Source: an optimization exercise on an open RTL-to-GDS flow (aim: small area). Production flows keep margins and buffers that such runs may drop. Only simulation tests tie the RTL to the original design; equivalence was not proved. Some runs may be left out. An edit can pass the tests and still lose a function that they never use. No driver is modelled on the clock port, so clocking that relies on it looks cheaper here than on a real chip.

[config.mk]
export PLATFORM = sky130hd
export DESIGN_NAME = mult_mem_top
export DESIGN_NICKNAME = mult_mem_top
export VERILOG_FILES = /design/flow/design.v
export SDC_FILE = /design/flow/constraint.sdc
export NUM_CORES = 4
export LEC_CHECK = 0
export CAP_MARGIN = 0
export CORE_MARGIN = 2
export CORE_UTILIZATION = 65
export CTS_CLUSTER_DIAMETER = 100
export CTS_CLUSTER_SIZE = 30
export SLEW_MARGIN = 0
export SYNTH_HIERARCHICAL = 1
export SYNTH_MINIMUM_KEEP_SIZE = 0
[constraint.sdc]
create_clock -name core_clock -period 4.5 [get_ports {clk}]
set_input_delay 0.9000 -clock core_clock [delete_from_list [all_inputs] [get_ports {clk}]]
set_output_delay 0.9000 -clock core_clock [all_outputs]
set_load 0.01 [all_outputs]
[design.v]
module mul_s0 (input logic [15:0] a, input logic [5:0] b, output logic [21:0] p);
    logic pp1;
    assign pp1 = a[0] & b[0];
    logic pp2;
    assign pp2 = a[1] & b[0];
    logic pp3;
    assign pp3 = a[2] & b[0];
    logic pp4;
    assign pp4 = a[3] & b[0];
    logic pp5;
    assign pp5 = a[4] & b[0];
    logic pp6;
    assign pp6 = a[5] & b[0];
    logic pp7;
    assign pp7 = a[6] & b[0];
    logic pp8;
    assign pp8 = a[7] & b[0];
    logic pp9;
    assign pp9 = a[8] & b[0];
    logic pp10;
    assign pp10 = a[9] & b[0];
    logic pp11;
    assign pp11 = a[10] & b[0];
    logic pp12;
    assign pp12 = a[11] & b[0];
    logic pp13;
    assign pp13 = a[12] & b[0];
    logic pp14;
    assign pp14 = a[13] & b[0];
    logic pp15;
    assign pp15 = a[14] & b[0];
    logic pp16;
    assign pp16 = a[15] & b[0];
    logic pp17;
    assign pp17 = a[0] & b[1];
    logic pp18;
    assign pp18 = a[1] & b[1];
    logic pp19;
    assign pp19 = a[2] & b[1];
    logic pp20;
    assign pp20 = a[3] & b[1];
    logic pp21;
    assign pp21 = a[4] & b[1];
    logic pp22;
    assign pp22 = a[5] & b[1];
    logic pp23;
    assign pp23 = a[6] & b[1];
    logic pp24;
    assign pp24 = a[7] & b[1];
    logic pp25;
    assign pp25 = a[8] & b[1];
    logic pp26;
    assign pp26 = a[9] & b[1];
    logic pp27;
    assign pp27 = a[10] & b[1];
    logic pp28;
    assign pp28 = a[11] & b[1];
    logic pp29;
    assign pp29 = a[12] & b[1];
    logic pp30;
    assign pp30 = a[13] & b[1];
    logic pp31;
    assign pp31 = a[14] & b[1];
    logic pp32;
    assign pp32 = a[15] & b[1];
    logic pp33;
    assign pp33 = a[0] & b[2];
    logic pp34;
    assign pp34 = a[1] & b[2];
    logic pp35;
    assign pp35 = a[2] & b[2];
    logic pp36;
    assign pp36 = a[3] & b[2];
    logic pp37;
    assign pp37 = a[4] & b[2];
    logic pp38;
    assign pp38 = a[5] & b[2];
    logic pp39;
    assign pp39 = a[6] & b[2];
    logic pp40;
    assign pp40 = a[7] & b[2];
    logic pp41;
    assign pp41 = a[8] & b[2];
    logic pp42;
    assign pp42 = a[9] & b[2];
    logic pp43;
    assign pp43 = a[10] & b[2];
    logic pp44;
    assign pp44 = a[11] & b[2];
    logic pp45;
    assign pp45 = a[12] & b[2];
    logic pp46;
    assign pp46 = a[13] & b[2];
    logic pp47;
    assign pp47 = a[14] & b[2];
    logic pp48;
    assign pp48 = a[15] & b[2];
    logic pp49;
    assign pp49 = a[0] & b[3];
    logic pp50;
    assign pp50 = a[1] & b[3];
    logic pp51;
    assign pp51 = a[2] & b[3];
    logic pp52;
    assign pp52 = a[3] & b[3];
    logic pp53;
    assign pp53 = a[4] & b[3];
    logic pp54;
    assign pp54 = a[5] & b[3];
    logic pp55;
    assign pp55 = a[6] & b[3];
    logic pp56;
    assign pp56 = a[7] & b[3];
    logic pp57;
    assign pp57 = a[8] & b[3];
    logic pp58;
    assign pp58 = a[9] & b[3];
    logic pp59;
    assign pp59 = a[10] & b[3];
    logic pp60;
    assign pp60 = a[11] & b[3];
    logic pp61;
    assign pp61 = a[12] & b[3];
    logic pp62;
    assign pp62 = a[13] & b[3];
    logic pp63;
    assign pp63 = a[14] & b[3];
    logic pp64;
    assign pp64 = a[15] & b[3];
    logic pp65;
    assign pp65 = a[0] & b[4];
    logic pp66;
    assign pp66 = a[1] & b[4];
    logic pp67;
    assign pp67 = a[2] & b[4];
    logic pp68;
    assign pp68 = a[3] & b[4];
    logic pp69;
    assign pp69 = a[4] & b[4];
    logic pp70;
    assign pp70 = a[5] & b[4];
    logic pp71;
    assign pp71 = a[6] & b[4];
    logic pp72;
    assign pp72 = a[7] & b[4];
    logic pp73;
    assign pp73 = a[8] & b[4];
    logic pp74;
    assign pp74 = a[9] & b[4];
    logic pp75;
    assign pp75 = a[10] & b[4];
    logic pp76;
    assign pp76 = a[11] & b[4];
    logic pp77;
    assign pp77 = a[12] & b[4];
    logic pp78;
    assign pp78 = a[13] & b[4];
    logic pp79;
    assign pp79 = a[14] & b[4];
    logic pp80;
    assign pp80 = a[15] & b[4];
    logic pp81;
    assign pp81 = a[0] & b[5];
    logic pp82;
    assign pp82 = a[1] & b[5];
    logic pp83;
    assign pp83 = a[2] & b[5];
    logic pp84;
    assign pp84 = a[3] & b[5];
    logic pp85;
    assign pp85 = a[4] & b[5];
    logic pp86;
    assign pp86 = a[5] & b[5];
    logic pp87;
    assign pp87 = a[6] & b[5];
    logic pp88;
    assign pp88 = a[7] & b[5];
    logic pp89;
    assign pp89 = a[8] & b[5];
    logic pp90;
    assign pp90 = a[9] & b[5];
    logic pp91;
    assign pp91 = a[10] & b[5];
    logic pp92;
    assign pp92 = a[11] & b[5];
    logic pp93;
    assign pp93 = a[12] & b[5];
    logic pp94;
    assign pp94 = a[13] & b[5];
    logic pp95;
    assign pp95 = a[14] & b[5];
    logic pp96;
    assign pp96 = a[15] & b[5];
    logic s97;
    logic c98;
    ha_cell u_s97 (.x(pp5), .y(pp20), .s(s97), .c(c98));
    logic s99;
    logic c100;
    fa_cell u_s99 (.x(pp6), .y(pp21), .z(pp36), .s(s99), .c(c100));
    logic s101;
    logic c102;
    ha_cell u_s101 (.x(pp51), .y(pp66), .s(s101), .c(c102));
    logic s103;
    logic c104;
    fa_cell u_s103 (.x(pp7), .y(pp22), .z(pp37), .s(s103), .c(c104));
    logic s105;
    logic c106;
    fa_cell u_s105 (.x(pp52), .y(pp67), .z(pp82), .s(s105), .c(c106));
    logic s107;
    logic c108;
    fa_cell u_s107 (.x(pp8), .y(pp23), .z(pp38), .s(s107), .c(c108));
    logic s109;
    logic c110;
    fa_cell u_s109 (.x(pp53), .y(pp68), .z(pp83), .s(s109), .c(c110));
    logic s111;
    logic c112;
    fa_cell u_s111 (.x(pp9), .y(pp24), .z(pp39), .s(s111), .c(c112));
    logic s113;
    logic c114;
    fa_cell u_s113 (.x(pp54), .y(pp69), .z(pp84), .s(s113), .c(c114));
    logic s115;
    logic c116;
    fa_cell u_s115 (.x(pp10), .y(pp25), .z(pp40), .s(s115), .c(c116));
    logic s117;
    logic c118;
    fa_cell u_s117 (.x(pp55), .y(pp70), .z(pp85), .s(s117), .c(c118));
    logic s119;
    logic c120;
    fa_cell u_s119 (.x(pp11), .y(pp26), .z(pp41), .s(s119), .c(c120));
    logic s121;
    logic c122;
    fa_cell u_s121 (.x(pp56), .y(pp71), .z(pp86), .s(s121), .c(c122));
    logic s123;
    logic c124;
    fa_cell u_s123 (.x(pp12), .y(pp27), .z(pp42), .s(s123), .c(c124));
    logic s125;
    logic c126;
    fa_cell u_s125 (.x(pp57), .y(pp72), .z(pp87), .s(s125), .c(c126));
    logic s127;
    logic c128;
    fa_cell u_s127 (.x(pp13), .y(pp28), .z(pp43), .s(s127), .c(c128));
    logic s129;
    logic c130;
    fa_cell u_s129 (.x(pp58), .y(pp73), .z(pp88), .s(s129), .c(c130));
    logic s131;
    logic c132;
    fa_cell u_s131 (.x(pp14), .y(pp29), .z(pp44), .s(s131), .c(c132));
    logic s133;
    logic c134;
    fa_cell u_s133 (.x(pp59), .y(pp74), .z(pp89), .s(s133), .c(c134));
    logic s135;
    logic c136;
    fa_cell u_s135 (.x(pp15), .y(pp30), .z(pp45), .s(s135), .c(c136));
    logic s137;
    logic c138;
    fa_cell u_s137 (.x(pp60), .y(pp75), .z(pp90), .s(s137), .c(c138));
    logic s139;
    logic c140;
    fa_cell u_s139 (.x(pp16), .y(pp31), .z(pp46), .s(s139), .c(c140));
    logic s141;
    logic c142;
    fa_cell u_s141 (.x(pp61), .y(pp76), .z(pp91), .s(s141), .c(c142));
    logic s143;
    logic c144;
    fa_cell u_s143 (.x(pp32), .y(pp47), .z(pp62), .s(s143), .c(c144));
    logic s145;
    logic c146;
    ha_cell u_s145 (.x(pp77), .y(pp92), .s(s145), .c(c146));
    logic s147;
    logic c148;
    fa_cell u_s147 (.x(pp48), .y(pp63), .z(pp78), .s(s147), .c(c148));
    logic s149;
    logic c150;
    ha_cell u_s149 (.x(pp4), .y(pp19), .s(s149), .c(c150));
    logic s151;
    logic c152;
    fa_cell u_s151 (.x(pp35), .y(pp50), .z(pp65), .s(s151), .c(c152));
    logic s153;
    logic c154;
    fa_cell u_s153 (.x(pp81), .y(s99), .z(s101), .s(s153), .c(c154));
    logic s155;
    logic c156;
    fa_cell u_s155 (.x(s103), .y(s105), .z(c100), .s(s155), .c(c156));
    logic s157;
    logic c158;
    fa_cell u_s157 (.x(s107), .y(s109), .z(c104), .s(s157), .c(c158));
    logic s159;
    logic c160;
    fa_cell u_s159 (.x(s111), .y(s113), .z(c108), .s(s159), .c(c160));
    logic s161;
    logic c162;
    fa_cell u_s161 (.x(s115), .y(s117), .z(c112), .s(s161), .c(c162));
    logic s163;
    logic c164;
    fa_cell u_s163 (.x(s119), .y(s121), .z(c116), .s(s163), .c(c164));
    logic s165;
    logic c166;
    fa_cell u_s165 (.x(s123), .y(s125), .z(c120), .s(s165), .c(c166));
    logic s167;
    logic c168;
    fa_cell u_s167 (.x(s127), .y(s129), .z(c124), .s(s167), .c(c168));
    logic s169;
    logic c170;
    fa_cell u_s169 (.x(s131), .y(s133), .z(c128), .s(s169), .c(c170));
    logic s171;
    logic c172;
    fa_cell u_s171 (.x(s135), .y(s137), .z(c132), .s(s171), .c(c172));
    logic s173;
    logic c174;
    fa_cell u_s173 (.x(s139), .y(s141), .z(c136), .s(s173), .c(c174));
    logic s175;
    logic c176;
    fa_cell u_s175 (.x(s143), .y(s145), .z(c140), .s(s175), .c(c176));
    logic s177;
    logic c178;
    fa_cell u_s177 (.x(pp93), .y(s147), .z(c144), .s(s177), .c(c178));
    logic s179;
    logic c180;
    fa_cell u_s179 (.x(pp64), .y(pp79), .z(pp94), .s(s179), .c(c180));
    logic s181;
    logic c182;
    ha_cell u_s181 (.x(pp3), .y(pp18), .s(s181), .c(c182));
    logic s183;
    logic c184;
    fa_cell u_s183 (.x(pp34), .y(pp49), .z(s149), .s(s183), .c(c184));
    logic s185;
    logic c186;
    fa_cell u_s185 (.x(s97), .y(s151), .z(c150), .s(s185), .c(c186));
    logic s187;
    logic c188;
    fa_cell u_s187 (.x(c98), .y(s153), .z(c152), .s(s187), .c(c188));
    logic s189;
    logic c190;
    fa_cell u_s189 (.x(c102), .y(s155), .z(c154), .s(s189), .c(c190));
    logic s191;
    logic c192;
    fa_cell u_s191 (.x(c106), .y(s157), .z(c156), .s(s191), .c(c192));
    logic s193;
    logic c194;
    fa_cell u_s193 (.x(c110), .y(s159), .z(c158), .s(s193), .c(c194));
    logic s195;
    logic c196;
    fa_cell u_s195 (.x(c114), .y(s161), .z(c160), .s(s195), .c(c196));
    logic s197;
    logic c198;
    fa_cell u_s197 (.x(c118), .y(s163), .z(c162), .s(s197), .c(c198));
    logic s199;
    logic c200;
    fa_cell u_s199 (.x(c122), .y(s165), .z(c164), .s(s199), .c(c200));
    logic s201;
    logic c202;
    fa_cell u_s201 (.x(c126), .y(s167), .z(c166), .s(s201), .c(c202));
    logic s203;
    logic c204;
    fa_cell u_s203 (.x(c130), .y(s169), .z(c168), .s(s203), .c(c204));
    logic s205;
    logic c206;
    fa_cell u_s205 (.x(c134), .y(s171), .z(c170), .s(s205), .c(c206));
    logic s207;
    logic c208;
    fa_cell u_s207 (.x(c138), .y(s173), .z(c172), .s(s207), .c(c208));
    logic s209;
    logic c210;
    fa_cell u_s209 (.x(c142), .y(s175), .z(c174), .s(s209), .c(c210));
    logic s211;
    logic c212;
    fa_cell u_s211 (.x(c146), .y(s177), .z(c176), .s(s211), .c(c212));
    logic s213;
    logic c214;
    fa_cell u_s213 (.x(c148), .y(s179), .z(c178), .s(s213), .c(c214));
    logic s215;
    logic c216;
    fa_cell u_s215 (.x(pp80), .y(pp95), .z(c180), .s(s215), .c(c216));
    logic p217;
    logic g218;
    ha_cell u_p217 (.x(pp2), .y(pp17), .s(p217), .c(g218));
    logic p219;
    logic g220;
    ha_cell u_p219 (.x(pp33), .y(s181), .s(p219), .c(g220));
    logic p221;
    logic g222;
    ha_cell u_p221 (.x(s183), .y(c182), .s(p221), .c(g222));
    logic p223;
    logic g224;
    ha_cell u_p223 (.x(s185), .y(c184), .s(p223), .c(g224));
    logic p225;
    logic g226;
    ha_cell u_p225 (.x(s187), .y(c186), .s(p225), .c(g226));
    logic p227;
    logic g228;
    ha_cell u_p227 (.x(s189), .y(c188), .s(p227), .c(g228));
    logic p229;
    logic g230;
    ha_cell u_p229 (.x(s191), .y(c190), .s(p229), .c(g230));
    logic p231;
    logic g232;
    ha_cell u_p231 (.x(s193), .y(c192), .s(p231), .c(g232));
    logic p233;
    logic g234;
    ha_cell u_p233 (.x(s195), .y(c194), .s(p233), .c(g234));
    logic p235;
    logic g236;
    ha_cell u_p235 (.x(s197), .y(c196), .s(p235), .c(g236));
    logic p237;
    logic g238;
    ha_cell u_p237 (.x(s199), .y(c198), .s(p237), .c(g238));
    logic p239;
    logic g240;
    ha_cell u_p239 (.x(s201), .y(c200), .s(p239), .c(g240));
    logic p241;
    logic g242;
    ha_cell u_p241 (.x(s203), .y(c202), .s(p241), .c(g242));
    logic p243;
    logic g244;
    ha_cell u_p243 (.x(s205), .y(c204), .s(p243), .c(g244));
    logic p245;
    logic g246;
    ha_cell u_p245 (.x(s207), .y(c206), .s(p245), .c(g246));
    logic p247;
    logic g248;
    ha_cell u_p247 (.x(s209), .y(c208), .s(p247), .c(g248));
    logic p249;
    logic g250;
    ha_cell u_p249 (.x(s211), .y(c210), .s(p249), .c(g250));
    logic p251;
    logic g252;
    ha_cell u_p251 (.x(s213), .y(c212), .s(p251), .c(g252));
    logic p253;
    logic g254;
    ha_cell u_p253 (.x(s215), .y(c214), .s(p253), .c(g254));
    logic p255;
    logic g256;
    ha_cell u_p255 (.x(pp96), .y(c216), .s(p255), .c(g256));
    logic G257;
    assign G257 = g220 | (p219 & g218);
    logic P258;
    assign P258 = p219 & p217;
    logic G259;
    assign G259 = g224 | (p223 & g222);
    logic P260;
    assign P260 = p223 & p221;
    logic G261;
    assign G261 = g228 | (p227 & g226);
    logic P262;
    assign P262 = p227 & p225;
    logic G263;
    assign G263 = g232 | (p231 & g230);
    logic P264;
    assign P264 = p231 & p229;
    logic G265;
    assign G265 = g236 | (p235 & g234);
    logic P266;
    assign P266 = p235 & p233;
    logic G267;
    assign G267 = g240 | (p239 & g238);
    logic P268;
    assign P268 = p239 & p237;
    logic G269;
    assign G269 = g244 | (p243 & g242);
    logic P270;
    assign P270 = p243 & p241;
    logic G271;
    assign G271 = g248 | (p247 & g246);
    logic P272;
    assign P272 = p247 & p245;
    logic G273;
    assign G273 = g252 | (p251 & g250);
    logic P274;
    assign P274 = p251 & p249;
    logic G275;
    assign G275 = g256 | (p255 & g254);
    logic P276;
    assign P276 = p255 & p253;
    logic G277;
    assign G277 = G259 | (P260 & G257);
    logic P278;
    assign P278 = P260 & P258;
    logic G279;
    assign G279 = G263 | (P264 & G261);
    logic P280;
    assign P280 = P264 & P262;
    logic G281;
    assign G281 = G267 | (P268 & G265);
    logic P282;
    assign P282 = P268 & P266;
    logic G283;
    assign G283 = G271 | (P272 & G269);
    logic P284;
    assign P284 = P272 & P270;
    logic G285;
    assign G285 = G275 | (P276 & G273);
    logic P286;
    assign P286 = P276 & P274;
    logic G287;
    assign G287 = G279 | (P280 & G277);
    logic P288;
    assign P288 = P280 & P278;
    logic G289;
    assign G289 = G283 | (P284 & G281);
    logic P290;
    assign P290 = P284 & P282;
    logic G291;
    assign G291 = G289 | (P290 & G287);
    logic P292;
    assign P292 = P290 & P288;
    logic G293;
    assign G293 = G281 | (P282 & G287);
    logic P294;
    assign P294 = P282 & P288;
    logic G295;
    assign G295 = G285 | (P286 & G291);
    logic P296;
    assign P296 = P286 & P292;
    logic G297;
    assign G297 = G261 | (P262 & G277);
    logic P298;
    assign P298 = P262 & P278;
    logic G299;
    assign G299 = G265 | (P266 & G287);
    logic P300;
    assign P300 = P266 & P288;
    logic G301;
    assign G301 = G269 | (P270 & G293);
    logic P302;
    assign P302 = P270 & P294;
    logic G303;
    assign G303 = G273 | (P274 & G291);
    logic P304;
    assign P304 = P274 & P292;
    logic G305;
    assign G305 = g222 | (p221 & G257);
    logic P306;
    assign P306 = p221 & P258;
    logic G307;
    assign G307 = g226 | (p225 & G277);
    logic P308;
    assign P308 = p225 & P278;
    logic G309;
    assign G309 = g230 | (p229 & G297);
    logic P310;
    assign P310 = p229 & P298;
    logic G311;
    assign G311 = g234 | (p233 & G287);
    logic P312;
    assign P312 = p233 & P288;
    logic G313;
    assign G313 = g238 | (p237 & G299);
    logic P314;
    assign P314 = p237 & P300;
    logic G315;
    assign G315 = g242 | (p241 & G293);
    logic P316;
    assign P316 = p241 & P294;
    logic G317;
    assign G317 = g246 | (p245 & G301);
    logic P318;
    assign P318 = p245 & P302;
    logic G319;
    assign G319 = g250 | (p249 & G291);
    logic P320;
    assign P320 = p249 & P292;
    logic G321;
    assign G321 = g254 | (p253 & G303);
    logic P322;
    assign P322 = p253 & P304;
    logic G323;
    assign G323 = 1'b0 | (1'b0 & G295);
    logic P324;
    assign P324 = 1'b0 & P296;
    logic o325;
    assign o325 = p219 ^ g218;
    logic o326;
    assign o326 = p221 ^ G257;
    logic o327;
    assign o327 = p223 ^ G305;
    logic o328;
    assign o328 = p225 ^ G277;
    logic o329;
    assign o329 = p227 ^ G307;
    logic o330;
    assign o330 = p229 ^ G297;
    logic o331;
    assign o331 = p231 ^ G309;
    logic o332;
    assign o332 = p233 ^ G287;
    logic o333;
    assign o333 = p235 ^ G311;
    logic o334;
    assign o334 = p237 ^ G299;
    logic o335;
    assign o335 = p239 ^ G313;
    logic o336;
    assign o336 = p241 ^ G293;
    logic o337;
    assign o337 = p243 ^ G315;
    logic o338;
    assign o338 = p245 ^ G301;
    logic o339;
    assign o339 = p247 ^ G317;
    logic o340;
    assign o340 = p249 ^ G291;
    logic o341;
    assign o341 = p251 ^ G319;
    logic o342;
    assign o342 = p253 ^ G303;
    logic o343;
    assign o343 = p255 ^ G321;
    logic o344;
    assign o344 = 1'b0 ^ G295;
    assign p = {o344, o343, o342, o341, o340, o339, o338, o337, o336, o335, o334, o333, o332, o331, o330, o329, o328, o327, o326, o325, p217, pp1};
endmodule
module mul_s1 (input logic [15:0] a, input logic [4:0] b, input logic [21:0] l, output logic [26:0] p);
    logic pp1;
    assign pp1 = a[0] & b[0];
    logic pp2;
    assign pp2 = a[1] & b[0];
    logic pp3;
    assign pp3 = a[2] & b[0];
    logic pp4;
    assign pp4 = a[3] & b[0];
    logic pp5;
    assign pp5 = a[4] & b[0];
    logic pp6;
    assign pp6 = a[5] & b[0];
    logic pp7;
    assign pp7 = a[6] & b[0];
    logic pp8;
    assign pp8 = a[7] & b[0];
    logic pp9;
    assign pp9 = a[8] & b[0];
    logic pp10;
    assign pp10 = a[9] & b[0];
    logic pp11;
    assign pp11 = a[10] & b[0];
    logic pp12;
    assign pp12 = a[11] & b[0];
    logic pp13;
    assign pp13 = a[12] & b[0];
    logic pp14;
    assign pp14 = a[13] & b[0];
    logic pp15;
    assign pp15 = a[14] & b[0];
    logic pp16;
    assign pp16 = a[15] & b[0];
    logic pp17;
    assign pp17 = a[0] & b[1];
    logic pp18;
    assign pp18 = a[1] & b[1];
    logic pp19;
    assign pp19 = a[2] & b[1];
    logic pp20;
    assign pp20 = a[3] & b[1];
    logic pp21;
    assign pp21 = a[4] & b[1];
    logic pp22;
    assign pp22 = a[5] & b[1];
    logic pp23;
    assign pp23 = a[6] & b[1];
    logic pp24;
    assign pp24 = a[7] & b[1];
    logic pp25;
    assign pp25 = a[8] & b[1];
    logic pp26;
    assign pp26 = a[9] & b[1];
    logic pp27;
    assign pp27 = a[10] & b[1];
    logic pp28;
    assign pp28 = a[11] & b[1];
    logic pp29;
    assign pp29 = a[12] & b[1];
    logic pp30;
    assign pp30 = a[13] & b[1];
    logic pp31;
    assign pp31 = a[14] & b[1];
    logic pp32;
    assign pp32 = a[15] & b[1];
    logic pp33;
    assign pp33 = a[0] & b[2];
    logic pp34;
    assign pp34 = a[1] & b[2];
    logic pp35;
    assign pp35 = a[2] & b[2];
    logic pp36;
    assign pp36 = a[3] & b[2];
    logic pp37;
    assign pp37 = a[4] & b[2];
    logic pp38;
    assign pp38 = a[5] & b[2];
    logic pp39;
    assign pp39 = a[6] & b[2];
    logic pp40;
    assign pp40 = a[7] & b[2];
    logic pp41;
    assign pp41 = a[8] & b[2];
    logic pp42;
    assign pp42 = a[9] & b[2];
    logic pp43;
    assign pp43 = a[10] & b[2];
    logic pp44;
    assign pp44 = a[11] & b[2];
    logic pp45;
    assign pp45 = a[12] & b[2];
    logic pp46;
    assign pp46 = a[13] & b[2];
    logic pp47;
    assign pp47 = a[14] & b[2];
    logic pp48;
    assign pp48 = a[15] & b[2];
    logic pp49;
    assign pp49 = a[0] & b[3];
    logic pp50;
    assign pp50 = a[1] & b[3];
    logic pp51;
    assign pp51 = a[2] & b[3];
    logic pp52;
    assign pp52 = a[3] & b[3];
    logic pp53;
    assign pp53 = a[4] & b[3];
    logic pp54;
    assign pp54 = a[5] & b[3];
    logic pp55;
    assign pp55 = a[6] & b[3];
    logic pp56;
    assign pp56 = a[7] & b[3];
    logic pp57;
    assign pp57 = a[8] & b[3];
    logic pp58;
    assign pp58 = a[9] & b[3];
    logic pp59;
    assign pp59 = a[10] & b[3];
    logic pp60;
    assign pp60 = a[11] & b[3];
    logic pp61;
    assign pp61 = a[12] & b[3];
    logic pp62;
    assign pp62 = a[13] & b[3];
    logic pp63;
    assign pp63 = a[14] & b[3];
    logic pp64;
    assign pp64 = a[15] & b[3];
    logic pp65;
    assign pp65 = a[0] & b[4];
    logic pp66;
    assign pp66 = a[1] & b[4];
    logic pp67;
    assign pp67 = a[2] & b[4];
    logic pp68;
    assign pp68 = a[3] & b[4];
    logic pp69;
    assign pp69 = a[4] & b[4];
    logic pp70;
    assign pp70 = a[5] & b[4];
    logic pp71;
    assign pp71 = a[6] & b[4];
    logic pp72;
    assign pp72 = a[7] & b[4];
    logic pp73;
    assign pp73 = a[8] & b[4];
    logic pp74;
    assign pp74 = a[9] & b[4];
    logic pp75;
    assign pp75 = a[10] & b[4];
    logic pp76;
    assign pp76 = a[11] & b[4];
    logic pp77;
    assign pp77 = a[12] & b[4];
    logic pp78;
    assign pp78 = a[13] & b[4];
    logic pp79;
    assign pp79 = a[14] & b[4];
    logic pp80;
    assign pp80 = a[15] & b[4];
    logic s81;
    logic c82;
    ha_cell u_s81 (.x(l[9]), .y(pp4), .s(s81), .c(c82));
    logic s83;
    logic c84;
    fa_cell u_s83 (.x(l[10]), .y(pp5), .z(pp20), .s(s83), .c(c84));
    logic s85;
    logic c86;
    ha_cell u_s85 (.x(pp35), .y(pp50), .s(s85), .c(c86));
    logic s87;
    logic c88;
    fa_cell u_s87 (.x(l[11]), .y(pp6), .z(pp21), .s(s87), .c(c88));
    logic s89;
    logic c90;
    fa_cell u_s89 (.x(pp36), .y(pp51), .z(pp66), .s(s89), .c(c90));
    logic s91;
    logic c92;
    fa_cell u_s91 (.x(l[12]), .y(pp7), .z(pp22), .s(s91), .c(c92));
    logic s93;
    logic c94;
    fa_cell u_s93 (.x(pp37), .y(pp52), .z(pp67), .s(s93), .c(c94));
    logic s95;
    logic c96;
    fa_cell u_s95 (.x(l[13]), .y(pp8), .z(pp23), .s(s95), .c(c96));
    logic s97;
    logic c98;
    fa_cell u_s97 (.x(pp38), .y(pp53), .z(pp68), .s(s97), .c(c98));
    logic s99;
    logic c100;
    fa_cell u_s99 (.x(l[14]), .y(pp9), .z(pp24), .s(s99), .c(c100));
    logic s101;
    logic c102;
    fa_cell u_s101 (.x(pp39), .y(pp54), .z(pp69), .s(s101), .c(c102));
    logic s103;
    logic c104;
    fa_cell u_s103 (.x(l[15]), .y(pp10), .z(pp25), .s(s103), .c(c104));
    logic s105;
    logic c106;
    fa_cell u_s105 (.x(pp40), .y(pp55), .z(pp70), .s(s105), .c(c106));
    logic s107;
    logic c108;
    fa_cell u_s107 (.x(l[16]), .y(pp11), .z(pp26), .s(s107), .c(c108));
    logic s109;
    logic c110;
    fa_cell u_s109 (.x(pp41), .y(pp56), .z(pp71), .s(s109), .c(c110));
    logic s111;
    logic c112;
    fa_cell u_s111 (.x(l[17]), .y(pp12), .z(pp27), .s(s111), .c(c112));
    logic s113;
    logic c114;
    fa_cell u_s113 (.x(pp42), .y(pp57), .z(pp72), .s(s113), .c(c114));
    logic s115;
    logic c116;
    fa_cell u_s115 (.x(l[18]), .y(pp13), .z(pp28), .s(s115), .c(c116));
    logic s117;
    logic c118;
    fa_cell u_s117 (.x(pp43), .y(pp58), .z(pp73), .s(s117), .c(c118));
    logic s119;
    logic c120;
    fa_cell u_s119 (.x(l[19]), .y(pp14), .z(pp29), .s(s119), .c(c120));
    logic s121;
    logic c122;
    fa_cell u_s121 (.x(pp44), .y(pp59), .z(pp74), .s(s121), .c(c122));
    logic s123;
    logic c124;
    fa_cell u_s123 (.x(l[20]), .y(pp15), .z(pp30), .s(s123), .c(c124));
    logic s125;
    logic c126;
    fa_cell u_s125 (.x(pp45), .y(pp60), .z(pp75), .s(s125), .c(c126));
    logic s127;
    logic c128;
    fa_cell u_s127 (.x(l[21]), .y(pp16), .z(pp31), .s(s127), .c(c128));
    logic s129;
    logic c130;
    fa_cell u_s129 (.x(pp46), .y(pp61), .z(pp76), .s(s129), .c(c130));
    logic s131;
    logic c132;
    fa_cell u_s131 (.x(pp32), .y(pp47), .z(pp62), .s(s131), .c(c132));
    logic s133;
    logic c134;
    ha_cell u_s133 (.x(l[8]), .y(pp3), .s(s133), .c(c134));
    logic s135;
    logic c136;
    fa_cell u_s135 (.x(pp19), .y(pp34), .z(pp49), .s(s135), .c(c136));
    logic s137;
    logic c138;
    fa_cell u_s137 (.x(pp65), .y(s83), .z(s85), .s(s137), .c(c138));
    logic s139;
    logic c140;
    fa_cell u_s139 (.x(s87), .y(s89), .z(c84), .s(s139), .c(c140));
    logic s141;
    logic c142;
    fa_cell u_s141 (.x(s91), .y(s93), .z(c88), .s(s141), .c(c142));
    logic s143;
    logic c144;
    fa_cell u_s143 (.x(s95), .y(s97), .z(c92), .s(s143), .c(c144));
    logic s145;
    logic c146;
    fa_cell u_s145 (.x(s99), .y(s101), .z(c96), .s(s145), .c(c146));
    logic s147;
    logic c148;
    fa_cell u_s147 (.x(s103), .y(s105), .z(c100), .s(s147), .c(c148));
    logic s149;
    logic c150;
    fa_cell u_s149 (.x(s107), .y(s109), .z(c104), .s(s149), .c(c150));
    logic s151;
    logic c152;
    fa_cell u_s151 (.x(s111), .y(s113), .z(c108), .s(s151), .c(c152));
    logic s153;
    logic c154;
    fa_cell u_s153 (.x(s115), .y(s117), .z(c112), .s(s153), .c(c154));
    logic s155;
    logic c156;
    fa_cell u_s155 (.x(s119), .y(s121), .z(c116), .s(s155), .c(c156));
    logic s157;
    logic c158;
    fa_cell u_s157 (.x(s123), .y(s125), .z(c120), .s(s157), .c(c158));
    logic s159;
    logic c160;
    fa_cell u_s159 (.x(s127), .y(s129), .z(c124), .s(s159), .c(c160));
    logic s161;
    logic c162;
    fa_cell u_s161 (.x(pp77), .y(s131), .z(c128), .s(s161), .c(c162));
    logic s163;
    logic c164;
    fa_cell u_s163 (.x(pp48), .y(pp63), .z(pp78), .s(s163), .c(c164));
    logic s165;
    logic c166;
    ha_cell u_s165 (.x(l[7]), .y(pp2), .s(s165), .c(c166));
    logic s167;
    logic c168;
    fa_cell u_s167 (.x(pp18), .y(pp33), .z(s133), .s(s167), .c(c168));
    logic s169;
    logic c170;
    fa_cell u_s169 (.x(s81), .y(s135), .z(c134), .s(s169), .c(c170));
    logic s171;
    logic c172;
    fa_cell u_s171 (.x(c82), .y(s137), .z(c136), .s(s171), .c(c172));
    logic s173;
    logic c174;
    fa_cell u_s173 (.x(c86), .y(s139), .z(c138), .s(s173), .c(c174));
    logic s175;
    logic c176;
    fa_cell u_s175 (.x(c90), .y(s141), .z(c140), .s(s175), .c(c176));
    logic s177;
    logic c178;
    fa_cell u_s177 (.x(c94), .y(s143), .z(c142), .s(s177), .c(c178));
    logic s179;
    logic c180;
    fa_cell u_s179 (.x(c98), .y(s145), .z(c144), .s(s179), .c(c180));
    logic s181;
    logic c182;
    fa_cell u_s181 (.x(c102), .y(s147), .z(c146), .s(s181), .c(c182));
    logic s183;
    logic c184;
    fa_cell u_s183 (.x(c106), .y(s149), .z(c148), .s(s183), .c(c184));
    logic s185;
    logic c186;
    fa_cell u_s185 (.x(c110), .y(s151), .z(c150), .s(s185), .c(c186));
    logic s187;
    logic c188;
    fa_cell u_s187 (.x(c114), .y(s153), .z(c152), .s(s187), .c(c188));
    logic s189;
    logic c190;
    fa_cell u_s189 (.x(c118), .y(s155), .z(c154), .s(s189), .c(c190));
    logic s191;
    logic c192;
    fa_cell u_s191 (.x(c122), .y(s157), .z(c156), .s(s191), .c(c192));
    logic s193;
    logic c194;
    fa_cell u_s193 (.x(c126), .y(s159), .z(c158), .s(s193), .c(c194));
    logic s195;
    logic c196;
    fa_cell u_s195 (.x(c130), .y(s161), .z(c160), .s(s195), .c(c196));
    logic s197;
    logic c198;
    fa_cell u_s197 (.x(c132), .y(s163), .z(c162), .s(s197), .c(c198));
    logic s199;
    logic c200;
    fa_cell u_s199 (.x(pp64), .y(pp79), .z(c164), .s(s199), .c(c200));
    logic p201;
    logic g202;
    ha_cell u_p201 (.x(l[6]), .y(pp1), .s(p201), .c(g202));
    logic p203;
    logic g204;
    ha_cell u_p203 (.x(pp17), .y(s165), .s(p203), .c(g204));
    logic p205;
    logic g206;
    ha_cell u_p205 (.x(s167), .y(c166), .s(p205), .c(g206));
    logic p207;
    logic g208;
    ha_cell u_p207 (.x(s169), .y(c168), .s(p207), .c(g208));
    logic p209;
    logic g210;
    ha_cell u_p209 (.x(s171), .y(c170), .s(p209), .c(g210));
    logic p211;
    logic g212;
    ha_cell u_p211 (.x(s173), .y(c172), .s(p211), .c(g212));
    logic p213;
    logic g214;
    ha_cell u_p213 (.x(s175), .y(c174), .s(p213), .c(g214));
    logic p215;
    logic g216;
    ha_cell u_p215 (.x(s177), .y(c176), .s(p215), .c(g216));
    logic p217;
    logic g218;
    ha_cell u_p217 (.x(s179), .y(c178), .s(p217), .c(g218));
    logic p219;
    logic g220;
    ha_cell u_p219 (.x(s181), .y(c180), .s(p219), .c(g220));
    logic p221;
    logic g222;
    ha_cell u_p221 (.x(s183), .y(c182), .s(p221), .c(g222));
    logic p223;
    logic g224;
    ha_cell u_p223 (.x(s185), .y(c184), .s(p223), .c(g224));
    logic p225;
    logic g226;
    ha_cell u_p225 (.x(s187), .y(c186), .s(p225), .c(g226));
    logic p227;
    logic g228;
    ha_cell u_p227 (.x(s189), .y(c188), .s(p227), .c(g228));
    logic p229;
    logic g230;
    ha_cell u_p229 (.x(s191), .y(c190), .s(p229), .c(g230));
    logic p231;
    logic g232;
    ha_cell u_p231 (.x(s193), .y(c192), .s(p231), .c(g232));
    logic p233;
    logic g234;
    ha_cell u_p233 (.x(s195), .y(c194), .s(p233), .c(g234));
    logic p235;
    logic g236;
    ha_cell u_p235 (.x(s197), .y(c196), .s(p235), .c(g236));
    logic p237;
    logic g238;
    ha_cell u_p237 (.x(s199), .y(c198), .s(p237), .c(g238));
    logic p239;
    logic g240;
    ha_cell u_p239 (.x(pp80), .y(c200), .s(p239), .c(g240));
    logic G241;
    assign G241 = g204 | (p203 & g202);
    logic P242;
    assign P242 = p203 & p201;
    logic G243;
    assign G243 = g208 | (p207 & g206);
    logic P244;
    assign P244 = p207 & p205;
    logic G245;
    assign G245 = g212 | (p211 & g210);
    logic P246;
    assign P246 = p211 & p209;
    logic G247;
    assign G247 = g216 | (p215 & g214);
    logic P248;
    assign P248 = p215 & p213;
    logic G249;
    assign G249 = g220 | (p219 & g218);
    logic P250;
    assign P250 = p219 & p217;
    logic G251;
    assign G251 = g224 | (p223 & g222);
    logic P252;
    assign P252 = p223 & p221;
    logic G253;
    assign G253 = g228 | (p227 & g226);
    logic P254;
    assign P254 = p227 & p225;
    logic G255;
    assign G255 = g232 | (p231 & g230);
    logic P256;
    assign P256 = p231 & p229;
    logic G257;
    assign G257 = g236 | (p235 & g234);
    logic P258;
    assign P258 = p235 & p233;
    logic G259;
    assign G259 = g240 | (p239 & g238);
    logic P260;
    assign P260 = p239 & p237;
    logic G261;
    assign G261 = G243 | (P244 & G241);
    logic P262;
    assign P262 = P244 & P242;
    logic G263;
    assign G263 = G247 | (P248 & G245);
    logic P264;
    assign P264 = P248 & P246;
    logic G265;
    assign G265 = G251 | (P252 & G249);
    logic P266;
    assign P266 = P252 & P250;
    logic G267;
    assign G267 = G255 | (P256 & G253);
    logic P268;
    assign P268 = P256 & P254;
    logic G269;
    assign G269 = G259 | (P260 & G257);
    logic P270;
    assign P270 = P260 & P258;
    logic G271;
    assign G271 = G263 | (P264 & G261);
    logic P272;
    assign P272 = P264 & P262;
    logic G273;
    assign G273 = G267 | (P268 & G265);
    logic P274;
    assign P274 = P268 & P266;
    logic G275;
    assign G275 = G273 | (P274 & G271);
    logic P276;
    assign P276 = P274 & P272;
    logic G277;
    assign G277 = G265 | (P266 & G271);
    logic P278;
    assign P278 = P266 & P272;
    logic G279;
    assign G279 = G269 | (P270 & G275);
    logic P280;
    assign P280 = P270 & P276;
    logic G281;
    assign G281 = G245 | (P246 & G261);
    logic P282;
    assign P282 = P246 & P262;
    logic G283;
    assign G283 = G249 | (P250 & G271);
    logic P284;
    assign P284 = P250 & P272;
    logic G285;
    assign G285 = G253 | (P254 & G277);
    logic P286;
    assign P286 = P254 & P278;
    logic G287;
    assign G287 = G257 | (P258 & G275);
    logic P288;
    assign P288 = P258 & P276;
    logic G289;
    assign G289 = g206 | (p205 & G241);
    logic P290;
    assign P290 = p205 & P242;
    logic G291;
    assign G291 = g210 | (p209 & G261);
    logic P292;
    assign P292 = p209 & P262;
    logic G293;
    assign G293 = g214 | (p213 & G281);
    logic P294;
    assign P294 = p213 & P282;
    logic G295;
    assign G295 = g218 | (p217 & G271);
    logic P296;
    assign P296 = p217 & P272;
    logic G297;
    assign G297 = g222 | (p221 & G283);
    logic P298;
    assign P298 = p221 & P284;
    logic G299;
    assign G299 = g226 | (p225 & G277);
    logic P300;
    assign P300 = p225 & P278;
    logic G301;
    assign G301 = g230 | (p229 & G285);
    logic P302;
    assign P302 = p229 & P286;
    logic G303;
    assign G303 = g234 | (p233 & G275);
    logic P304;
    assign P304 = p233 & P276;
    logic G305;
    assign G305 = g238 | (p237 & G287);
    logic P306;
    assign P306 = p237 & P288;
    logic G307;
    assign G307 = 1'b0 | (1'b0 & G279);
    logic P308;
    assign P308 = 1'b0 & P280;
    logic o309;
    assign o309 = p203 ^ g202;
    logic o310;
    assign o310 = p205 ^ G241;
    logic o311;
    assign o311 = p207 ^ G289;
    logic o312;
    assign o312 = p209 ^ G261;
    logic o313;
    assign o313 = p211 ^ G291;
    logic o314;
    assign o314 = p213 ^ G281;
    logic o315;
    assign o315 = p215 ^ G293;
    logic o316;
    assign o316 = p217 ^ G271;
    logic o317;
    assign o317 = p219 ^ G295;
    logic o318;
    assign o318 = p221 ^ G283;
    logic o319;
    assign o319 = p223 ^ G297;
    logic o320;
    assign o320 = p225 ^ G277;
    logic o321;
    assign o321 = p227 ^ G299;
    logic o322;
    assign o322 = p229 ^ G285;
    logic o323;
    assign o323 = p231 ^ G301;
    logic o324;
    assign o324 = p233 ^ G275;
    logic o325;
    assign o325 = p235 ^ G303;
    logic o326;
    assign o326 = p237 ^ G287;
    logic o327;
    assign o327 = p239 ^ G305;
    logic o328;
    assign o328 = 1'b0 ^ G279;
    assign p = {o328, o327, o326, o325, o324, o323, o322, o321, o320, o319, o318, o317, o316, o315, o314, o313, o312, o311, o310, o309, p201, l[5], l[4], l[3], l[2], l[1], l[0]};
endmodule
module mul_s2 (input logic [15:0] a, input logic [4:0] b, input logic [26:0] l, output logic [31:0] p);
    logic pp1;
    assign pp1 = a[0] & b[0];
    logic pp2;
    assign pp2 = a[1] & b[0];
    logic pp3;
    assign pp3 = a[2] & b[0];
    logic pp4;
    assign pp4 = a[3] & b[0];
    logic pp5;
    assign pp5 = a[4] & b[0];
    logic pp6;
    assign pp6 = a[5] & b[0];
    logic pp7;
    assign pp7 = a[6] & b[0];
    logic pp8;
    assign pp8 = a[7] & b[0];
    logic pp9;
    assign pp9 = a[8] & b[0];
    logic pp10;
    assign pp10 = a[9] & b[0];
    logic pp11;
    assign pp11 = a[10] & b[0];
    logic pp12;
    assign pp12 = a[11] & b[0];
    logic pp13;
    assign pp13 = a[12] & b[0];
    logic pp14;
    assign pp14 = a[13] & b[0];
    logic pp15;
    assign pp15 = a[14] & b[0];
    logic pp16;
    assign pp16 = a[15] & b[0];
    logic pp17;
    assign pp17 = a[0] & b[1];
    logic pp18;
    assign pp18 = a[1] & b[1];
    logic pp19;
    assign pp19 = a[2] & b[1];
    logic pp20;
    assign pp20 = a[3] & b[1];
    logic pp21;
    assign pp21 = a[4] & b[1];
    logic pp22;
    assign pp22 = a[5] & b[1];
    logic pp23;
    assign pp23 = a[6] & b[1];
    logic pp24;
    assign pp24 = a[7] & b[1];
    logic pp25;
    assign pp25 = a[8] & b[1];
    logic pp26;
    assign pp26 = a[9] & b[1];
    logic pp27;
    assign pp27 = a[10] & b[1];
    logic pp28;
    assign pp28 = a[11] & b[1];
    logic pp29;
    assign pp29 = a[12] & b[1];
    logic pp30;
    assign pp30 = a[13] & b[1];
    logic pp31;
    assign pp31 = a[14] & b[1];
    logic pp32;
    assign pp32 = a[15] & b[1];
    logic pp33;
    assign pp33 = a[0] & b[2];
    logic pp34;
    assign pp34 = a[1] & b[2];
    logic pp35;
    assign pp35 = a[2] & b[2];
    logic pp36;
    assign pp36 = a[3] & b[2];
    logic pp37;
    assign pp37 = a[4] & b[2];
    logic pp38;
    assign pp38 = a[5] & b[2];
    logic pp39;
    assign pp39 = a[6] & b[2];
    logic pp40;
    assign pp40 = a[7] & b[2];
    logic pp41;
    assign pp41 = a[8] & b[2];
    logic pp42;
    assign pp42 = a[9] & b[2];
    logic pp43;
    assign pp43 = a[10] & b[2];
    logic pp44;
    assign pp44 = a[11] & b[2];
    logic pp45;
    assign pp45 = a[12] & b[2];
    logic pp46;
    assign pp46 = a[13] & b[2];
    logic pp47;
    assign pp47 = a[14] & b[2];
    logic pp48;
    assign pp48 = a[15] & b[2];
    logic pp49;
    assign pp49 = a[0] & b[3];
    logic pp50;
    assign pp50 = a[1] & b[3];
    logic pp51;
    assign pp51 = a[2] & b[3];
    logic pp52;
    assign pp52 = a[3] & b[3];
    logic pp53;
    assign pp53 = a[4] & b[3];
    logic pp54;
    assign pp54 = a[5] & b[3];
    logic pp55;
    assign pp55 = a[6] & b[3];
    logic pp56;
    assign pp56 = a[7] & b[3];
    logic pp57;
    assign pp57 = a[8] & b[3];
    logic pp58;
    assign pp58 = a[9] & b[3];
    logic pp59;
    assign pp59 = a[10] & b[3];
    logic pp60;
    assign pp60 = a[11] & b[3];
    logic pp61;
    assign pp61 = a[12] & b[3];
    logic pp62;
    assign pp62 = a[13] & b[3];
    logic pp63;
    assign pp63 = a[14] & b[3];
    logic pp64;
    assign pp64 = a[15] & b[3];
    logic pp65;
    assign pp65 = a[0] & b[4];
    logic pp66;
    assign pp66 = a[1] & b[4];
    logic pp67;
    assign pp67 = a[2] & b[4];
    logic pp68;
    assign pp68 = a[3] & b[4];
    logic pp69;
    assign pp69 = a[4] & b[4];
    logic pp70;
    assign pp70 = a[5] & b[4];
    logic pp71;
    assign pp71 = a[6] & b[4];
    logic pp72;
    assign pp72 = a[7] & b[4];
    logic pp73;
    assign pp73 = a[8] & b[4];
    logic pp74;
    assign pp74 = a[9] & b[4];
    logic pp75;
    assign pp75 = a[10] & b[4];
    logic pp76;
    assign pp76 = a[11] & b[4];
    logic pp77;
    assign pp77 = a[12] & b[4];
    logic pp78;
    assign pp78 = a[13] & b[4];
    logic pp79;
    assign pp79 = a[14] & b[4];
    logic pp80;
    assign pp80 = a[15] & b[4];
    logic s81;
    logic c82;
    ha_cell u_s81 (.x(l[14]), .y(pp4), .s(s81), .c(c82));
    logic s83;
    logic c84;
    fa_cell u_s83 (.x(l[15]), .y(pp5), .z(pp20), .s(s83), .c(c84));
    logic s85;
    logic c86;
    ha_cell u_s85 (.x(pp35), .y(pp50), .s(s85), .c(c86));
    logic s87;
    logic c88;
    fa_cell u_s87 (.x(l[16]), .y(pp6), .z(pp21), .s(s87), .c(c88));
    logic s89;
    logic c90;
    fa_cell u_s89 (.x(pp36), .y(pp51), .z(pp66), .s(s89), .c(c90));
    logic s91;
    logic c92;
    fa_cell u_s91 (.x(l[17]), .y(pp7), .z(pp22), .s(s91), .c(c92));
    logic s93;
    logic c94;
    fa_cell u_s93 (.x(pp37), .y(pp52), .z(pp67), .s(s93), .c(c94));
    logic s95;
    logic c96;
    fa_cell u_s95 (.x(l[18]), .y(pp8), .z(pp23), .s(s95), .c(c96));
    logic s97;
    logic c98;
    fa_cell u_s97 (.x(pp38), .y(pp53), .z(pp68), .s(s97), .c(c98));
    logic s99;
    logic c100;
    fa_cell u_s99 (.x(l[19]), .y(pp9), .z(pp24), .s(s99), .c(c100));
    logic s101;
    logic c102;
    fa_cell u_s101 (.x(pp39), .y(pp54), .z(pp69), .s(s101), .c(c102));
    logic s103;
    logic c104;
    fa_cell u_s103 (.x(l[20]), .y(pp10), .z(pp25), .s(s103), .c(c104));
    logic s105;
    logic c106;
    fa_cell u_s105 (.x(pp40), .y(pp55), .z(pp70), .s(s105), .c(c106));
    logic s107;
    logic c108;
    fa_cell u_s107 (.x(l[21]), .y(pp11), .z(pp26), .s(s107), .c(c108));
    logic s109;
    logic c110;
    fa_cell u_s109 (.x(pp41), .y(pp56), .z(pp71), .s(s109), .c(c110));
    logic s111;
    logic c112;
    fa_cell u_s111 (.x(l[22]), .y(pp12), .z(pp27), .s(s111), .c(c112));
    logic s113;
    logic c114;
    fa_cell u_s113 (.x(pp42), .y(pp57), .z(pp72), .s(s113), .c(c114));
    logic s115;
    logic c116;
    fa_cell u_s115 (.x(l[23]), .y(pp13), .z(pp28), .s(s115), .c(c116));
    logic s117;
    logic c118;
    fa_cell u_s117 (.x(pp43), .y(pp58), .z(pp73), .s(s117), .c(c118));
    logic s119;
    logic c120;
    fa_cell u_s119 (.x(l[24]), .y(pp14), .z(pp29), .s(s119), .c(c120));
    logic s121;
    logic c122;
    fa_cell u_s121 (.x(pp44), .y(pp59), .z(pp74), .s(s121), .c(c122));
    logic s123;
    logic c124;
    fa_cell u_s123 (.x(l[25]), .y(pp15), .z(pp30), .s(s123), .c(c124));
    logic s125;
    logic c126;
    fa_cell u_s125 (.x(pp45), .y(pp60), .z(pp75), .s(s125), .c(c126));
    logic s127;
    logic c128;
    fa_cell u_s127 (.x(l[26]), .y(pp16), .z(pp31), .s(s127), .c(c128));
    logic s129;
    logic c130;
    fa_cell u_s129 (.x(pp46), .y(pp61), .z(pp76), .s(s129), .c(c130));
    logic s131;
    logic c132;
    fa_cell u_s131 (.x(pp32), .y(pp47), .z(pp62), .s(s131), .c(c132));
    logic s133;
    logic c134;
    ha_cell u_s133 (.x(l[13]), .y(pp3), .s(s133), .c(c134));
    logic s135;
    logic c136;
    fa_cell u_s135 (.x(pp19), .y(pp34), .z(pp49), .s(s135), .c(c136));
    logic s137;
    logic c138;
    fa_cell u_s137 (.x(pp65), .y(s83), .z(s85), .s(s137), .c(c138));
    logic s139;
    logic c140;
    fa_cell u_s139 (.x(s87), .y(s89), .z(c84), .s(s139), .c(c140));
    logic s141;
    logic c142;
    fa_cell u_s141 (.x(s91), .y(s93), .z(c88), .s(s141), .c(c142));
    logic s143;
    logic c144;
    fa_cell u_s143 (.x(s95), .y(s97), .z(c92), .s(s143), .c(c144));
    logic s145;
    logic c146;
    fa_cell u_s145 (.x(s99), .y(s101), .z(c96), .s(s145), .c(c146));
    logic s147;
    logic c148;
    fa_cell u_s147 (.x(s103), .y(s105), .z(c100), .s(s147), .c(c148));
    logic s149;
    logic c150;
    fa_cell u_s149 (.x(s107), .y(s109), .z(c104), .s(s149), .c(c150));
    logic s151;
    logic c152;
    fa_cell u_s151 (.x(s111), .y(s113), .z(c108), .s(s151), .c(c152));
    logic s153;
    logic c154;
    fa_cell u_s153 (.x(s115), .y(s117), .z(c112), .s(s153), .c(c154));
    logic s155;
    logic c156;
    fa_cell u_s155 (.x(s119), .y(s121), .z(c116), .s(s155), .c(c156));
    logic s157;
    logic c158;
    fa_cell u_s157 (.x(s123), .y(s125), .z(c120), .s(s157), .c(c158));
    logic s159;
    logic c160;
    fa_cell u_s159 (.x(s127), .y(s129), .z(c124), .s(s159), .c(c160));
    logic s161;
    logic c162;
    fa_cell u_s161 (.x(pp77), .y(s131), .z(c128), .s(s161), .c(c162));
    logic s163;
    logic c164;
    fa_cell u_s163 (.x(pp48), .y(pp63), .z(pp78), .s(s163), .c(c164));
    logic s165;
    logic c166;
    ha_cell u_s165 (.x(l[12]), .y(pp2), .s(s165), .c(c166));
    logic s167;
    logic c168;
    fa_cell u_s167 (.x(pp18), .y(pp33), .z(s133), .s(s167), .c(c168));
    logic s169;
    logic c170;
    fa_cell u_s169 (.x(s81), .y(s135), .z(c134), .s(s169), .c(c170));
    logic s171;
    logic c172;
    fa_cell u_s171 (.x(c82), .y(s137), .z(c136), .s(s171), .c(c172));
    logic s173;
    logic c174;
    fa_cell u_s173 (.x(c86), .y(s139), .z(c138), .s(s173), .c(c174));
    logic s175;
    logic c176;
    fa_cell u_s175 (.x(c90), .y(s141), .z(c140), .s(s175), .c(c176));
    logic s177;
    logic c178;
    fa_cell u_s177 (.x(c94), .y(s143), .z(c142), .s(s177), .c(c178));
    logic s179;
    logic c180;
    fa_cell u_s179 (.x(c98), .y(s145), .z(c144), .s(s179), .c(c180));
    logic s181;
    logic c182;
    fa_cell u_s181 (.x(c102), .y(s147), .z(c146), .s(s181), .c(c182));
    logic s183;
    logic c184;
    fa_cell u_s183 (.x(c106), .y(s149), .z(c148), .s(s183), .c(c184));
    logic s185;
    logic c186;
    fa_cell u_s185 (.x(c110), .y(s151), .z(c150), .s(s185), .c(c186));
    logic s187;
    logic c188;
    fa_cell u_s187 (.x(c114), .y(s153), .z(c152), .s(s187), .c(c188));
    logic s189;
    logic c190;
    fa_cell u_s189 (.x(c118), .y(s155), .z(c154), .s(s189), .c(c190));
    logic s191;
    logic c192;
    fa_cell u_s191 (.x(c122), .y(s157), .z(c156), .s(s191), .c(c192));
    logic s193;
    logic c194;
    fa_cell u_s193 (.x(c126), .y(s159), .z(c158), .s(s193), .c(c194));
    logic s195;
    logic c196;
    fa_cell u_s195 (.x(c130), .y(s161), .z(c160), .s(s195), .c(c196));
    logic s197;
    logic c198;
    fa_cell u_s197 (.x(c132), .y(s163), .z(c162), .s(s197), .c(c198));
    logic s199;
    logic c200;
    fa_cell u_s199 (.x(pp64), .y(pp79), .z(c164), .s(s199), .c(c200));
    logic p201;
    logic g202;
    ha_cell u_p201 (.x(l[11]), .y(pp1), .s(p201), .c(g202));
    logic p203;
    logic g204;
    ha_cell u_p203 (.x(pp17), .y(s165), .s(p203), .c(g204));
    logic p205;
    logic g206;
    ha_cell u_p205 (.x(s167), .y(c166), .s(p205), .c(g206));
    logic p207;
    logic g208;
    ha_cell u_p207 (.x(s169), .y(c168), .s(p207), .c(g208));
    logic p209;
    logic g210;
    ha_cell u_p209 (.x(s171), .y(c170), .s(p209), .c(g210));
    logic p211;
    logic g212;
    ha_cell u_p211 (.x(s173), .y(c172), .s(p211), .c(g212));
    logic p213;
    logic g214;
    ha_cell u_p213 (.x(s175), .y(c174), .s(p213), .c(g214));
    logic p215;
    logic g216;
    ha_cell u_p215 (.x(s177), .y(c176), .s(p215), .c(g216));
    logic p217;
    logic g218;
    ha_cell u_p217 (.x(s179), .y(c178), .s(p217), .c(g218));
    logic p219;
    logic g220;
    ha_cell u_p219 (.x(s181), .y(c180), .s(p219), .c(g220));
    logic p221;
    logic g222;
    ha_cell u_p221 (.x(s183), .y(c182), .s(p221), .c(g222));
    logic p223;
    logic g224;
    ha_cell u_p223 (.x(s185), .y(c184), .s(p223), .c(g224));
    logic p225;
    logic g226;
    ha_cell u_p225 (.x(s187), .y(c186), .s(p225), .c(g226));
    logic p227;
    logic g228;
    ha_cell u_p227 (.x(s189), .y(c188), .s(p227), .c(g228));
    logic p229;
    logic g230;
    ha_cell u_p229 (.x(s191), .y(c190), .s(p229), .c(g230));
    logic p231;
    logic g232;
    ha_cell u_p231 (.x(s193), .y(c192), .s(p231), .c(g232));
    logic p233;
    logic g234;
    ha_cell u_p233 (.x(s195), .y(c194), .s(p233), .c(g234));
    logic p235;
    logic g236;
    ha_cell u_p235 (.x(s197), .y(c196), .s(p235), .c(g236));
    logic p237;
    logic g238;
    ha_cell u_p237 (.x(s199), .y(c198), .s(p237), .c(g238));
    logic p239;
    logic g240;
    ha_cell u_p239 (.x(pp80), .y(c200), .s(p239), .c(g240));
    logic G241;
    assign G241 = g204 | (p203 & g202);
    logic P242;
    assign P242 = p203 & p201;
    logic G243;
    assign G243 = g208 | (p207 & g206);
    logic P244;
    assign P244 = p207 & p205;
    logic G245;
    assign G245 = g212 | (p211 & g210);
    logic P246;
    assign P246 = p211 & p209;
    logic G247;
    assign G247 = g216 | (p215 & g214);
    logic P248;
    assign P248 = p215 & p213;
    logic G249;
    assign G249 = g220 | (p219 & g218);
    logic P250;
    assign P250 = p219 & p217;
    logic G251;
    assign G251 = g224 | (p223 & g222);
    logic P252;
    assign P252 = p223 & p221;
    logic G253;
    assign G253 = g228 | (p227 & g226);
    logic P254;
    assign P254 = p227 & p225;
    logic G255;
    assign G255 = g232 | (p231 & g230);
    logic P256;
    assign P256 = p231 & p229;
    logic G257;
    assign G257 = g236 | (p235 & g234);
    logic P258;
    assign P258 = p235 & p233;
    logic G259;
    assign G259 = g240 | (p239 & g238);
    logic P260;
    assign P260 = p239 & p237;
    logic G261;
    assign G261 = G243 | (P244 & G241);
    logic P262;
    assign P262 = P244 & P242;
    logic G263;
    assign G263 = G247 | (P248 & G245);
    logic P264;
    assign P264 = P248 & P246;
    logic G265;
    assign G265 = G251 | (P252 & G249);
    logic P266;
    assign P266 = P252 & P250;
    logic G267;
    assign G267 = G255 | (P256 & G253);
    logic P268;
    assign P268 = P256 & P254;
    logic G269;
    assign G269 = G259 | (P260 & G257);
    logic P270;
    assign P270 = P260 & P258;
    logic G271;
    assign G271 = G263 | (P264 & G261);
    logic P272;
    assign P272 = P264 & P262;
    logic G273;
    assign G273 = G267 | (P268 & G265);
    logic P274;
    assign P274 = P268 & P266;
    logic G275;
    assign G275 = G273 | (P274 & G271);
    logic P276;
    assign P276 = P274 & P272;
    logic G277;
    assign G277 = G265 | (P266 & G271);
    logic P278;
    assign P278 = P266 & P272;
    logic G279;
    assign G279 = G269 | (P270 & G275);
    logic P280;
    assign P280 = P270 & P276;
    logic G281;
    assign G281 = G245 | (P246 & G261);
    logic P282;
    assign P282 = P246 & P262;
    logic G283;
    assign G283 = G249 | (P250 & G271);
    logic P284;
    assign P284 = P250 & P272;
    logic G285;
    assign G285 = G253 | (P254 & G277);
    logic P286;
    assign P286 = P254 & P278;
    logic G287;
    assign G287 = G257 | (P258 & G275);
    logic P288;
    assign P288 = P258 & P276;
    logic G289;
    assign G289 = g206 | (p205 & G241);
    logic P290;
    assign P290 = p205 & P242;
    logic G291;
    assign G291 = g210 | (p209 & G261);
    logic P292;
    assign P292 = p209 & P262;
    logic G293;
    assign G293 = g214 | (p213 & G281);
    logic P294;
    assign P294 = p213 & P282;
    logic G295;
    assign G295 = g218 | (p217 & G271);
    logic P296;
    assign P296 = p217 & P272;
    logic G297;
    assign G297 = g222 | (p221 & G283);
    logic P298;
    assign P298 = p221 & P284;
    logic G299;
    assign G299 = g226 | (p225 & G277);
    logic P300;
    assign P300 = p225 & P278;
    logic G301;
    assign G301 = g230 | (p229 & G285);
    logic P302;
    assign P302 = p229 & P286;
    logic G303;
    assign G303 = g234 | (p233 & G275);
    logic P304;
    assign P304 = p233 & P276;
    logic G305;
    assign G305 = g238 | (p237 & G287);
    logic P306;
    assign P306 = p237 & P288;
    logic G307;
    assign G307 = 1'b0 | (1'b0 & G279);
    logic P308;
    assign P308 = 1'b0 & P280;
    logic o309;
    assign o309 = p203 ^ g202;
    logic o310;
    assign o310 = p205 ^ G241;
    logic o311;
    assign o311 = p207 ^ G289;
    logic o312;
    assign o312 = p209 ^ G261;
    logic o313;
    assign o313 = p211 ^ G291;
    logic o314;
    assign o314 = p213 ^ G281;
    logic o315;
    assign o315 = p215 ^ G293;
    logic o316;
    assign o316 = p217 ^ G271;
    logic o317;
    assign o317 = p219 ^ G295;
    logic o318;
    assign o318 = p221 ^ G283;
    logic o319;
    assign o319 = p223 ^ G297;
    logic o320;
    assign o320 = p225 ^ G277;
    logic o321;
    assign o321 = p227 ^ G299;
    logic o322;
    assign o322 = p229 ^ G285;
    logic o323;
    assign o323 = p231 ^ G301;
    logic o324;
    assign o324 = p233 ^ G275;
    logic o325;
    assign o325 = p235 ^ G303;
    logic o326;
    assign o326 = p237 ^ G287;
    logic o327;
    assign o327 = p239 ^ G305;
    logic o328;
    assign o328 = 1'b0 ^ G279;
    assign p = {o328, o327, o326, o325, o324, o323, o322, o321, o320, o319, o318, o317, o316, o315, o314, o313, o312, o311, o310, o309, p201, l[10], l[9], l[8], l[7], l[6], l[5], l[4], l[3], l[2], l[1], l[0]};
endmodule
module fa_cell (input logic x, input logic y, input logic z, output logic s, output logic c);
    assign s = x ^ y ^ z;
    assign c = (x & y) | (x & z) | (y & z);
endmodule
module ha_cell (input logic x, input logic y, output logic s, output logic c);
    assign s = x ^ y;
    assign c = x & y;
endmodule
module mult_mem_top (
    input  logic        clk,
    input  logic        rst,
    input  logic        EN_mult,
    input  logic        EN_blockRead,
    input  logic [15:0] mult_input0,
    input  logic [15:0] mult_input1,
    output logic        RDY_mult,
    output logic        VALID_memVal,
    output logic [31:0] memVal_data
);
    localparam logic [1:0] S_IDLE = 2'd0, S_CAP = 2'd1, S_FULL = 2'd2, S_READ = 2'd3;
    logic [1:0]  st;
    logic [6:0]  cnt;      
    logic [2:0]  rot;      
    logic [7:0]  tsel;     
    logic [63:0][31:0] m;  
    logic [21:0] l0;
    logic [26:0] l1;
    logic [31:0] prod;
    logic [15:0] a0, a1;
    logic        conv1, conv2;
    mul_s0 u_s0 (.a(mult_input0), .b(mult_input1[5:0]), .p(l0));
    mul_s1 u_s1 (.a(a0), .b(m[0][26:22]), .l(m[0][21:0]), .p(l1));
    mul_s2 u_s2 (.a(a1), .b(m[1][31:27]), .l(m[1][26:0]), .p(prod));
    logic idle, start, push, chain;
    assign idle  = rst || (st == S_IDLE);
    assign start = idle && EN_mult;
    assign push  = !idle && (st == S_CAP) && !cnt[6];
    assign chain = push || ((st == S_READ) && (cnt != 7'd0) && (rot == 3'd0));
    always_ff @(posedge clk) begin
        if (idle) begin
            RDY_mult     <= 1'b1;
            VALID_memVal <= 1'b0;
            cnt          <= 7'd0;
            st           <= EN_mult ? S_CAP : S_IDLE;
        end else begin
            case (st)
                S_CAP: begin
                    cnt <= cnt + 7'd1;
                    if (cnt == 7'd71) RDY_mult <= 1'b0;
                    if (cnt == 7'd73) st <= S_FULL;
                end
                S_FULL: begin
                    cnt <= 7'd0;
                    if (EN_blockRead) begin
                        st   <= S_READ;
                        tsel <= 8'd1 << (rot + 3'd1);
                    end
                end
                default: begin  
                    VALID_memVal <= 1'b1;
                    cnt <= cnt + 7'd1;
                    if (cnt == 7'd63) begin
                        RDY_mult <= 1'b1;
                        st       <= S_IDLE;
                    end
                end
            endcase
        end
    end
    always_ff @(posedge clk) begin
        if (start)      rot <= 3'd0;
        else if (!chain) rot <= rot + 3'd1;
    end
    always_ff @(posedge clk) begin
        a0    <= mult_input0;
        a1    <= a0;
        conv1 <= push;
        conv2 <= conv1;
        for (int g = 0; g < 8; g++) begin
            for (int j = (g == 0) ? 3 : 1; j < 8; j++)
                m[8*g+j] <= m[8*g+j-1];
        end
        m[0] <= push ? {mult_input1[15:6], l0} : m[7];
        m[1] <= conv1 ? {m[0][31:27], l1} : m[0];
        m[2] <= conv2 ? prod : m[1];
        for (int g = 1; g < 8; g++)
            m[8*g] <= chain ? m[8*g-1] : m[8*g+7];
    end
    always_comb begin
        memVal_data = '0;
        for (int i = 0; i < 8; i++)
            memVal_data = memVal_data | (m[56+i] & {32{tsel[i]}});
    end
endmodule
[run.sh]
#!/bin/bash
# synth_recipe.tcl (not shown) runs the flow's synth.tcl, then flattens the netlist and writes it again
# the make line also repeats each setting of config.mk as NAME=value (left out here)
make -C /OpenROAD-flow-scripts/flow DESIGN_CONFIG=/design/flow/config.mk WORK_HOME=/design/flow/orfs CLKGATE_MAP_FILE= SYNTH_SCRIPT=/design/flow/synth_recipe.tcl finish
==> results.ini, run 1 <==
[finish]
seq_area_frac = 0.6949
multi_input_area_share = 0.2175
fill_cells = 5741
area_dominant_class = sequential cells
final_cell_mix = dfxtp_1 (2089), and2_1 (264), fa_1 (167), mux2_4 (149)
drive_gt1_frac = 0.1342
n_antenna_cell = 0
seq_area_sq_um = 42230
clkCellAreaFrac = 0.03772
multi_input_gates = 1325
buffer_area_frac = 0.02514
final_nets = 4009
final_cells = 4859
area_growth_syn_to_layout_pct = 7.544
seq_cells = 2104
nNonClkBuffers = 163
final_area_sq_um = 60770
multiInputGateArea_sq_um = 13210
final_util = 0.7026
nClkBuffers = 85
inv_count = 15
layout.cells.most_common = dfxtp_1

[route]
dr.first_iter.drc_count = 1087
vias_per_cell = 4.930
dr.pass1.iters = 4
drc_errors = 0
ant_nets = 0
drt-total-wl_microns = 81370

[sta]
worst_pin_slew_ns = 0.9097
max_slew_margin = 0.3936
drv_slew = 0
layout_min_cycle_time_ns = 4.332
hold_viol_final = 0
post-route-period-util = 0.9626
setup_viol = 0
hold_ws_ns = 0.3119
max_freq_ghz = 0.2309
tns_ns = 0
setup_slack_ns = 0.1683
skew_ns = 0.04696

[worst_hold_path]
min_to = m[872]$_DFF_P_
min_path_cells = 0
min_from = m[840]$_DFF_P_
worstHoldPathType = reg2reg

[critical_path]
endpoint = m[57]$_DFF_P_
cp_max_fo = 14
cp.arrival_ns = 4.90
critical-path-top-delay-family = adder cells
rr_startpoint = m[26]$_DFF_P_
setup.worst_path.start = m[26]$_DFF_P_
critPathCaptureType = flip-flop
worstPathCellList = buf_4 -> buf_4 -> and2_1 -> fa_1 -> fa_1 -> fa_1 -> ha_1 -> a211oi_2 -> nor2_2 -> o41ai_4 -> nand3_2 -> a31o_1 -> ha_1 -> nor2_2 -> xnor2_1 -> mux2_2
path_buf_inv = 2
worst_setup_path_start_kind = flip-flop
crit_slowest_cell = fa_1
required_ns = 5.07
critPathMostFrequentCell = fa_1
timing.rr.end = m[57]$_DFF_P_
rrSetupSlack_ns = 0.17
reg2reg_depth = 16
critPathMaxStageDelay_ns = 0.48
setup.worst_path.class = reg2reg
cp.depth = 16

[logic_synthesis]
synth_seq_area_share = 0.7472
synth-seq-cells = 2104
syn_area_sq_um = 56500
synth_edf_count = 10
yosysTopAreaCell = dfxtp_1
syn_inst = 3606
synth_most_common_cell = dfxtp_1
avgSynthCellArea_sq_um = 15.67
synth_common_cells = dfxtp_1 (2094), and2_1 (264), fa_1 (167), mux2_4 (149)
synth_top_area_share = 0.7419
async_flop_share = 0
synth_cell_types = 51
synthFlopType = dfxtp_1
synth.top_cells.by_area = dfxtp_1 (74%), fa_1 (5.9%), mux2_4 (4.0%), and2_1 (2.9%), mux2_2 (2.7%)
yosys_warnings = 7

[global_routing]
antenna_found_initial = 1
busiest_layer = met2
use_met1 = 0.2557
grt_max_degree = 87
grt_pass1_vias = 25510
grt_use_met2 = 0.3025
grt_use_met3 = 0.02712
grt_pass1_wl_microns = 132900
grt_overflow_total = 0

[cts]
cts_tree = done
cts.htree.levels = 3
numCtsBuffers = 82
cts_hold_buffers = 0
cts_root_buffer = clkbuf_16
ctsResizeCount = 0
cts_setup_buffers = 0
path_clk_slew_ns = 0.10
cts.path.max_buffers = 3
clk_latency_ns = 0.67
clock_sinks = 2104

[floorplanning]
die_area_sq_um = 89310
io-pin-count = 70
die_y_microns = 298.8
core_area_sq_um = 86480
die_w_microns = 298.8
start_util = 0.6534
core.rowCount = 108
tapCellCount = 1155

[flow_run]
drv_cap = 0

[placement]
gp_congestion = 0.8099
port_buffers = 69
place_inst = 4762
hpwl_microns = 54700
place_area_sq_um = 58410
dpl_worst_slack_ns = -0.6684

[run_status]
outcome = complete, no violations

[run 1: Yosys stat by module (local to each module, per instance)]
module / area (sq um) / times used / flops+latches / cells
mul_s0: 1295 / 1 / 0 / 197
ha_cell: 12.51 / 73 / 0 / 1
mul_s2: 1266 / 1 / 0 / 190
fa_cell: 20.02 / 167 / 0 / 1
mult_mem_top: 48460 / 1 / 2104 / 2794
mul_s1: 1229 / 1 / 0 / 185
[run 1: flip-flops by register name, indices dropped and copies added, names as in the netlist]
register,cells
conv2,1
cnt,7
a0,16
st,2
RDY_mult,1
conv1,1
VALID_memVal,1
rot,3
m,2048
a1,16
tsel,8
[run 1: per-layer routing]
| metal | up-vias | share of wire | routed length (microns) |
|---|---|---|---|
| met5 | - | 0 | 0 |
| met4 | 0 | 0.030 | 2435 |
| met3 | 136 | 0.030 | 2408 |
| met2 | 299 | 0.46 | 37350 |
| met1 | 11740 | 0.48 | 39180 |
| li1 | 11780 | - | - |
[run 1: kinds of logic after synthesis]
group | after synthesis | share of synthesized area
simple gates | 521 | 0.04958
xor+xnor | 34 | 0.005270
buf+inv | 177 | 0.01969
fa+ha+maj | 282 | 0.08463
flops | 2104 | 0.7472
mux | 284 | 0.06647
compound gates | 204 | 0.02715
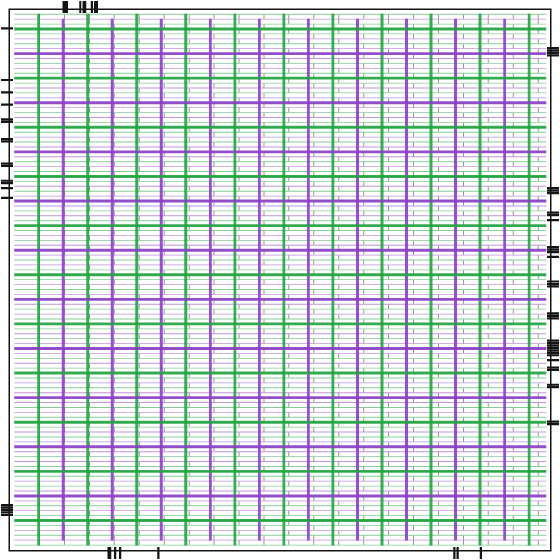
Figure 1: run 1, floorplan with the power grid.
Pins as bars on the die edge. Tap cells in grey.
net	colour
VSS	green
VDD	purple
tap cells	1155
met1 rails	109
signal pins	70
met5 straps	21

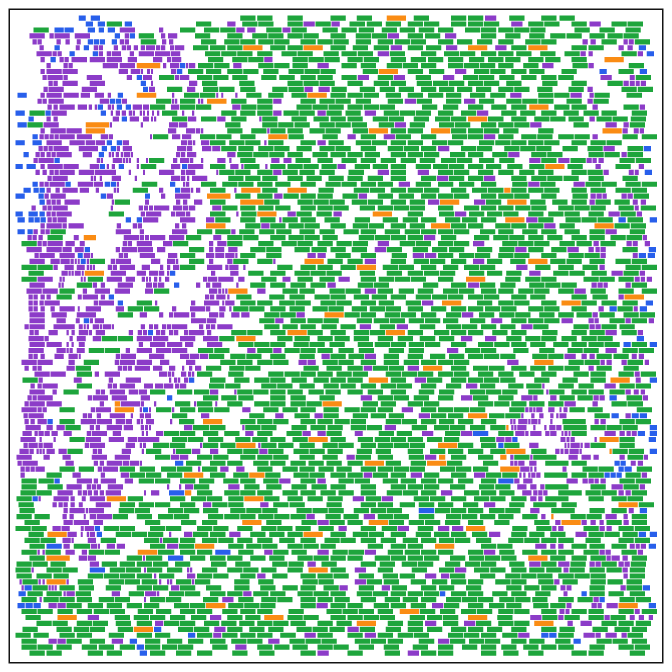
Figure 2: run 1, placed cells, one colour a class.
class	colour	cells
flops	green	2104
all other logic	purple	1340
clock drivers and dummy loads	orange	97
other buffers and delay cells	blue	163

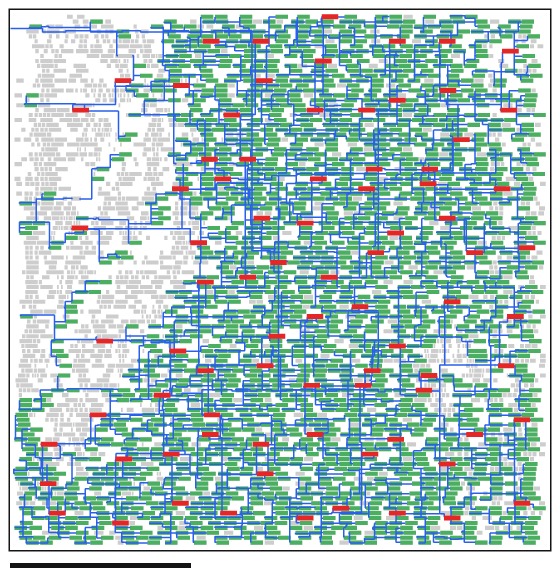
Figure 3: run 1, clock distribution.
The bar under the picture is 100 microns long.
[clock wires] blue | length: 16900 microns
[cells driving clock nets] red | count: 82
[flip-flops] green | count: 2104
flops lie	spread over the die

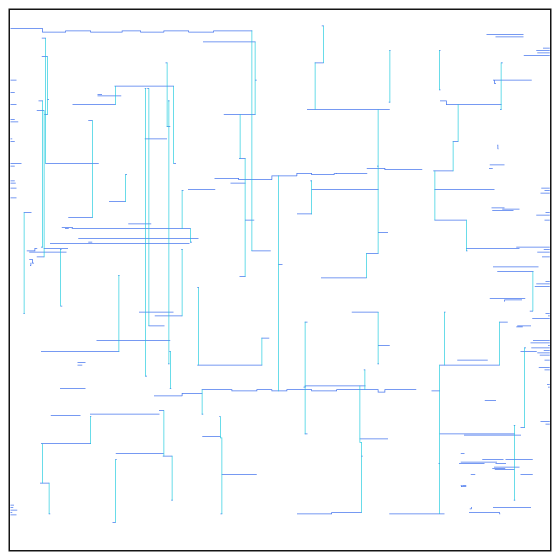
Figure 4: run 1, routed metal, one colour a layer.
Two of the layers only.
layer	colour	wire length
met4	cyan	2440 microns
met3	blue	2410 microns
wire per inst: 16.75 microns
Tot GR Track Use: 0.1847
Vias: 23950

--- run 2 (diff from run 1) ---
--- a/config.mk
+++ b/config.mk
@@ -6,4 +6,5 @@
 export NUM_CORES = 4
 export LEC_CHECK = 0
+export ABC_AREA = 1
 export CAP_MARGIN = 0
 export CORE_MARGIN = 2
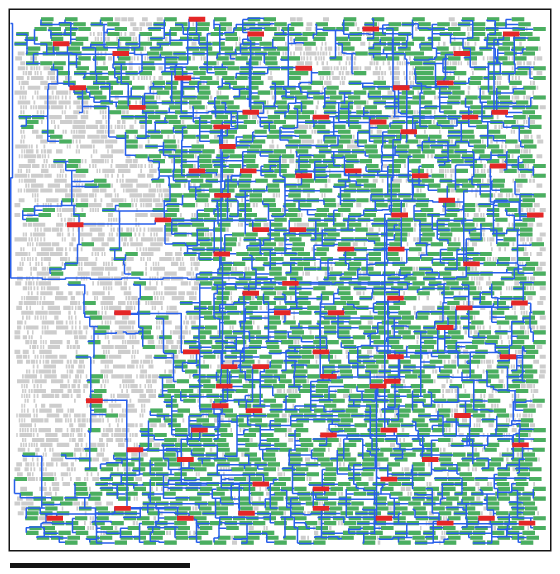
Figure 5: run 2, clock distribution.
The bar under the picture is 100 microns long.
[flip-flops] green | count: 2104
[cells driving clock nets] red | count: 81
[clock wires] blue | length: 16800 microns
routed clock nets	82

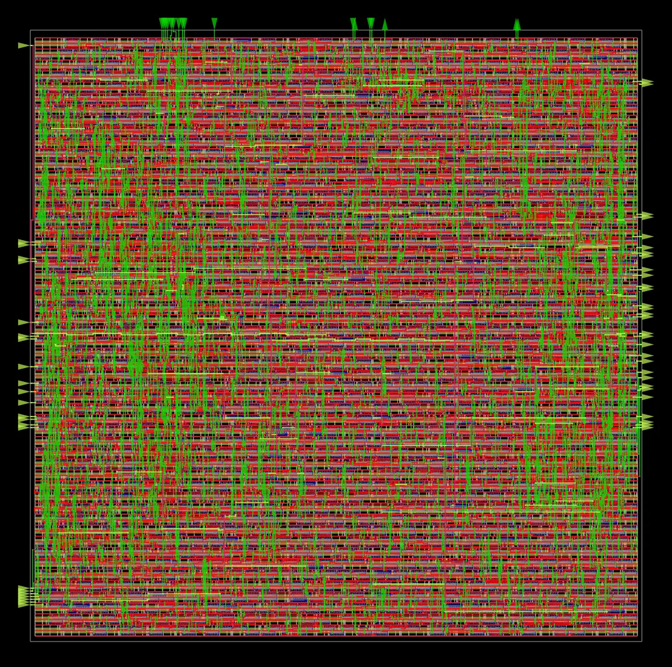
Figure 6: run 2, routing view.
Vias: 26480
wire per inst: 13.88 microns
Tot GR Track Use: 0.1788
routed length on met2: 35460 microns
max layer used: met4

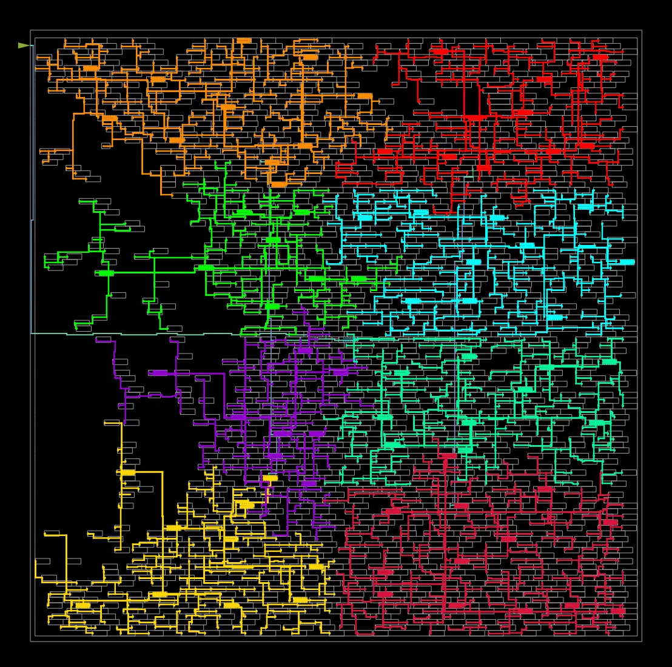
Figure 7: run 2, clock tree branches.
htree depth: 3
total CTS buffers: 81
Root Driver: clkbuf_16

==> run 2 against run 1 <==
Flip-flop and latch count unchanged. Count of clock-buffer cells in the layout up 1. Routed wire length down 3.0%. Register-to-register slack better by 0.33 ns. Global-route usage down 0.59 points. Clock skew down 0.022 ns. First-iteration DRC count up 7.1%. Critical path type is now in2reg.
==> results.ini, run 2 <==
[run_status]
outcome = complete, no violations

[critical_path]
worst_setup_path_start_kind = input pin
rrSetupSlack_ns = 0.50
crit_slowest_cell = clkdlybuf4s50_1
worstPathCellList = clkdlybuf4s50_1 -> nand2_1 -> inv_1 -> fa_1 -> fa_1 -> fa_1 -> ha_1 -> nand2_1 -> inv_1 -> a21oi_2 -> nand2_4 -> nand2_2 -> nand2_2 -> nand2_1 -> nand2_1 -> ha_1 -> nor2_1 -> xor2_1 -> nand2_1 -> nand2_1
cp.depth = 20
setup.worst_path.class = in2reg
endpoint = m[20]$_DFF_P_
path_buf_inv = 3
critPathMostFrequentCell = nand2_1
cp_max_fo = 7

[global_routing]
grt_use_met2 = 0.2868
antenna_found_initial = 0
grt_pass1_wl_microns = 131100
use_met1 = 0.2598

[cts]
clk_latency_ns = 0.66
cts_setup_buffers = 0
cts_tree = done
cts_hold_buffers = 0
path_clk_slew_ns = 0.10
cts.path.max_buffers = 3

[sta]
setup_slack_ns = 0.3310
worst_pin_slew_ns = 1.153
post-route-period-util = 0.9265
setup_viol = 0
max_slew_margin = 0.2317
hold_ws_ns = 0.3176
max_freq_ghz = 0.2399
drv_slew = 0

[logic_synthesis]
avgSynthCellArea_sq_um = 12.73
synth_common_cells = dfxtp_1 (2094), nand2_1 (846), inv_1 (420), fa_1 (167), nor2_1 (149)
synth_compound_area_frac = 0.03399
syn_inst = 4482
yosys_warnings = 7
synth_edf_count = 10
synth_top_area_share = 0.7347
synthFlopType = dfxtp_1
synth_xor_area_frac = 0.004144
synth_cell_types = 36
yosys.area_share.simple = 0.07578
async_flop_share = 0
synth_seq_area_share = 0.7400
synth_top_family_by_area = adder cells
synth-adder-area-share = 0.08381

[placement]
dpl_worst_slack_ns = -0.3717
gp_congestion = 0.8272
place_area_sq_um = 58630

[flow_run]
drv_cap = 0

[floorplanning]
start_util = 0.6567
core.rowCount = 108
die_area_sq_um = 90170
core_area_sq_um = 86890

[route]
drt-total-wl_microns = 78960
ant_nets = 0
wl_met1_microns = 40220
route.met3.wl_microns = 2078
vias_per_cell = 4.657

[finish]
final_cells = 5687
final_area_sq_um = 60890
final_cell_mix = dfxtp_1 (2094), nand2_1 (846), inv_1 (420), fa_1 (167), nor2_1 (149)
layout.cells.most_common = dfxtp_1
drive_gt1_frac = 0.07171

==> run 2: layout make-up <==
cell class                      instances  area (sq um)
Inverter                              424          1592
Clock inverter                         11         197.7
Tap cell                             1155          1445
Clock buffer                           86          2056
Multi-Input combinational cell       1750         11960
Fill cell                            6230         26000
Timing Repair Buffer                  157          1414
Sequential cell                      2104         42220
==> run 2: worst min-delay path by stage <==
stage / slack (ns) / depth (start not counted) / end / startpoint
2_1_floorplan: 0.31 / 0 / m[1000]$_DFF_P_ / m[968]$_DFF_P_
3_3_place_gp: 0.31 / 0 / m[1313]$_DFF_P_ / m[1281]$_DFF_P_
3_5_place_dp: 0.31 / 0 / m[1324]$_DFF_P_ / m[1292]$_DFF_P_
4_1_cts: 0.31 / 0 / m[689]$_DFF_P_ / m[657]$_DFF_P_
5_1_grt: 0.32 / 0 / m[661]$_DFF_P_ / m[629]$_DFF_P_
6_report: 0.32 / 0 / m[724]$_DFF_P_ / m[692]$_DFF_P_
--- run 3 (diff from run 2) ---
--- a/design.v
+++ b/design.v
@@ -1841,4 +1841,40 @@
         else if (!chain) rot <= rot + 3'd1;
     end
+    logic [63:0][31:0] d;   
+    logic [7:0][31:0]  dj;    
+    logic [7:0]        sj;    
+    logic [7:0][31:0]  aj;    
+    logic [7:0][31:0]  bj;
+    logic [31:0] d1, d2;
+    assign sj[0] = push;
+    assign aj[0] = {mult_input1[15:6], l0};
+    assign bj[0] = m[7];
+    for (genvar g = 1; g < 8; g++) begin : grp
+        assign sj[g] = chain;
+        assign aj[g] = m[8*g-1];
+        assign bj[g] = m[8*g+7];
+    end
+    for (genvar g = 0; g < 8; g++) begin : gw
+        for (genvar k = 0; k < 32; k++) begin : gb
+            mux2 u_j (.s(sj[g]), .sn(!sj[g]), .a(aj[g][k]), .b(bj[g][k]), .y(dj[g][k]));
+        end
+    end
+    for (genvar k = 0; k < 32; k++) begin : cb
+        if (k < 27)
+            mux2 u_c1 (.s(conv1), .sn(!conv1), .a(l1[k]), .b(m[0][k]), .y(d1[k]));
+        else
+            assign d1[k] = m[0][k];
+        mux2 u_c2 (.s(conv2), .sn(!conv2), .a(prod[k]), .b(m[1][k]), .y(d2[k]));
+    end
+    for (genvar w = 0; w < 64; w++) begin : wd
+        if (w == 1)
+            assign d[w] = d1;
+        else if (w == 2)
+            assign d[w] = d2;
+        else if (w % 8 == 0)
+            assign d[w] = dj[w/8];
+        else
+            assign d[w] = m[w-1];
+    end
     always_ff @(posedge clk) begin
         a0    <= mult_input0;
@@ -1846,13 +1882,5 @@
         conv1 <= push;
         conv2 <= conv1;
-        for (int g = 0; g < 8; g++) begin
-            for (int j = (g == 0) ? 3 : 1; j < 8; j++)
-                m[8*g+j] <= m[8*g+j-1];
-        end
-        m[0] <= push ? {mult_input1[15:6], l0} : m[7];
-        m[1] <= conv1 ? {m[0][31:27], l1} : m[0];
-        m[2] <= conv2 ? prod : m[1];
-        for (int g = 1; g < 8; g++)
-            m[8*g] <= chain ? m[8*g-1] : m[8*g+7];
+        m     <= d;
     end
     always_comb begin
@@ -1862,2 +1890,11 @@
     end
 endmodule
+module mux2 (
+    input  logic s,
+    input  logic sn,
+    input  logic a,
+    input  logic b,
+    output logic y
+);
+    assign y = (s & a) | (sn & b);
+endmodule
--- a/config.mk
+++ b/config.mk
@@ -6,5 +6,4 @@
 export NUM_CORES = 4
 export LEC_CHECK = 0
-export ABC_AREA = 1
 export CAP_MARGIN = 0
 export CORE_MARGIN = 2
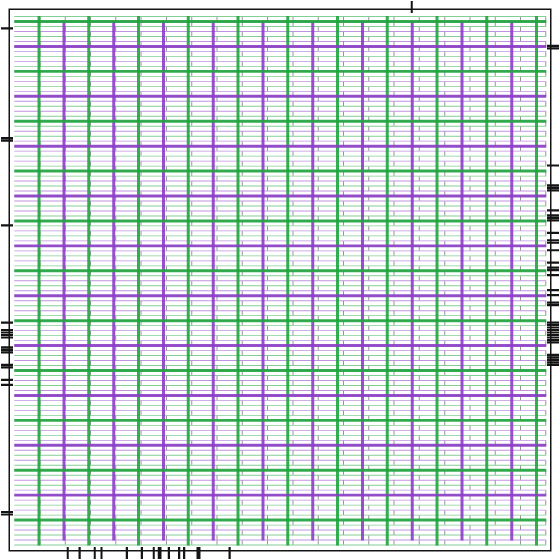
Figure 8: run 3, floorplan with the power grid.
Pins as bars on the die edge. Tap cells in grey.
net	colour
VDD	purple
VSS	green
rows	106
met1 rails	107
met5 straps	21
Die Y: 294.6 microns
core area: 83690 sq um
die width: 294.6 microns

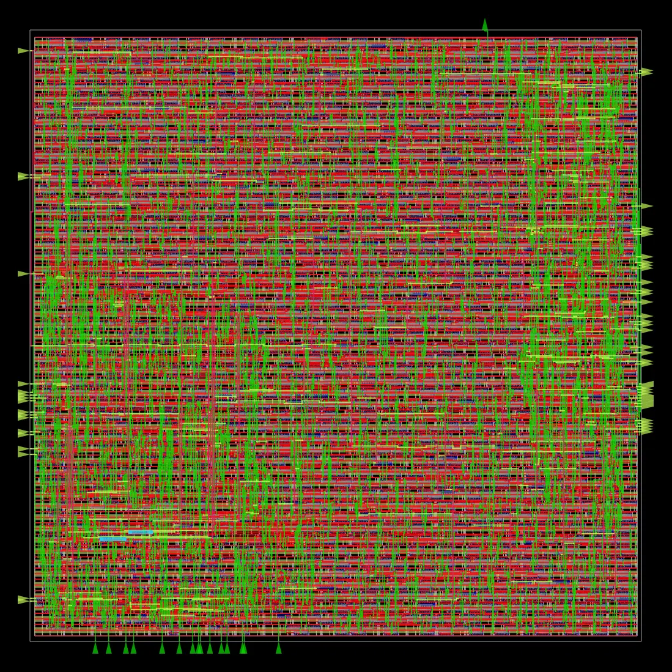
Figure 9: run 3, routing view.
routed length on met2: 41670 microns
wire per inst: 18.51 microns
WL met1: 40480 microns
max layer used: met5

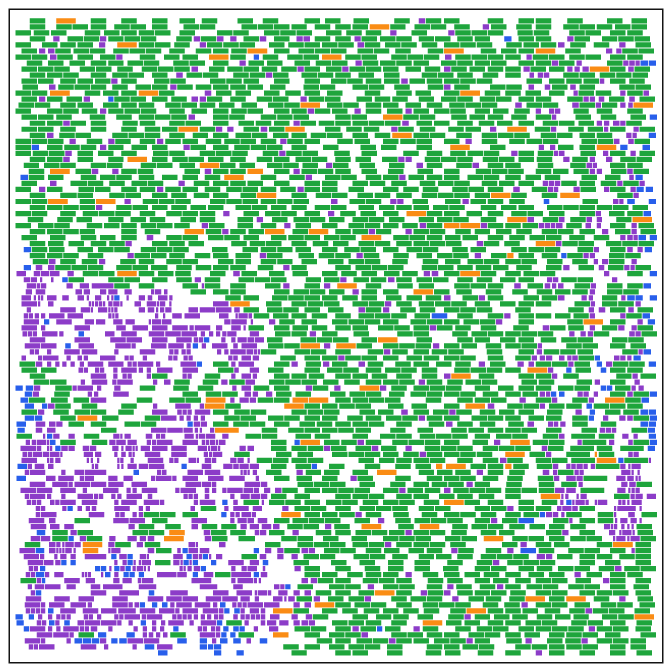
Figure 10: run 3, placed cells, one colour a class.
class	colour	cells
all other logic	purple	1275
other buffers and delay cells	blue	167
clock drivers and dummy loads	orange	92
flops	green	2104

==> run 3 against run 2 <==
Still clean. Final cell count is 16% lower. Area after synthesis fell by 3.8%. Register-to-register slack got worse by 0.26 ns. Fmax shrank 4.1%. Largest cell class unchanged.
==> results.ini, run 3 <==
[sta]
hold_ws_ns = 0.3134
layout_min_cycle_time_ns = 4.346
max_freq_ghz = 0.2301
max_slew_margin = 0.3765
drv_slew = 0
hold_viol_final = 0
setup_viol = 0
rsz0062_at_grt = no
skew_ns = 0.02350
post-route-period-util = 0.9659
setup_slack_ns = 0.1536
worst_pin_slew_ns = 0.9352
tns_ns = 0

[critical_path]
cp.arrival_ns = 4.90
cp.depth = 16
setup.worst_path.class = in2reg
worst_setup_path_start_kind = input pin
crit_slowest_cell = fa_1
path_buf_inv = 2
setup.worst_path.start = mult_input1[3]
critPathMaxStageDelay_ns = 0.57
critPathCaptureType = flip-flop
worstPathCellList = clkdlybuf4s50_1 -> buf_6 -> and2_4 -> fa_1 -> fa_1 -> fa_1 -> ha_4 -> a211oi_2 -> nor2_2 -> o41ai_4 -> nand3_2 -> a31o_1 -> ha_1 -> nor2_2 -> xnor2_1 -> a22o_1
required_ns = 5.06
cp_max_fo = 7
critical-path-top-delay-family = adder cells
rr_startpoint = m[63]$_DFF_P_
reg2reg_depth = 15
critPathMostFrequentCell = fa_1

[route]
drc_errors = 0
dr.first_iter.drc_count = 1249
ant_nets = 0
vias_per_cell = 5.202
route.met3.wl_microns = 3150
drt-total-wl_microns = 88310
dr.pass1.iters = 5
via_count = 24830

[logic_synthesis]
synth_seq_area_share = 0.7691
synth_edf_count = 10
syn_area_sq_um = 54890
synthFlopType = dfxtp_1
synth-adder-area-share = 0.08712
synth_top_area_share = 0.7637
synth_xor_area_frac = 0.005425
synth_cell_types = 45
yosysTopAreaCell = dfxtp_1
synth_compound_area_frac = 0.07873
synth.top_cells.by_area = dfxtp_1 (76%), fa_1 (6.1%), a22o_1 (5.0%), and2_1 (3.0%), ha_1 (2.6%)
yosys_warnings = 7
async_flop_share = 0
synth_common_cells = dfxtp_1 (2094), a22o_1 (316), and2_1 (264), fa_1 (167), a22oi_1 (128)
synth_most_common_cell = dfxtp_1
synth_mux_area_frac = 0
synth_top_family_by_area = adder cells
yosys.area_share.simple = 0.04411
avgSynthCellArea_sq_um = 15.67
synth-seq-cells = 2104
syn_inst = 3503

[placement]
place_area_sq_um = 57020
dpl_worst_slack_ns = -0.7591
gp_congestion = 0.8512
hpwl_microns = 57900
place_inst = 4674
port_buffers = 69

[finish]
final_nets = 3947
largest_reg_flops = 2048
final_util = 0.7094
n_antenna_cell = 0
layout.cells.most_common = dfxtp_1
largestRegisters = m (2048), a0 (16), a1 (16)
final_cells = 4772
area_growth_syn_to_layout_pct = 8.160
final_cell_mix = dfxtp_1 (2085), a22o_1 (316), and2_1 (261), fa_1 (163), a22oi_1 (128)
final_area_sq_um = 59370
drive_gt1_frac = 0.06570
largest_register = m

[floorplanning]
die_area_sq_um = 86790
io-pin-count = 70
core.rowCount = 106
start_util = 0.6559

[cts]
cts.htree.levels = 3
ctsResizeCount = 1
cts_setup_buffers = 0
numCtsBuffers = 81
cts.path.max_buffers = 3
clk_latency_ns = 0.67
path_clk_slew_ns = 0.10
clock_sinks = 2104
cts_tree = done
cts_hold_buffers = 0
cts_root_buffer = clkbuf_16

[worst_hold_path]
worstHoldPathType = reg2reg
min_from = m[1638]$_DFF_P_
min_path_cells = 0

[global_routing]
grt_pass1_vias = 26070
use_met1 = 0.2801
grt_use_met3 = 0.02933
grt_max_degree = 138
busiest_layer = met2
antenna_found_initial = 2
grt_pass1_wl_microns = 141000
grt_overflow_total = 0
grt_use_met2 = 0.3446
grt.total_usage = 0.2072

[run_status]
outcome = complete, no violations

[flow_run]
drv_cap = 0

==> run 3: cell count changes in the layout (fill, tap and decap cells not counted), moves of 54 or more <==
cell      delta
nand3_1     -54
a22o_1     +315
o21ai_1     -55
and2_1     +258
nor2_1      -94
a21oi_2     -62
inv_1      -403
a221oi_1    -61
a22oi_1    +128
nand2_1    -814
==> run 3: worst paths after layout <==
| kind | to | slack (ns) |
|---|---|---|
| min reg2reg | m[1670]$_DFF_P_ | 0.31 |
| max reg2reg | m[94]$_DFF_P_ | 0.24 |
| min | m[1670]$_DFF_P_ | 0.31 |
| max | m[20]$_DFF_P_ | 0.15 |
==> run 3: cells by family after synthesis <==
kind of cell               after synthesis
buffers and inverters                  143
xor gates and xnor gates                34
DFF                                   2104
adders and majority gates              282
and+or+nand+nor                        417
AOI/OAI and AO/OA                      523
==> run 3: layout make-up <==
type | instances | area [sq um]
inverter | 19 | 82.58
sequential | 2104 | 42230
clock buffer | 82 | 2031
multi-input combinational | 1256 | 11930
clock inverter | 10 | 176.4
fill | 5519 | 24320
tap | 1134 | 1419
timing repair buffer | 167 | 1503
--- run 4 (diff from run 3) ---
--- a/config.mk
+++ b/config.mk
@@ -8,5 +8,5 @@
 export CAP_MARGIN = 0
 export CORE_MARGIN = 2
-export CORE_UTILIZATION = 65
+export CORE_UTILIZATION = 75
 export CTS_CLUSTER_DIAMETER = 100
 export CTS_CLUSTER_SIZE = 30
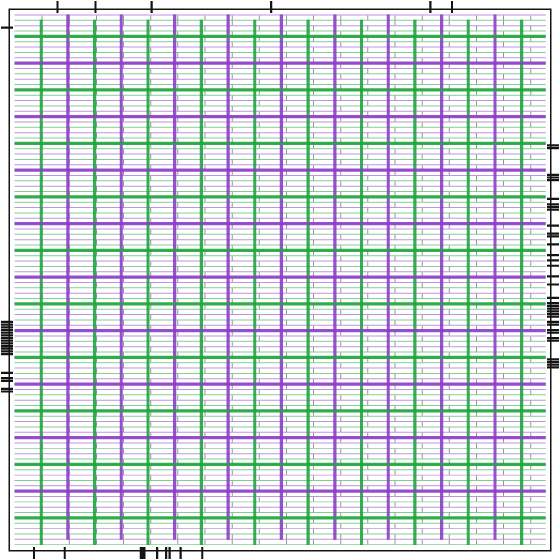
Figure 11: run 4, floorplan with the power grid.
Pins as bars on the die edge. Tap cells in grey.
net	colour
VSS	green
VDD	purple
met4 straps	19
signal pins	70
rows	99
met5 straps	19

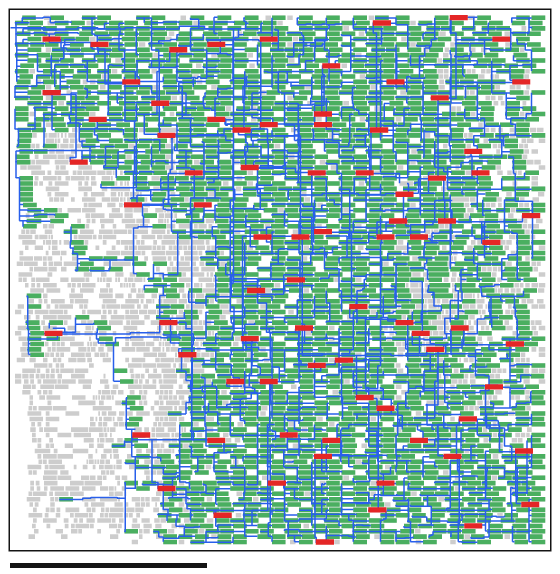
Figure 12: run 4, clock distribution.
The bar under the picture is 100 microns long.
[cells driving clock nets] red | count: 80
[flip-flops] green | count: 2104
[clock wires] blue | length: 17000 microns
flops lie	spread over the die

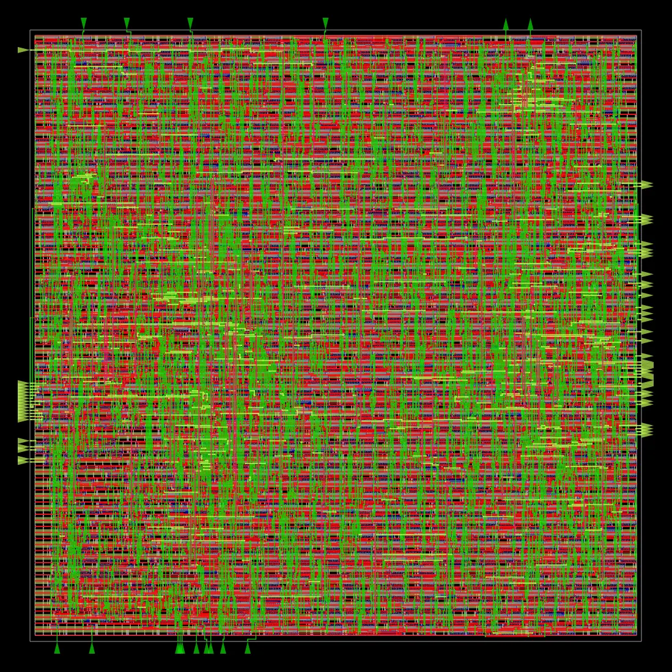
Figure 13: run 4, routing view.
met3 routed WL: 3799 microns
WL met1: 43470 microns
max layer used: met4

==> run 4 against run 3 <==
Still clean on timing, DRC and antenna. Worst setup slack got worse by 0.033 ns. Flip-flop and latch count is the same. Synthesized cell count stayed put.
==> results.ini, run 4 <==
[finish]
n_antenna_cell = 0
inv_count = 19
area_dominant_class = sequential cells
final_cells = 4579
fill_cells = 3406
final_cell_mix = dfxtp_1 (2087), a22o_1 (316), and2_1 (262), fa_1 (163), a22oi_1 (128)
clkCellAreaFrac = 0.03713
layout.cells.most_common = dfxtp_1
drive_gt1_frac = 0.06050
nNonClkBuffers = 150
final_area_sq_um = 59000
largest_register = m
buffer_area_frac = 0.02280
multi_input_gates = 1256
final_nets = 3929
nClkBuffers = 85
multi_input_area_share = 0.2025
multiInputGateArea_sq_um = 11950
seq_cells = 2104
seq_area_sq_um = 42230
area_growth_syn_to_layout_pct = 7.481
largest_reg_flops = 2048

[logic_synthesis]
async_flop_share = 0
syn_area_sq_um = 54890
synth_top_family_by_area = adder cells
synth_most_common_cell = dfxtp_1
synth_common_cells = dfxtp_1 (2094), a22o_1 (316), and2_1 (264), fa_1 (167), a22oi_1 (128)
synth_mux_area_frac = 0
synth-seq-cells = 2104
yosys_warnings = 7
yosysTopAreaCell = dfxtp_1
synth_xor_area_frac = 0.005425
synthFlopType = dfxtp_1
synth_cell_types = 45
yosys.area_share.simple = 0.04411
synth_edf_count = 10
synth.top_cells.by_area = dfxtp_1 (76%), fa_1 (6.1%), a22o_1 (5.0%), and2_1 (3.0%), ha_1 (2.6%)
syn_inst = 3503
avgSynthCellArea_sq_um = 15.67
synth-adder-area-share = 0.08712
synth_top_area_share = 0.7637
synth_compound_area_frac = 0.07873

[placement]
place_area_sq_um = 56700
dpl_worst_slack_ns = -0.6186
hpwl_microns = 59560
port_buffers = 69
gp_congestion = 0.8566
place_inst = 4487

[cts]
cts_tree = done
numCtsBuffers = 80
cts.path.max_buffers = 3
cts_hold_buffers = 0
cts_root_buffer = clkbuf_16
clock_sinks = 2104
cts.htree.levels = 3
path_clk_slew_ns = 0.11

[worst_hold_path]
min_to = m[1692]$_DFF_P_
worstHoldPathType = reg2reg
min_from = m[1660]$_DFF_P_
min_path_cells = 0

[global_routing]
grt_overflow_total = 0
grt.total_usage = 0.2821
grt_pass1_vias = 28170
grt_pass1_wl_microns = 163600

[sta]
layout_min_cycle_time_ns = 4.379
hold_ws_ns = 0.3109
worst_pin_slew_ns = 1.080
tns_ns = 0
hold_viol_final = 0
setup_slack_ns = 0.1208
max_freq_ghz = 0.2284
setup_viol = 0
max_slew_margin = 0.2801
post-route-period-util = 0.9732

[route]
vias_per_cell = 5.640
via_count = 25830
ant_nets = 0
drc_errors = 0
wl_per_cell_microns = 22.70

[critical_path]
reg2reg_depth = 14
worst_setup_path_start_kind = input pin
worstPathCellList = clkdlybuf4s50_1 -> and2_1 -> fa_1 -> fa_1 -> fa_1 -> ha_4 -> a21o_1 -> or2_1 -> a31oi_2 -> buf_4 -> inv_1 -> ha_1 -> nor2_1 -> xnor2_1 -> a22o_1
setup.worst_path.start = mult_input0[4]
crit_slowest_cell = clkdlybuf4s50_1
setup.worst_path.class = in2reg
critPathMostFrequentCell = fa_1
critPathCaptureType = flip-flop
rr_startpoint = m[62]$_DFF_P_
cp_max_fo = 7
timing.rr.end = m[94]$_DFF_P_

[floorplanning]
die_area_sq_um = 75370
die_w_microns = 274.5
core.rowCount = 99
start_util = 0.7549
die_y_microns = 274.5
core_area_sq_um = 72710

[run_status]
outcome = complete, no violations

[run 4: cell counts after synthesis]
No cell type changed its count.
[run 4: critical path, delay by kind of cell]
kind	cells	cell delay, ns
and+or+nand+nor	3	0.61
adders and majority gates	5	1.98
buffers and inverters	3	0.75
AOI/OAI and AO/OA	3	0.62
xor gates and xnor gates	1	0.07
[run 4: per-layer routing]
| layer | vias to the layer above | routed length (microns) | GRT usage |
|---|---|---|---|
| met5 | - | 0 | 0 |
| met4 | 0 | 3083 | 0.08309 |
| met3 | 211 | 3799 | 0.03352 |
| met2 | 690 | 53570 | 0.5038 |
| met1 | 13040 | 43470 | 0.3640 |
| li1 | 11880 | - | - |
[run 4: repair_timing]
item / in CTS / in global routing
gates resized for setup: 2 / 28
buffers inserted: 0 / 1
endpoints found under the setup margin: 8 / 17
cloned: 0 / 0
pin swaps: 0 / 2
--- run 5 (diff from run 4) ---
==> flow/run.sh (new file) <==
#!/bin/bash
# The standard layout (standard.sh), with two changes: clock tree synthesis
# adds no dummy loads, and the port buffers are the smallest buffer cell
# (the resizer still sizes them up where timing or slew needs it).
# All tool output goes to standard.log in the work folder; ORFS also keeps
# each step's own log under orfs/logs/.
set -euo pipefail
export CTS_ARGS="-sink_clustering_enable -repair_clock_nets -dont_use_dummy_load -sink_clustering_size 30 -sink_clustering_max_diameter 100"
export BUFFER_PORTS_ARGS="-buffer_cell sky130_fd_sc_hd__buf_1"
bash standard.sh finish > standard.log 2>&1
==> standard.sh (new file) <==
#!/bin/bash
# synth_recipe.tcl (not shown) runs the flow's synth.tcl, then flattens the netlist and writes it again
# the make line also repeats each setting of config.mk as NAME=value (left out here)
make -C /OpenROAD-flow-scripts/flow DESIGN_CONFIG=/design/flow/config.mk WORK_HOME=/design/flow/orfs CLKGATE_MAP_FILE= SYNTH_SCRIPT=/design/flow/synth_recipe.tcl "${@:-finish}"
--- a/config.mk
+++ b/config.mk
@@ -8,5 +8,5 @@
 export CAP_MARGIN = 0
 export CORE_MARGIN = 2
-export CORE_UTILIZATION = 75
+export CORE_UTILIZATION = 65
 export CTS_CLUSTER_DIAMETER = 100
 export CTS_CLUSTER_SIZE = 30
removed: run.sh
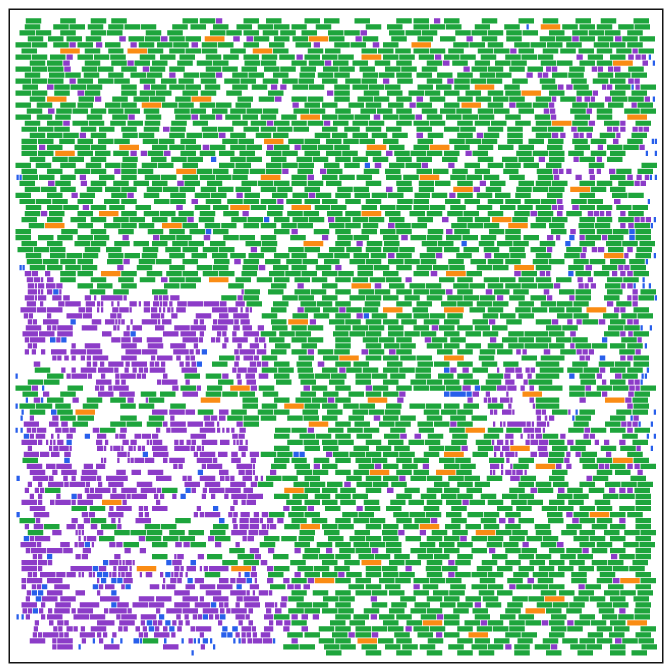
Figure 14: run 5, placed cells, one colour a class.
class	colour	cells
cells driving clock nets	orange	81
other buffers and delay cells	blue	149
all other logic	purple	1275
flops	green	2104

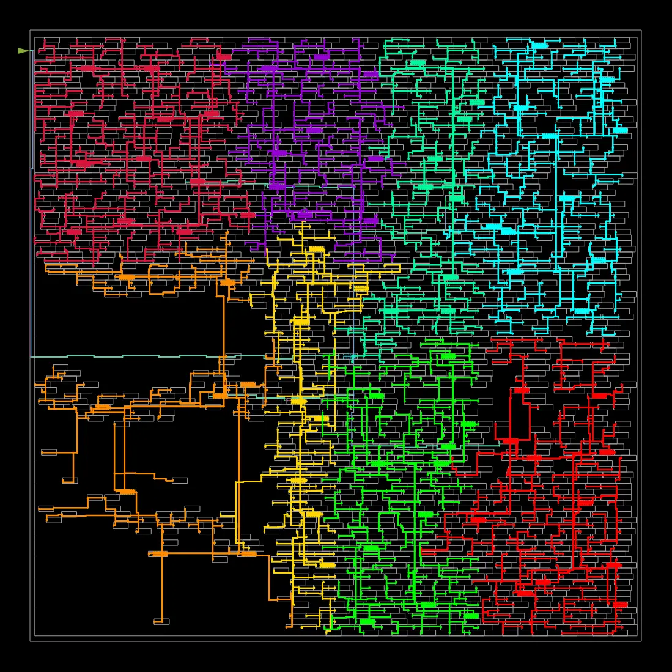
Figure 15: run 5, clock tree branches.
sequential cell count: 2104
TritonCTS Sinks: 2104

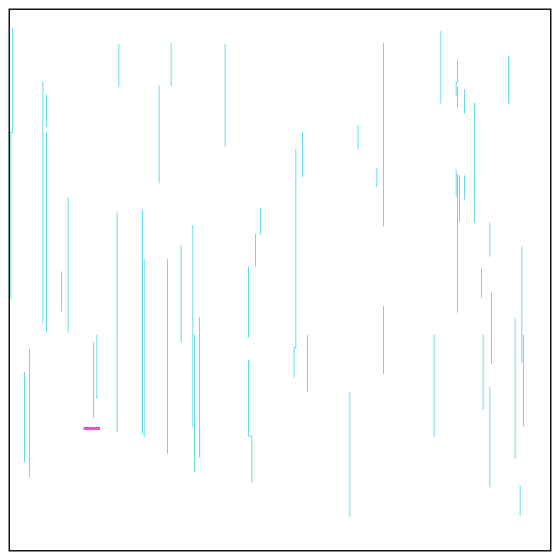
Figure 16: run 5, routed metal, one colour a layer.
Two of the layers only.
layer	colour	wire length
met4	cyan	2890 microns
met5	magenta	7.40 microns

==> run 5 against run 4 <==
Fmax up 1.6%. Synthesized cell count unchanged. Count of clock-buffer cells in the layout down 4. Sequential share of layout area up 0.59 points. Still clean on timing, DRC and antenna. Core utilization down 11 points. Critical path depth down 2. Register-to-register slack better by 0.06 ns. Die area up 15%.
==> results.ini, run 5 <==
[logic_synthesis]
synth.top_cells.by_area = dfxtp_1 (76%), fa_1 (6.1%), a22o_1 (5.0%), and2_1 (3.0%), ha_1 (2.6%)
synth_cell_types = 45
synth_common_cells = dfxtp_1 (2094), a22o_1 (316), and2_1 (264), fa_1 (167), a22oi_1 (128)
synthFlopType = dfxtp_1
yosys.area_share.simple = 0.04411
syn_area_sq_um = 54890
async_flop_share = 0
synth_edf_count = 10
synth_top_family_by_area = adder cells
synth_compound_area_frac = 0.07873
syn_inst = 3503
synth_top_area_share = 0.7637
synth_seq_area_share = 0.7691
yosysTopAreaCell = dfxtp_1
synth_most_common_cell = dfxtp_1
synth_xor_area_frac = 0.005425
yosys_warnings = 7
synth-seq-cells = 2104
avgSynthCellArea_sq_um = 15.67
synth_mux_area_frac = 0
synth-adder-area-share = 0.08712

[floorplanning]
io-pin-count = 70
core_area_sq_um = 83690
die_y_microns = 294.6
tapCellCount = 1134
start_util = 0.6559
core.rowCount = 106
die_w_microns = 294.6
die_area_sq_um = 86790

[sta]
max_freq_ghz = 0.2320
rsz0062_at_grt = no
hold_viol_final = 0
skew_ns = 0.06538
drv_slew = 0
setup_viol = 0
tns_ns = 0
worst_pin_slew_ns = 1.247
layout_min_cycle_time_ns = 4.310
post-route-period-util = 0.9578

[critical_path]
rr_startpoint = m[61]$_DFF_P_
cp.arrival_ns = 4.84
reg2reg_depth = 13
required_ns = 5.03
crit_slowest_cell = dfxtp_1
rrSetupSlack_ns = 0.19
critical-path-top-delay-family = adder cells
critPathCaptureType = flip-flop
path_buf_inv = 0
timing.rr.end = m[90]$_DFF_P_
worst_setup_path_start_kind = flip-flop
worstPathCellList = and2_1 -> fa_1 -> fa_1 -> fa_1 -> ha_1 -> a21o_1 -> or2_1 -> a31oi_1 -> o21ai_0 -> ha_1 -> nor2_1 -> xnor2_1 -> a22o_1
setup.worst_path.class = reg2reg
cp_max_fo = 12
critPathMostFrequentCell = fa_1
critPathMaxStageDelay_ns = 0.63

[cts]
cts_tree = done
cts.path.max_buffers = 3
ctsResizeCount = 0
cts_root_buffer = clkbuf_16
cts.htree.levels = 3
clk_latency_ns = 0.67
path_clk_slew_ns = 0.11
cts_hold_buffers = 0
cts_setup_buffers = 0
numCtsBuffers = 81

[route]
wl_per_cell_microns = 18.44
wl_met1_microns = 40530
vias_per_cell = 5.198
drt-total-wl_microns = 87450
ant_nets = 0
drc_errors = 0
maxUsedRoutingLayer = met5
dr.first_iter.drc_count = 1284
wl_met2_microns = 40660
via_count = 24660
route.met3.wl_microns = 3369

[finish]
inv_count = 19
nNonClkBuffers = 149
final_cell_mix = dfxtp_1 (2085), a22o_1 (316), and2_1 (262), fa_1 (165), a22oi_1 (128)
final_nets = 3929
multi_input_area_share = 0.2031
fill_cells = 5615
area_growth_syn_to_layout_pct = 6.606
largest_reg_flops = 2048
seq_area_sq_um = 42230
layout.cells.most_common = dfxtp_1
multi_input_gates = 1256
largest_register = m
n_antenna_cell = 0
multiInputGateArea_sq_um = 11880
area_dominant_class = sequential cells
nClkBuffers = 81
largestRegisters = m (2048), a0 (16), a1 (16)
seq_area_frac = 0.7217
drive_gt1_frac = 0.05653

[placement]
gp_congestion = 0.8478
port_buffers = 69
hpwl_microns = 57420

[worst_hold_path]
min_path_cells = 0
worstHoldPathType = reg2reg
min_from = m[885]$_DFF_P_
min_to = m[917]$_DFF_P_

[global_routing]
grt.total_usage = 0.2058
busiest_layer = met2
grt_pass1_wl_microns = 139900
grt_overflow_total = 0
grt_pass1_vias = 25710
use_met1 = 0.2834
grt_use_met2 = 0.3357
grt_use_met3 = 0.03107
grt_max_degree = 111
antenna_found_initial = 2

[flow_run]
drv_cap = 0

[run_status]
outcome = complete, no violations

==> run 5: cell counts after synthesis <==
No cell type changed its count.
==> run 5: per-stage QoR <==
stage	cells	setup WS, ns	instance area, sq um	hold slack (ns)
final	4743	0.1899	58520	0.2903
after global routing	4743	0.03019	58520	0.2933
after CTS	4743	0.04040	58500	0.2859
after detailed placement	4662	-0.4674	56470	0.3121
after global placement	4662	-0.3678	56470	0.3095
after floorplan	3503	-2.197	54960	0.3096
==> run 5: worst max-delay path by stage <==
stage                               from              end  slack [ns]  cells past startpoint
final                      m[61]$_DFF_P_    m[90]$_DFF_P_        0.19                     13
after global routing       m[61]$_DFF_P_    m[90]$_DFF_P_        0.03                     14
after CTS                  m[59]$_DFF_P_    m[90]$_DFF_P_        0.04                     13
after detailed placement  mult_input1[5]    m[20]$_DFF_P_       -0.47                     16
after global placement    mult_input1[5]    m[20]$_DFF_P_       -0.37                     16
after floorplan                      rst  m[1024]$_DFF_P_       -2.20                      5
==> run 6: a larger rewrite; changed files in full <==
removed: flow/run.sh
removed: standard.sh
==> design.v <==
module mul_s0 (input logic [15:0] a, input logic [7:0] b, output logic [23:0] p);
    logic pp1;
    assign pp1 = a[0] & b[0];
    logic pp2;
    assign pp2 = a[1] & b[0];
    logic pp3;
    assign pp3 = a[2] & b[0];
    logic pp4;
    assign pp4 = a[3] & b[0];
    logic pp5;
    assign pp5 = a[4] & b[0];
    logic pp6;
    assign pp6 = a[5] & b[0];
    logic pp7;
    assign pp7 = a[6] & b[0];
    logic pp8;
    assign pp8 = a[7] & b[0];
    logic pp9;
    assign pp9 = a[8] & b[0];
    logic pp10;
    assign pp10 = a[9] & b[0];
    logic pp11;
    assign pp11 = a[10] & b[0];
    logic pp12;
    assign pp12 = a[11] & b[0];
    logic pp13;
    assign pp13 = a[12] & b[0];
    logic pp14;
    assign pp14 = a[13] & b[0];
    logic pp15;
    assign pp15 = a[14] & b[0];
    logic pp16;
    assign pp16 = a[15] & b[0];
    logic pp17;
    assign pp17 = a[0] & b[1];
    logic pp18;
    assign pp18 = a[1] & b[1];
    logic pp19;
    assign pp19 = a[2] & b[1];
    logic pp20;
    assign pp20 = a[3] & b[1];
    logic pp21;
    assign pp21 = a[4] & b[1];
    logic pp22;
    assign pp22 = a[5] & b[1];
    logic pp23;
    assign pp23 = a[6] & b[1];
    logic pp24;
    assign pp24 = a[7] & b[1];
    logic pp25;
    assign pp25 = a[8] & b[1];
    logic pp26;
    assign pp26 = a[9] & b[1];
    logic pp27;
    assign pp27 = a[10] & b[1];
    logic pp28;
    assign pp28 = a[11] & b[1];
    logic pp29;
    assign pp29 = a[12] & b[1];
    logic pp30;
    assign pp30 = a[13] & b[1];
    logic pp31;
    assign pp31 = a[14] & b[1];
    logic pp32;
    assign pp32 = a[15] & b[1];
    logic pp33;
    assign pp33 = a[0] & b[2];
    logic pp34;
    assign pp34 = a[1] & b[2];
    logic pp35;
    assign pp35 = a[2] & b[2];
    logic pp36;
    assign pp36 = a[3] & b[2];
    logic pp37;
    assign pp37 = a[4] & b[2];
    logic pp38;
    assign pp38 = a[5] & b[2];
    logic pp39;
    assign pp39 = a[6] & b[2];
    logic pp40;
    assign pp40 = a[7] & b[2];
    logic pp41;
    assign pp41 = a[8] & b[2];
    logic pp42;
    assign pp42 = a[9] & b[2];
    logic pp43;
    assign pp43 = a[10] & b[2];
    logic pp44;
    assign pp44 = a[11] & b[2];
    logic pp45;
    assign pp45 = a[12] & b[2];
    logic pp46;
    assign pp46 = a[13] & b[2];
    logic pp47;
    assign pp47 = a[14] & b[2];
    logic pp48;
    assign pp48 = a[15] & b[2];
    logic pp49;
    assign pp49 = a[0] & b[3];
    logic pp50;
    assign pp50 = a[1] & b[3];
    logic pp51;
    assign pp51 = a[2] & b[3];
    logic pp52;
    assign pp52 = a[3] & b[3];
    logic pp53;
    assign pp53 = a[4] & b[3];
    logic pp54;
    assign pp54 = a[5] & b[3];
    logic pp55;
    assign pp55 = a[6] & b[3];
    logic pp56;
    assign pp56 = a[7] & b[3];
    logic pp57;
    assign pp57 = a[8] & b[3];
    logic pp58;
    assign pp58 = a[9] & b[3];
    logic pp59;
    assign pp59 = a[10] & b[3];
    logic pp60;
    assign pp60 = a[11] & b[3];
    logic pp61;
    assign pp61 = a[12] & b[3];
    logic pp62;
    assign pp62 = a[13] & b[3];
    logic pp63;
    assign pp63 = a[14] & b[3];
    logic pp64;
    assign pp64 = a[15] & b[3];
    logic pp65;
    assign pp65 = a[0] & b[4];
    logic pp66;
    assign pp66 = a[1] & b[4];
    logic pp67;
    assign pp67 = a[2] & b[4];
    logic pp68;
    assign pp68 = a[3] & b[4];
    logic pp69;
    assign pp69 = a[4] & b[4];
    logic pp70;
    assign pp70 = a[5] & b[4];
    logic pp71;
    assign pp71 = a[6] & b[4];
    logic pp72;
    assign pp72 = a[7] & b[4];
    logic pp73;
    assign pp73 = a[8] & b[4];
    logic pp74;
    assign pp74 = a[9] & b[4];
    logic pp75;
    assign pp75 = a[10] & b[4];
    logic pp76;
    assign pp76 = a[11] & b[4];
    logic pp77;
    assign pp77 = a[12] & b[4];
    logic pp78;
    assign pp78 = a[13] & b[4];
    logic pp79;
    assign pp79 = a[14] & b[4];
    logic pp80;
    assign pp80 = a[15] & b[4];
    logic pp81;
    assign pp81 = a[0] & b[5];
    logic pp82;
    assign pp82 = a[1] & b[5];
    logic pp83;
    assign pp83 = a[2] & b[5];
    logic pp84;
    assign pp84 = a[3] & b[5];
    logic pp85;
    assign pp85 = a[4] & b[5];
    logic pp86;
    assign pp86 = a[5] & b[5];
    logic pp87;
    assign pp87 = a[6] & b[5];
    logic pp88;
    assign pp88 = a[7] & b[5];
    logic pp89;
    assign pp89 = a[8] & b[5];
    logic pp90;
    assign pp90 = a[9] & b[5];
    logic pp91;
    assign pp91 = a[10] & b[5];
    logic pp92;
    assign pp92 = a[11] & b[5];
    logic pp93;
    assign pp93 = a[12] & b[5];
    logic pp94;
    assign pp94 = a[13] & b[5];
    logic pp95;
    assign pp95 = a[14] & b[5];
    logic pp96;
    assign pp96 = a[15] & b[5];
    logic pp97;
    assign pp97 = a[0] & b[6];
    logic pp98;
    assign pp98 = a[1] & b[6];
    logic pp99;
    assign pp99 = a[2] & b[6];
    logic pp100;
    assign pp100 = a[3] & b[6];
    logic pp101;
    assign pp101 = a[4] & b[6];
    logic pp102;
    assign pp102 = a[5] & b[6];
    logic pp103;
    assign pp103 = a[6] & b[6];
    logic pp104;
    assign pp104 = a[7] & b[6];
    logic pp105;
    assign pp105 = a[8] & b[6];
    logic pp106;
    assign pp106 = a[9] & b[6];
    logic pp107;
    assign pp107 = a[10] & b[6];
    logic pp108;
    assign pp108 = a[11] & b[6];
    logic pp109;
    assign pp109 = a[12] & b[6];
    logic pp110;
    assign pp110 = a[13] & b[6];
    logic pp111;
    assign pp111 = a[14] & b[6];
    logic pp112;
    assign pp112 = a[15] & b[6];
    logic pp113;
    assign pp113 = a[0] & b[7];
    logic pp114;
    assign pp114 = a[1] & b[7];
    logic pp115;
    assign pp115 = a[2] & b[7];
    logic pp116;
    assign pp116 = a[3] & b[7];
    logic pp117;
    assign pp117 = a[4] & b[7];
    logic pp118;
    assign pp118 = a[5] & b[7];
    logic pp119;
    assign pp119 = a[6] & b[7];
    logic pp120;
    assign pp120 = a[7] & b[7];
    logic pp121;
    assign pp121 = a[8] & b[7];
    logic pp122;
    assign pp122 = a[9] & b[7];
    logic pp123;
    assign pp123 = a[10] & b[7];
    logic pp124;
    assign pp124 = a[11] & b[7];
    logic pp125;
    assign pp125 = a[12] & b[7];
    logic pp126;
    assign pp126 = a[13] & b[7];
    logic pp127;
    assign pp127 = a[14] & b[7];
    logic pp128;
    assign pp128 = a[15] & b[7];
    logic s129;
    logic c130;
    ha_cell u_s129 (.x(pp7), .y(pp22), .s(s129), .c(c130));
    logic s131;
    logic c132;
    fa_cell u_s131 (.x(pp8), .y(pp23), .z(pp38), .s(s131), .c(c132));
    logic s133;
    logic c134;
    ha_cell u_s133 (.x(pp53), .y(pp68), .s(s133), .c(c134));
    logic s135;
    logic c136;
    fa_cell u_s135 (.x(pp9), .y(pp24), .z(pp39), .s(s135), .c(c136));
    logic s137;
    logic c138;
    fa_cell u_s137 (.x(pp54), .y(pp69), .z(pp84), .s(s137), .c(c138));
    logic s139;
    logic c140;
    fa_cell u_s139 (.x(pp10), .y(pp25), .z(pp40), .s(s139), .c(c140));
    logic s141;
    logic c142;
    fa_cell u_s141 (.x(pp55), .y(pp70), .z(pp85), .s(s141), .c(c142));
    logic s143;
    logic c144;
    fa_cell u_s143 (.x(pp11), .y(pp26), .z(pp41), .s(s143), .c(c144));
    logic s145;
    logic c146;
    fa_cell u_s145 (.x(pp56), .y(pp71), .z(pp86), .s(s145), .c(c146));
    logic s147;
    logic c148;
    fa_cell u_s147 (.x(pp12), .y(pp27), .z(pp42), .s(s147), .c(c148));
    logic s149;
    logic c150;
    fa_cell u_s149 (.x(pp57), .y(pp72), .z(pp87), .s(s149), .c(c150));
    logic s151;
    logic c152;
    fa_cell u_s151 (.x(pp13), .y(pp28), .z(pp43), .s(s151), .c(c152));
    logic s153;
    logic c154;
    fa_cell u_s153 (.x(pp58), .y(pp73), .z(pp88), .s(s153), .c(c154));
    logic s155;
    logic c156;
    fa_cell u_s155 (.x(pp14), .y(pp29), .z(pp44), .s(s155), .c(c156));
    logic s157;
    logic c158;
    fa_cell u_s157 (.x(pp59), .y(pp74), .z(pp89), .s(s157), .c(c158));
    logic s159;
    logic c160;
    fa_cell u_s159 (.x(pp15), .y(pp30), .z(pp45), .s(s159), .c(c160));
    logic s161;
    logic c162;
    fa_cell u_s161 (.x(pp60), .y(pp75), .z(pp90), .s(s161), .c(c162));
    logic s163;
    logic c164;
    fa_cell u_s163 (.x(pp16), .y(pp31), .z(pp46), .s(s163), .c(c164));
    logic s165;
    logic c166;
    fa_cell u_s165 (.x(pp61), .y(pp76), .z(pp91), .s(s165), .c(c166));
    logic s167;
    logic c168;
    fa_cell u_s167 (.x(pp32), .y(pp47), .z(pp62), .s(s167), .c(c168));
    logic s169;
    logic c170;
    ha_cell u_s169 (.x(pp77), .y(pp92), .s(s169), .c(c170));
    logic s171;
    logic c172;
    fa_cell u_s171 (.x(pp48), .y(pp63), .z(pp78), .s(s171), .c(c172));
    logic s173;
    logic c174;
    ha_cell u_s173 (.x(pp5), .y(pp20), .s(s173), .c(c174));
    logic s175;
    logic c176;
    fa_cell u_s175 (.x(pp6), .y(pp21), .z(pp36), .s(s175), .c(c176));
    logic s177;
    logic c178;
    ha_cell u_s177 (.x(pp51), .y(pp66), .s(s177), .c(c178));
    logic s179;
    logic c180;
    fa_cell u_s179 (.x(pp37), .y(pp52), .z(pp67), .s(s179), .c(c180));
    logic s181;
    logic c182;
    fa_cell u_s181 (.x(pp82), .y(pp97), .z(s129), .s(s181), .c(c182));
    logic s183;
    logic c184;
    fa_cell u_s183 (.x(pp83), .y(pp98), .z(pp113), .s(s183), .c(c184));
    logic s185;
    logic c186;
    fa_cell u_s185 (.x(s131), .y(s133), .z(c130), .s(s185), .c(c186));
    logic s187;
    logic c188;
    fa_cell u_s187 (.x(pp99), .y(pp114), .z(s135), .s(s187), .c(c188));
    logic s189;
    logic c190;
    fa_cell u_s189 (.x(s137), .y(c132), .z(c134), .s(s189), .c(c190));
    logic s191;
    logic c192;
    fa_cell u_s191 (.x(pp100), .y(pp115), .z(s139), .s(s191), .c(c192));
    logic s193;
    logic c194;
    fa_cell u_s193 (.x(s141), .y(c136), .z(c138), .s(s193), .c(c194));
    logic s195;
    logic c196;
    fa_cell u_s195 (.x(pp101), .y(pp116), .z(s143), .s(s195), .c(c196));
    logic s197;
    logic c198;
    fa_cell u_s197 (.x(s145), .y(c140), .z(c142), .s(s197), .c(c198));
    logic s199;
    logic c200;
    fa_cell u_s199 (.x(pp102), .y(pp117), .z(s147), .s(s199), .c(c200));
    logic s201;
    logic c202;
    fa_cell u_s201 (.x(s149), .y(c144), .z(c146), .s(s201), .c(c202));
    logic s203;
    logic c204;
    fa_cell u_s203 (.x(pp103), .y(pp118), .z(s151), .s(s203), .c(c204));
    logic s205;
    logic c206;
    fa_cell u_s205 (.x(s153), .y(c148), .z(c150), .s(s205), .c(c206));
    logic s207;
    logic c208;
    fa_cell u_s207 (.x(pp104), .y(pp119), .z(s155), .s(s207), .c(c208));
    logic s209;
    logic c210;
    fa_cell u_s209 (.x(s157), .y(c152), .z(c154), .s(s209), .c(c210));
    logic s211;
    logic c212;
    fa_cell u_s211 (.x(pp105), .y(pp120), .z(s159), .s(s211), .c(c212));
    logic s213;
    logic c214;
    fa_cell u_s213 (.x(s161), .y(c156), .z(c158), .s(s213), .c(c214));
    logic s215;
    logic c216;
    fa_cell u_s215 (.x(pp106), .y(pp121), .z(s163), .s(s215), .c(c216));
    logic s217;
    logic c218;
    fa_cell u_s217 (.x(s165), .y(c160), .z(c162), .s(s217), .c(c218));
    logic s219;
    logic c220;
    fa_cell u_s219 (.x(pp107), .y(pp122), .z(s167), .s(s219), .c(c220));
    logic s221;
    logic c222;
    fa_cell u_s221 (.x(s169), .y(c164), .z(c166), .s(s221), .c(c222));
    logic s223;
    logic c224;
    fa_cell u_s223 (.x(pp93), .y(pp108), .z(pp123), .s(s223), .c(c224));
    logic s225;
    logic c226;
    fa_cell u_s225 (.x(s171), .y(c168), .z(c170), .s(s225), .c(c226));
    logic s227;
    logic c228;
    fa_cell u_s227 (.x(pp64), .y(pp79), .z(pp94), .s(s227), .c(c228));
    logic s229;
    logic c230;
    fa_cell u_s229 (.x(pp109), .y(pp124), .z(c172), .s(s229), .c(c230));
    logic s231;
    logic c232;
    fa_cell u_s231 (.x(pp80), .y(pp95), .z(pp110), .s(s231), .c(c232));
    logic s233;
    logic c234;
    ha_cell u_s233 (.x(pp4), .y(pp19), .s(s233), .c(c234));
    logic s235;
    logic c236;
    fa_cell u_s235 (.x(pp35), .y(pp50), .z(pp65), .s(s235), .c(c236));
    logic s237;
    logic c238;
    fa_cell u_s237 (.x(pp81), .y(s175), .z(s177), .s(s237), .c(c238));
    logic s239;
    logic c240;
    fa_cell u_s239 (.x(s179), .y(s181), .z(c176), .s(s239), .c(c240));
    logic s241;
    logic c242;
    fa_cell u_s241 (.x(s183), .y(s185), .z(c180), .s(s241), .c(c242));
    logic s243;
    logic c244;
    fa_cell u_s243 (.x(s187), .y(s189), .z(c184), .s(s243), .c(c244));
    logic s245;
    logic c246;
    fa_cell u_s245 (.x(s191), .y(s193), .z(c188), .s(s245), .c(c246));
    logic s247;
    logic c248;
    fa_cell u_s247 (.x(s195), .y(s197), .z(c192), .s(s247), .c(c248));
    logic s249;
    logic c250;
    fa_cell u_s249 (.x(s199), .y(s201), .z(c196), .s(s249), .c(c250));
    logic s251;
    logic c252;
    fa_cell u_s251 (.x(s203), .y(s205), .z(c200), .s(s251), .c(c252));
    logic s253;
    logic c254;
    fa_cell u_s253 (.x(s207), .y(s209), .z(c204), .s(s253), .c(c254));
    logic s255;
    logic c256;
    fa_cell u_s255 (.x(s211), .y(s213), .z(c208), .s(s255), .c(c256));
    logic s257;
    logic c258;
    fa_cell u_s257 (.x(s215), .y(s217), .z(c212), .s(s257), .c(c258));
    logic s259;
    logic c260;
    fa_cell u_s259 (.x(s219), .y(s221), .z(c216), .s(s259), .c(c260));
    logic s261;
    logic c262;
    fa_cell u_s261 (.x(s223), .y(s225), .z(c220), .s(s261), .c(c262));
    logic s263;
    logic c264;
    fa_cell u_s263 (.x(s227), .y(s229), .z(c224), .s(s263), .c(c264));
    logic s265;
    logic c266;
    fa_cell u_s265 (.x(pp125), .y(s231), .z(c228), .s(s265), .c(c266));
    logic s267;
    logic c268;
    fa_cell u_s267 (.x(pp96), .y(pp111), .z(pp126), .s(s267), .c(c268));
    logic s269;
    logic c270;
    ha_cell u_s269 (.x(pp3), .y(pp18), .s(s269), .c(c270));
    logic s271;
    logic c272;
    fa_cell u_s271 (.x(pp34), .y(pp49), .z(s233), .s(s271), .c(c272));
    logic s273;
    logic c274;
    fa_cell u_s273 (.x(s173), .y(s235), .z(c234), .s(s273), .c(c274));
    logic s275;
    logic c276;
    fa_cell u_s275 (.x(c174), .y(s237), .z(c236), .s(s275), .c(c276));
    logic s277;
    logic c278;
    fa_cell u_s277 (.x(c178), .y(s239), .z(c238), .s(s277), .c(c278));
    logic s279;
    logic c280;
    fa_cell u_s279 (.x(c182), .y(s241), .z(c240), .s(s279), .c(c280));
    logic s281;
    logic c282;
    fa_cell u_s281 (.x(c186), .y(s243), .z(c242), .s(s281), .c(c282));
    logic s283;
    logic c284;
    fa_cell u_s283 (.x(c190), .y(s245), .z(c244), .s(s283), .c(c284));
    logic s285;
    logic c286;
    fa_cell u_s285 (.x(c194), .y(s247), .z(c246), .s(s285), .c(c286));
    logic s287;
    logic c288;
    fa_cell u_s287 (.x(c198), .y(s249), .z(c248), .s(s287), .c(c288));
    logic s289;
    logic c290;
    fa_cell u_s289 (.x(c202), .y(s251), .z(c250), .s(s289), .c(c290));
    logic s291;
    logic c292;
    fa_cell u_s291 (.x(c206), .y(s253), .z(c252), .s(s291), .c(c292));
    logic s293;
    logic c294;
    fa_cell u_s293 (.x(c210), .y(s255), .z(c254), .s(s293), .c(c294));
    logic s295;
    logic c296;
    fa_cell u_s295 (.x(c214), .y(s257), .z(c256), .s(s295), .c(c296));
    logic s297;
    logic c298;
    fa_cell u_s297 (.x(c218), .y(s259), .z(c258), .s(s297), .c(c298));
    logic s299;
    logic c300;
    fa_cell u_s299 (.x(c222), .y(s261), .z(c260), .s(s299), .c(c300));
    logic s301;
    logic c302;
    fa_cell u_s301 (.x(c226), .y(s263), .z(c262), .s(s301), .c(c302));
    logic s303;
    logic c304;
    fa_cell u_s303 (.x(c230), .y(s265), .z(c264), .s(s303), .c(c304));
    logic s305;
    logic c306;
    fa_cell u_s305 (.x(c232), .y(s267), .z(c266), .s(s305), .c(c306));
    logic s307;
    logic c308;
    fa_cell u_s307 (.x(pp112), .y(pp127), .z(c268), .s(s307), .c(c308));
    logic [23:0] sum309;
    assign sum309 = {1'b0, pp128, s307, s305, s303, s301, s299, s297, s295, s293, s291, s289, s287, s285, s283, s281, s279, s277, s275, s273, s271, pp33, pp2, pp1}
        + {1'b0, c308, c306, c304, c302, c300, c298, c296, c294, c292, c290, c288, c286, c284, c282, c280, c278, c276, c274, c272, c270, s269, pp17, 1'b0};
    assign p = {sum309[23], sum309[22], sum309[21], sum309[20], sum309[19], sum309[18], sum309[17], sum309[16], sum309[15], sum309[14], sum309[13], sum309[12], sum309[11], sum309[10], sum309[9], sum309[8], sum309[7], sum309[6], sum309[5], sum309[4], sum309[3], sum309[2], sum309[1], sum309[0]};
endmodule
module mul_s1 (input logic [15:0] a, input logic [7:0] b, input logic [31:0] l, output logic [31:0] p);
    logic pp1;
    assign pp1 = a[0] & b[0];
    logic pp2;
    assign pp2 = a[1] & b[0];
    logic pp3;
    assign pp3 = a[2] & b[0];
    logic pp4;
    assign pp4 = a[3] & b[0];
    logic pp5;
    assign pp5 = a[4] & b[0];
    logic pp6;
    assign pp6 = a[5] & b[0];
    logic pp7;
    assign pp7 = a[6] & b[0];
    logic pp8;
    assign pp8 = a[7] & b[0];
    logic pp9;
    assign pp9 = a[8] & b[0];
    logic pp10;
    assign pp10 = a[9] & b[0];
    logic pp11;
    assign pp11 = a[10] & b[0];
    logic pp12;
    assign pp12 = a[11] & b[0];
    logic pp13;
    assign pp13 = a[12] & b[0];
    logic pp14;
    assign pp14 = a[13] & b[0];
    logic pp15;
    assign pp15 = a[14] & b[0];
    logic pp16;
    assign pp16 = a[15] & b[0];
    logic pp17;
    assign pp17 = a[0] & b[1];
    logic pp18;
    assign pp18 = a[1] & b[1];
    logic pp19;
    assign pp19 = a[2] & b[1];
    logic pp20;
    assign pp20 = a[3] & b[1];
    logic pp21;
    assign pp21 = a[4] & b[1];
    logic pp22;
    assign pp22 = a[5] & b[1];
    logic pp23;
    assign pp23 = a[6] & b[1];
    logic pp24;
    assign pp24 = a[7] & b[1];
    logic pp25;
    assign pp25 = a[8] & b[1];
    logic pp26;
    assign pp26 = a[9] & b[1];
    logic pp27;
    assign pp27 = a[10] & b[1];
    logic pp28;
    assign pp28 = a[11] & b[1];
    logic pp29;
    assign pp29 = a[12] & b[1];
    logic pp30;
    assign pp30 = a[13] & b[1];
    logic pp31;
    assign pp31 = a[14] & b[1];
    logic pp32;
    assign pp32 = a[15] & b[1];
    logic pp33;
    assign pp33 = a[0] & b[2];
    logic pp34;
    assign pp34 = a[1] & b[2];
    logic pp35;
    assign pp35 = a[2] & b[2];
    logic pp36;
    assign pp36 = a[3] & b[2];
    logic pp37;
    assign pp37 = a[4] & b[2];
    logic pp38;
    assign pp38 = a[5] & b[2];
    logic pp39;
    assign pp39 = a[6] & b[2];
    logic pp40;
    assign pp40 = a[7] & b[2];
    logic pp41;
    assign pp41 = a[8] & b[2];
    logic pp42;
    assign pp42 = a[9] & b[2];
    logic pp43;
    assign pp43 = a[10] & b[2];
    logic pp44;
    assign pp44 = a[11] & b[2];
    logic pp45;
    assign pp45 = a[12] & b[2];
    logic pp46;
    assign pp46 = a[13] & b[2];
    logic pp47;
    assign pp47 = a[14] & b[2];
    logic pp48;
    assign pp48 = a[15] & b[2];
    logic pp49;
    assign pp49 = a[0] & b[3];
    logic pp50;
    assign pp50 = a[1] & b[3];
    logic pp51;
    assign pp51 = a[2] & b[3];
    logic pp52;
    assign pp52 = a[3] & b[3];
    logic pp53;
    assign pp53 = a[4] & b[3];
    logic pp54;
    assign pp54 = a[5] & b[3];
    logic pp55;
    assign pp55 = a[6] & b[3];
    logic pp56;
    assign pp56 = a[7] & b[3];
    logic pp57;
    assign pp57 = a[8] & b[3];
    logic pp58;
    assign pp58 = a[9] & b[3];
    logic pp59;
    assign pp59 = a[10] & b[3];
    logic pp60;
    assign pp60 = a[11] & b[3];
    logic pp61;
    assign pp61 = a[12] & b[3];
    logic pp62;
    assign pp62 = a[13] & b[3];
    logic pp63;
    assign pp63 = a[14] & b[3];
    logic pp64;
    assign pp64 = a[15] & b[3];
    logic pp65;
    assign pp65 = a[0] & b[4];
    logic pp66;
    assign pp66 = a[1] & b[4];
    logic pp67;
    assign pp67 = a[2] & b[4];
    logic pp68;
    assign pp68 = a[3] & b[4];
    logic pp69;
    assign pp69 = a[4] & b[4];
    logic pp70;
    assign pp70 = a[5] & b[4];
    logic pp71;
    assign pp71 = a[6] & b[4];
    logic pp72;
    assign pp72 = a[7] & b[4];
    logic pp73;
    assign pp73 = a[8] & b[4];
    logic pp74;
    assign pp74 = a[9] & b[4];
    logic pp75;
    assign pp75 = a[10] & b[4];
    logic pp76;
    assign pp76 = a[11] & b[4];
    logic pp77;
    assign pp77 = a[12] & b[4];
    logic pp78;
    assign pp78 = a[13] & b[4];
    logic pp79;
    assign pp79 = a[14] & b[4];
    logic pp80;
    assign pp80 = a[15] & b[4];
    logic pp81;
    assign pp81 = a[0] & b[5];
    logic pp82;
    assign pp82 = a[1] & b[5];
    logic pp83;
    assign pp83 = a[2] & b[5];
    logic pp84;
    assign pp84 = a[3] & b[5];
    logic pp85;
    assign pp85 = a[4] & b[5];
    logic pp86;
    assign pp86 = a[5] & b[5];
    logic pp87;
    assign pp87 = a[6] & b[5];
    logic pp88;
    assign pp88 = a[7] & b[5];
    logic pp89;
    assign pp89 = a[8] & b[5];
    logic pp90;
    assign pp90 = a[9] & b[5];
    logic pp91;
    assign pp91 = a[10] & b[5];
    logic pp92;
    assign pp92 = a[11] & b[5];
    logic pp93;
    assign pp93 = a[12] & b[5];
    logic pp94;
    assign pp94 = a[13] & b[5];
    logic pp95;
    assign pp95 = a[14] & b[5];
    logic pp96;
    assign pp96 = a[15] & b[5];
    logic pp97;
    assign pp97 = a[0] & b[6];
    logic pp98;
    assign pp98 = a[1] & b[6];
    logic pp99;
    assign pp99 = a[2] & b[6];
    logic pp100;
    assign pp100 = a[3] & b[6];
    logic pp101;
    assign pp101 = a[4] & b[6];
    logic pp102;
    assign pp102 = a[5] & b[6];
    logic pp103;
    assign pp103 = a[6] & b[6];
    logic pp104;
    assign pp104 = a[7] & b[6];
    logic pp105;
    assign pp105 = a[8] & b[6];
    logic pp106;
    assign pp106 = a[9] & b[6];
    logic pp107;
    assign pp107 = a[10] & b[6];
    logic pp108;
    assign pp108 = a[11] & b[6];
    logic pp109;
    assign pp109 = a[12] & b[6];
    logic pp110;
    assign pp110 = a[13] & b[6];
    logic pp111;
    assign pp111 = a[14] & b[6];
    logic pp112;
    assign pp112 = a[15] & b[6];
    logic pp113;
    assign pp113 = a[0] & b[7];
    logic pp114;
    assign pp114 = a[1] & b[7];
    logic pp115;
    assign pp115 = a[2] & b[7];
    logic pp116;
    assign pp116 = a[3] & b[7];
    logic pp117;
    assign pp117 = a[4] & b[7];
    logic pp118;
    assign pp118 = a[5] & b[7];
    logic pp119;
    assign pp119 = a[6] & b[7];
    logic pp120;
    assign pp120 = a[7] & b[7];
    logic pp121;
    assign pp121 = a[8] & b[7];
    logic pp122;
    assign pp122 = a[9] & b[7];
    logic pp123;
    assign pp123 = a[10] & b[7];
    logic pp124;
    assign pp124 = a[11] & b[7];
    logic pp125;
    assign pp125 = a[12] & b[7];
    logic pp126;
    assign pp126 = a[13] & b[7];
    logic pp127;
    assign pp127 = a[14] & b[7];
    logic pp128;
    assign pp128 = a[15] & b[7];
    logic s129;
    logic c130;
    ha_cell u_s129 (.x(l[13]), .y(pp6), .s(s129), .c(c130));
    logic s131;
    logic c132;
    fa_cell u_s131 (.x(l[14]), .y(pp7), .z(pp22), .s(s131), .c(c132));
    logic s133;
    logic c134;
    ha_cell u_s133 (.x(pp37), .y(pp52), .s(s133), .c(c134));
    logic s135;
    logic c136;
    fa_cell u_s135 (.x(l[15]), .y(pp8), .z(pp23), .s(s135), .c(c136));
    logic s137;
    logic c138;
    fa_cell u_s137 (.x(pp38), .y(pp53), .z(pp68), .s(s137), .c(c138));
    logic s139;
    logic c140;
    ha_cell u_s139 (.x(pp83), .y(pp98), .s(s139), .c(c140));
    logic s141;
    logic c142;
    fa_cell u_s141 (.x(l[16]), .y(pp9), .z(pp24), .s(s141), .c(c142));
    logic s143;
    logic c144;
    fa_cell u_s143 (.x(pp39), .y(pp54), .z(pp69), .s(s143), .c(c144));
    logic s145;
    logic c146;
    fa_cell u_s145 (.x(pp84), .y(pp99), .z(pp114), .s(s145), .c(c146));
    logic s147;
    logic c148;
    fa_cell u_s147 (.x(l[17]), .y(pp10), .z(pp25), .s(s147), .c(c148));
    logic s149;
    logic c150;
    fa_cell u_s149 (.x(pp40), .y(pp55), .z(pp70), .s(s149), .c(c150));
    logic s151;
    logic c152;
    fa_cell u_s151 (.x(pp85), .y(pp100), .z(pp115), .s(s151), .c(c152));
    logic s153;
    logic c154;
    fa_cell u_s153 (.x(l[18]), .y(pp11), .z(pp26), .s(s153), .c(c154));
    logic s155;
    logic c156;
    fa_cell u_s155 (.x(pp41), .y(pp56), .z(pp71), .s(s155), .c(c156));
    logic s157;
    logic c158;
    fa_cell u_s157 (.x(pp86), .y(pp101), .z(pp116), .s(s157), .c(c158));
    logic s159;
    logic c160;
    fa_cell u_s159 (.x(l[19]), .y(pp12), .z(pp27), .s(s159), .c(c160));
    logic s161;
    logic c162;
    fa_cell u_s161 (.x(pp42), .y(pp57), .z(pp72), .s(s161), .c(c162));
    logic s163;
    logic c164;
    fa_cell u_s163 (.x(pp87), .y(pp102), .z(pp117), .s(s163), .c(c164));
    logic s165;
    logic c166;
    fa_cell u_s165 (.x(l[20]), .y(pp13), .z(pp28), .s(s165), .c(c166));
    logic s167;
    logic c168;
    fa_cell u_s167 (.x(pp43), .y(pp58), .z(pp73), .s(s167), .c(c168));
    logic s169;
    logic c170;
    fa_cell u_s169 (.x(pp88), .y(pp103), .z(pp118), .s(s169), .c(c170));
    logic s171;
    logic c172;
    fa_cell u_s171 (.x(l[21]), .y(pp14), .z(pp29), .s(s171), .c(c172));
    logic s173;
    logic c174;
    fa_cell u_s173 (.x(pp44), .y(pp59), .z(pp74), .s(s173), .c(c174));
    logic s175;
    logic c176;
    fa_cell u_s175 (.x(pp89), .y(pp104), .z(pp119), .s(s175), .c(c176));
    logic s177;
    logic c178;
    fa_cell u_s177 (.x(l[22]), .y(pp15), .z(pp30), .s(s177), .c(c178));
    logic s179;
    logic c180;
    fa_cell u_s179 (.x(pp45), .y(pp60), .z(pp75), .s(s179), .c(c180));
    logic s181;
    logic c182;
    fa_cell u_s181 (.x(pp90), .y(pp105), .z(pp120), .s(s181), .c(c182));
    logic s183;
    logic c184;
    fa_cell u_s183 (.x(l[23]), .y(pp16), .z(pp31), .s(s183), .c(c184));
    logic s185;
    logic c186;
    fa_cell u_s185 (.x(pp46), .y(pp61), .z(pp76), .s(s185), .c(c186));
    logic s187;
    logic c188;
    fa_cell u_s187 (.x(pp91), .y(pp106), .z(pp121), .s(s187), .c(c188));
    logic s189;
    logic c190;
    fa_cell u_s189 (.x(l[24]), .y(pp32), .z(pp47), .s(s189), .c(c190));
    logic s191;
    logic c192;
    fa_cell u_s191 (.x(pp62), .y(pp77), .z(pp92), .s(s191), .c(c192));
    logic s193;
    logic c194;
    ha_cell u_s193 (.x(pp107), .y(pp122), .s(s193), .c(c194));
    logic s195;
    logic c196;
    fa_cell u_s195 (.x(l[25]), .y(pp48), .z(pp63), .s(s195), .c(c196));
    logic s197;
    logic c198;
    fa_cell u_s197 (.x(pp78), .y(pp93), .z(pp108), .s(s197), .c(c198));
    logic s199;
    logic c200;
    fa_cell u_s199 (.x(l[26]), .y(pp64), .z(pp79), .s(s199), .c(c200));
    logic s201;
    logic c202;
    ha_cell u_s201 (.x(l[11]), .y(pp4), .s(s201), .c(c202));
    logic s203;
    logic c204;
    fa_cell u_s203 (.x(l[12]), .y(pp5), .z(pp20), .s(s203), .c(c204));
    logic s205;
    logic c206;
    ha_cell u_s205 (.x(pp35), .y(pp50), .s(s205), .c(c206));
    logic s207;
    logic c208;
    fa_cell u_s207 (.x(pp21), .y(pp36), .z(pp51), .s(s207), .c(c208));
    logic s209;
    logic c210;
    fa_cell u_s209 (.x(pp66), .y(pp81), .z(s129), .s(s209), .c(c210));
    logic s211;
    logic c212;
    fa_cell u_s211 (.x(pp67), .y(pp82), .z(pp97), .s(s211), .c(c212));
    logic s213;
    logic c214;
    fa_cell u_s213 (.x(s131), .y(s133), .z(c130), .s(s213), .c(c214));
    logic s215;
    logic c216;
    fa_cell u_s215 (.x(pp113), .y(s135), .z(s137), .s(s215), .c(c216));
    logic s217;
    logic c218;
    fa_cell u_s217 (.x(s139), .y(c132), .z(c134), .s(s217), .c(c218));
    logic s219;
    logic c220;
    fa_cell u_s219 (.x(s141), .y(s143), .z(s145), .s(s219), .c(c220));
    logic s221;
    logic c222;
    fa_cell u_s221 (.x(c136), .y(c138), .z(c140), .s(s221), .c(c222));
    logic s223;
    logic c224;
    fa_cell u_s223 (.x(s147), .y(s149), .z(s151), .s(s223), .c(c224));
    logic s225;
    logic c226;
    fa_cell u_s225 (.x(c142), .y(c144), .z(c146), .s(s225), .c(c226));
    logic s227;
    logic c228;
    fa_cell u_s227 (.x(s153), .y(s155), .z(s157), .s(s227), .c(c228));
    logic s229;
    logic c230;
    fa_cell u_s229 (.x(c148), .y(c150), .z(c152), .s(s229), .c(c230));
    logic s231;
    logic c232;
    fa_cell u_s231 (.x(s159), .y(s161), .z(s163), .s(s231), .c(c232));
    logic s233;
    logic c234;
    fa_cell u_s233 (.x(c154), .y(c156), .z(c158), .s(s233), .c(c234));
    logic s235;
    logic c236;
    fa_cell u_s235 (.x(s165), .y(s167), .z(s169), .s(s235), .c(c236));
    logic s237;
    logic c238;
    fa_cell u_s237 (.x(c160), .y(c162), .z(c164), .s(s237), .c(c238));
    logic s239;
    logic c240;
    fa_cell u_s239 (.x(s171), .y(s173), .z(s175), .s(s239), .c(c240));
    logic s241;
    logic c242;
    fa_cell u_s241 (.x(c166), .y(c168), .z(c170), .s(s241), .c(c242));
    logic s243;
    logic c244;
    fa_cell u_s243 (.x(s177), .y(s179), .z(s181), .s(s243), .c(c244));
    logic s245;
    logic c246;
    fa_cell u_s245 (.x(c172), .y(c174), .z(c176), .s(s245), .c(c246));
    logic s247;
    logic c248;
    fa_cell u_s247 (.x(s183), .y(s185), .z(s187), .s(s247), .c(c248));
    logic s249;
    logic c250;
    fa_cell u_s249 (.x(c178), .y(c180), .z(c182), .s(s249), .c(c250));
    logic s251;
    logic c252;
    fa_cell u_s251 (.x(s189), .y(s191), .z(s193), .s(s251), .c(c252));
    logic s253;
    logic c254;
    fa_cell u_s253 (.x(c184), .y(c186), .z(c188), .s(s253), .c(c254));
    logic s255;
    logic c256;
    fa_cell u_s255 (.x(pp123), .y(s195), .z(s197), .s(s255), .c(c256));
    logic s257;
    logic c258;
    fa_cell u_s257 (.x(c190), .y(c192), .z(c194), .s(s257), .c(c258));
    logic s259;
    logic c260;
    fa_cell u_s259 (.x(pp94), .y(pp109), .z(pp124), .s(s259), .c(c260));
    logic s261;
    logic c262;
    fa_cell u_s261 (.x(s199), .y(c196), .z(c198), .s(s261), .c(c262));
    logic s263;
    logic c264;
    fa_cell u_s263 (.x(l[27]), .y(pp80), .z(pp95), .s(s263), .c(c264));
    logic s265;
    logic c266;
    fa_cell u_s265 (.x(pp110), .y(pp125), .z(c200), .s(s265), .c(c266));
    logic s267;
    logic c268;
    fa_cell u_s267 (.x(l[28]), .y(pp96), .z(pp111), .s(s267), .c(c268));
    logic s269;
    logic c270;
    ha_cell u_s269 (.x(l[10]), .y(pp3), .s(s269), .c(c270));
    logic s271;
    logic c272;
    fa_cell u_s271 (.x(pp19), .y(pp34), .z(pp49), .s(s271), .c(c272));
    logic s273;
    logic c274;
    fa_cell u_s273 (.x(pp65), .y(s203), .z(s205), .s(s273), .c(c274));
    logic s275;
    logic c276;
    fa_cell u_s275 (.x(s207), .y(s209), .z(c204), .s(s275), .c(c276));
    logic s277;
    logic c278;
    fa_cell u_s277 (.x(s211), .y(s213), .z(c208), .s(s277), .c(c278));
    logic s279;
    logic c280;
    fa_cell u_s279 (.x(s215), .y(s217), .z(c212), .s(s279), .c(c280));
    logic s281;
    logic c282;
    fa_cell u_s281 (.x(s219), .y(s221), .z(c216), .s(s281), .c(c282));
    logic s283;
    logic c284;
    fa_cell u_s283 (.x(s223), .y(s225), .z(c220), .s(s283), .c(c284));
    logic s285;
    logic c286;
    fa_cell u_s285 (.x(s227), .y(s229), .z(c224), .s(s285), .c(c286));
    logic s287;
    logic c288;
    fa_cell u_s287 (.x(s231), .y(s233), .z(c228), .s(s287), .c(c288));
    logic s289;
    logic c290;
    fa_cell u_s289 (.x(s235), .y(s237), .z(c232), .s(s289), .c(c290));
    logic s291;
    logic c292;
    fa_cell u_s291 (.x(s239), .y(s241), .z(c236), .s(s291), .c(c292));
    logic s293;
    logic c294;
    fa_cell u_s293 (.x(s243), .y(s245), .z(c240), .s(s293), .c(c294));
    logic s295;
    logic c296;
    fa_cell u_s295 (.x(s247), .y(s249), .z(c244), .s(s295), .c(c296));
    logic s297;
    logic c298;
    fa_cell u_s297 (.x(s251), .y(s253), .z(c248), .s(s297), .c(c298));
    logic s299;
    logic c300;
    fa_cell u_s299 (.x(s255), .y(s257), .z(c252), .s(s299), .c(c300));
    logic s301;
    logic c302;
    fa_cell u_s301 (.x(s259), .y(s261), .z(c256), .s(s301), .c(c302));
    logic s303;
    logic c304;
    fa_cell u_s303 (.x(s263), .y(s265), .z(c260), .s(s303), .c(c304));
    logic s305;
    logic c306;
    fa_cell u_s305 (.x(pp126), .y(s267), .z(c264), .s(s305), .c(c306));
    logic s307;
    logic c308;
    fa_cell u_s307 (.x(l[29]), .y(pp112), .z(pp127), .s(s307), .c(c308));
    logic s309;
    logic c310;
    ha_cell u_s309 (.x(l[9]), .y(pp2), .s(s309), .c(c310));
    logic s311;
    logic c312;
    fa_cell u_s311 (.x(pp18), .y(pp33), .z(s269), .s(s311), .c(c312));
    logic s313;
    logic c314;
    fa_cell u_s313 (.x(s201), .y(s271), .z(c270), .s(s313), .c(c314));
    logic s315;
    logic c316;
    fa_cell u_s315 (.x(c202), .y(s273), .z(c272), .s(s315), .c(c316));
    logic s317;
    logic c318;
    fa_cell u_s317 (.x(c206), .y(s275), .z(c274), .s(s317), .c(c318));
    logic s319;
    logic c320;
    fa_cell u_s319 (.x(c210), .y(s277), .z(c276), .s(s319), .c(c320));
    logic s321;
    logic c322;
    fa_cell u_s321 (.x(c214), .y(s279), .z(c278), .s(s321), .c(c322));
    logic s323;
    logic c324;
    fa_cell u_s323 (.x(c218), .y(s281), .z(c280), .s(s323), .c(c324));
    logic s325;
    logic c326;
    fa_cell u_s325 (.x(c222), .y(s283), .z(c282), .s(s325), .c(c326));
    logic s327;
    logic c328;
    fa_cell u_s327 (.x(c226), .y(s285), .z(c284), .s(s327), .c(c328));
    logic s329;
    logic c330;
    fa_cell u_s329 (.x(c230), .y(s287), .z(c286), .s(s329), .c(c330));
    logic s331;
    logic c332;
    fa_cell u_s331 (.x(c234), .y(s289), .z(c288), .s(s331), .c(c332));
    logic s333;
    logic c334;
    fa_cell u_s333 (.x(c238), .y(s291), .z(c290), .s(s333), .c(c334));
    logic s335;
    logic c336;
    fa_cell u_s335 (.x(c242), .y(s293), .z(c292), .s(s335), .c(c336));
    logic s337;
    logic c338;
    fa_cell u_s337 (.x(c246), .y(s295), .z(c294), .s(s337), .c(c338));
    logic s339;
    logic c340;
    fa_cell u_s339 (.x(c250), .y(s297), .z(c296), .s(s339), .c(c340));
    logic s341;
    logic c342;
    fa_cell u_s341 (.x(c254), .y(s299), .z(c298), .s(s341), .c(c342));
    logic s343;
    logic c344;
    fa_cell u_s343 (.x(c258), .y(s301), .z(c300), .s(s343), .c(c344));
    logic s345;
    logic c346;
    fa_cell u_s345 (.x(c262), .y(s303), .z(c302), .s(s345), .c(c346));
    logic s347;
    logic c348;
    fa_cell u_s347 (.x(c266), .y(s305), .z(c304), .s(s347), .c(c348));
    logic s349;
    logic c350;
    fa_cell u_s349 (.x(c268), .y(s307), .z(c306), .s(s349), .c(c350));
    logic s351;
    logic c352;
    fa_cell u_s351 (.x(l[30]), .y(pp128), .z(c308), .s(s351), .c(c352));
    logic [31:0] sum353;
    assign sum353 = {l[31], s351, s349, s347, s345, s343, s341, s339, s337, s335, s333, s331, s329, s327, s325, s323, s321, s319, s317, s315, s313, s311, pp17, l[8], l[7], l[6], l[5], l[4], l[3], l[2], l[1], l[0]}
        + {c352, c350, c348, c346, c344, c342, c340, c338, c336, c334, c332, c330, c328, c326, c324, c322, c320, c318, c316, c314, c312, c310, s309, pp1, 1'b0, 1'b0, 1'b0, 1'b0, 1'b0, 1'b0, 1'b0, 1'b0};
    assign p = {sum353[31], sum353[30], sum353[29], sum353[28], sum353[27], sum353[26], sum353[25], sum353[24], sum353[23], sum353[22], sum353[21], sum353[20], sum353[19], sum353[18], sum353[17], sum353[16], sum353[15], sum353[14], sum353[13], sum353[12], sum353[11], sum353[10], sum353[9], sum353[8], sum353[7], sum353[6], sum353[5], sum353[4], sum353[3], sum353[2], sum353[1], sum353[0]};
endmodule
module fa_cell (input logic x, input logic y, input logic z, output logic s, output logic c);
    assign s = x ^ y ^ z;
    assign c = (x & y) | (x & z) | (y & z);
endmodule
module ha_cell (input logic x, input logic y, output logic s, output logic c);
    assign s = x ^ y;
    assign c = x & y;
endmodule
module mult_mem_top (
    input  logic        clk,
    input  logic        rst,
    input  logic        EN_mult,
    input  logic        EN_blockRead,
    input  logic [15:0] mult_input0,
    input  logic [15:0] mult_input1,
    output logic        RDY_mult,
    output logic        VALID_memVal,
    output logic [31:0] memVal_data
);
    localparam logic [1:0] S_IDLE = 2'd0, S_CAP = 2'd1, S_FULL = 2'd2, S_READ = 2'd3;
    logic [1:0]  st;
    logic [6:0]  cnt;      
    logic [2:0]  rot;      
    logic [7:0]  tsel;     
    logic [63:0][31:0] m;  
    logic [23:0] lo;
    logic [15:0] a0;
    logic [7:4]  b0;       
    logic [31:0] prod;
    logic        conv;
    mul_s0 u_lo (.a(mult_input0), .b(mult_input1[7:0]), .p(lo));
    mul_s1 u_hi (.a(a0), .b({b0[7:4], m[0][27:24]}),
                 .l({m[0][31:24] & {8{!conv}}, m[0][23:0]}), .p(prod));
    logic idle, start, push, chain;
    assign idle  = rst || (st == S_IDLE);
    assign start = idle && EN_mult;
    assign push  = !idle && (st == S_CAP) && !cnt[6];
    assign chain = push || ((st == S_READ) && (cnt != 7'd0) && (rot == 3'd0));
    always_ff @(posedge clk) begin
        if (idle) begin
            RDY_mult     <= 1'b1;
            VALID_memVal <= 1'b0;
            cnt          <= 7'd0;
            st           <= EN_mult ? S_CAP : S_IDLE;
        end else begin
            case (st)
                S_CAP: begin
                    cnt <= cnt + 7'd1;
                    if (cnt == 7'd71) RDY_mult <= 1'b0;
                    if (cnt == 7'd73) st <= S_FULL;
                end
                S_FULL: begin
                    cnt <= 7'd0;
                    if (EN_blockRead) begin
                        st   <= S_READ;
                        tsel <= 8'd1 << (rot + 3'd1);
                    end
                end
                default: begin  
                    VALID_memVal <= 1'b1;
                    cnt <= cnt + 7'd1;
                    if (cnt == 7'd63) begin
                        RDY_mult <= 1'b1;
                        st       <= S_IDLE;
                    end
                end
            endcase
        end
    end
    always_ff @(posedge clk) begin
        if (start)      rot <= 3'd0;
        else if (!chain) rot <= rot + 3'd1;
    end
    always_ff @(posedge clk) begin
        a0   <= push ? mult_input0 : 16'd0;
        b0   <= mult_input1[15:12];
        conv <= push;
        for (int g = 0; g < 8; g++) begin
            for (int j = (g == 0) ? 2 : 1; j < 8; j++)
                m[8*g+j] <= m[8*g+j-1];
        end
        m[0] <= push ? {mult_input1[15:8], lo} : m[7];
        m[1] <= prod;
        for (int g = 1; g < 8; g++)
            m[8*g] <= chain ? m[8*g-1] : m[8*g+7];
    end
    always_comb begin
        memVal_data = '0;
        for (int i = 0; i < 8; i++)
            memVal_data = memVal_data | (m[56+i] & {32{tsel[i]}});
    end
endmodule
==> run.sh <==
#!/bin/bash
# synth_recipe.tcl (not shown) runs the flow's synth.tcl, then flattens the netlist and writes it again
# the make line also repeats each setting of config.mk as NAME=value (left out here)
make -C /OpenROAD-flow-scripts/flow DESIGN_CONFIG=/design/flow/config.mk WORK_HOME=/design/flow/orfs CLKGATE_MAP_FILE= SYNTH_SCRIPT=/design/flow/synth_recipe.tcl finish
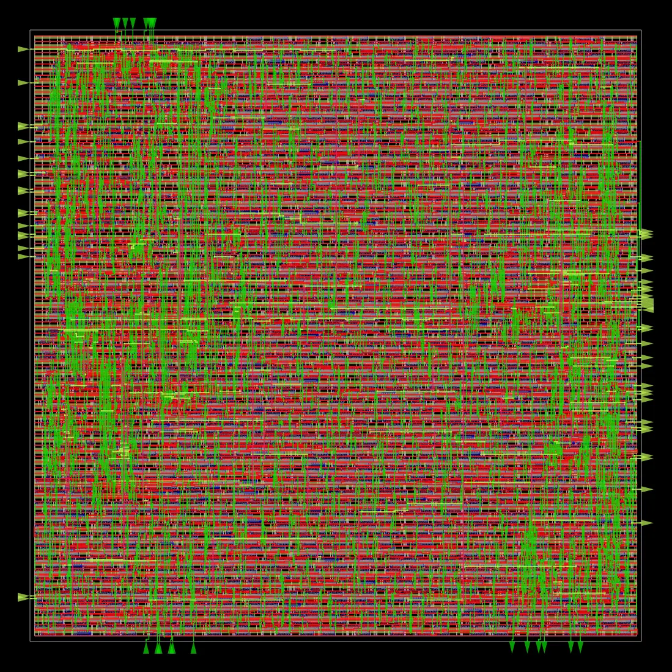
Figure 17: run 6, routing view.
Vias: 24440
Tot GR Track Use: 0.1955

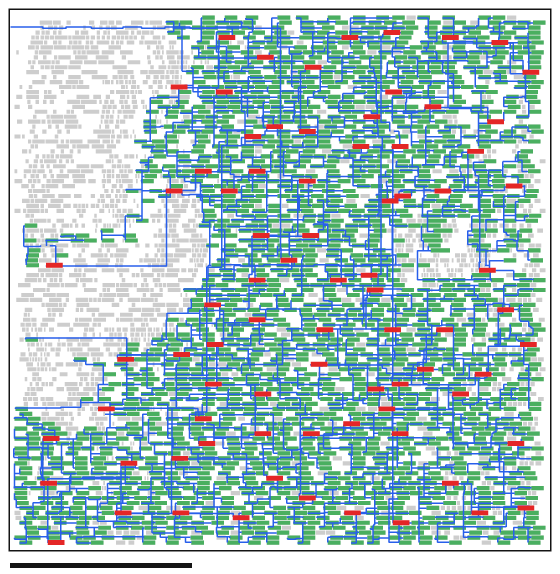
Figure 18: run 6, clock distribution.
The bar under the picture is 100 microns long.
[cells driving clock nets] red | count: 80
[clock wires] blue | length: 16600 microns
[flip-flops] green | count: 2091
flops lie	spread over the die

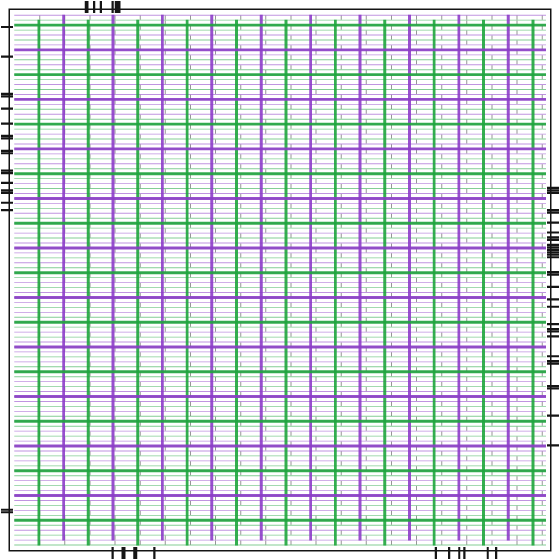
Figure 19: run 6, floorplan with the power grid.
Pins as bars on the die edge. Tap cells in grey.
net	colour
VDD	purple
VSS	green
rows	107
met1 rails	108
signal pins	70
met4 straps	21
Die Y: 296.6 microns
core area: 85010 sq um

==> run 6 against run 5 <==
Design area grew 4.1%. Final cell count grew 3.3%. Non-clock buffer count grew 62. Critical path depth is the same. Area after synthesis grew 1.4%. Synthesized cell count grew 1.1%.
==> results.ini, run 6 <==
[run_status]
outcome = complete, no violations

[logic_synthesis]
synth-seq-cells = 2091
synth_most_common_cell = dfxtp_1
avgSynthCellArea_sq_um = 15.72
yosys_warnings = 7
synth_cell_types = 73
synth_top_area_share = 0.7485
synth_common_cells = dfxtp_1 (2081), and2_1 (280), fa_1 (189), mux2_4 (149), nand2_1 (132)
async_flop_share = 0
synth_edf_count = 10
synth_seq_area_share = 0.7539
synthFlopType = dfxtp_1
synth.top_cells.by_area = dfxtp_1 (75%), fa_1 (6.8%), mux2_4 (4.0%), and2_1 (3.1%), a22oi_1 (1.7%)

[critical_path]
cp.depth = 13
worst_setup_path_start_kind = flip-flop
critPathCaptureType = flip-flop
timing.rr.end = m[56]$_DFF_P_
cp_max_fo = 17
worstPathCellList = buf_12 -> and2_1 -> fa_1 -> fa_1 -> fa_1 -> fa_1 -> ha_2 -> a21oi_4 -> o211ai_1 -> a32oi_1 -> o21ai_2 -> and3_1 -> a211o_1
setup.worst_path.class = reg2reg
critical-path-top-delay-family = adder cells
rr_startpoint = m[27]$_DFF_P_
path_buf_inv = 1
endpoint = m[56]$_DFF_P_
rrSetupSlack_ns = 0.09
reg2reg_depth = 13
setup.worst_path.start = m[27]$_DFF_P_

[route]
maxUsedRoutingLayer = met4
wl_met1_microns = 39770
drt-total-wl_microns = 84570
drc_errors = 0
dr.pass1.iters = 5
dr.first_iter.drc_count = 1060
ant_nets = 0
vias_per_cell = 4.987
wl_met2_microns = 40210
wl_per_cell_microns = 17.26

[sta]
worst_pin_slew_ns = 1.105
drv_slew = 0
hold_viol_final = 0
tns_ns = 0
max_freq_ghz = 0.2266
layout_min_cycle_time_ns = 4.413
setup_slack_ns = 0.08682
skew_ns = 0.03732
post-route-period-util = 0.9807
setup_viol = 0
max_slew_margin = 0.2634

[global_routing]
grt_pass1_wl_microns = 135900
grt_use_met3 = 0.02660
grt_overflow_total = 0
use_met1 = 0.2685
busiest_layer = met2
grt_max_degree = 121
grt_pass1_vias = 25710
grt_use_met2 = 0.3261

[finish]
clkCellAreaFrac = 0.03631
seq_area_sq_um = 41970
seq_area_frac = 0.6889
multiInputGateArea_sq_um = 13380
seq_cells = 2091
largest_reg_flops = 2048
largest_register = m
drive_gt1_frac = 0.1422
multi_input_area_share = 0.2196
n_antenna_cell = 0
area_dominant_class = sequential cells
largestRegisters = m (2048), a0 (16), tsel (8)
final_cell_mix = dfxtp_1 (2077), and2_1 (275), fa_1 (188), mux2_4 (149), buf_4 (131)
buffer_area_frac = 0.03017
final_area_sq_um = 60920
nNonClkBuffers = 211
inv_count = 24
final_util = 0.7166
final_nets = 4041
final_cells = 4900
layout.cells.most_common = dfxtp_1
nClkBuffers = 85

[worst_hold_path]
min_path_cells = 0
worstHoldPathType = reg2reg
min_from = m[310]$_DFF_P_
min_to = m[342]$_DFF_P_

[floorplanning]
io-pin-count = 70
die_area_sq_um = 87990
core.rowCount = 107
tapCellCount = 1144

[cts]
clk_latency_ns = 0.66
numCtsBuffers = 80
cts_hold_buffers = 0
clock_sinks = 2091
path_clk_slew_ns = 0.11
cts_tree = done
cts.path.max_buffers = 3
cts.htree.levels = 3
cts_root_buffer = clkbuf_16

[placement]
port_buffers = 69
place_area_sq_um = 58460
place_inst = 4801
hpwl_microns = 55830

[flow_run]
drv_cap = 0

==> run 6: cell count changes after synthesis, moves of 16 or more <==
| cell | delta |
|---|---|
| a21oi_1 | +19 |
| buf_4 | -72 |
| and2_1 | +16 |
| a22o_1 | -316 |
| nand2_1 | +100 |
| mux2_4 | +149 |
| nor2_1 | -28 |
| fa_1 | +22 |
| buf_6 | +17 |
| ha_1 | -43 |
| mux2_2 | +76 |
==> run 6: modules after synthesis (local to each module, per instance) <==
module        copies in the design  flip-flops and latches  area [sq um]
mul_s1                           1                       0          2158
mul_s0                           1                       0          1911
fa_cell                        187                       0         20.02
mult_mem_top                     1                    2091         47660
ha_cell                         15                       0         12.51
==> run 6: kinds of logic after synthesis <==
group / count (synthesis) / synth area share
DFF: 2091 / 0.7539
and+or+nand+nor: 536 / 0.05287
AOI/OAI and AO/OA: 267 / 0.03520
adders and majority gates: 261 / 0.08416
muxes: 226 / 0.05575
buffers and inverters: 113 / 0.01092
xor gates and xnor gates: 46 / 0.007238
--- run 7 (diff from run 6) ---
--- a/config.mk
+++ b/config.mk
@@ -6,4 +6,5 @@
 export NUM_CORES = 4
 export LEC_CHECK = 0
+export ABC_AREA = 1
 export CAP_MARGIN = 0
 export CORE_MARGIN = 2
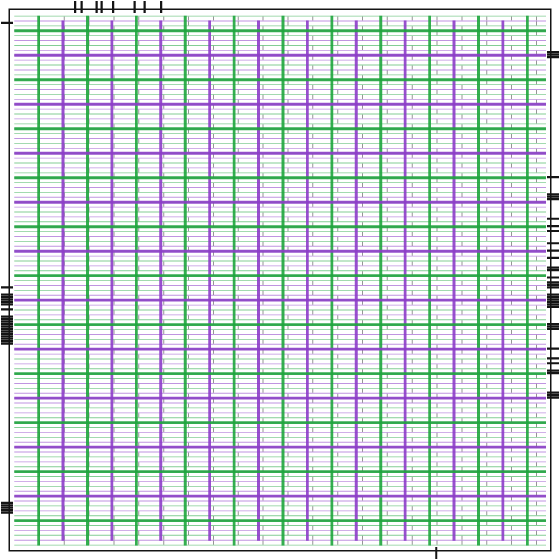
Figure 20: run 7, floorplan with the power grid.
Pins as bars on the die edge. Tap cells in grey.
net	colour
VSS	green
VDD	purple
met5 straps	21
met1 rails	109
tap cells	1155
signal pins	70
rows	108
Die Y: 299.8 microns

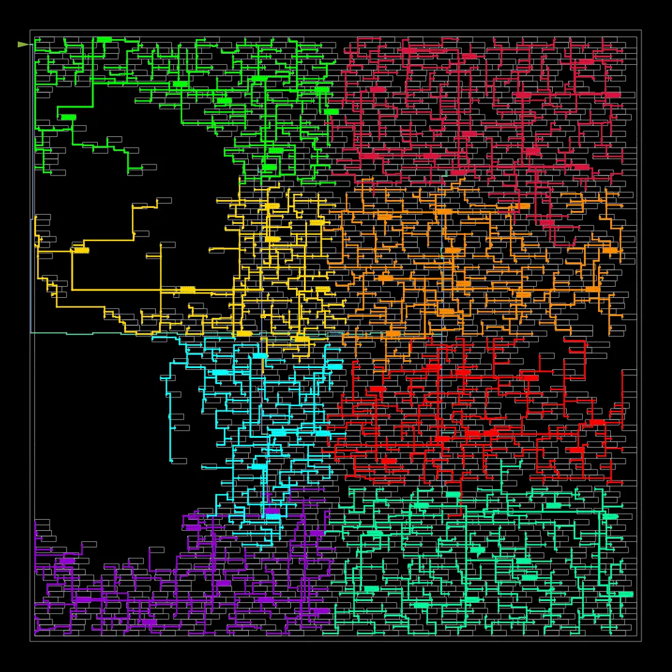
Figure 21: run 7, clock tree branches.
total CTS buffers: 80
sequential cell count: 2091

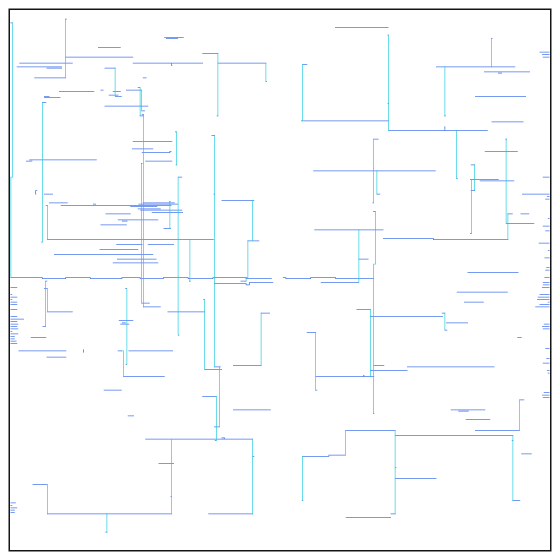
Figure 22: run 7, routed metal, one colour a layer.
Two of the layers only.
layer	colour	wire length
met4	cyan	1860 microns
met3	blue	2820 microns

==> run 7 against run 6 <==
Still clean on timing, DRC and antenna. Hold slack better by 0.0056 ns. Via count is 16% higher. Flip-flop and latch count stayed put. Register-to-register slack better by 0.21 ns. Core utilization is 0.88 points lower. Critical path depth is 6 higher. Design area is 0.79% higher. Global-route usage is 0.45 points higher. Critical path type is now in2reg. Critical endpoint is now m[20]$_DFF_P_. Largest cell class unchanged.
==> results.ini, run 7 <==
[route]
drt-total-wl_microns = 87620
vias_per_cell = 4.700
via_count = 28250
drc_errors = 0
dr.pass1.iters = 4
dr.first_iter.drc_count = 1489

[cts]
clock_sinks = 2091
cts_tree = done
path_clk_slew_ns = 0.11

[logic_synthesis]
synth_edf_count = 10
synth_compound_area_frac = 0.03136
synthFlopType = dfxtp_1
synth_most_common_cell = dfxtp_1
synth.top_cells.by_area = dfxtp_1 (73%), nand2_1 (6.7%), fa_1 (6.7%), inv_1 (3.6%), ha_1 (1.6%)
synth-adder-area-share = 0.08234
yosys.area_share.simple = 0.09490
synth_xor_area_frac = 0.003541
syn_area_sq_um = 56890
yosysTopAreaCell = dfxtp_1
synth_common_cells = dfxtp_1 (2081), nand2_1 (1012), inv_1 (549), nor2_1 (194), fa_1 (189)
synth-seq-cells = 2091
synth_mux_area_frac = 0

[critical_path]
rr_startpoint = a0[9]$_SDFF_PN0_
worst_setup_path_start_kind = input pin
critPathMostFrequentCell = nand2_1
crit_slowest_cell = fa_1
required_ns = 5.09
timing.rr.end = m[52]$_DFF_P_
worstPathCellList = clkdlybuf4s50_1 -> buf_12 -> nand2_1 -> inv_1 -> fa_1 -> fa_1 -> fa_1 -> fa_1 -> ha_1 -> nand2_1 -> nor2_1 -> inv_1 -> nor2_2 -> nand3b_1 -> nand3_1 -> nand2_1 -> nand2_1 -> nand2_1 -> nand2_1
critical-path-top-delay-family = adder cells
reg2reg_depth = 14

[placement]
port_buffers = 69
place_inst = 5917

[sta]
max_freq_ghz = 0.2322
max_slew_margin = 0.4545
setup_viol = 0
drv_slew = 0
hold_viol_final = 0
hold_ws_ns = 0.3138

[worst_hold_path]
min_path_cells = 0

[floorplanning]
io-pin-count = 70
die_area_sq_um = 89910
core.rowCount = 108

[finish]
final_cell_mix = dfxtp_1 (2081), nand2_1 (1008), inv_1 (549), nor2_1 (192), fa_1 (189)
final_cells = 6011
drive_gt1_frac = 0.05025
layout.cells.most_common = dfxtp_1
largest_register = m

[global_routing]
grt.total_usage = 0.2000
grt_max_degree = 78

[run_status]
outcome = complete, no violations

## run 7: cell types whose count changed in the layout (fill, tap and decap cells not counted), moves of 68 or more
cell / previous run / this run
o21ai_1: 10 / 78
mux2_2: 76 / 0
a22oi_1: 128 / 0
a21oi_1: 30 / 137
mux2_4: 149 / 0
nand3_1: 12 / 88
and2_1: 275 / 2
inv_1: 22 / 549
nand2_1: 130 / 1008
nor2_1: 28 / 192
## run 7: layer usage
metal  global-route usage  vias up  wire, microns
met5                    0        -              0
met4              0.05619        0           1858
met3              0.02356      121           2822
met2               0.3251      346          39810
met1               0.2863    13340          43120
li1                     -    14450              -
## run 7: layout make-up
type | instances | area share
Multi-Input combinational cell | 1950 | 0.1983
Inverter | 553 | 0.03381
Tap cell | 1155 | 0.02354
Timing Repair Buffer | 168 | 0.02510
Clock buffer | 83 | 0.03313
Sequential cell | 2091 | 0.6834
Clock inverter | 11 | 0.002792
## run 7: timing repair
item                                    CTS  global route
hold endpoints to repair                  0             0
setup buffers                             0             0
endpoints found under the setup margin    0            13
gates resized for setup                   0            18
--- run 8 (diff from run 7) ---
--- a/design.v
+++ b/design.v
@@ -1202,16 +1202,35 @@
         else if (!chain) rot <= rot + 3'd1;
     end
+    logic [63:0][31:0] d;   
+    logic [7:0][31:0]  dj;    
+    logic [7:0]        sj;    
+    logic [7:0][31:0]  aj;    
+    logic [7:0][31:0]  bj;
+    assign sj[0] = push;
+    assign aj[0] = {mult_input1[15:8], lo};
+    assign bj[0] = m[7];
+    for (genvar g = 1; g < 8; g++) begin : grp
+        assign sj[g] = chain;
+        assign aj[g] = m[8*g-1];
+        assign bj[g] = m[8*g+7];
+    end
+    for (genvar g = 0; g < 8; g++) begin : gw
+        for (genvar k = 0; k < 32; k++) begin : gb
+            mux2 u_j (.s(sj[g]), .sn(!sj[g]), .a(aj[g][k]), .b(bj[g][k]), .y(dj[g][k]));
+        end
+    end
+    for (genvar w = 0; w < 64; w++) begin : wd
+        if (w == 1)
+            assign d[w] = prod;
+        else if (w % 8 == 0)
+            assign d[w] = dj[w/8];
+        else
+            assign d[w] = m[w-1];
+    end
     always_ff @(posedge clk) begin
         a0   <= push ? mult_input0 : 16'd0;
         b0   <= mult_input1[15:12];
         conv <= push;
-        for (int g = 0; g < 8; g++) begin
-            for (int j = (g == 0) ? 2 : 1; j < 8; j++)
-                m[8*g+j] <= m[8*g+j-1];
-        end
-        m[0] <= push ? {mult_input1[15:8], lo} : m[7];
-        m[1] <= prod;
-        for (int g = 1; g < 8; g++)
-            m[8*g] <= chain ? m[8*g-1] : m[8*g+7];
+        m    <= d;
     end
     always_comb begin
@@ -1221,2 +1240,11 @@
     end
 endmodule
+module mux2 (
+    input  logic s,
+    input  logic sn,
+    input  logic a,
+    input  logic b,
+    output logic y
+);
+    assign y = (s & a) | (sn & b);
+endmodule
--- a/config.mk
+++ b/config.mk
@@ -6,5 +6,4 @@
 export NUM_CORES = 4
 export LEC_CHECK = 0
-export ABC_AREA = 1
 export CAP_MARGIN = 0
 export CORE_MARGIN = 2
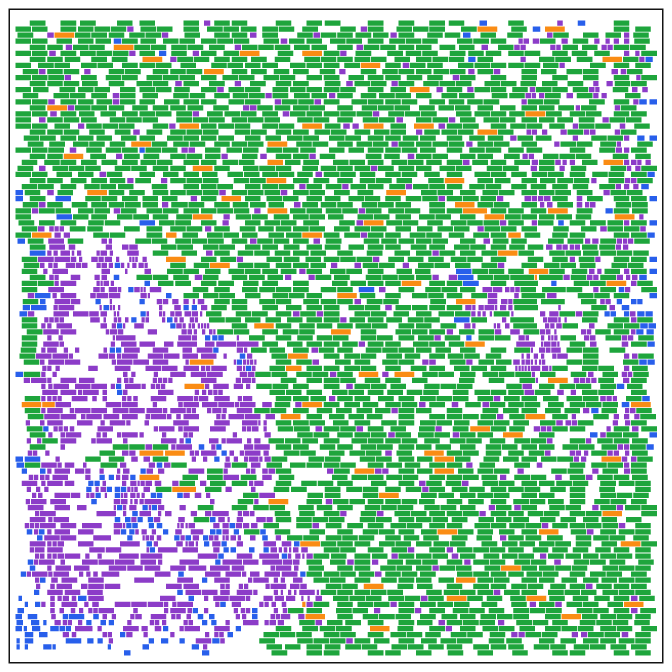
Figure 23: run 8, placed cells, one colour a class.
class	colour	cells
all other logic	purple	1295
flops	green	2091
clock drivers and dummy loads	orange	94
other buffers and delay cells	blue	227
final instance area: 60010 sq um
core area: 82370 sq um
row count: 105

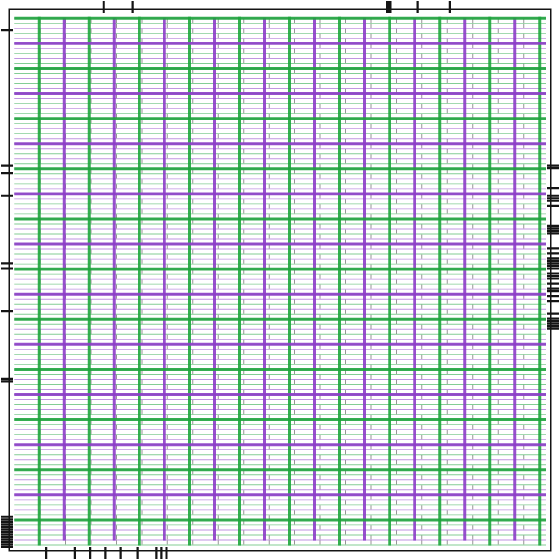
Figure 24: run 8, floorplan with the power grid.
Pins as bars on the die edge. Tap cells in grey.
net	colour
VSS	green
VDD	purple
rows	105
met4 straps	21
met5 straps	21
tap cells	1070
signal pins	70
die width: 292.8 microns

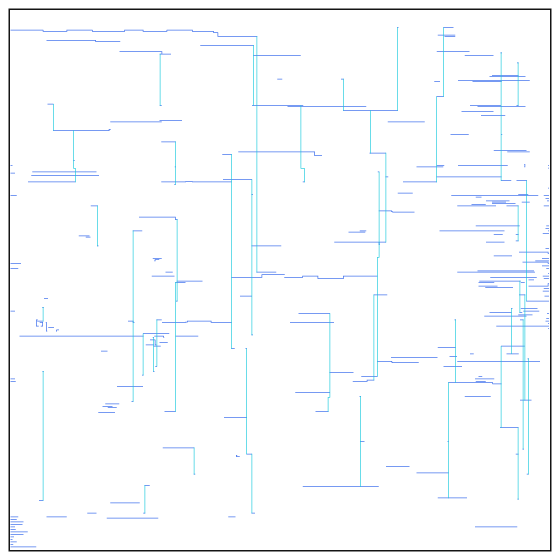
Figure 25: run 8, routed metal, one colour a layer.
Two of the layers only.
layer	colour	wire length
met3	blue	2740 microns
met4	cyan	2040 microns
Tot GR Track Use: 0.2127
wire per inst: 18.64 microns
drt total wl: 89030 microns
Vias: 24930

==> run 8 against run 7 <==
Core utilization is 2.1 points higher. Via count is 12% lower. Critical path type unchanged. Largest cell class unchanged.
==> results.ini, run 8 <==
[run_status]
outcome = complete, no violations

[global_routing]
grt_pass1_vias = 26780
grt_use_met3 = 0.02595
use_met1 = 0.2955
grt_use_met2 = 0.3570
antenna_found_initial = 0
grt_pass1_wl_microns = 144900
busiest_layer = met2
grt_max_degree = 99

[finish]
multi_input_area_share = 0.2045
seq_cells = 2091
largest_register = m
seq_area_frac = 0.6993
final_nets = 3993
fill_cells = 5159
layout.cells.most_common = dfxtp_1
multiInputGateArea_sq_um = 12270
nClkBuffers = 85
seq_area_sq_um = 41970
inv_count = 26
multi_input_gates = 1269
drive_gt1_frac = 0.09334
buffer_area_frac = 0.03380
nNonClkBuffers = 227
area_dominant_class = sequential cells
final_cells = 4777
area_growth_syn_to_layout_pct = 10.67
final_cell_mix = dfxtp_1 (2077), and2_1 (268), a22o_1 (256), fa_1 (184), buf_4 (137)
final_util = 0.7285
largestRegisters = m (2048), a0 (16), tsel (8)
n_antenna_cell = 0
clkCellAreaFrac = 0.03820

[logic_synthesis]
synth_common_cells = dfxtp_1 (2081), and2_1 (280), a22o_1 (256), fa_1 (189), a22oi_1 (128)
synthFlopType = dfxtp_1
synth_seq_area_share = 0.7738
synth_top_area_share = 0.7683
yosysTopAreaCell = dfxtp_1
syn_inst = 3444
synth_most_common_cell = dfxtp_1
synth_edf_count = 10
syn_area_sq_um = 54220
synth.top_cells.by_area = dfxtp_1 (77%), fa_1 (7.0%), a22o_1 (4.1%), and2_1 (3.2%), a22oi_1 (1.8%)
synth-seq-cells = 2091
yosys_warnings = 7
synth_cell_types = 70

[critical_path]
required_ns = 5.06
critPathCaptureType = flip-flop
setup.worst_path.class = in2reg
worstPathCellList = clkdlybuf4s50_1 -> and2_1 -> fa_1 -> fa_1 -> fa_1 -> fa_1 -> ha_4 -> a21oi_4 -> o21ai_2 -> a21o_1 -> a211oi_4 -> buf_4 -> o31ai_4 -> xnor2_1 -> a22o_1
path_buf_inv = 2
critPathMaxStageDelay_ns = 0.53
critical-path-top-delay-family = adder cells
critPathMostFrequentCell = fa_1
cp.arrival_ns = 4.96
worst_setup_path_start_kind = input pin
crit_slowest_cell = fa_1
cp_max_fo = 5

[sta]
hold_viol_final = 0
max_freq_ghz = 0.2270
max_slew_margin = 0.4938
post-route-period-util = 0.9790
worst_pin_slew_ns = 0.7593
drv_slew = 0
skew_ns = 0.04335
tns_ns = 0
rsz0062_at_grt = yes
layout_min_cycle_time_ns = 4.405
setup_viol = 0

[cts]
cts.htree.levels = 3
numCtsBuffers = 81
cts_hold_buffers = 0
cts_root_buffer = clkbuf_16
cts_tree = done
path_clk_slew_ns = 0.10
clk_latency_ns = 0.66
clock_sinks = 2091
cts.path.max_buffers = 3

[placement]
place_inst = 4673
hpwl_microns = 56860
place_area_sq_um = 57380
dpl_worst_slack_ns = -0.9500
gp_congestion = 0.8435
port_buffers = 69

[floorplanning]
tapCellCount = 1070
io-pin-count = 70
start_util = 0.6583
die_area_sq_um = 85750

[route]
route.met3.wl_microns = 2738
ant_nets = 0
vias_per_cell = 5.218
wl_met2_microns = 42610
dr.pass1.iters = 5
dr.first_iter.drc_count = 1154
drc_errors = 0
maxUsedRoutingLayer = met4

[worst_hold_path]
worstHoldPathType = reg2reg

[flow_run]
drv_cap = 0

## run 8: cell types whose count changed in the layout (fill, tap and decap cells not counted), moves of 46 or more
cell	previous run	this run
a22oi_1	0	128
inv_1	549	23
a22o_1	12	256
nand3_1	88	11
o21ai_1	78	8
buf_4	91	137
a21oi_1	137	29
nand2_1	1008	31
nor2_1	192	28
and2_1	2	268
## run 8: repair_timing
item	CTS	global route
setup endpoints to repair	17	17
resized for setup	43	54
cloned	1	0
pin swaps	24	52
setup buffers	7	2
## run 8: logic make-up after synthesis
group                    synth area share
AND/OR/NAND/NOR                   0.04756
adder cells (fa/ha/maj)           0.08639
AO/OA/AOI/OAI                     0.07779
flip-flops                         0.7738
XOR/XNOR                         0.007269
multiplexers                    0.0002077
buffers and inverters            0.006945
## run 8: worst paths after layout
check	startpoint	end	slack, ns	cells past startpoint
min	m[1462]$_DFF_P_	m[1494]$_DFF_P_	0.31	0
min reg2reg	m[1462]$_DFF_P_	m[1494]$_DFF_P_	0.31	0
max reg2reg	m[25]$_DFF_P_	m[61]$_DFF_P_	0.11	13
max	mult_input0[3]	m[17]$_DFF_P_	0.09	15
==> run 9: too many edits to list; what changed since run 8 <==
design.v: 1250 -> 1731 lines; modules unchanged: 2
  mul_s0: edited, 532 -> 787 lines
  mul_s1: edited, 598 -> 853 lines
  mult_mem_top: edited, 103 -> 83 lines
  removed: mux2
==> module mult_mem_top as of run 9 <==
module mult_mem_top (
    input  logic        clk,
    input  logic        rst,
    input  logic        EN_mult,
    input  logic        EN_blockRead,
    input  logic [15:0] mult_input0,
    input  logic [15:0] mult_input1,
    output logic        RDY_mult,
    output logic        VALID_memVal,
    output logic [31:0] memVal_data
);
    localparam logic [1:0] S_IDLE = 2'd0, S_CAP = 2'd1, S_FULL = 2'd2, S_READ = 2'd3;
    logic [1:0]  st;
    logic [6:0]  cnt;      
    logic [2:0]  rot;      
    logic [7:0]  tsel;     
    logic [63:0][31:0] m;  
    logic [23:0] lo;
    logic [15:0] a0;
    logic [31:0] prod;
    logic        conv;
    mul_s0 u_lo (.a(mult_input0), .b(mult_input1[7:0]), .p(lo));
    logic [7:4]  b0;       
    mul_s1 u_hi (.a(a0), .b({b0[7:4], m[0][27:24]}), .l(m[0][23:0]), .p(prod));
    logic idle, start, push, chain;
    assign idle  = rst || (st == S_IDLE);
    assign start = idle && EN_mult;
    assign push  = !idle && (st == S_CAP) && !cnt[6];
    assign chain = push || ((st == S_READ) && (cnt != 7'd0) && (rot == 3'd0));
    always_ff @(posedge clk) begin
        if (idle) begin
            RDY_mult     <= 1'b1;
            VALID_memVal <= 1'b0;
            cnt          <= 7'd0;
            st           <= EN_mult ? S_CAP : S_IDLE;
        end else begin
            case (st)
                S_CAP: begin
                    cnt <= cnt + 7'd1;
                    if (cnt == 7'd71) RDY_mult <= 1'b0;
                    if (cnt == 7'd73) st <= S_FULL;
                end
                S_FULL: begin
                    cnt <= 7'd0;
                    if (EN_blockRead) begin
                        st   <= S_READ;
                        tsel <= 8'd1 << (rot + 3'd1);
                    end
                end
                default: begin  
                    VALID_memVal <= 1'b1;
                    cnt <= cnt + 7'd1;
                    if (cnt == 7'd63) begin
                        RDY_mult <= 1'b1;
                        st       <= S_IDLE;
                    end
                end
            endcase
        end
    end
    always_ff @(posedge clk) begin
        if (start)      rot <= 3'd0;
        else if (!chain) rot <= rot + 3'd1;
    end
    always_ff @(posedge clk) begin
        a0   <= mult_input0;
        b0   <= mult_input1[15:12];
        conv <= push;
        for (int g = 0; g < 8; g++) begin
            for (int j = (g == 0) ? 2 : 1; j < 8; j++)
                m[8*g+j] <= m[8*g+j-1];
        end
        m[0] <= push ? {mult_input1[15:8], lo} : m[7];
        m[1] <= conv ? prod : m[0];
        for (int g = 1; g < 8; g++)
            m[8*g] <= chain ? m[8*g-1] : m[8*g+7];
    end
    always_comb begin
        memVal_data = '0;
        for (int i = 0; i < 8; i++)
            memVal_data = memVal_data | (m[56+i] & {32{tsel[i]}});
    end
endmodule
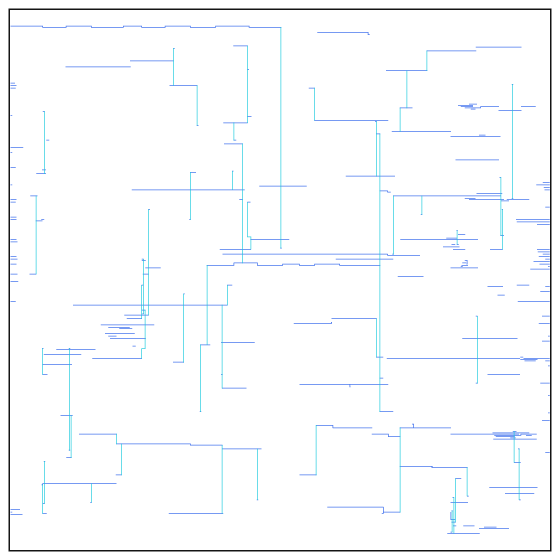
Figure 26: run 9, routed metal, one colour a layer.
Two of the layers only.
layer	colour	wire length
met4	cyan	1620 microns
met3	blue	2670 microns

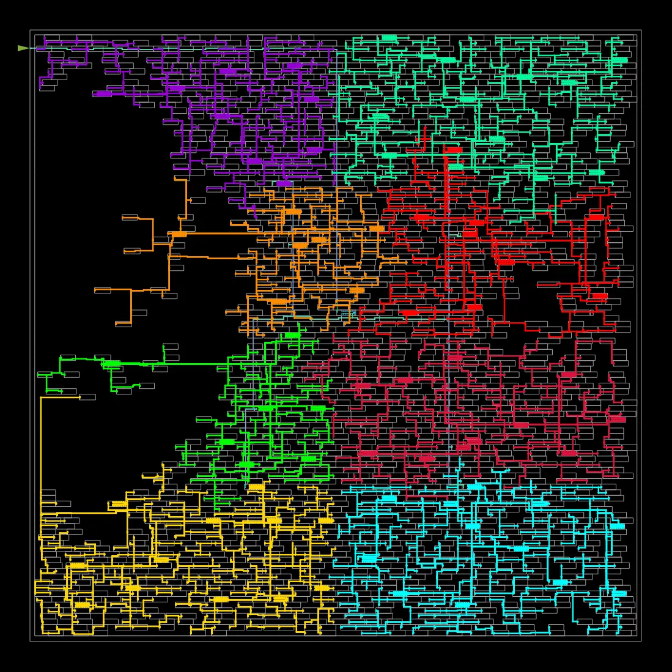
Figure 27: run 9, clock tree branches.
TritonCTS Sinks: 2091

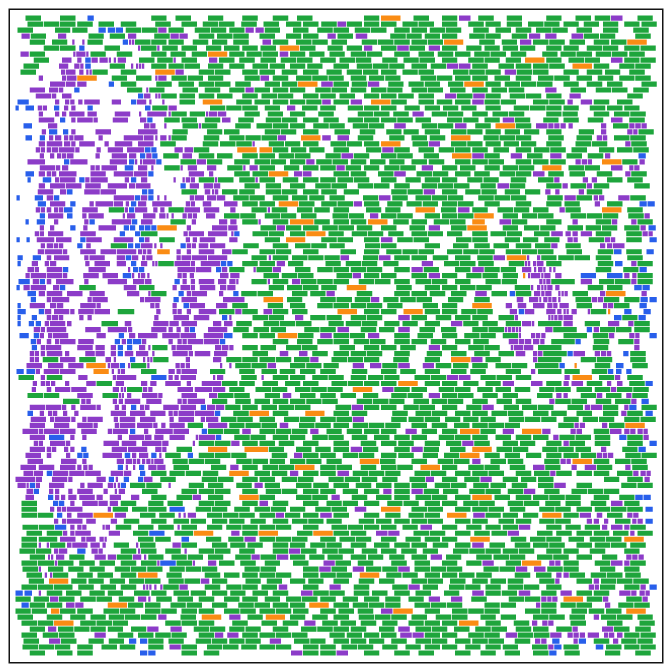
Figure 28: run 9, placed cells, one colour a class.
class	colour	cells
clock drivers and dummy loads	orange	91
other buffers and delay cells	blue	217
flops	green	2091
all other logic	purple	1254
final instance area: 60930 sq um
row count: 107
core area: 84880 sq um
final core utilization: 0.7179

==> run 9 against run 8 <==
Now fails the layout checks on setup timing. Final cell count increased by 0.42%. Count of clock-buffer cells in the layout decreased by 1. Non-clock buffer count fell by 10. Global-route usage down 2.5 points. Register-to-register slack worse by 0.20 ns.
==> results.ini, run 9 <==
[sta]
hold_ws_ns = 0.3078
max_slew_margin = 0.3110
skew_ns = 0.03586
worst_pin_slew_ns = 1.034
post-route-period-util = 1.020
drv_slew = 0
max_freq_ghz = 0.2179
hold_viol_final = 0
setup_viol = 6
tns_ns = -0.2392
layout_min_cycle_time_ns = 4.588
rsz0062_at_grt = yes
setup_slack_ns = -0.08835

[route]
vias_per_cell = 4.894
wl_per_cell_microns = 17.09
ant_nets = 0
wl_met2_microns = 37540
dr.first_iter.drc_count = 953
drc_errors = 0
via_count = 23480
dr.pass1.iters = 5
route.met3.wl_microns = 2668
wl_met1_microns = 40150
maxUsedRoutingLayer = met4
drt-total-wl_microns = 81970

[critical_path]
setup.worst_path.class = reg2reg
crit_slowest_cell = fa_1
critPathMostFrequentCell = fa_1
critPathMaxStageDelay_ns = 0.58
worstPathCellList = buf_8 -> and2_4 -> fa_1 -> fa_1 -> fa_1 -> fa_1 -> ha_4 -> nand2_2 -> buf_4 -> nor3_2 -> buf_4 -> a41oi_2 -> a31oi_1 -> ha_2 -> mux2_2
cp_max_fo = 5
setup.worst_path.start = m[24]$_DFF_P_
cp.depth = 15
cp.arrival_ns = 5.14
reg2reg_depth = 15
endpoint = m[62]$_DFF_P_
required_ns = 5.05
rr_startpoint = m[24]$_DFF_P_
path_buf_inv = 3
critPathCaptureType = flip-flop
timing.rr.end = m[62]$_DFF_P_
rrSetupSlack_ns = -0.09
critical-path-top-delay-family = adder cells
worst_setup_path_start_kind = flip-flop

[logic_synthesis]
yosys_warnings = 7
synth_seq_area_share = 0.7566
async_flop_share = 0
synth.top_cells.by_area = dfxtp_1 (75%), fa_1 (6.5%), mux2_4 (4.0%), and2_1 (3.0%), mux2_2 (2.2%)
synth_cell_types = 59
synth-seq-cells = 2091
avgSynthCellArea_sq_um = 15.94
synthFlopType = dfxtp_1
synth_common_cells = dfxtp_1 (2081), and2_1 (264), fa_1 (181), mux2_4 (149), a22oi_1 (128)
yosysTopAreaCell = dfxtp_1
syn_area_sq_um = 55460
synth_top_area_share = 0.7511
syn_inst = 3479
synth_most_common_cell = dfxtp_1
synth_edf_count = 10

[global_routing]
grt_pass1_vias = 24810
grt_use_met3 = 0.02556
use_met1 = 0.2680
busiest_layer = met2
grt_pass1_wl_microns = 130800
grt_overflow_total = 0
antenna_found_initial = 1
grt_max_degree = 120
grt.total_usage = 0.1881
grt_use_met2 = 0.3064

[floorplanning]
start_util = 0.6534
die_area_sq_um = 87680
io-pin-count = 70
die_w_microns = 296.1
die_y_microns = 296.1

[finish]
final_cells = 4797
largest_reg_flops = 2048
largest_register = m
drive_gt1_frac = 0.1820
final_nets = 3955
largestRegisters = m (2048), a0 (16), tsel (8)
final_cell_mix = dfxtp_1 (2069), and2_1 (237), fa_1 (161), mux2_4 (150), a22oi_1 (128)
layout.cells.most_common = dfxtp_1
area_growth_syn_to_layout_pct = 9.863
n_antenna_cell = 0

[placement]
place_inst = 4687
place_area_sq_um = 58020
hpwl_microns = 53250
dpl_worst_slack_ns = -1.320
port_buffers = 69
gp_congestion = 0.8340

[cts]
cts_root_buffer = clkbuf_16
clk_latency_ns = 0.66
ctsResizeCount = 141
cts_hold_buffers = 0
cts_tree = done
path_clk_slew_ns = 0.11
cts_setup_buffers = 13
numCtsBuffers = 80
cts.htree.levels = 3
cts.path.max_buffers = 3

[run_status]
failed_checks = setup timing
outcome = failed layout checks

[flow_run]
drv_cap = 0

[worst_hold_path]
min_to = m[739]$_DFF_P_
min_path_cells = 0
worstHoldPathType = reg2reg
min_from = m[707]$_DFF_P_

==> run 9: cell count changes in the layout (fill, tap and decap cells not counted), sizes merged, moves of 16 or more <==
cell	before	now
a21oi	45	20
a22o	256	0
and2	280	264
ha	72	94
mux2	1	256
nand2	31	122
o21ai	28	12
==> run 9: cell type report <==
type | instances | area [sq um]
Inverter | 14 | 60.06
Clock buffer | 84 | 2038
Clock inverter | 7 | 140.1
Multi-Input combinational cell | 1240 | 13370
Fill cell | 5543 | 23950
Sequential cell | 2091 | 41990
Timing Repair Buffer | 217 | 1909
Tap cell | 1144 | 1431
==> run 9: kinds of logic (layout without fill, tap and decap cells) <==
logic type | Yosys count | in the layout | share of synthesized area
AND/OR/NAND/NOR | 491 | 491 | 0.04871
XOR/XNOR | 27 | 27 | 0.004264
flip-flops | 2091 | 2091 | 0.7566
AO/OA/AOI/OAI | 190 | 190 | 0.02529
buffers and inverters | 148 | 322 | 0.01640
adder cells (fa/ha/maj) | 275 | 275 | 0.08654
multiplexers | 257 | 257 | 0.06224
==> run 9: modules after synthesis (local to each module, per instance) <==
module	cells inside	flops+latches
mult_mem_top	2751	2091
mul_s0	240	0
fa_cell	1	0
mul_s1	248	0
ha_cell	1	0
## Run 10: large edit since run 9, in outline
design.v: 1731 -> 1771 lines; modules unchanged: 2
  mul_s0: edited, 787 -> 791 lines
  mul_s1: edited, 853 -> 857 lines
  mult_mem_top: edited, 83 -> 106 lines
  mux2: new, 9 lines
==> module mult_mem_top as of run 10 <==
module mult_mem_top (
    input  logic        clk,
    input  logic        rst,
    input  logic        EN_mult,
    input  logic        EN_blockRead,
    input  logic [15:0] mult_input0,
    input  logic [15:0] mult_input1,
    output logic        RDY_mult,
    output logic        VALID_memVal,
    output logic [31:0] memVal_data
);
    localparam logic [1:0] S_IDLE = 2'd0, S_CAP = 2'd1, S_FULL = 2'd2, S_READ = 2'd3;
    logic [1:0]  st;
    logic [6:0]  cnt;      
    logic [2:0]  rot;      
    logic [7:0]  tsel;     
    logic [63:0][31:0] m;  
    logic [23:0] l0;       
    logic [31:0] prod;
    logic [15:0] a0;
    logic [7:4]  b0;       
    logic        conv;
    mul_s0 u_s0 (.a(mult_input0), .b(mult_input1[7:0]), .pn(l0));
    mul_s1 u_s1 (.a(a0), .b({b0, m[0][27:24]}), .ln(m[0][23:0]), .p(prod));
    logic idle, start, push, chain;
    assign idle  = rst || (st == S_IDLE);
    assign start = idle && EN_mult;
    assign push  = !idle && (st == S_CAP) && !cnt[6];
    assign chain = push || ((st == S_READ) && (cnt != 7'd0) && (rot == 3'd0));
    always_ff @(posedge clk) begin
        if (idle) begin
            RDY_mult     <= 1'b1;
            VALID_memVal <= 1'b0;
            cnt          <= 7'd0;
            st           <= EN_mult ? S_CAP : S_IDLE;
        end else begin
            case (st)
                S_CAP: begin
                    cnt <= cnt + 7'd1;
                    if (cnt == 7'd71) RDY_mult <= 1'b0;
                    if (cnt == 7'd73) st <= S_FULL;
                end
                S_FULL: begin
                    cnt <= 7'd0;
                    if (EN_blockRead) begin
                        st   <= S_READ;
                        tsel <= 8'd1 << (rot + 3'd1);
                    end
                end
                default: begin  
                    VALID_memVal <= 1'b1;
                    cnt <= cnt + 7'd1;
                    if (cnt == 7'd63) begin
                        RDY_mult <= 1'b1;
                        st       <= S_IDLE;
                    end
                end
            endcase
        end
    end
    always_ff @(posedge clk) begin
        if (start)      rot <= 3'd0;
        else if (!chain) rot <= rot + 3'd1;
    end
    logic [63:0][31:0] d;   
    logic [7:0][31:0]  dj;    
    logic [7:0]        sj;    
    logic [7:0][31:0]  aj;    
    logic [7:0][31:0]  bj;
    logic [31:0] d1;
    assign sj[0] = push;
    assign aj[0] = {mult_input1[15:8], l0};
    assign bj[0] = m[7];
    for (genvar g = 1; g < 8; g++) begin : grp
        assign sj[g] = chain;
        assign aj[g] = m[8*g-1];
        assign bj[g] = m[8*g+7];
    end
    for (genvar g = 0; g < 8; g++) begin : gw
        for (genvar k = 0; k < 32; k++) begin : gb
            mux2 u_j (.s(sj[g]), .sn(!sj[g]), .a(aj[g][k]), .b(bj[g][k]), .y(dj[g][k]));
        end
    end
    for (genvar k = 0; k < 32; k++) begin : cb
        mux2 u_c (.s(conv), .sn(!conv), .a(prod[k]), .b(m[0][k]), .y(d1[k]));
    end
    for (genvar w = 0; w < 64; w++) begin : wd
        if (w == 1)
            assign d[w] = d1;
        else if (w % 8 == 0)
            assign d[w] = dj[w/8];
        else
            assign d[w] = m[w-1];
    end
    always_ff @(posedge clk) begin
        a0   <= mult_input0;
        b0   <= mult_input1[15:12];
        conv <= push;
        m    <= d;
    end
    always_comb begin
        memVal_data = '0;
        for (int i = 0; i < 8; i++)
            memVal_data = memVal_data | (m[56+i] & {32{tsel[i]}});
    end
endmodule
==> module mux2 as of run 10 <==
module mux2 (
    input  logic s,
    input  logic sn,
    input  logic a,
    input  logic b,
    output logic y
);
    assign y = (s & a) | (sn & b);
endmodule
==> flow/run.sh (new file) <==
#!/bin/bash
# The standard layout (standard.sh), with two changes: clock tree synthesis
# adds no dummy loads, and the port buffers are the smallest buffer cell
# (the resizer still sizes them up where timing or slew needs it).
# All tool output goes to standard.log in the work folder; ORFS also keeps
# each step's own log under orfs/logs/.
set -euo pipefail
export CTS_ARGS="-sink_clustering_enable -repair_clock_nets -dont_use_dummy_load -sink_clustering_size 34 -sink_clustering_max_diameter 100"
export BUFFER_PORTS_ARGS="-buffer_cell sky130_fd_sc_hd__buf_1"
bash standard.sh finish > standard.log 2>&1
==> standard.sh (new file) <==
#!/bin/bash
# synth_recipe.tcl (not shown) runs the flow's synth.tcl, then flattens the netlist and writes it again
# the make line also repeats each setting of config.mk as NAME=value (left out here)
make -C /OpenROAD-flow-scripts/flow DESIGN_CONFIG=/design/flow/config.mk WORK_HOME=/design/flow/orfs CLKGATE_MAP_FILE= SYNTH_SCRIPT=/design/flow/synth_recipe.tcl "${@:-finish}"
--- a/config.mk
+++ b/config.mk
@@ -8,5 +8,5 @@
 export CAP_MARGIN = 0
 export CORE_MARGIN = 2
-export CORE_UTILIZATION = 65
+export CORE_UTILIZATION = 72
 export CTS_CLUSTER_DIAMETER = 100
 export CTS_CLUSTER_SIZE = 30
removed: run.sh
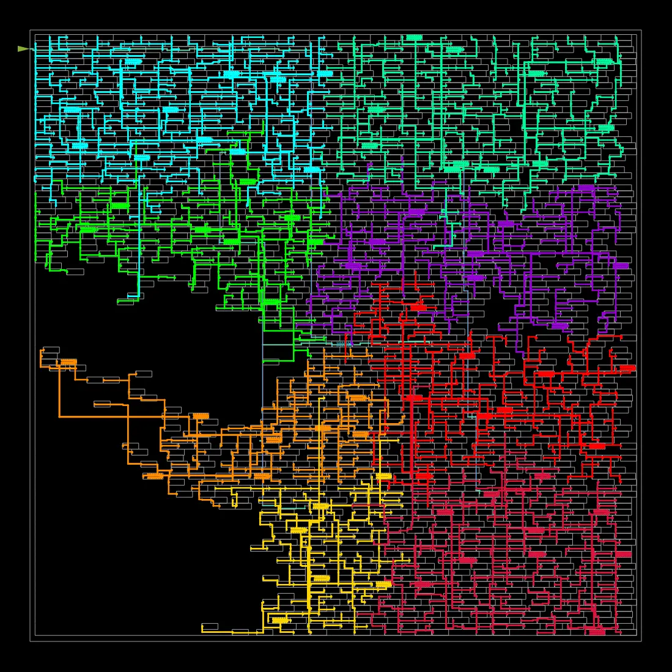
Figure 29: run 10, clock tree branches.
total CTS buffers: 73

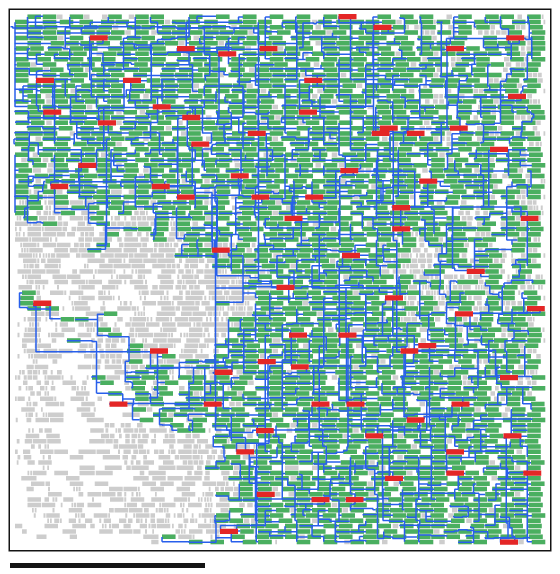
Figure 30: run 10, clock distribution.
The bar under the picture is 100 microns long.
[cells driving clock nets] red | count: 73
[clock wires] blue | length: 16500 microns
[flip-flops] green | count: 2091
routed clock nets	74
flops lie	spread over the die

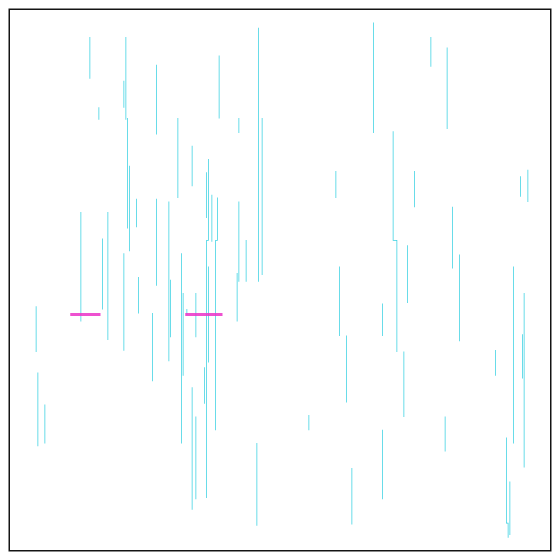
Figure 31: run 10, routed metal, one colour a layer.
Two of the layers only.
layer	colour	wire length
met4	cyan	2740 microns
met5	magenta	31.3 microns

==> run 10 against run 9 <==
Still fails the layout checks on setup timing. Critical path depth is 2 higher. Non-clock buffer count grew 47. Synthesized cell count decreased by 0.95%. Worst setup slack got worse by 0.081 ns. Via count grew 7.0%. Area after synthesis down 3.4%. Clock skew grew 0.061 ns. Routed wire length grew 23%. Core utilization is 7.9 points higher.
==> results.ini, run 10 <==
[finish]
final_nets = 3970
multi_input_gates = 1194
multi_input_area_share = 0.1994
final_cells = 4626
nClkBuffers = 73
final_cell_mix = dfxtp_1 (2072), a22o_1 (288), nand2_1 (251), fa_1 (183), buf_4 (154)
clkCellAreaFrac = 0.03096
largest_reg_flops = 2048
final_util = 0.7966
n_antenna_cell = 0
largestRegisters = m (2048), a0 (16), tsel (8)
buffer_area_frac = 0.03522
fill_cells = 3823
seq_area_frac = 0.7113
drive_gt1_frac = 0.1165
inv_count = 35
area_dominant_class = sequential cells
nNonClkBuffers = 264
multiInputGateArea_sq_um = 11770
seq_area_sq_um = 41970
layout.cells.most_common = dfxtp_1
largest_register = m
seq_cells = 2091
area_growth_syn_to_layout_pct = 10.13

[placement]
dpl_worst_slack_ns = -1.014
hpwl_microns = 59760
port_buffers = 69
gp_congestion = 0.8474
place_inst = 4531

[route]
maxUsedRoutingLayer = met5
drc_errors = 0
vias_per_cell = 5.430
drt-total-wl_microns = 100900
via_count = 25120
dr.pass1.iters = 5
wl_met2_microns = 51620
wl_per_cell_microns = 21.82
route.met3.wl_microns = 3372
dr.first_iter.drc_count = 1589
wl_met1_microns = 43170
ant_nets = 0

[critical_path]
critPathMostFrequentCell = fa_1
worst_setup_path_start_kind = flip-flop
critPathCaptureType = flip-flop
setup.worst_path.start = m[24]$_DFF_P_
crit_slowest_cell = fa_1
critPathMaxStageDelay_ns = 0.56
cp.depth = 17
cp_max_fo = 6
setup.worst_path.class = reg2reg
endpoint = m[55]$_DFF_P_
cp.arrival_ns = 5.20
critical-path-top-delay-family = adder cells
rr_startpoint = m[24]$_DFF_P_
path_buf_inv = 2
timing.rr.end = m[55]$_DFF_P_
required_ns = 5.03
worstPathCellList = buf_12 -> nand2_1 -> fa_1 -> fa_1 -> fa_1 -> fa_1 -> ha_4 -> nand3_4 -> a211oi_4 -> buf_4 -> nor3_2 -> a2bb2oi_2 -> a21oi_2 -> ha_4 -> nor2_2 -> xor2_1 -> a22o_1
reg2reg_depth = 17
rrSetupSlack_ns = -0.17

[sta]
setup_viol = 12
layout_min_cycle_time_ns = 4.669
max_slew_margin = 0.3017
rsz0062_at_grt = yes
worst_pin_slew_ns = 1.047
post-route-period-util = 1.038
tns_ns = -0.8340
skew_ns = 0.09734
max_freq_ghz = 0.2142
setup_slack_ns = -0.1690
drv_slew = 0
hold_viol_final = 0

[global_routing]
busiest_layer = met2
grt_use_met2 = 0.4670
use_met1 = 0.3483
grt_use_met3 = 0.02902
antenna_found_initial = 2
grt_overflow_total = 0
grt_max_degree = 173
grt.total_usage = 0.2648
grt_pass1_wl_microns = 157200
grt_pass1_vias = 27080

[cts]
cts_root_buffer = clkbuf_16
ctsResizeCount = 89
cts.path.max_buffers = 3
cts_setup_buffers = 15
clk_latency_ns = 0.65
cts_hold_buffers = 0
clock_sinks = 2091
path_clk_slew_ns = 0.12
cts_tree = done
cts.htree.levels = 3

[floorplanning]
io-pin-count = 70
die_w_microns = 276.8
core_area_sq_um = 74070
tapCellCount = 969
core.rowCount = 100
die_y_microns = 276.8
start_util = 0.7234
die_area_sq_um = 76620

[logic_synthesis]
synth_seq_area_share = 0.7831
yosysTopAreaCell = dfxtp_1
yosys_warnings = 7
synth_edf_count = 10
syn_inst = 3446
synthFlopType = dfxtp_1
synth_most_common_cell = dfxtp_1
synth_top_area_share = 0.7775
synth-seq-cells = 2091
syn_area_sq_um = 53580
async_flop_share = 0
avgSynthCellArea_sq_um = 15.55
synth_common_cells = dfxtp_1 (2081), a22o_1 (288), nand2_1 (274), fa_1 (195), a22oi_1 (128)
synth.top_cells.by_area = dfxtp_1 (78%), fa_1 (7.3%), a22o_1 (4.7%), nand2_1 (1.9%), ha_1 (1.9%)
synth_cell_types = 50

[worst_hold_path]
min_path_cells = 0
worstHoldPathType = reg2reg
min_from = m[59]$_DFF_P_
min_to = m[91]$_DFF_P_

[run_status]
outcome = failed layout checks
failed_checks = setup timing

[flow_run]
drv_cap = 0

==> run 10: kinds of logic (layout without fill, tap and decap cells) <==
group,after synthesis,count (layout),synth area share
other,2,14,0.0001402
and+or+nand+nor,399,399,0.03237
xor gates and xnor gates,27,27,0.004414
buffers and inverters,173,372,0.01553
DFF,2091,2091,0.7831
AOI/OAI and AO/OA,479,479,0.07288
adders and majority gates,275,275,0.09154
==> run 10: worst register-to-register path: stages, from the launching register on <==
cell and delay, ns:
dfxtp_4 0.44, buf_12 0.16, nand2_1 0.09, fa_1 0.56, fa_1 0.44, fa_1 0.52, fa_1 0.47, ha_4 0.32
nand3_4 0.09, a211oi_4 0.29, buf_4 0.17, nor3_2 0.05, a2bb2oi_2 0.19, a21oi_2 0.23, ha_4 0.17, nor2_2 0.04
xor2_1 0.13, a22o_1 0.21
==> run 10: per-stage QoR <==
stage / hold slack, ns / cell area (sq um)
5_1_grt: 0.2669 / 59010
3_3_place_gp: 0.3095 / 56260
3_5_place_dp: 0.3121 / 56260
2_1_floorplan: 0.3096 / 54300
6_report: 0.2651 / 59010
4_1_cts: 0.2714 / 58640
==> run 11: too many edits to list; what changed since run 10 <==
design.v: 1771 -> 1912 lines; modules unchanged: 3
  mul_s0: edited, 791 -> 615 lines
  mul_s1: edited, 857 -> 583 lines
  mul_s2: new, 583 lines
  mult_mem_top: edited, 106 -> 114 lines
==> module mult_mem_top as of run 11 <==
module mult_mem_top (
    input  logic        clk,
    input  logic        rst,
    input  logic        EN_mult,
    input  logic        EN_blockRead,
    input  logic [15:0] mult_input0,
    input  logic [15:0] mult_input1,
    output logic        RDY_mult,
    output logic        VALID_memVal,
    output logic [31:0] memVal_data
);
    localparam logic [1:0] S_IDLE = 2'd0, S_CAP = 2'd1, S_FULL = 2'd2, S_READ = 2'd3;
    logic [1:0]  st;
    logic [6:0]  cnt;      
    logic [2:0]  rot;      
    logic [7:0]  tsel;     
    logic [63:0][31:0] m;  
    logic [21:0] l0;       
    logic [26:0] l1;       
    logic [31:0] prod;
    logic [15:0] a0, a1;
    logic        conv1, conv2;
    mul_s0 u_s0 (.a(mult_input0), .b(mult_input1[5:0]), .pn(l0));
    mul_s1 u_s1 (.a(a0), .b(m[0][26:22]), .ln(m[0][21:0]), .pn(l1));
    mul_s2 u_s2 (.a(a1), .b(m[1][31:27]), .ln(m[1][26:0]), .p(prod));
    logic idle, start, push, chain;
    assign idle  = rst || (st == S_IDLE);
    assign start = idle && EN_mult;
    assign push  = !idle && (st == S_CAP) && !cnt[6];
    assign chain = push || ((st == S_READ) && (cnt != 7'd0) && (rot == 3'd0));
    always_ff @(posedge clk) begin
        if (idle) begin
            RDY_mult     <= 1'b1;
            VALID_memVal <= 1'b0;
            cnt          <= 7'd0;
            st           <= EN_mult ? S_CAP : S_IDLE;
        end else begin
            case (st)
                S_CAP: begin
                    cnt <= cnt + 7'd1;
                    if (cnt == 7'd71) RDY_mult <= 1'b0;
                    if (cnt == 7'd73) st <= S_FULL;
                end
                S_FULL: begin
                    cnt <= 7'd0;
                    if (EN_blockRead) begin
                        st   <= S_READ;
                        tsel <= 8'd1 << (rot + 3'd1);
                    end
                end
                default: begin  
                    VALID_memVal <= 1'b1;
                    cnt <= cnt + 7'd1;
                    if (cnt == 7'd63) begin
                        RDY_mult <= 1'b1;
                        st       <= S_IDLE;
                    end
                end
            endcase
        end
    end
    always_ff @(posedge clk) begin
        if (start)      rot <= 3'd0;
        else if (!chain) rot <= rot + 3'd1;
    end
    logic [63:0][31:0] d;   
    logic [7:0][31:0]  dj;    
    logic [7:0]        sj;    
    logic [7:0][31:0]  aj;    
    logic [7:0][31:0]  bj;
    logic [31:0] d1, d2;
    assign sj[0] = push;
    assign aj[0] = {mult_input1[15:6], l0};
    assign bj[0] = m[7];
    for (genvar g = 1; g < 8; g++) begin : grp
        assign sj[g] = chain;
        assign aj[g] = m[8*g-1];
        assign bj[g] = m[8*g+7];
    end
    for (genvar g = 0; g < 8; g++) begin : gw
        for (genvar k = 0; k < 32; k++) begin : gb
            mux2 u_j (.s(sj[g]), .sn(!sj[g]), .a(aj[g][k]), .b(bj[g][k]), .y(dj[g][k]));
        end
    end
    for (genvar k = 0; k < 32; k++) begin : cb
        if (k < 27)
            mux2 u_c1 (.s(conv1), .sn(!conv1), .a(l1[k]), .b(m[0][k]), .y(d1[k]));
        else
            assign d1[k] = m[0][k];
        mux2 u_c2 (.s(conv2), .sn(!conv2), .a(prod[k]), .b(m[1][k]), .y(d2[k]));
    end
    for (genvar w = 0; w < 64; w++) begin : wd
        if (w == 1)
            assign d[w] = d1;
        else if (w == 2)
            assign d[w] = d2;
        else if (w % 8 == 0)
            assign d[w] = dj[w/8];
        else
            assign d[w] = m[w-1];
    end
    always_ff @(posedge clk) begin
        a0    <= mult_input0;
        a1    <= a0;
        conv1 <= push;
        conv2 <= conv1;
        m     <= d;
    end
    always_comb begin
        memVal_data = '0;
        for (int i = 0; i < 8; i++)
            memVal_data = memVal_data | (m[56+i] & {32{tsel[i]}});
    end
endmodule
--- a/flow/run.sh
+++ b/flow/run.sh
@@ -6,5 +6,5 @@
 # each step's own log under orfs/logs/.
 set -euo pipefail
-export CTS_ARGS="-sink_clustering_enable -repair_clock_nets -dont_use_dummy_load -sink_clustering_size 34 -sink_clustering_max_diameter 100"
+export CTS_ARGS="-sink_clustering_enable -repair_clock_nets -dont_use_dummy_load -sink_clustering_size 30 -sink_clustering_max_diameter 100"
 export BUFFER_PORTS_ARGS="-buffer_cell sky130_fd_sc_hd__buf_1"
 bash standard.sh finish > standard.log 2>&1
--- a/config.mk
+++ b/config.mk
@@ -8,5 +8,5 @@
 export CAP_MARGIN = 0
 export CORE_MARGIN = 2
-export CORE_UTILIZATION = 72
+export CORE_UTILIZATION = 65
 export CTS_CLUSTER_DIAMETER = 100
 export CTS_CLUSTER_SIZE = 30
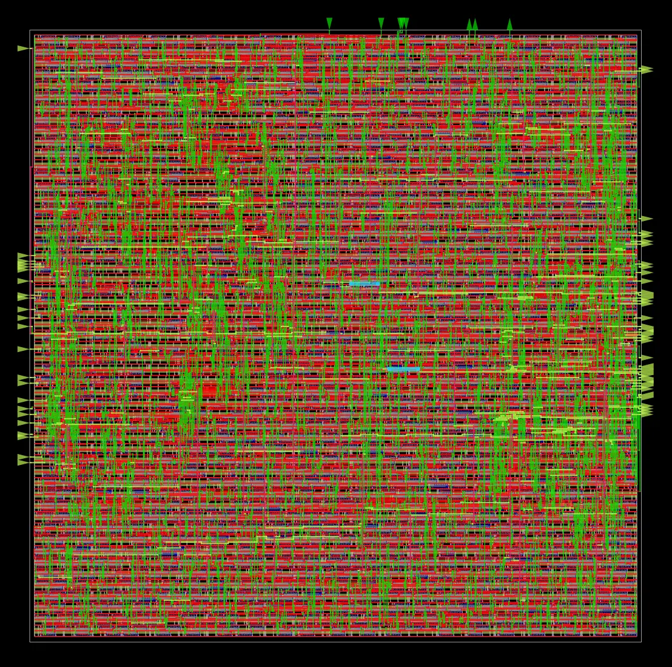
Figure 32: run 11, routing view.
routed length on met2: 40490 microns
wire per inst: 18.87 microns
WL met1: 43170 microns
Vias: 24940
met3 routed WL: 3214 microns

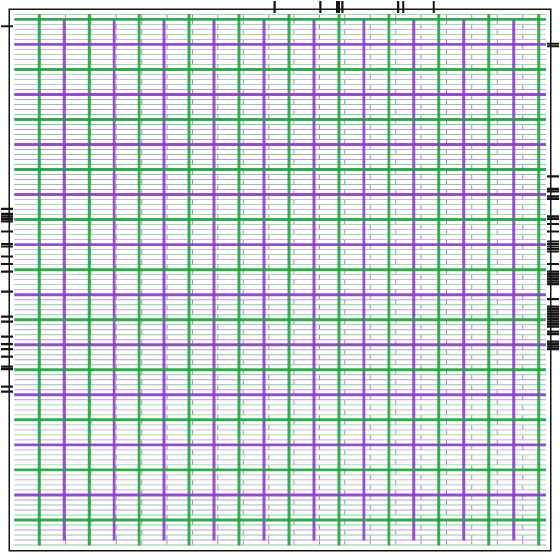
Figure 33: run 11, floorplan with the power grid.
Pins as bars on the die edge. Tap cells in grey.
net	colour
VSS	green
VDD	purple
rows	106
met1 rails	107
met4 straps	21
met5 straps	21
core area: 83290 sq um
Die Y: 293.4 microns
die width: 293.4 microns

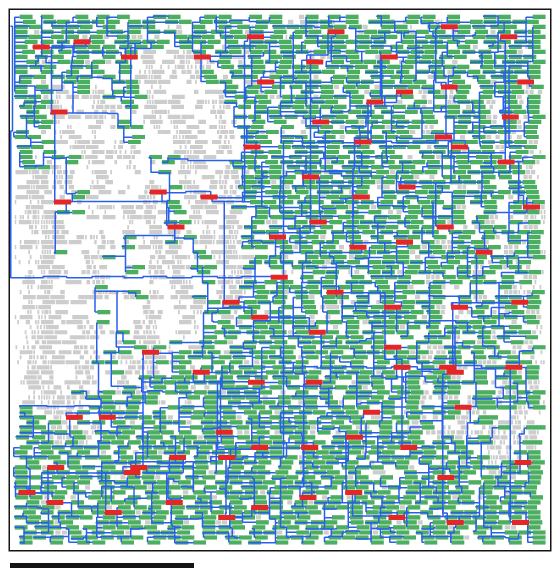
Figure 34: run 11, clock distribution.
The bar under the picture is 100 microns long.
[flip-flops] green | count: 2104
[cells driving clock nets] red | count: 81
[clock wires] blue | length: 16700 microns
flops lie	spread over the die

==> run 11 against run 10 <==
The run now finishes clean. Via count shrank 0.70%. First-iteration DRC count shrank 14%. Final cell count grew 2.4%. Count of clock-buffer cells in the layout grew 8. Design area shrank 1.1%. Clock skew grew 0.020 ns. Worst setup slack gained 0.38 ns. Sequential share of layout area grew 1.2 points.
==> results.ini, run 11 <==
[run_status]
outcome = complete, no violations

[sta]
max_freq_ghz = 0.2332
skew_ns = 0.1171
worst_pin_slew_ns = 0.9596
max_slew_margin = 0.3595
hold_viol_final = 0
hold_ws_ns = 0.2469
post-route-period-util = 0.9528
setup_slack_ns = 0.2123
tns_ns = 0

[cts]
numCtsBuffers = 81
cts.htree.levels = 3
cts_tree = done
cts_root_buffer = clkbuf_16

[finish]
largestRegisters = m (2048), a0 (16), a1 (16)
seq_cells = 2104
final_cells = 4738
clkCellAreaFrac = 0.03473
area_dominant_class = sequential cells
largest_register = m
multi_input_gates = 1278
final_area_sq_um = 58370
nNonClkBuffers = 155
nClkBuffers = 81
multi_input_area_share = 0.1972
final_cell_mix = dfxtp_1 (2093), a22o_1 (316), nand2_1 (280), fa_1 (175), a22oi_1 (128)
multiInputGateArea_sq_um = 11510
inv_count = 39
fill_cells = 5540
drive_gt1_frac = 0.06125
buffer_area_frac = 0.01871
layout.cells.most_common = dfxtp_1
area_growth_syn_to_layout_pct = 7.212
seq_area_frac = 0.7234
largest_reg_flops = 2048
final_util = 0.7008

[critical_path]
rr_startpoint = m[62]$_DFF_P_
cp_max_fo = 17
cp.depth = 15
worst_setup_path_start_kind = flip-flop
worstPathCellList = buf_12 -> nand2_1 -> fa_1 -> fa_1 -> fa_1 -> ha_2 -> a211oi_2 -> nor2_1 -> o41ai_4 -> nand3_2 -> a31o_1 -> ha_1 -> nor2_1 -> xor2_1 -> a22o_1
setup.worst_path.start = m[62]$_DFF_P_
rrSetupSlack_ns = 0.21
timing.rr.end = m[94]$_DFF_P_
critPathCaptureType = flip-flop
setup.worst_path.class = reg2reg
cp.arrival_ns = 4.81
path_buf_inv = 1
critPathMaxStageDelay_ns = 0.55
crit_slowest_cell = fa_1
reg2reg_depth = 15
critical-path-top-delay-family = adder cells
endpoint = m[94]$_DFF_P_
critPathMostFrequentCell = fa_1

[logic_synthesis]
synth.top_cells.by_area = dfxtp_1 (77%), fa_1 (6.6%), a22o_1 (5.1%), ha_1 (2.3%), nand2_1 (2.0%)
yosys_warnings = 7
yosys.area_share.simple = 0.03346
synth_compound_area_frac = 0.07911
avgSynthCellArea_sq_um = 15.38
synth_edf_count = 10
synth-adder-area-share = 0.08963
synth_top_area_share = 0.7700
synth_most_common_cell = dfxtp_1
synth_common_cells = dfxtp_1 (2094), a22o_1 (316), nand2_1 (284), fa_1 (180), a22oi_1 (128)
synth_mux_area_frac = 0
yosysTopAreaCell = dfxtp_1
syn_area_sq_um = 54440
synth-seq-cells = 2104

[placement]
gp_congestion = 0.8703
place_area_sq_um = 56300
dpl_worst_slack_ns = -0.1998
hpwl_microns = 56790
place_inst = 4655

[global_routing]
grt.total_usage = 0.2110
grt_overflow_total = 0
grt_max_degree = 130
grt_pass1_wl_microns = 142900
grt_pass1_vias = 26120

[floorplanning]
core.rowCount = 106
die_area_sq_um = 86080
tapCellCount = 1080
start_util = 0.6536

[flow_run]
drv_cap = 0

[worst_hold_path]
min_to = m[418]$_DFF_P_
min_from = m[386]$_DFF_P_
worstHoldPathType = reg2reg

[route]
dr.pass1.iters = 5
vias_per_cell = 5.265
ant_nets = 0
dr.first_iter.drc_count = 1369

==> run 11: changes by cell type after synthesis, sizes merged, moves of 10 or more <==
cell	delta
ha	+22
a22o	+28
buf	+16
dfxtp	+13
nand2	+10
o21ai	+12
fa	-15
clkbuf	-25
nor2	+18
==> run 11: Yosys stat by module, one instance, submodules excluded <==
| module | flops+latches | cell area [sq um] |
|---|---|---|
| mul_s2 | 0 | 1090 |
| ha_cell | 0 | 12.51 |
| fa_cell | 0 | 20.02 |
| mul_s0 | 0 | 1090 |
| mult_mem_top | 2104 | 44090 |
| mux2 | 0 | 8.758 |
| mul_s1 | 0 | 1060 |
==> run 11: what timing repair did <==
| action | 4_1_cts | 5_1_grt |
|---|---|---|
| endpoints found under the setup margin | 0 | 6 |
| resized for setup | 0 | 8 |
| buffers inserted | 0 | 1 |
==> run 11: metal layers <==
| metal | vias to the layer above | share of wire | global-route usage |
|---|---|---|---|
| met5 | - | 0.00029 | 0 |
| met4 | 4 | 0.028 | 0.06770 |
| met3 | 148 | 0.036 | 0.03094 |
| met2 | 467 | 0.45 | 0.3355 |
| met1 | 12370 | 0.48 | 0.3015 |
| li1 | 11960 | - | - |
--- run 12 (diff from run 11) ---
--- a/config.mk
+++ b/config.mk
@@ -8,5 +8,5 @@
 export CAP_MARGIN = 0
 export CORE_MARGIN = 2
-export CORE_UTILIZATION = 65
+export CORE_UTILIZATION = 72
 export CTS_CLUSTER_DIAMETER = 100
 export CTS_CLUSTER_SIZE = 30
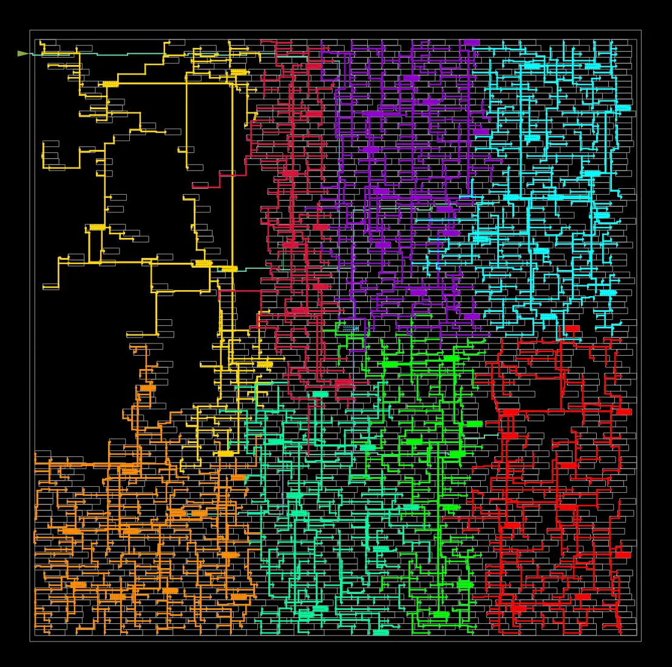
Figure 35: run 12, clock tree branches.
sequential cell count: 2104
total CTS buffers: 80
TritonCTS Sinks: 2104

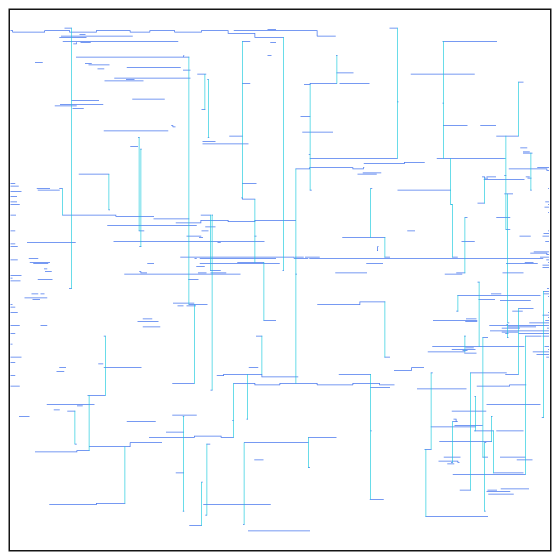
Figure 36: run 12, routed metal, one colour a layer.
Two of the layers only.
layer	colour	wire length
met4	cyan	2430 microns
met3	blue	3620 microns
wire per inst: 20.59 microns
Tot GR Track Use: 0.2493
drt total wl: 95290 microns
Vias: 25320

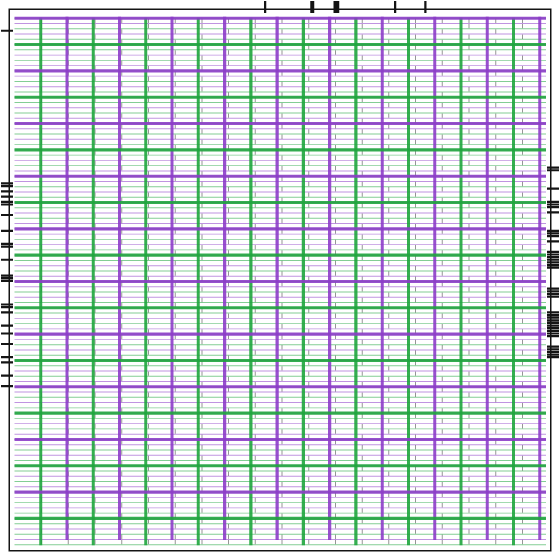
Figure 37: run 12, floorplan with the power grid.
Pins as bars on the die edge. Tap cells in grey.
net	colour
VDD	purple
VSS	green
tap cells	969
signal pins	70
met4 straps	20

==> run 12 against run 11 <==
Die area decreased by 9.6%. Largest cell class unchanged. Worst setup slack got worse by 0.048 ns. Hold slack improved by 0.032 ns. Global-route usage increased by 3.8 points. Final cell count decreased by 2.3%. Fmax decreased by 1.1%. Sequential share of layout area increased by 0.27 points. First-iteration DRC count increased by 22%. Non-clock buffer count increased by 2.
==> results.ini, run 12 <==
[finish]
buffer_area_frac = 0.01797
final_cell_mix = dfxtp_1 (2090), a22o_1 (316), nand2_1 (280), fa_1 (175), a22oi_1 (128)
final_area_sq_um = 58150
multi_input_area_share = 0.1978
multi_input_gates = 1278
largest_reg_flops = 2048
fill_cells = 4098
seq_area_frac = 0.7262
area_dominant_class = sequential cells
drive_gt1_frac = 0.06178
n_antenna_cell = 1
nNonClkBuffers = 157
clkCellAreaFrac = 0.03443
inv_count = 39
final_cells = 4628
nClkBuffers = 80
largest_register = m
final_util = 0.7785
largestRegisters = m (2048), a0 (16), a1 (16)
layout.cells.most_common = dfxtp_1
seq_area_sq_um = 42230
area_growth_syn_to_layout_pct = 6.814
multiInputGateArea_sq_um = 11500
final_nets = 3978

[route]
wl_met1_microns = 42290
ant_nets = 0
maxUsedRoutingLayer = met4
drc_errors = 0
vias_per_cell = 5.471
dr.first_iter.drc_count = 1677
wl_met2_microns = 46960
route.met3.wl_microns = 3616
dr.pass1.iters = 5

[sta]
max_freq_ghz = 0.2307
drv_slew = 0
tns_ns = 0
setup_viol = 0
max_slew_margin = 0.2461
hold_ws_ns = 0.2789
hold_viol_final = 0
worst_pin_slew_ns = 1.131
post-route-period-util = 0.9634
setup_slack_ns = 0.1646
layout_min_cycle_time_ns = 4.335

[floorplanning]
tapCellCount = 969
core.rowCount = 100
start_util = 0.7288
core_area_sq_um = 74700
die_y_microns = 279.0
die_w_microns = 279.0
die_area_sq_um = 77830
io-pin-count = 70

[critical_path]
endpoint = m[90]$_DFF_P_
reg2reg_depth = 15
rrSetupSlack_ns = 0.16
timing.rr.end = m[90]$_DFF_P_
worst_setup_path_start_kind = flip-flop
rr_startpoint = m[62]$_DFF_P_
cp_max_fo = 17
critPathCaptureType = flip-flop
setup.worst_path.start = m[62]$_DFF_P_
setup.worst_path.class = reg2reg
required_ns = 5.02
cp.arrival_ns = 4.86

[global_routing]
grt_pass1_vias = 27210
grt_pass1_wl_microns = 151600
antenna_found_initial = 1
grt_overflow_total = 0
grt_use_met2 = 0.4269
use_met1 = 0.3367
grt_max_degree = 186
busiest_layer = met2
grt_use_met3 = 0.03263

[logic_synthesis]
synth_cell_types = 50
synthFlopType = dfxtp_1
synth_common_cells = dfxtp_1 (2094), a22o_1 (316), nand2_1 (284), fa_1 (180), a22oi_1 (128)
synth_compound_area_frac = 0.07911
yosysTopAreaCell = dfxtp_1
synth-seq-cells = 2104
syn_area_sq_um = 54440
synth_mux_area_frac = 0
syn_inst = 3540
synth_most_common_cell = dfxtp_1
synth_edf_count = 10
async_flop_share = 0
synth_xor_area_frac = 0.005470
avgSynthCellArea_sq_um = 15.38
synth_seq_area_share = 0.7755
synth_top_area_share = 0.7700
yosys_warnings = 7
synth_top_family_by_area = adder cells
synth.top_cells.by_area = dfxtp_1 (77%), fa_1 (6.6%), a22o_1 (5.1%), ha_1 (2.3%), nand2_1 (2.0%)
yosys.area_share.simple = 0.03346

[worst_hold_path]
min_from = m[311]$_DFF_P_
min_path_cells = 0
worstHoldPathType = reg2reg
min_to = m[343]$_DFF_P_

[placement]
port_buffers = 69
gp_congestion = 0.8873
hpwl_microns = 57560
dpl_worst_slack_ns = -0.2305
place_area_sq_um = 56130
place_inst = 4547

[cts]
cts.path.max_buffers = 3
cts.htree.levels = 3
cts_tree = done
cts_root_buffer = clkbuf_16
path_clk_slew_ns = 0.11
clk_latency_ns = 0.66
cts_hold_buffers = 0

[run_status]
outcome = complete, no violations

[flow_run]
drv_cap = 0

[run 12: what timing repair did]
item,4_1_cts,5_1_grt
setup buffers,0,0
resized for setup,0,6
endpoints found under the setup margin,0,6
[run 12: per-module statistics from Yosys, one instance, submodules excluded, excerpt]
module	copies in the design	flops+latches
mux2	315	0
ha_cell	60	0
fa_cell	180	0
mul_s1	1	0
mult_mem_top	1	2104
mul_s2	1	0
[run 12: critical path: stages, from the launching register on]
cell	delay, ns
dfxtp_1	0.35
buf_4	0.26
nand2_1	0.13
fa_1	0.52
fa_1	0.52
fa_1	0.50
ha_1	0.34
a21o_1	0.23
or2_1	0.27
a31oi_1	0.21
buf_4	0.16
o21ai_0	0.11
ha_1	0.22
nor2_1	0.14
xor2_1	0.09
a22o_1	0.21
--- run 13 (diff from run 12) ---
--- a/flow/run.sh
+++ b/flow/run.sh
@@ -6,5 +6,5 @@
 # each step's own log under orfs/logs/.
 set -euo pipefail
-export CTS_ARGS="-sink_clustering_enable -repair_clock_nets -dont_use_dummy_load -sink_clustering_size 30 -sink_clustering_max_diameter 100"
+export CTS_ARGS="-sink_clustering_enable -repair_clock_nets -dont_use_dummy_load -sink_clustering_size 34 -sink_clustering_max_diameter 100"
 export BUFFER_PORTS_ARGS="-buffer_cell sky130_fd_sc_hd__buf_1"
 bash standard.sh finish > standard.log 2>&1
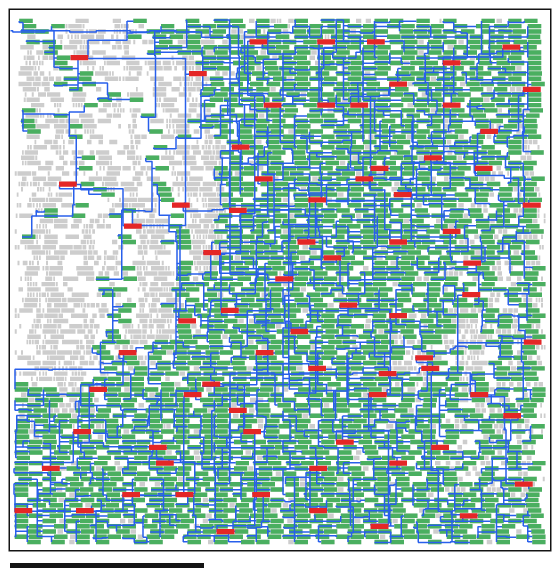
Figure 38: run 13, clock distribution.
The bar under the picture is 100 microns long.
[flip-flops] green | count: 2104
[clock wires] blue | length: 16800 microns
[cells driving clock nets] red | count: 73
routed clock nets	74
flops lie	spread over the die

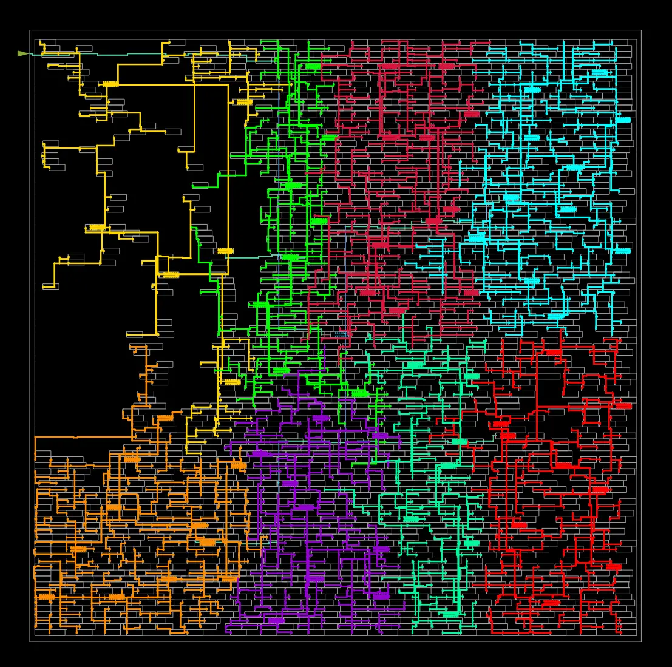
Figure 39: run 13, clock tree branches.
total CTS buffers: 73

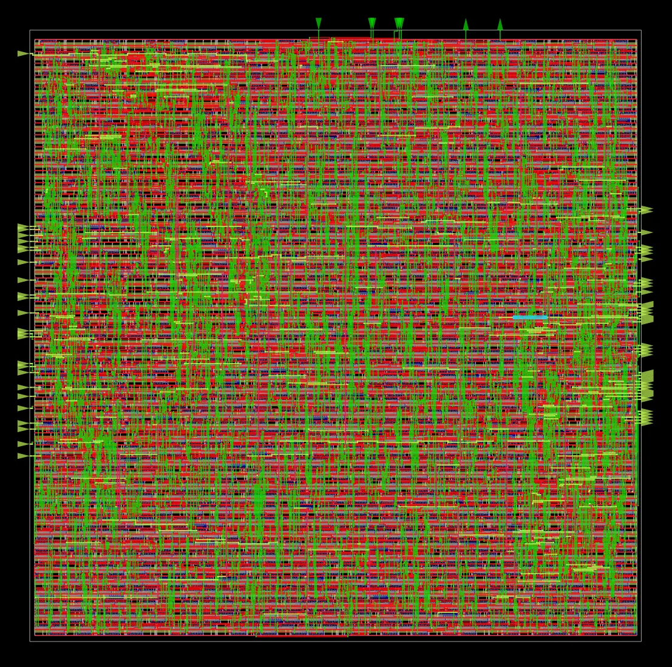
Figure 40: run 13, routing view.
drt total wl: 94370 microns
wire per inst: 20.43 microns
WL met1: 42500 microns
max layer used: met5

==> run 13 against run 12 <==
Count of clock-buffer cells in the layout decreased by 7. Fmax up 0.73%. Final cell count fell by 0.17%. Global-route usage fell by 0.17 points. Critical endpoint is now m[89]$_DFF_P_. Flip-flop and latch count unchanged.
==> results.ini, run 13 <==
[floorplanning]
die_area_sq_um = 77830
tapCellCount = 969
core_area_sq_um = 74700
core.rowCount = 100
die_y_microns = 279.0
io-pin-count = 70

[finish]
largestRegisters = m (2048), a0 (16), a1 (16)
final_util = 0.7763
seq_area_sq_um = 42230
area_dominant_class = sequential cells
nNonClkBuffers = 157
largest_reg_flops = 2048
final_area_sq_um = 57980
n_antenna_cell = 0
final_cell_mix = dfxtp_1 (2090), a22o_1 (316), nand2_1 (280), fa_1 (175), a22oi_1 (128)
multiInputGateArea_sq_um = 11510
inv_count = 39
seq_area_frac = 0.7282
final_cells = 4620
buffer_area_frac = 0.01808

[worst_hold_path]
worstHoldPathType = reg2reg
min_path_cells = 0

[critical_path]
endpoint = m[89]$_DFF_P_
critPathCaptureType = flip-flop
cp.arrival_ns = 4.81
required_ns = 5.01
critical-path-top-delay-family = adder cells
timing.rr.end = m[89]$_DFF_P_
cp.depth = 14

[sta]
tns_ns = 0
max_freq_ghz = 0.2323
hold_ws_ns = 0.2730
hold_viol_final = 0
skew_ns = 0.09705
max_slew_margin = 0.2775
worst_pin_slew_ns = 1.084
drv_slew = 0

[route]
ant_nets = 0
dr.pass1.iters = 5
drc_errors = 0
vias_per_cell = 5.479
via_count = 25310

[cts]
clock_sinks = 2104
cts_tree = done
clk_latency_ns = 0.67
cts_root_buffer = clkbuf_16
cts.htree.levels = 3
ctsResizeCount = 0
cts_setup_buffers = 0
path_clk_slew_ns = 0.11
cts.path.max_buffers = 3
cts_hold_buffers = 0

[logic_synthesis]
synth_top_area_share = 0.7700
synth.top_cells.by_area = dfxtp_1 (77%), fa_1 (6.6%), a22o_1 (5.1%), ha_1 (2.3%), nand2_1 (2.0%)
syn_inst = 3540
synth_common_cells = dfxtp_1 (2094), a22o_1 (316), nand2_1 (284), fa_1 (180), a22oi_1 (128)
async_flop_share = 0
synthFlopType = dfxtp_1
avgSynthCellArea_sq_um = 15.38
yosys_warnings = 7
synth_edf_count = 10
synth_cell_types = 50

[run_status]
outcome = complete, no violations

[global_routing]
grt_overflow_total = 0
grt.total_usage = 0.2476
grt_pass1_vias = 27120

[placement]
place_inst = 4547
place_area_sq_um = 56130
dpl_worst_slack_ns = -0.2305
port_buffers = 69

[flow_run]
drv_cap = 0

-- run 13: logic make-up after synthesis --
group | count (synthesis) | synth area share
other | 3 | 0.0002068
adder cells (fa/ha/maj) | 282 | 0.08963
flip-flops | 2104 | 0.7755
XOR/XNOR | 34 | 0.005470
AND/OR/NAND/NOR | 424 | 0.03346
buffers and inverters | 168 | 0.01657
AO/OA/AOI/OAI | 525 | 0.07911
-- run 13: per-layer routing --
layer | vias to the layer above | track usage | wire (microns)
met1 | 12700 | 0.3382 | 42500
met5 | - | 0 | 13
li1 | 11950 | - | -
met4 | 2 | 0.06465 | 2226
met2 | 514 | 0.4234 | 46320
met3 | 149 | 0.03196 | 3303
-- run 13: Yosys stat by module, one instance, submodules excluded --
module,cells inside,area [sq um],copies in the design,flip-flops and latches
mul_s1,195,1060,1,0
mul_s2,206,1090,1,0
mux2,1,8.758,315,0
mult_mem_top,2376,44090,1,2104
ha_cell,1,12.51,60,0
mul_s0,208,1090,1,0
fa_cell,1,20.02,180,0
--- run 14 (diff from run 13) ---
--- a/config.mk
+++ b/config.mk
@@ -10,5 +10,6 @@
 export CORE_UTILIZATION = 72
 export CTS_CLUSTER_DIAMETER = 100
-export CTS_CLUSTER_SIZE = 30
+export CTS_CLUSTER_SIZE = 34
+export GPL_TIMING_DRIVEN = 0
 export SLEW_MARGIN = 0
 export SYNTH_HIERARCHICAL = 1
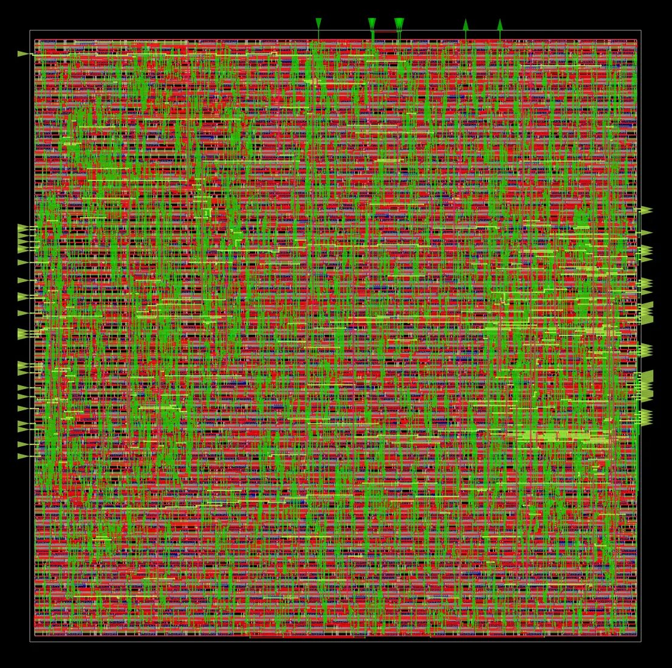
Figure 41: run 14, routing view.
wire per inst: 21.47 microns
routed length on met2: 49910 microns

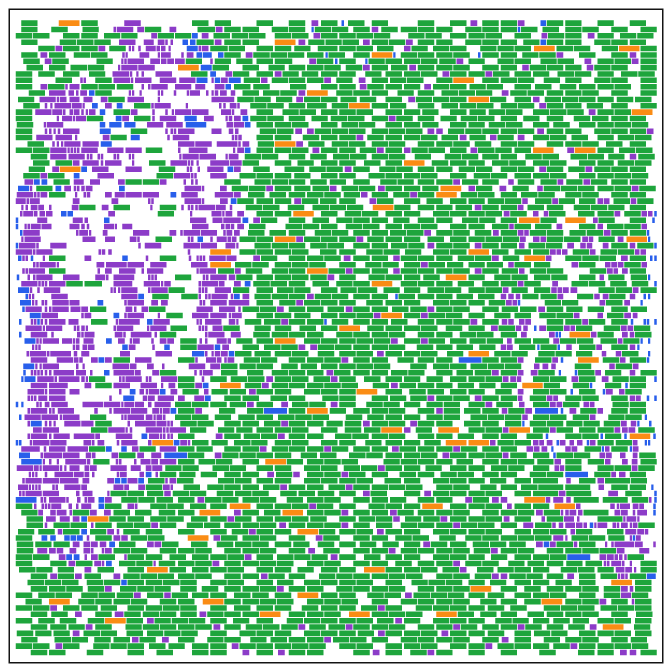
Figure 42: run 14, placed cells, one colour a class.
class	colour	cells
cells driving clock nets	orange	71
flops	green	2104
all other logic	purple	1318
other buffers and delay cells	blue	197

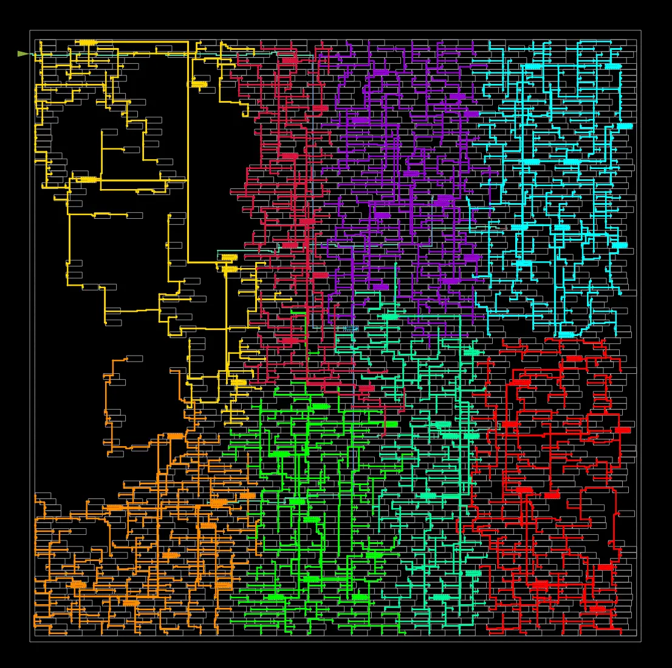
Figure 43: run 14, clock tree branches.
total CTS buffers: 71

==> run 14 against run 13 <==
Clock skew is 0.053 ns lower. Die area did not move. Count of clock-buffer cells in the layout shrank 2. Sequential share of layout area shrank 0.67 points. Fmax shrank 2.0%. Global-route usage grew 1.4 points. Synthesized cell count unchanged. Final cell count is 0.89% higher. Via count rose by 1.4%. Register-to-register slack lost 0.09 ns.
==> results.ini, run 14 <==
[finish]
layout.cells.most_common = dfxtp_1
clkCellAreaFrac = 0.03035
drive_gt1_frac = 0.07317
final_cells = 4661
final_nets = 4010
nNonClkBuffers = 197
final_cell_mix = dfxtp_1 (2085), a22o_1 (316), nand2_1 (280), fa_1 (171), a22oi_1 (128)
fill_cells = 4001
nClkBuffers = 71
seq_cells = 2104
n_antenna_cell = 2
largest_register = m
buffer_area_frac = 0.02490
multiInputGateArea_sq_um = 11690
seq_area_frac = 0.7215
inv_count = 40
largestRegisters = m (2048), a0 (16), a1 (16)
largest_reg_flops = 2048
final_util = 0.7838
area_dominant_class = sequential cells
area_growth_syn_to_layout_pct = 7.541
seq_area_sq_um = 42240

[sta]
layout_min_cycle_time_ns = 4.393
max_freq_ghz = 0.2276
post-route-period-util = 0.9762
max_slew_margin = 0.09857
hold_viol_final = 0
drv_slew = 0
setup_viol = 0
skew_ns = 0.04421
worst_pin_slew_ns = 1.350

[route]
drc_errors = 0
dr.first_iter.drc_count = 1646
vias_per_cell = 5.507
via_count = 25670
dr.pass1.iters = 5
ant_nets = 0

[global_routing]
antenna_found_initial = 2
grt_overflow_total = 0
grt.total_usage = 0.2611
grt_max_degree = 127
grt_pass1_wl_microns = 157200
grt_pass1_vias = 27380

[critical_path]
rrSetupSlack_ns = 0.11
setup.worst_path.class = reg2reg
required_ns = 5.02
rr_startpoint = m[22]$_DFF_P_
cp.arrival_ns = 4.92
critPathMaxStageDelay_ns = 0.58
crit_slowest_cell = fa_1
critPathMostFrequentCell = fa_1
setup.worst_path.start = m[22]$_DFF_P_
cp.depth = 17
reg2reg_depth = 17
cp_max_fo = 10
endpoint = m[57]$_DFF_P_
path_buf_inv = 3
timing.rr.end = m[57]$_DFF_P_
critPathCaptureType = flip-flop
critical-path-top-delay-family = adder cells

[logic_synthesis]
synth_most_common_cell = dfxtp_1
synth_xor_area_frac = 0.005470
async_flop_share = 0
synth-adder-area-share = 0.08963
synth_top_area_share = 0.7700
yosys_warnings = 7
synth_top_family_by_area = adder cells
yosysTopAreaCell = dfxtp_1
syn_area_sq_um = 54440
synth_common_cells = dfxtp_1 (2094), a22o_1 (316), nand2_1 (284), fa_1 (180), a22oi_1 (128)
synth_edf_count = 10
synth_cell_types = 50
avgSynthCellArea_sq_um = 15.38
synth.top_cells.by_area = dfxtp_1 (77%), fa_1 (6.6%), a22o_1 (5.1%), ha_1 (2.3%), nand2_1 (2.0%)
synth_mux_area_frac = 0
syn_inst = 3540
synth_compound_area_frac = 0.07911
synth-seq-cells = 2104

[floorplanning]
core.rowCount = 100
start_util = 0.7288
die_y_microns = 279.0
core_area_sq_um = 74700
io-pin-count = 70
die_area_sq_um = 77830
die_w_microns = 279.0
tapCellCount = 969

[cts]
cts_root_buffer = clkbuf_16
cts.path.max_buffers = 3
ctsResizeCount = 79
clock_sinks = 2104
path_clk_slew_ns = 0.12
clk_latency_ns = 0.65
cts_hold_buffers = 0
cts_setup_buffers = 4
cts.htree.levels = 3

[worst_hold_path]
min_path_cells = 0
min_to = m[602]$_DFF_P_
min_from = m[570]$_DFF_P_
worstHoldPathType = reg2reg

[flow_run]
drv_cap = 0

[placement]
port_buffers = 63
hpwl_microns = 61550
place_inst = 4587
gp_congestion = 0.8958

[run_status]
outcome = complete, no violations

==> run 14: cell counts after synthesis <==
Identical to the previous run, type by type.
==> run 14: through the flow <==
stage	setup TNS [ns]	setup slack [ns]	hold slack, ns	instance area (sq um)
2_1_floorplan	-492.06	-2.197	0.3096	54760
3_3_place_gp	-2070.23	-9.234	0.3096	56210
3_5_place_dp	-138.86	-0.8927	0.3121	56350
4_1_cts	-0.03387	-0.03387	0.2986	58420
5_1_grt	-0.04227	-0.03829	0.3060	58540
6_report	0	0.1070	0.3001	58540
==> run 14: layer usage <==
layer  up-vias  part of all wire  GRT usage
met5         -                 0          0
met3       137             0.036    0.02862
met4         0             0.027    0.07403
li1      12060                 -          -
met2       582              0.50     0.4550
met1     12890              0.44     0.3499
--- run 15 (diff from run 14) ---
--- a/config.mk
+++ b/config.mk
@@ -6,4 +6,5 @@
 export NUM_CORES = 4
 export LEC_CHECK = 0
+export ABC_AREA = 1
 export CAP_MARGIN = 0
 export CORE_MARGIN = 2
@@ -11,5 +12,4 @@
 export CTS_CLUSTER_DIAMETER = 100
 export CTS_CLUSTER_SIZE = 34
-export GPL_TIMING_DRIVEN = 0
 export SLEW_MARGIN = 0
 export SYNTH_HIERARCHICAL = 1
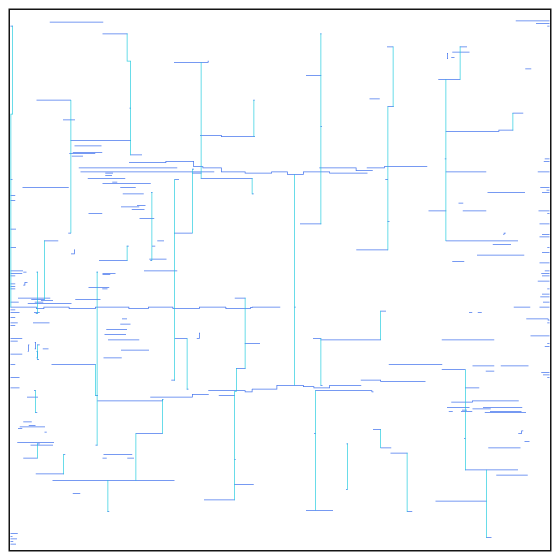
Figure 44: run 15, routed metal, one colour a layer.
Two of the layers only.
layer	colour	wire length
met4	cyan	1620 microns
met3	blue	2470 microns

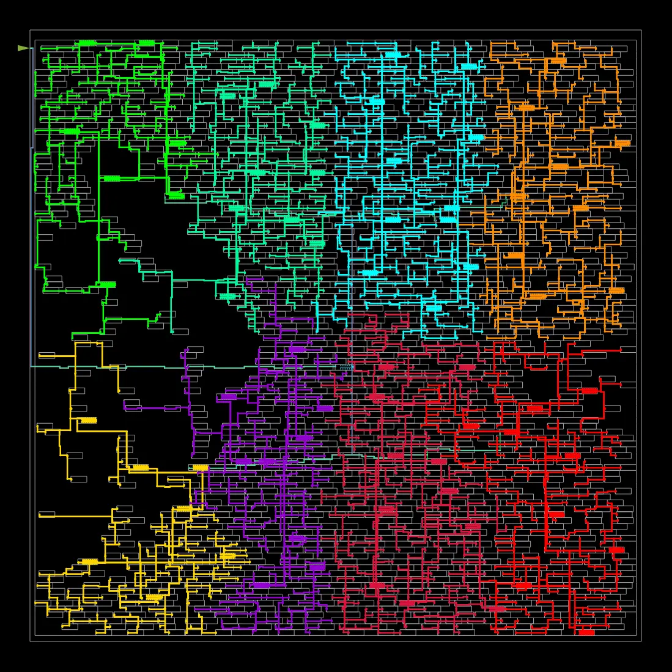
Figure 45: run 15, clock tree branches.
total CTS buffers: 73

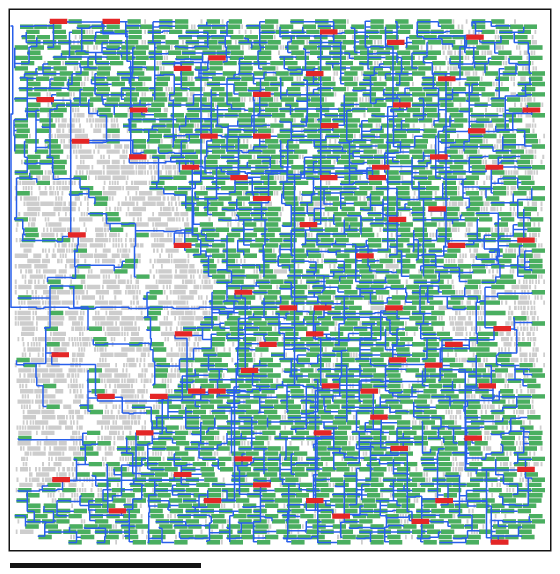
Figure 46: run 15, clock distribution.
The bar under the picture is 100 microns long.
[flip-flops] green | count: 2104
[clock wires] blue | length: 16500 microns
[cells driving clock nets] red | count: 73
routed clock nets	74
clk_skew: 0.08801 ns
Clock Latency Late Sink: 0.64 ns

==> run 15 against run 14 <==
Worst setup slack improved by 0.37 ns. Count of clock-buffer cells in the layout is 2 higher. Critical path type unchanged. Still clean on timing, DRC and antenna. Global-route usage down 4.4 points. Critical endpoint unchanged.
==> results.ini, run 15 <==
[cts]
cts_root_buffer = clkbuf_16
cts.htree.levels = 3
cts_tree = done
ctsResizeCount = 0
path_clk_slew_ns = 0.12
cts.path.max_buffers = 3

[critical_path]
path_buf_inv = 0
crit_slowest_cell = dfxtp_1
cp_max_fo = 13
required_ns = 5.08
critPathMaxStageDelay_ns = 0.70
worst_setup_path_start_kind = flip-flop

[logic_synthesis]
synth_top_area_share = 0.7530
synth_seq_area_share = 0.7584
syn_area_sq_um = 55670
yosysTopAreaCell = dfxtp_1
async_flop_share = 0
synthFlopType = dfxtp_1
synth_edf_count = 10
syn_inst = 4393
yosys_warnings = 7

[global_routing]
grt_overflow_total = 0
use_met1 = 0.3064
grt_max_degree = 91
antenna_found_initial = 0
busiest_layer = met2

[sta]
worst_pin_slew_ns = 1.127
post-route-period-util = 0.8929
max_freq_ghz = 0.2489
hold_ws_ns = 0.2984
max_slew_margin = 0.2486
tns_ns = 0
layout_min_cycle_time_ns = 4.018
rsz0062_at_grt = no

[floorplanning]
io-pin-count = 70
core.rowCount = 101
start_util = 0.7306
core_area_sq_um = 76200
die_w_microns = 282.1

[finish]
nNonClkBuffers = 111
clkCellAreaFrac = 0.03107
largestRegisters = m (2048), a0 (16), a1 (16)
seq_area_frac = 0.7181
multi_input_area_share = 0.2099
multi_input_gates = 2069
final_cells = 5491
final_cell_mix = dfxtp_1 (2094), nand2_1 (1525), fa_1 (180), ha_1 (102), inv_1 (96)
seq_area_sq_um = 42220
final_util = 0.7716
buffer_area_frac = 0.01232
multiInputGateArea_sq_um = 12340
area_dominant_class = sequential cells
nClkBuffers = 73
largest_reg_flops = 2048
final_nets = 4781

[route]
wl_met1_microns = 41060
maxUsedRoutingLayer = met4
dr.pass1.iters = 5
wl_per_cell_microns = 15.24
dr.first_iter.drc_count = 1357
drt-total-wl_microns = 83670
wl_met2_microns = 38520

[placement]
hpwl_microns = 53320
gp_congestion = 0.8486
dpl_worst_slack_ns = 0.05438
place_inst = 5418
port_buffers = 69
place_area_sq_um = 56970

[run_status]
outcome = complete, no violations

[flow_run]
drv_cap = 0

==> run 15: cell types whose count changed in the layout (fill, tap and decap cells not counted), sizes merged, moves of 13 or more <==
| cell | change |
|---|---|
| a221oi | +64 |
| a22o | -316 |
| a22oi | -130 |
| buf | -41 |
| clkbuf | -43 |
| inv | +63 |
| nand2 | +1268 |
| nand4 | -36 |
| nor2 | +13 |
| o21ai | -23 |
==> run 15: logic make-up (layout without fill, tap and decap cells) <==
family | after synthesis | in the layout | share of synthesized area
and+or+nand+nor | 1648 | 1648 | 0.1143
xor gates and xnor gates | 29 | 29 | 0.004562
adders and majority gates | 282 | 282 | 0.08765
buffers and inverters | 230 | 288 | 0.02090
DFF | 2104 | 2104 | 0.7584
other | 3 | 13 | 0.0002023
AOI/OAI and AO/OA | 97 | 97 | 0.01396
==> run 15: final timing paths <==
kind                                     start  cells after the start  slack, ns             end
worst max-delay path             m[26]$_DFF_P_                     18       0.48   m[57]$_DFF_P_
worst min-delay path            m[806]$_DFF_P_                      0       0.30  m[838]$_DFF_P_
worst max register to register   m[26]$_DFF_P_                     18       0.48   m[57]$_DFF_P_
worst min register to register  m[806]$_DFF_P_                      0       0.30  m[838]$_DFF_P_

==> notes/layouts.md <==
Pictures saved along the way, in no particular order.

Clock distribution.
The bar under the picture is 100 microns long.
picture 1
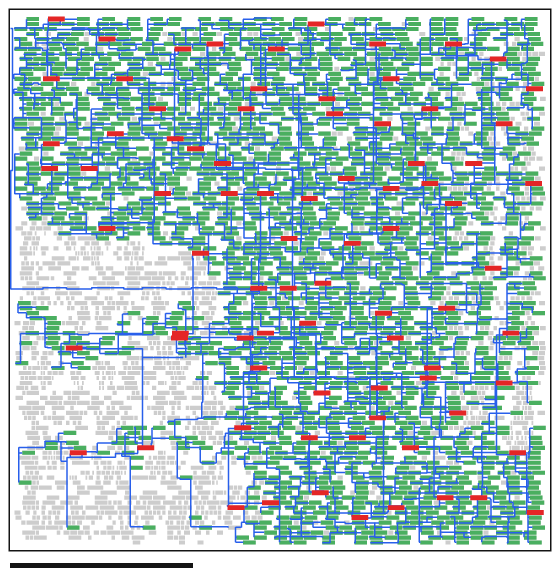
picture 2
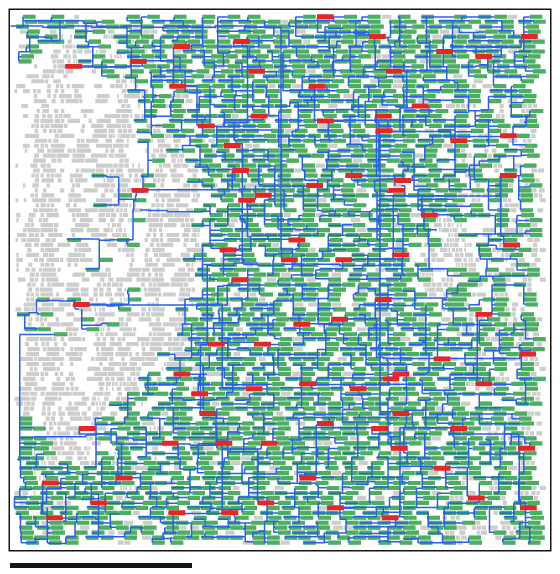
picture 3
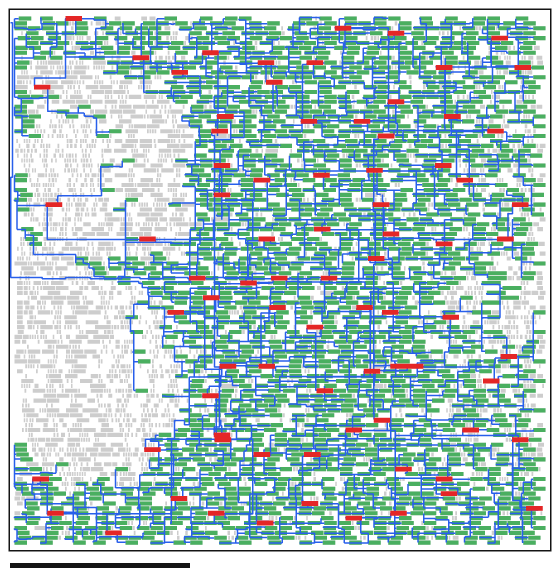
picture 4
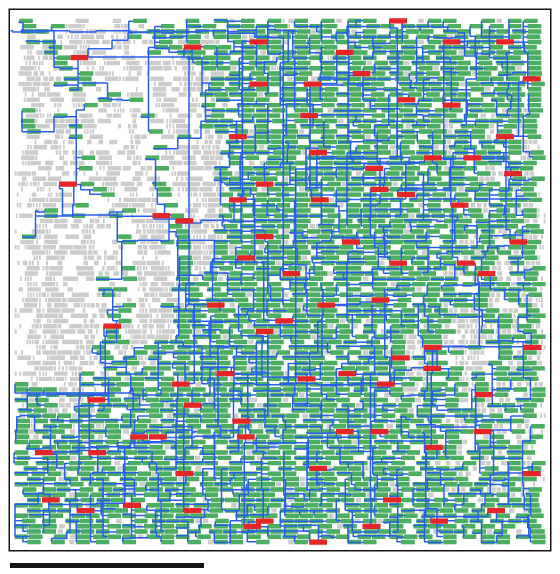
picture 2 -> run 9
picture 1 -> run 3
picture 4 -> run 12
picture 3 -> run 7

afterwards: timing with drivers on the ports:
The flow's constraints put no driver on any port. The routed layouts listed below were extracted and timed again, unchanged, in two steps. Step 1: set_driving_cell puts a clkbuf_16 on clk and a buf_2 on each other input, an assumption about the parent block. Step 2, shift: input delay + t, output delay - t, t = (earliest + latest rising clock arrival at the registers) / 2. This alone moves slack from input paths to output paths. Three values: ideal, step 1, step 2; two values: the first two.
run | shift t [ns] | setup WS [ns] | latest minus earliest clock arrival (ns) | cell pins on the clock port's net
run 1 | 0.710 | 0.168 / 0.168 / -0.433 | 0.048 / 0.048 | 1
run 2 | 0.712 | 0.331 / 0.373 / -0.339 | 0.032 / 0.031 | 1
run 3 | 0.720 | 0.154 / 0.191 / -0.530 | 0.028 / 0.027 | 1
run 4 | 0.724 | 0.121 / 0.135 / -0.563 | 0.034 / 0.035 | 1
run 5 | 0.699 | 0.190 / 0.190 / -0.432 | 0.071 / 0.071 | 1
run 6 | 0.711 | 0.087 / 0.087 / -0.526 | 0.044 / 0.044 | 1
run 7 | 0.715 | 0.193 / 0.234 / -0.481 | 0.040 / 0.040 | 1
run 8 | 0.712 | 0.095 / 0.108 / -0.581 | 0.049 / 0.049 | 1
run 9 | 0.714 | -0.088 / -0.088 / -0.712 | 0.038 / 0.039 | 1
run 10 | 0.680 | -0.169 / -0.169 / -0.698 | 0.121 / 0.122 | 1
run 11 | 0.694 | 0.212 / 0.212 / -0.221 | 0.122 / 0.122 | 1
run 12 | 0.704 | 0.165 / 0.165 / -0.236 | 0.065 / 0.064 | 1
run 13 | 0.688 | 0.196 / 0.196 / -0.250 | 0.099 / 0.099 | 1
run 14 | 0.701 | 0.107 / 0.107 / -0.442 | 0.054 / 0.054 | 1
run 15 | 0.667 | 0.482 / 0.482 / -0.002 | 0.109 / 0.109 | 1
With both steps, setup timing fails in 13 of these runs, where it was met with ideal ports.
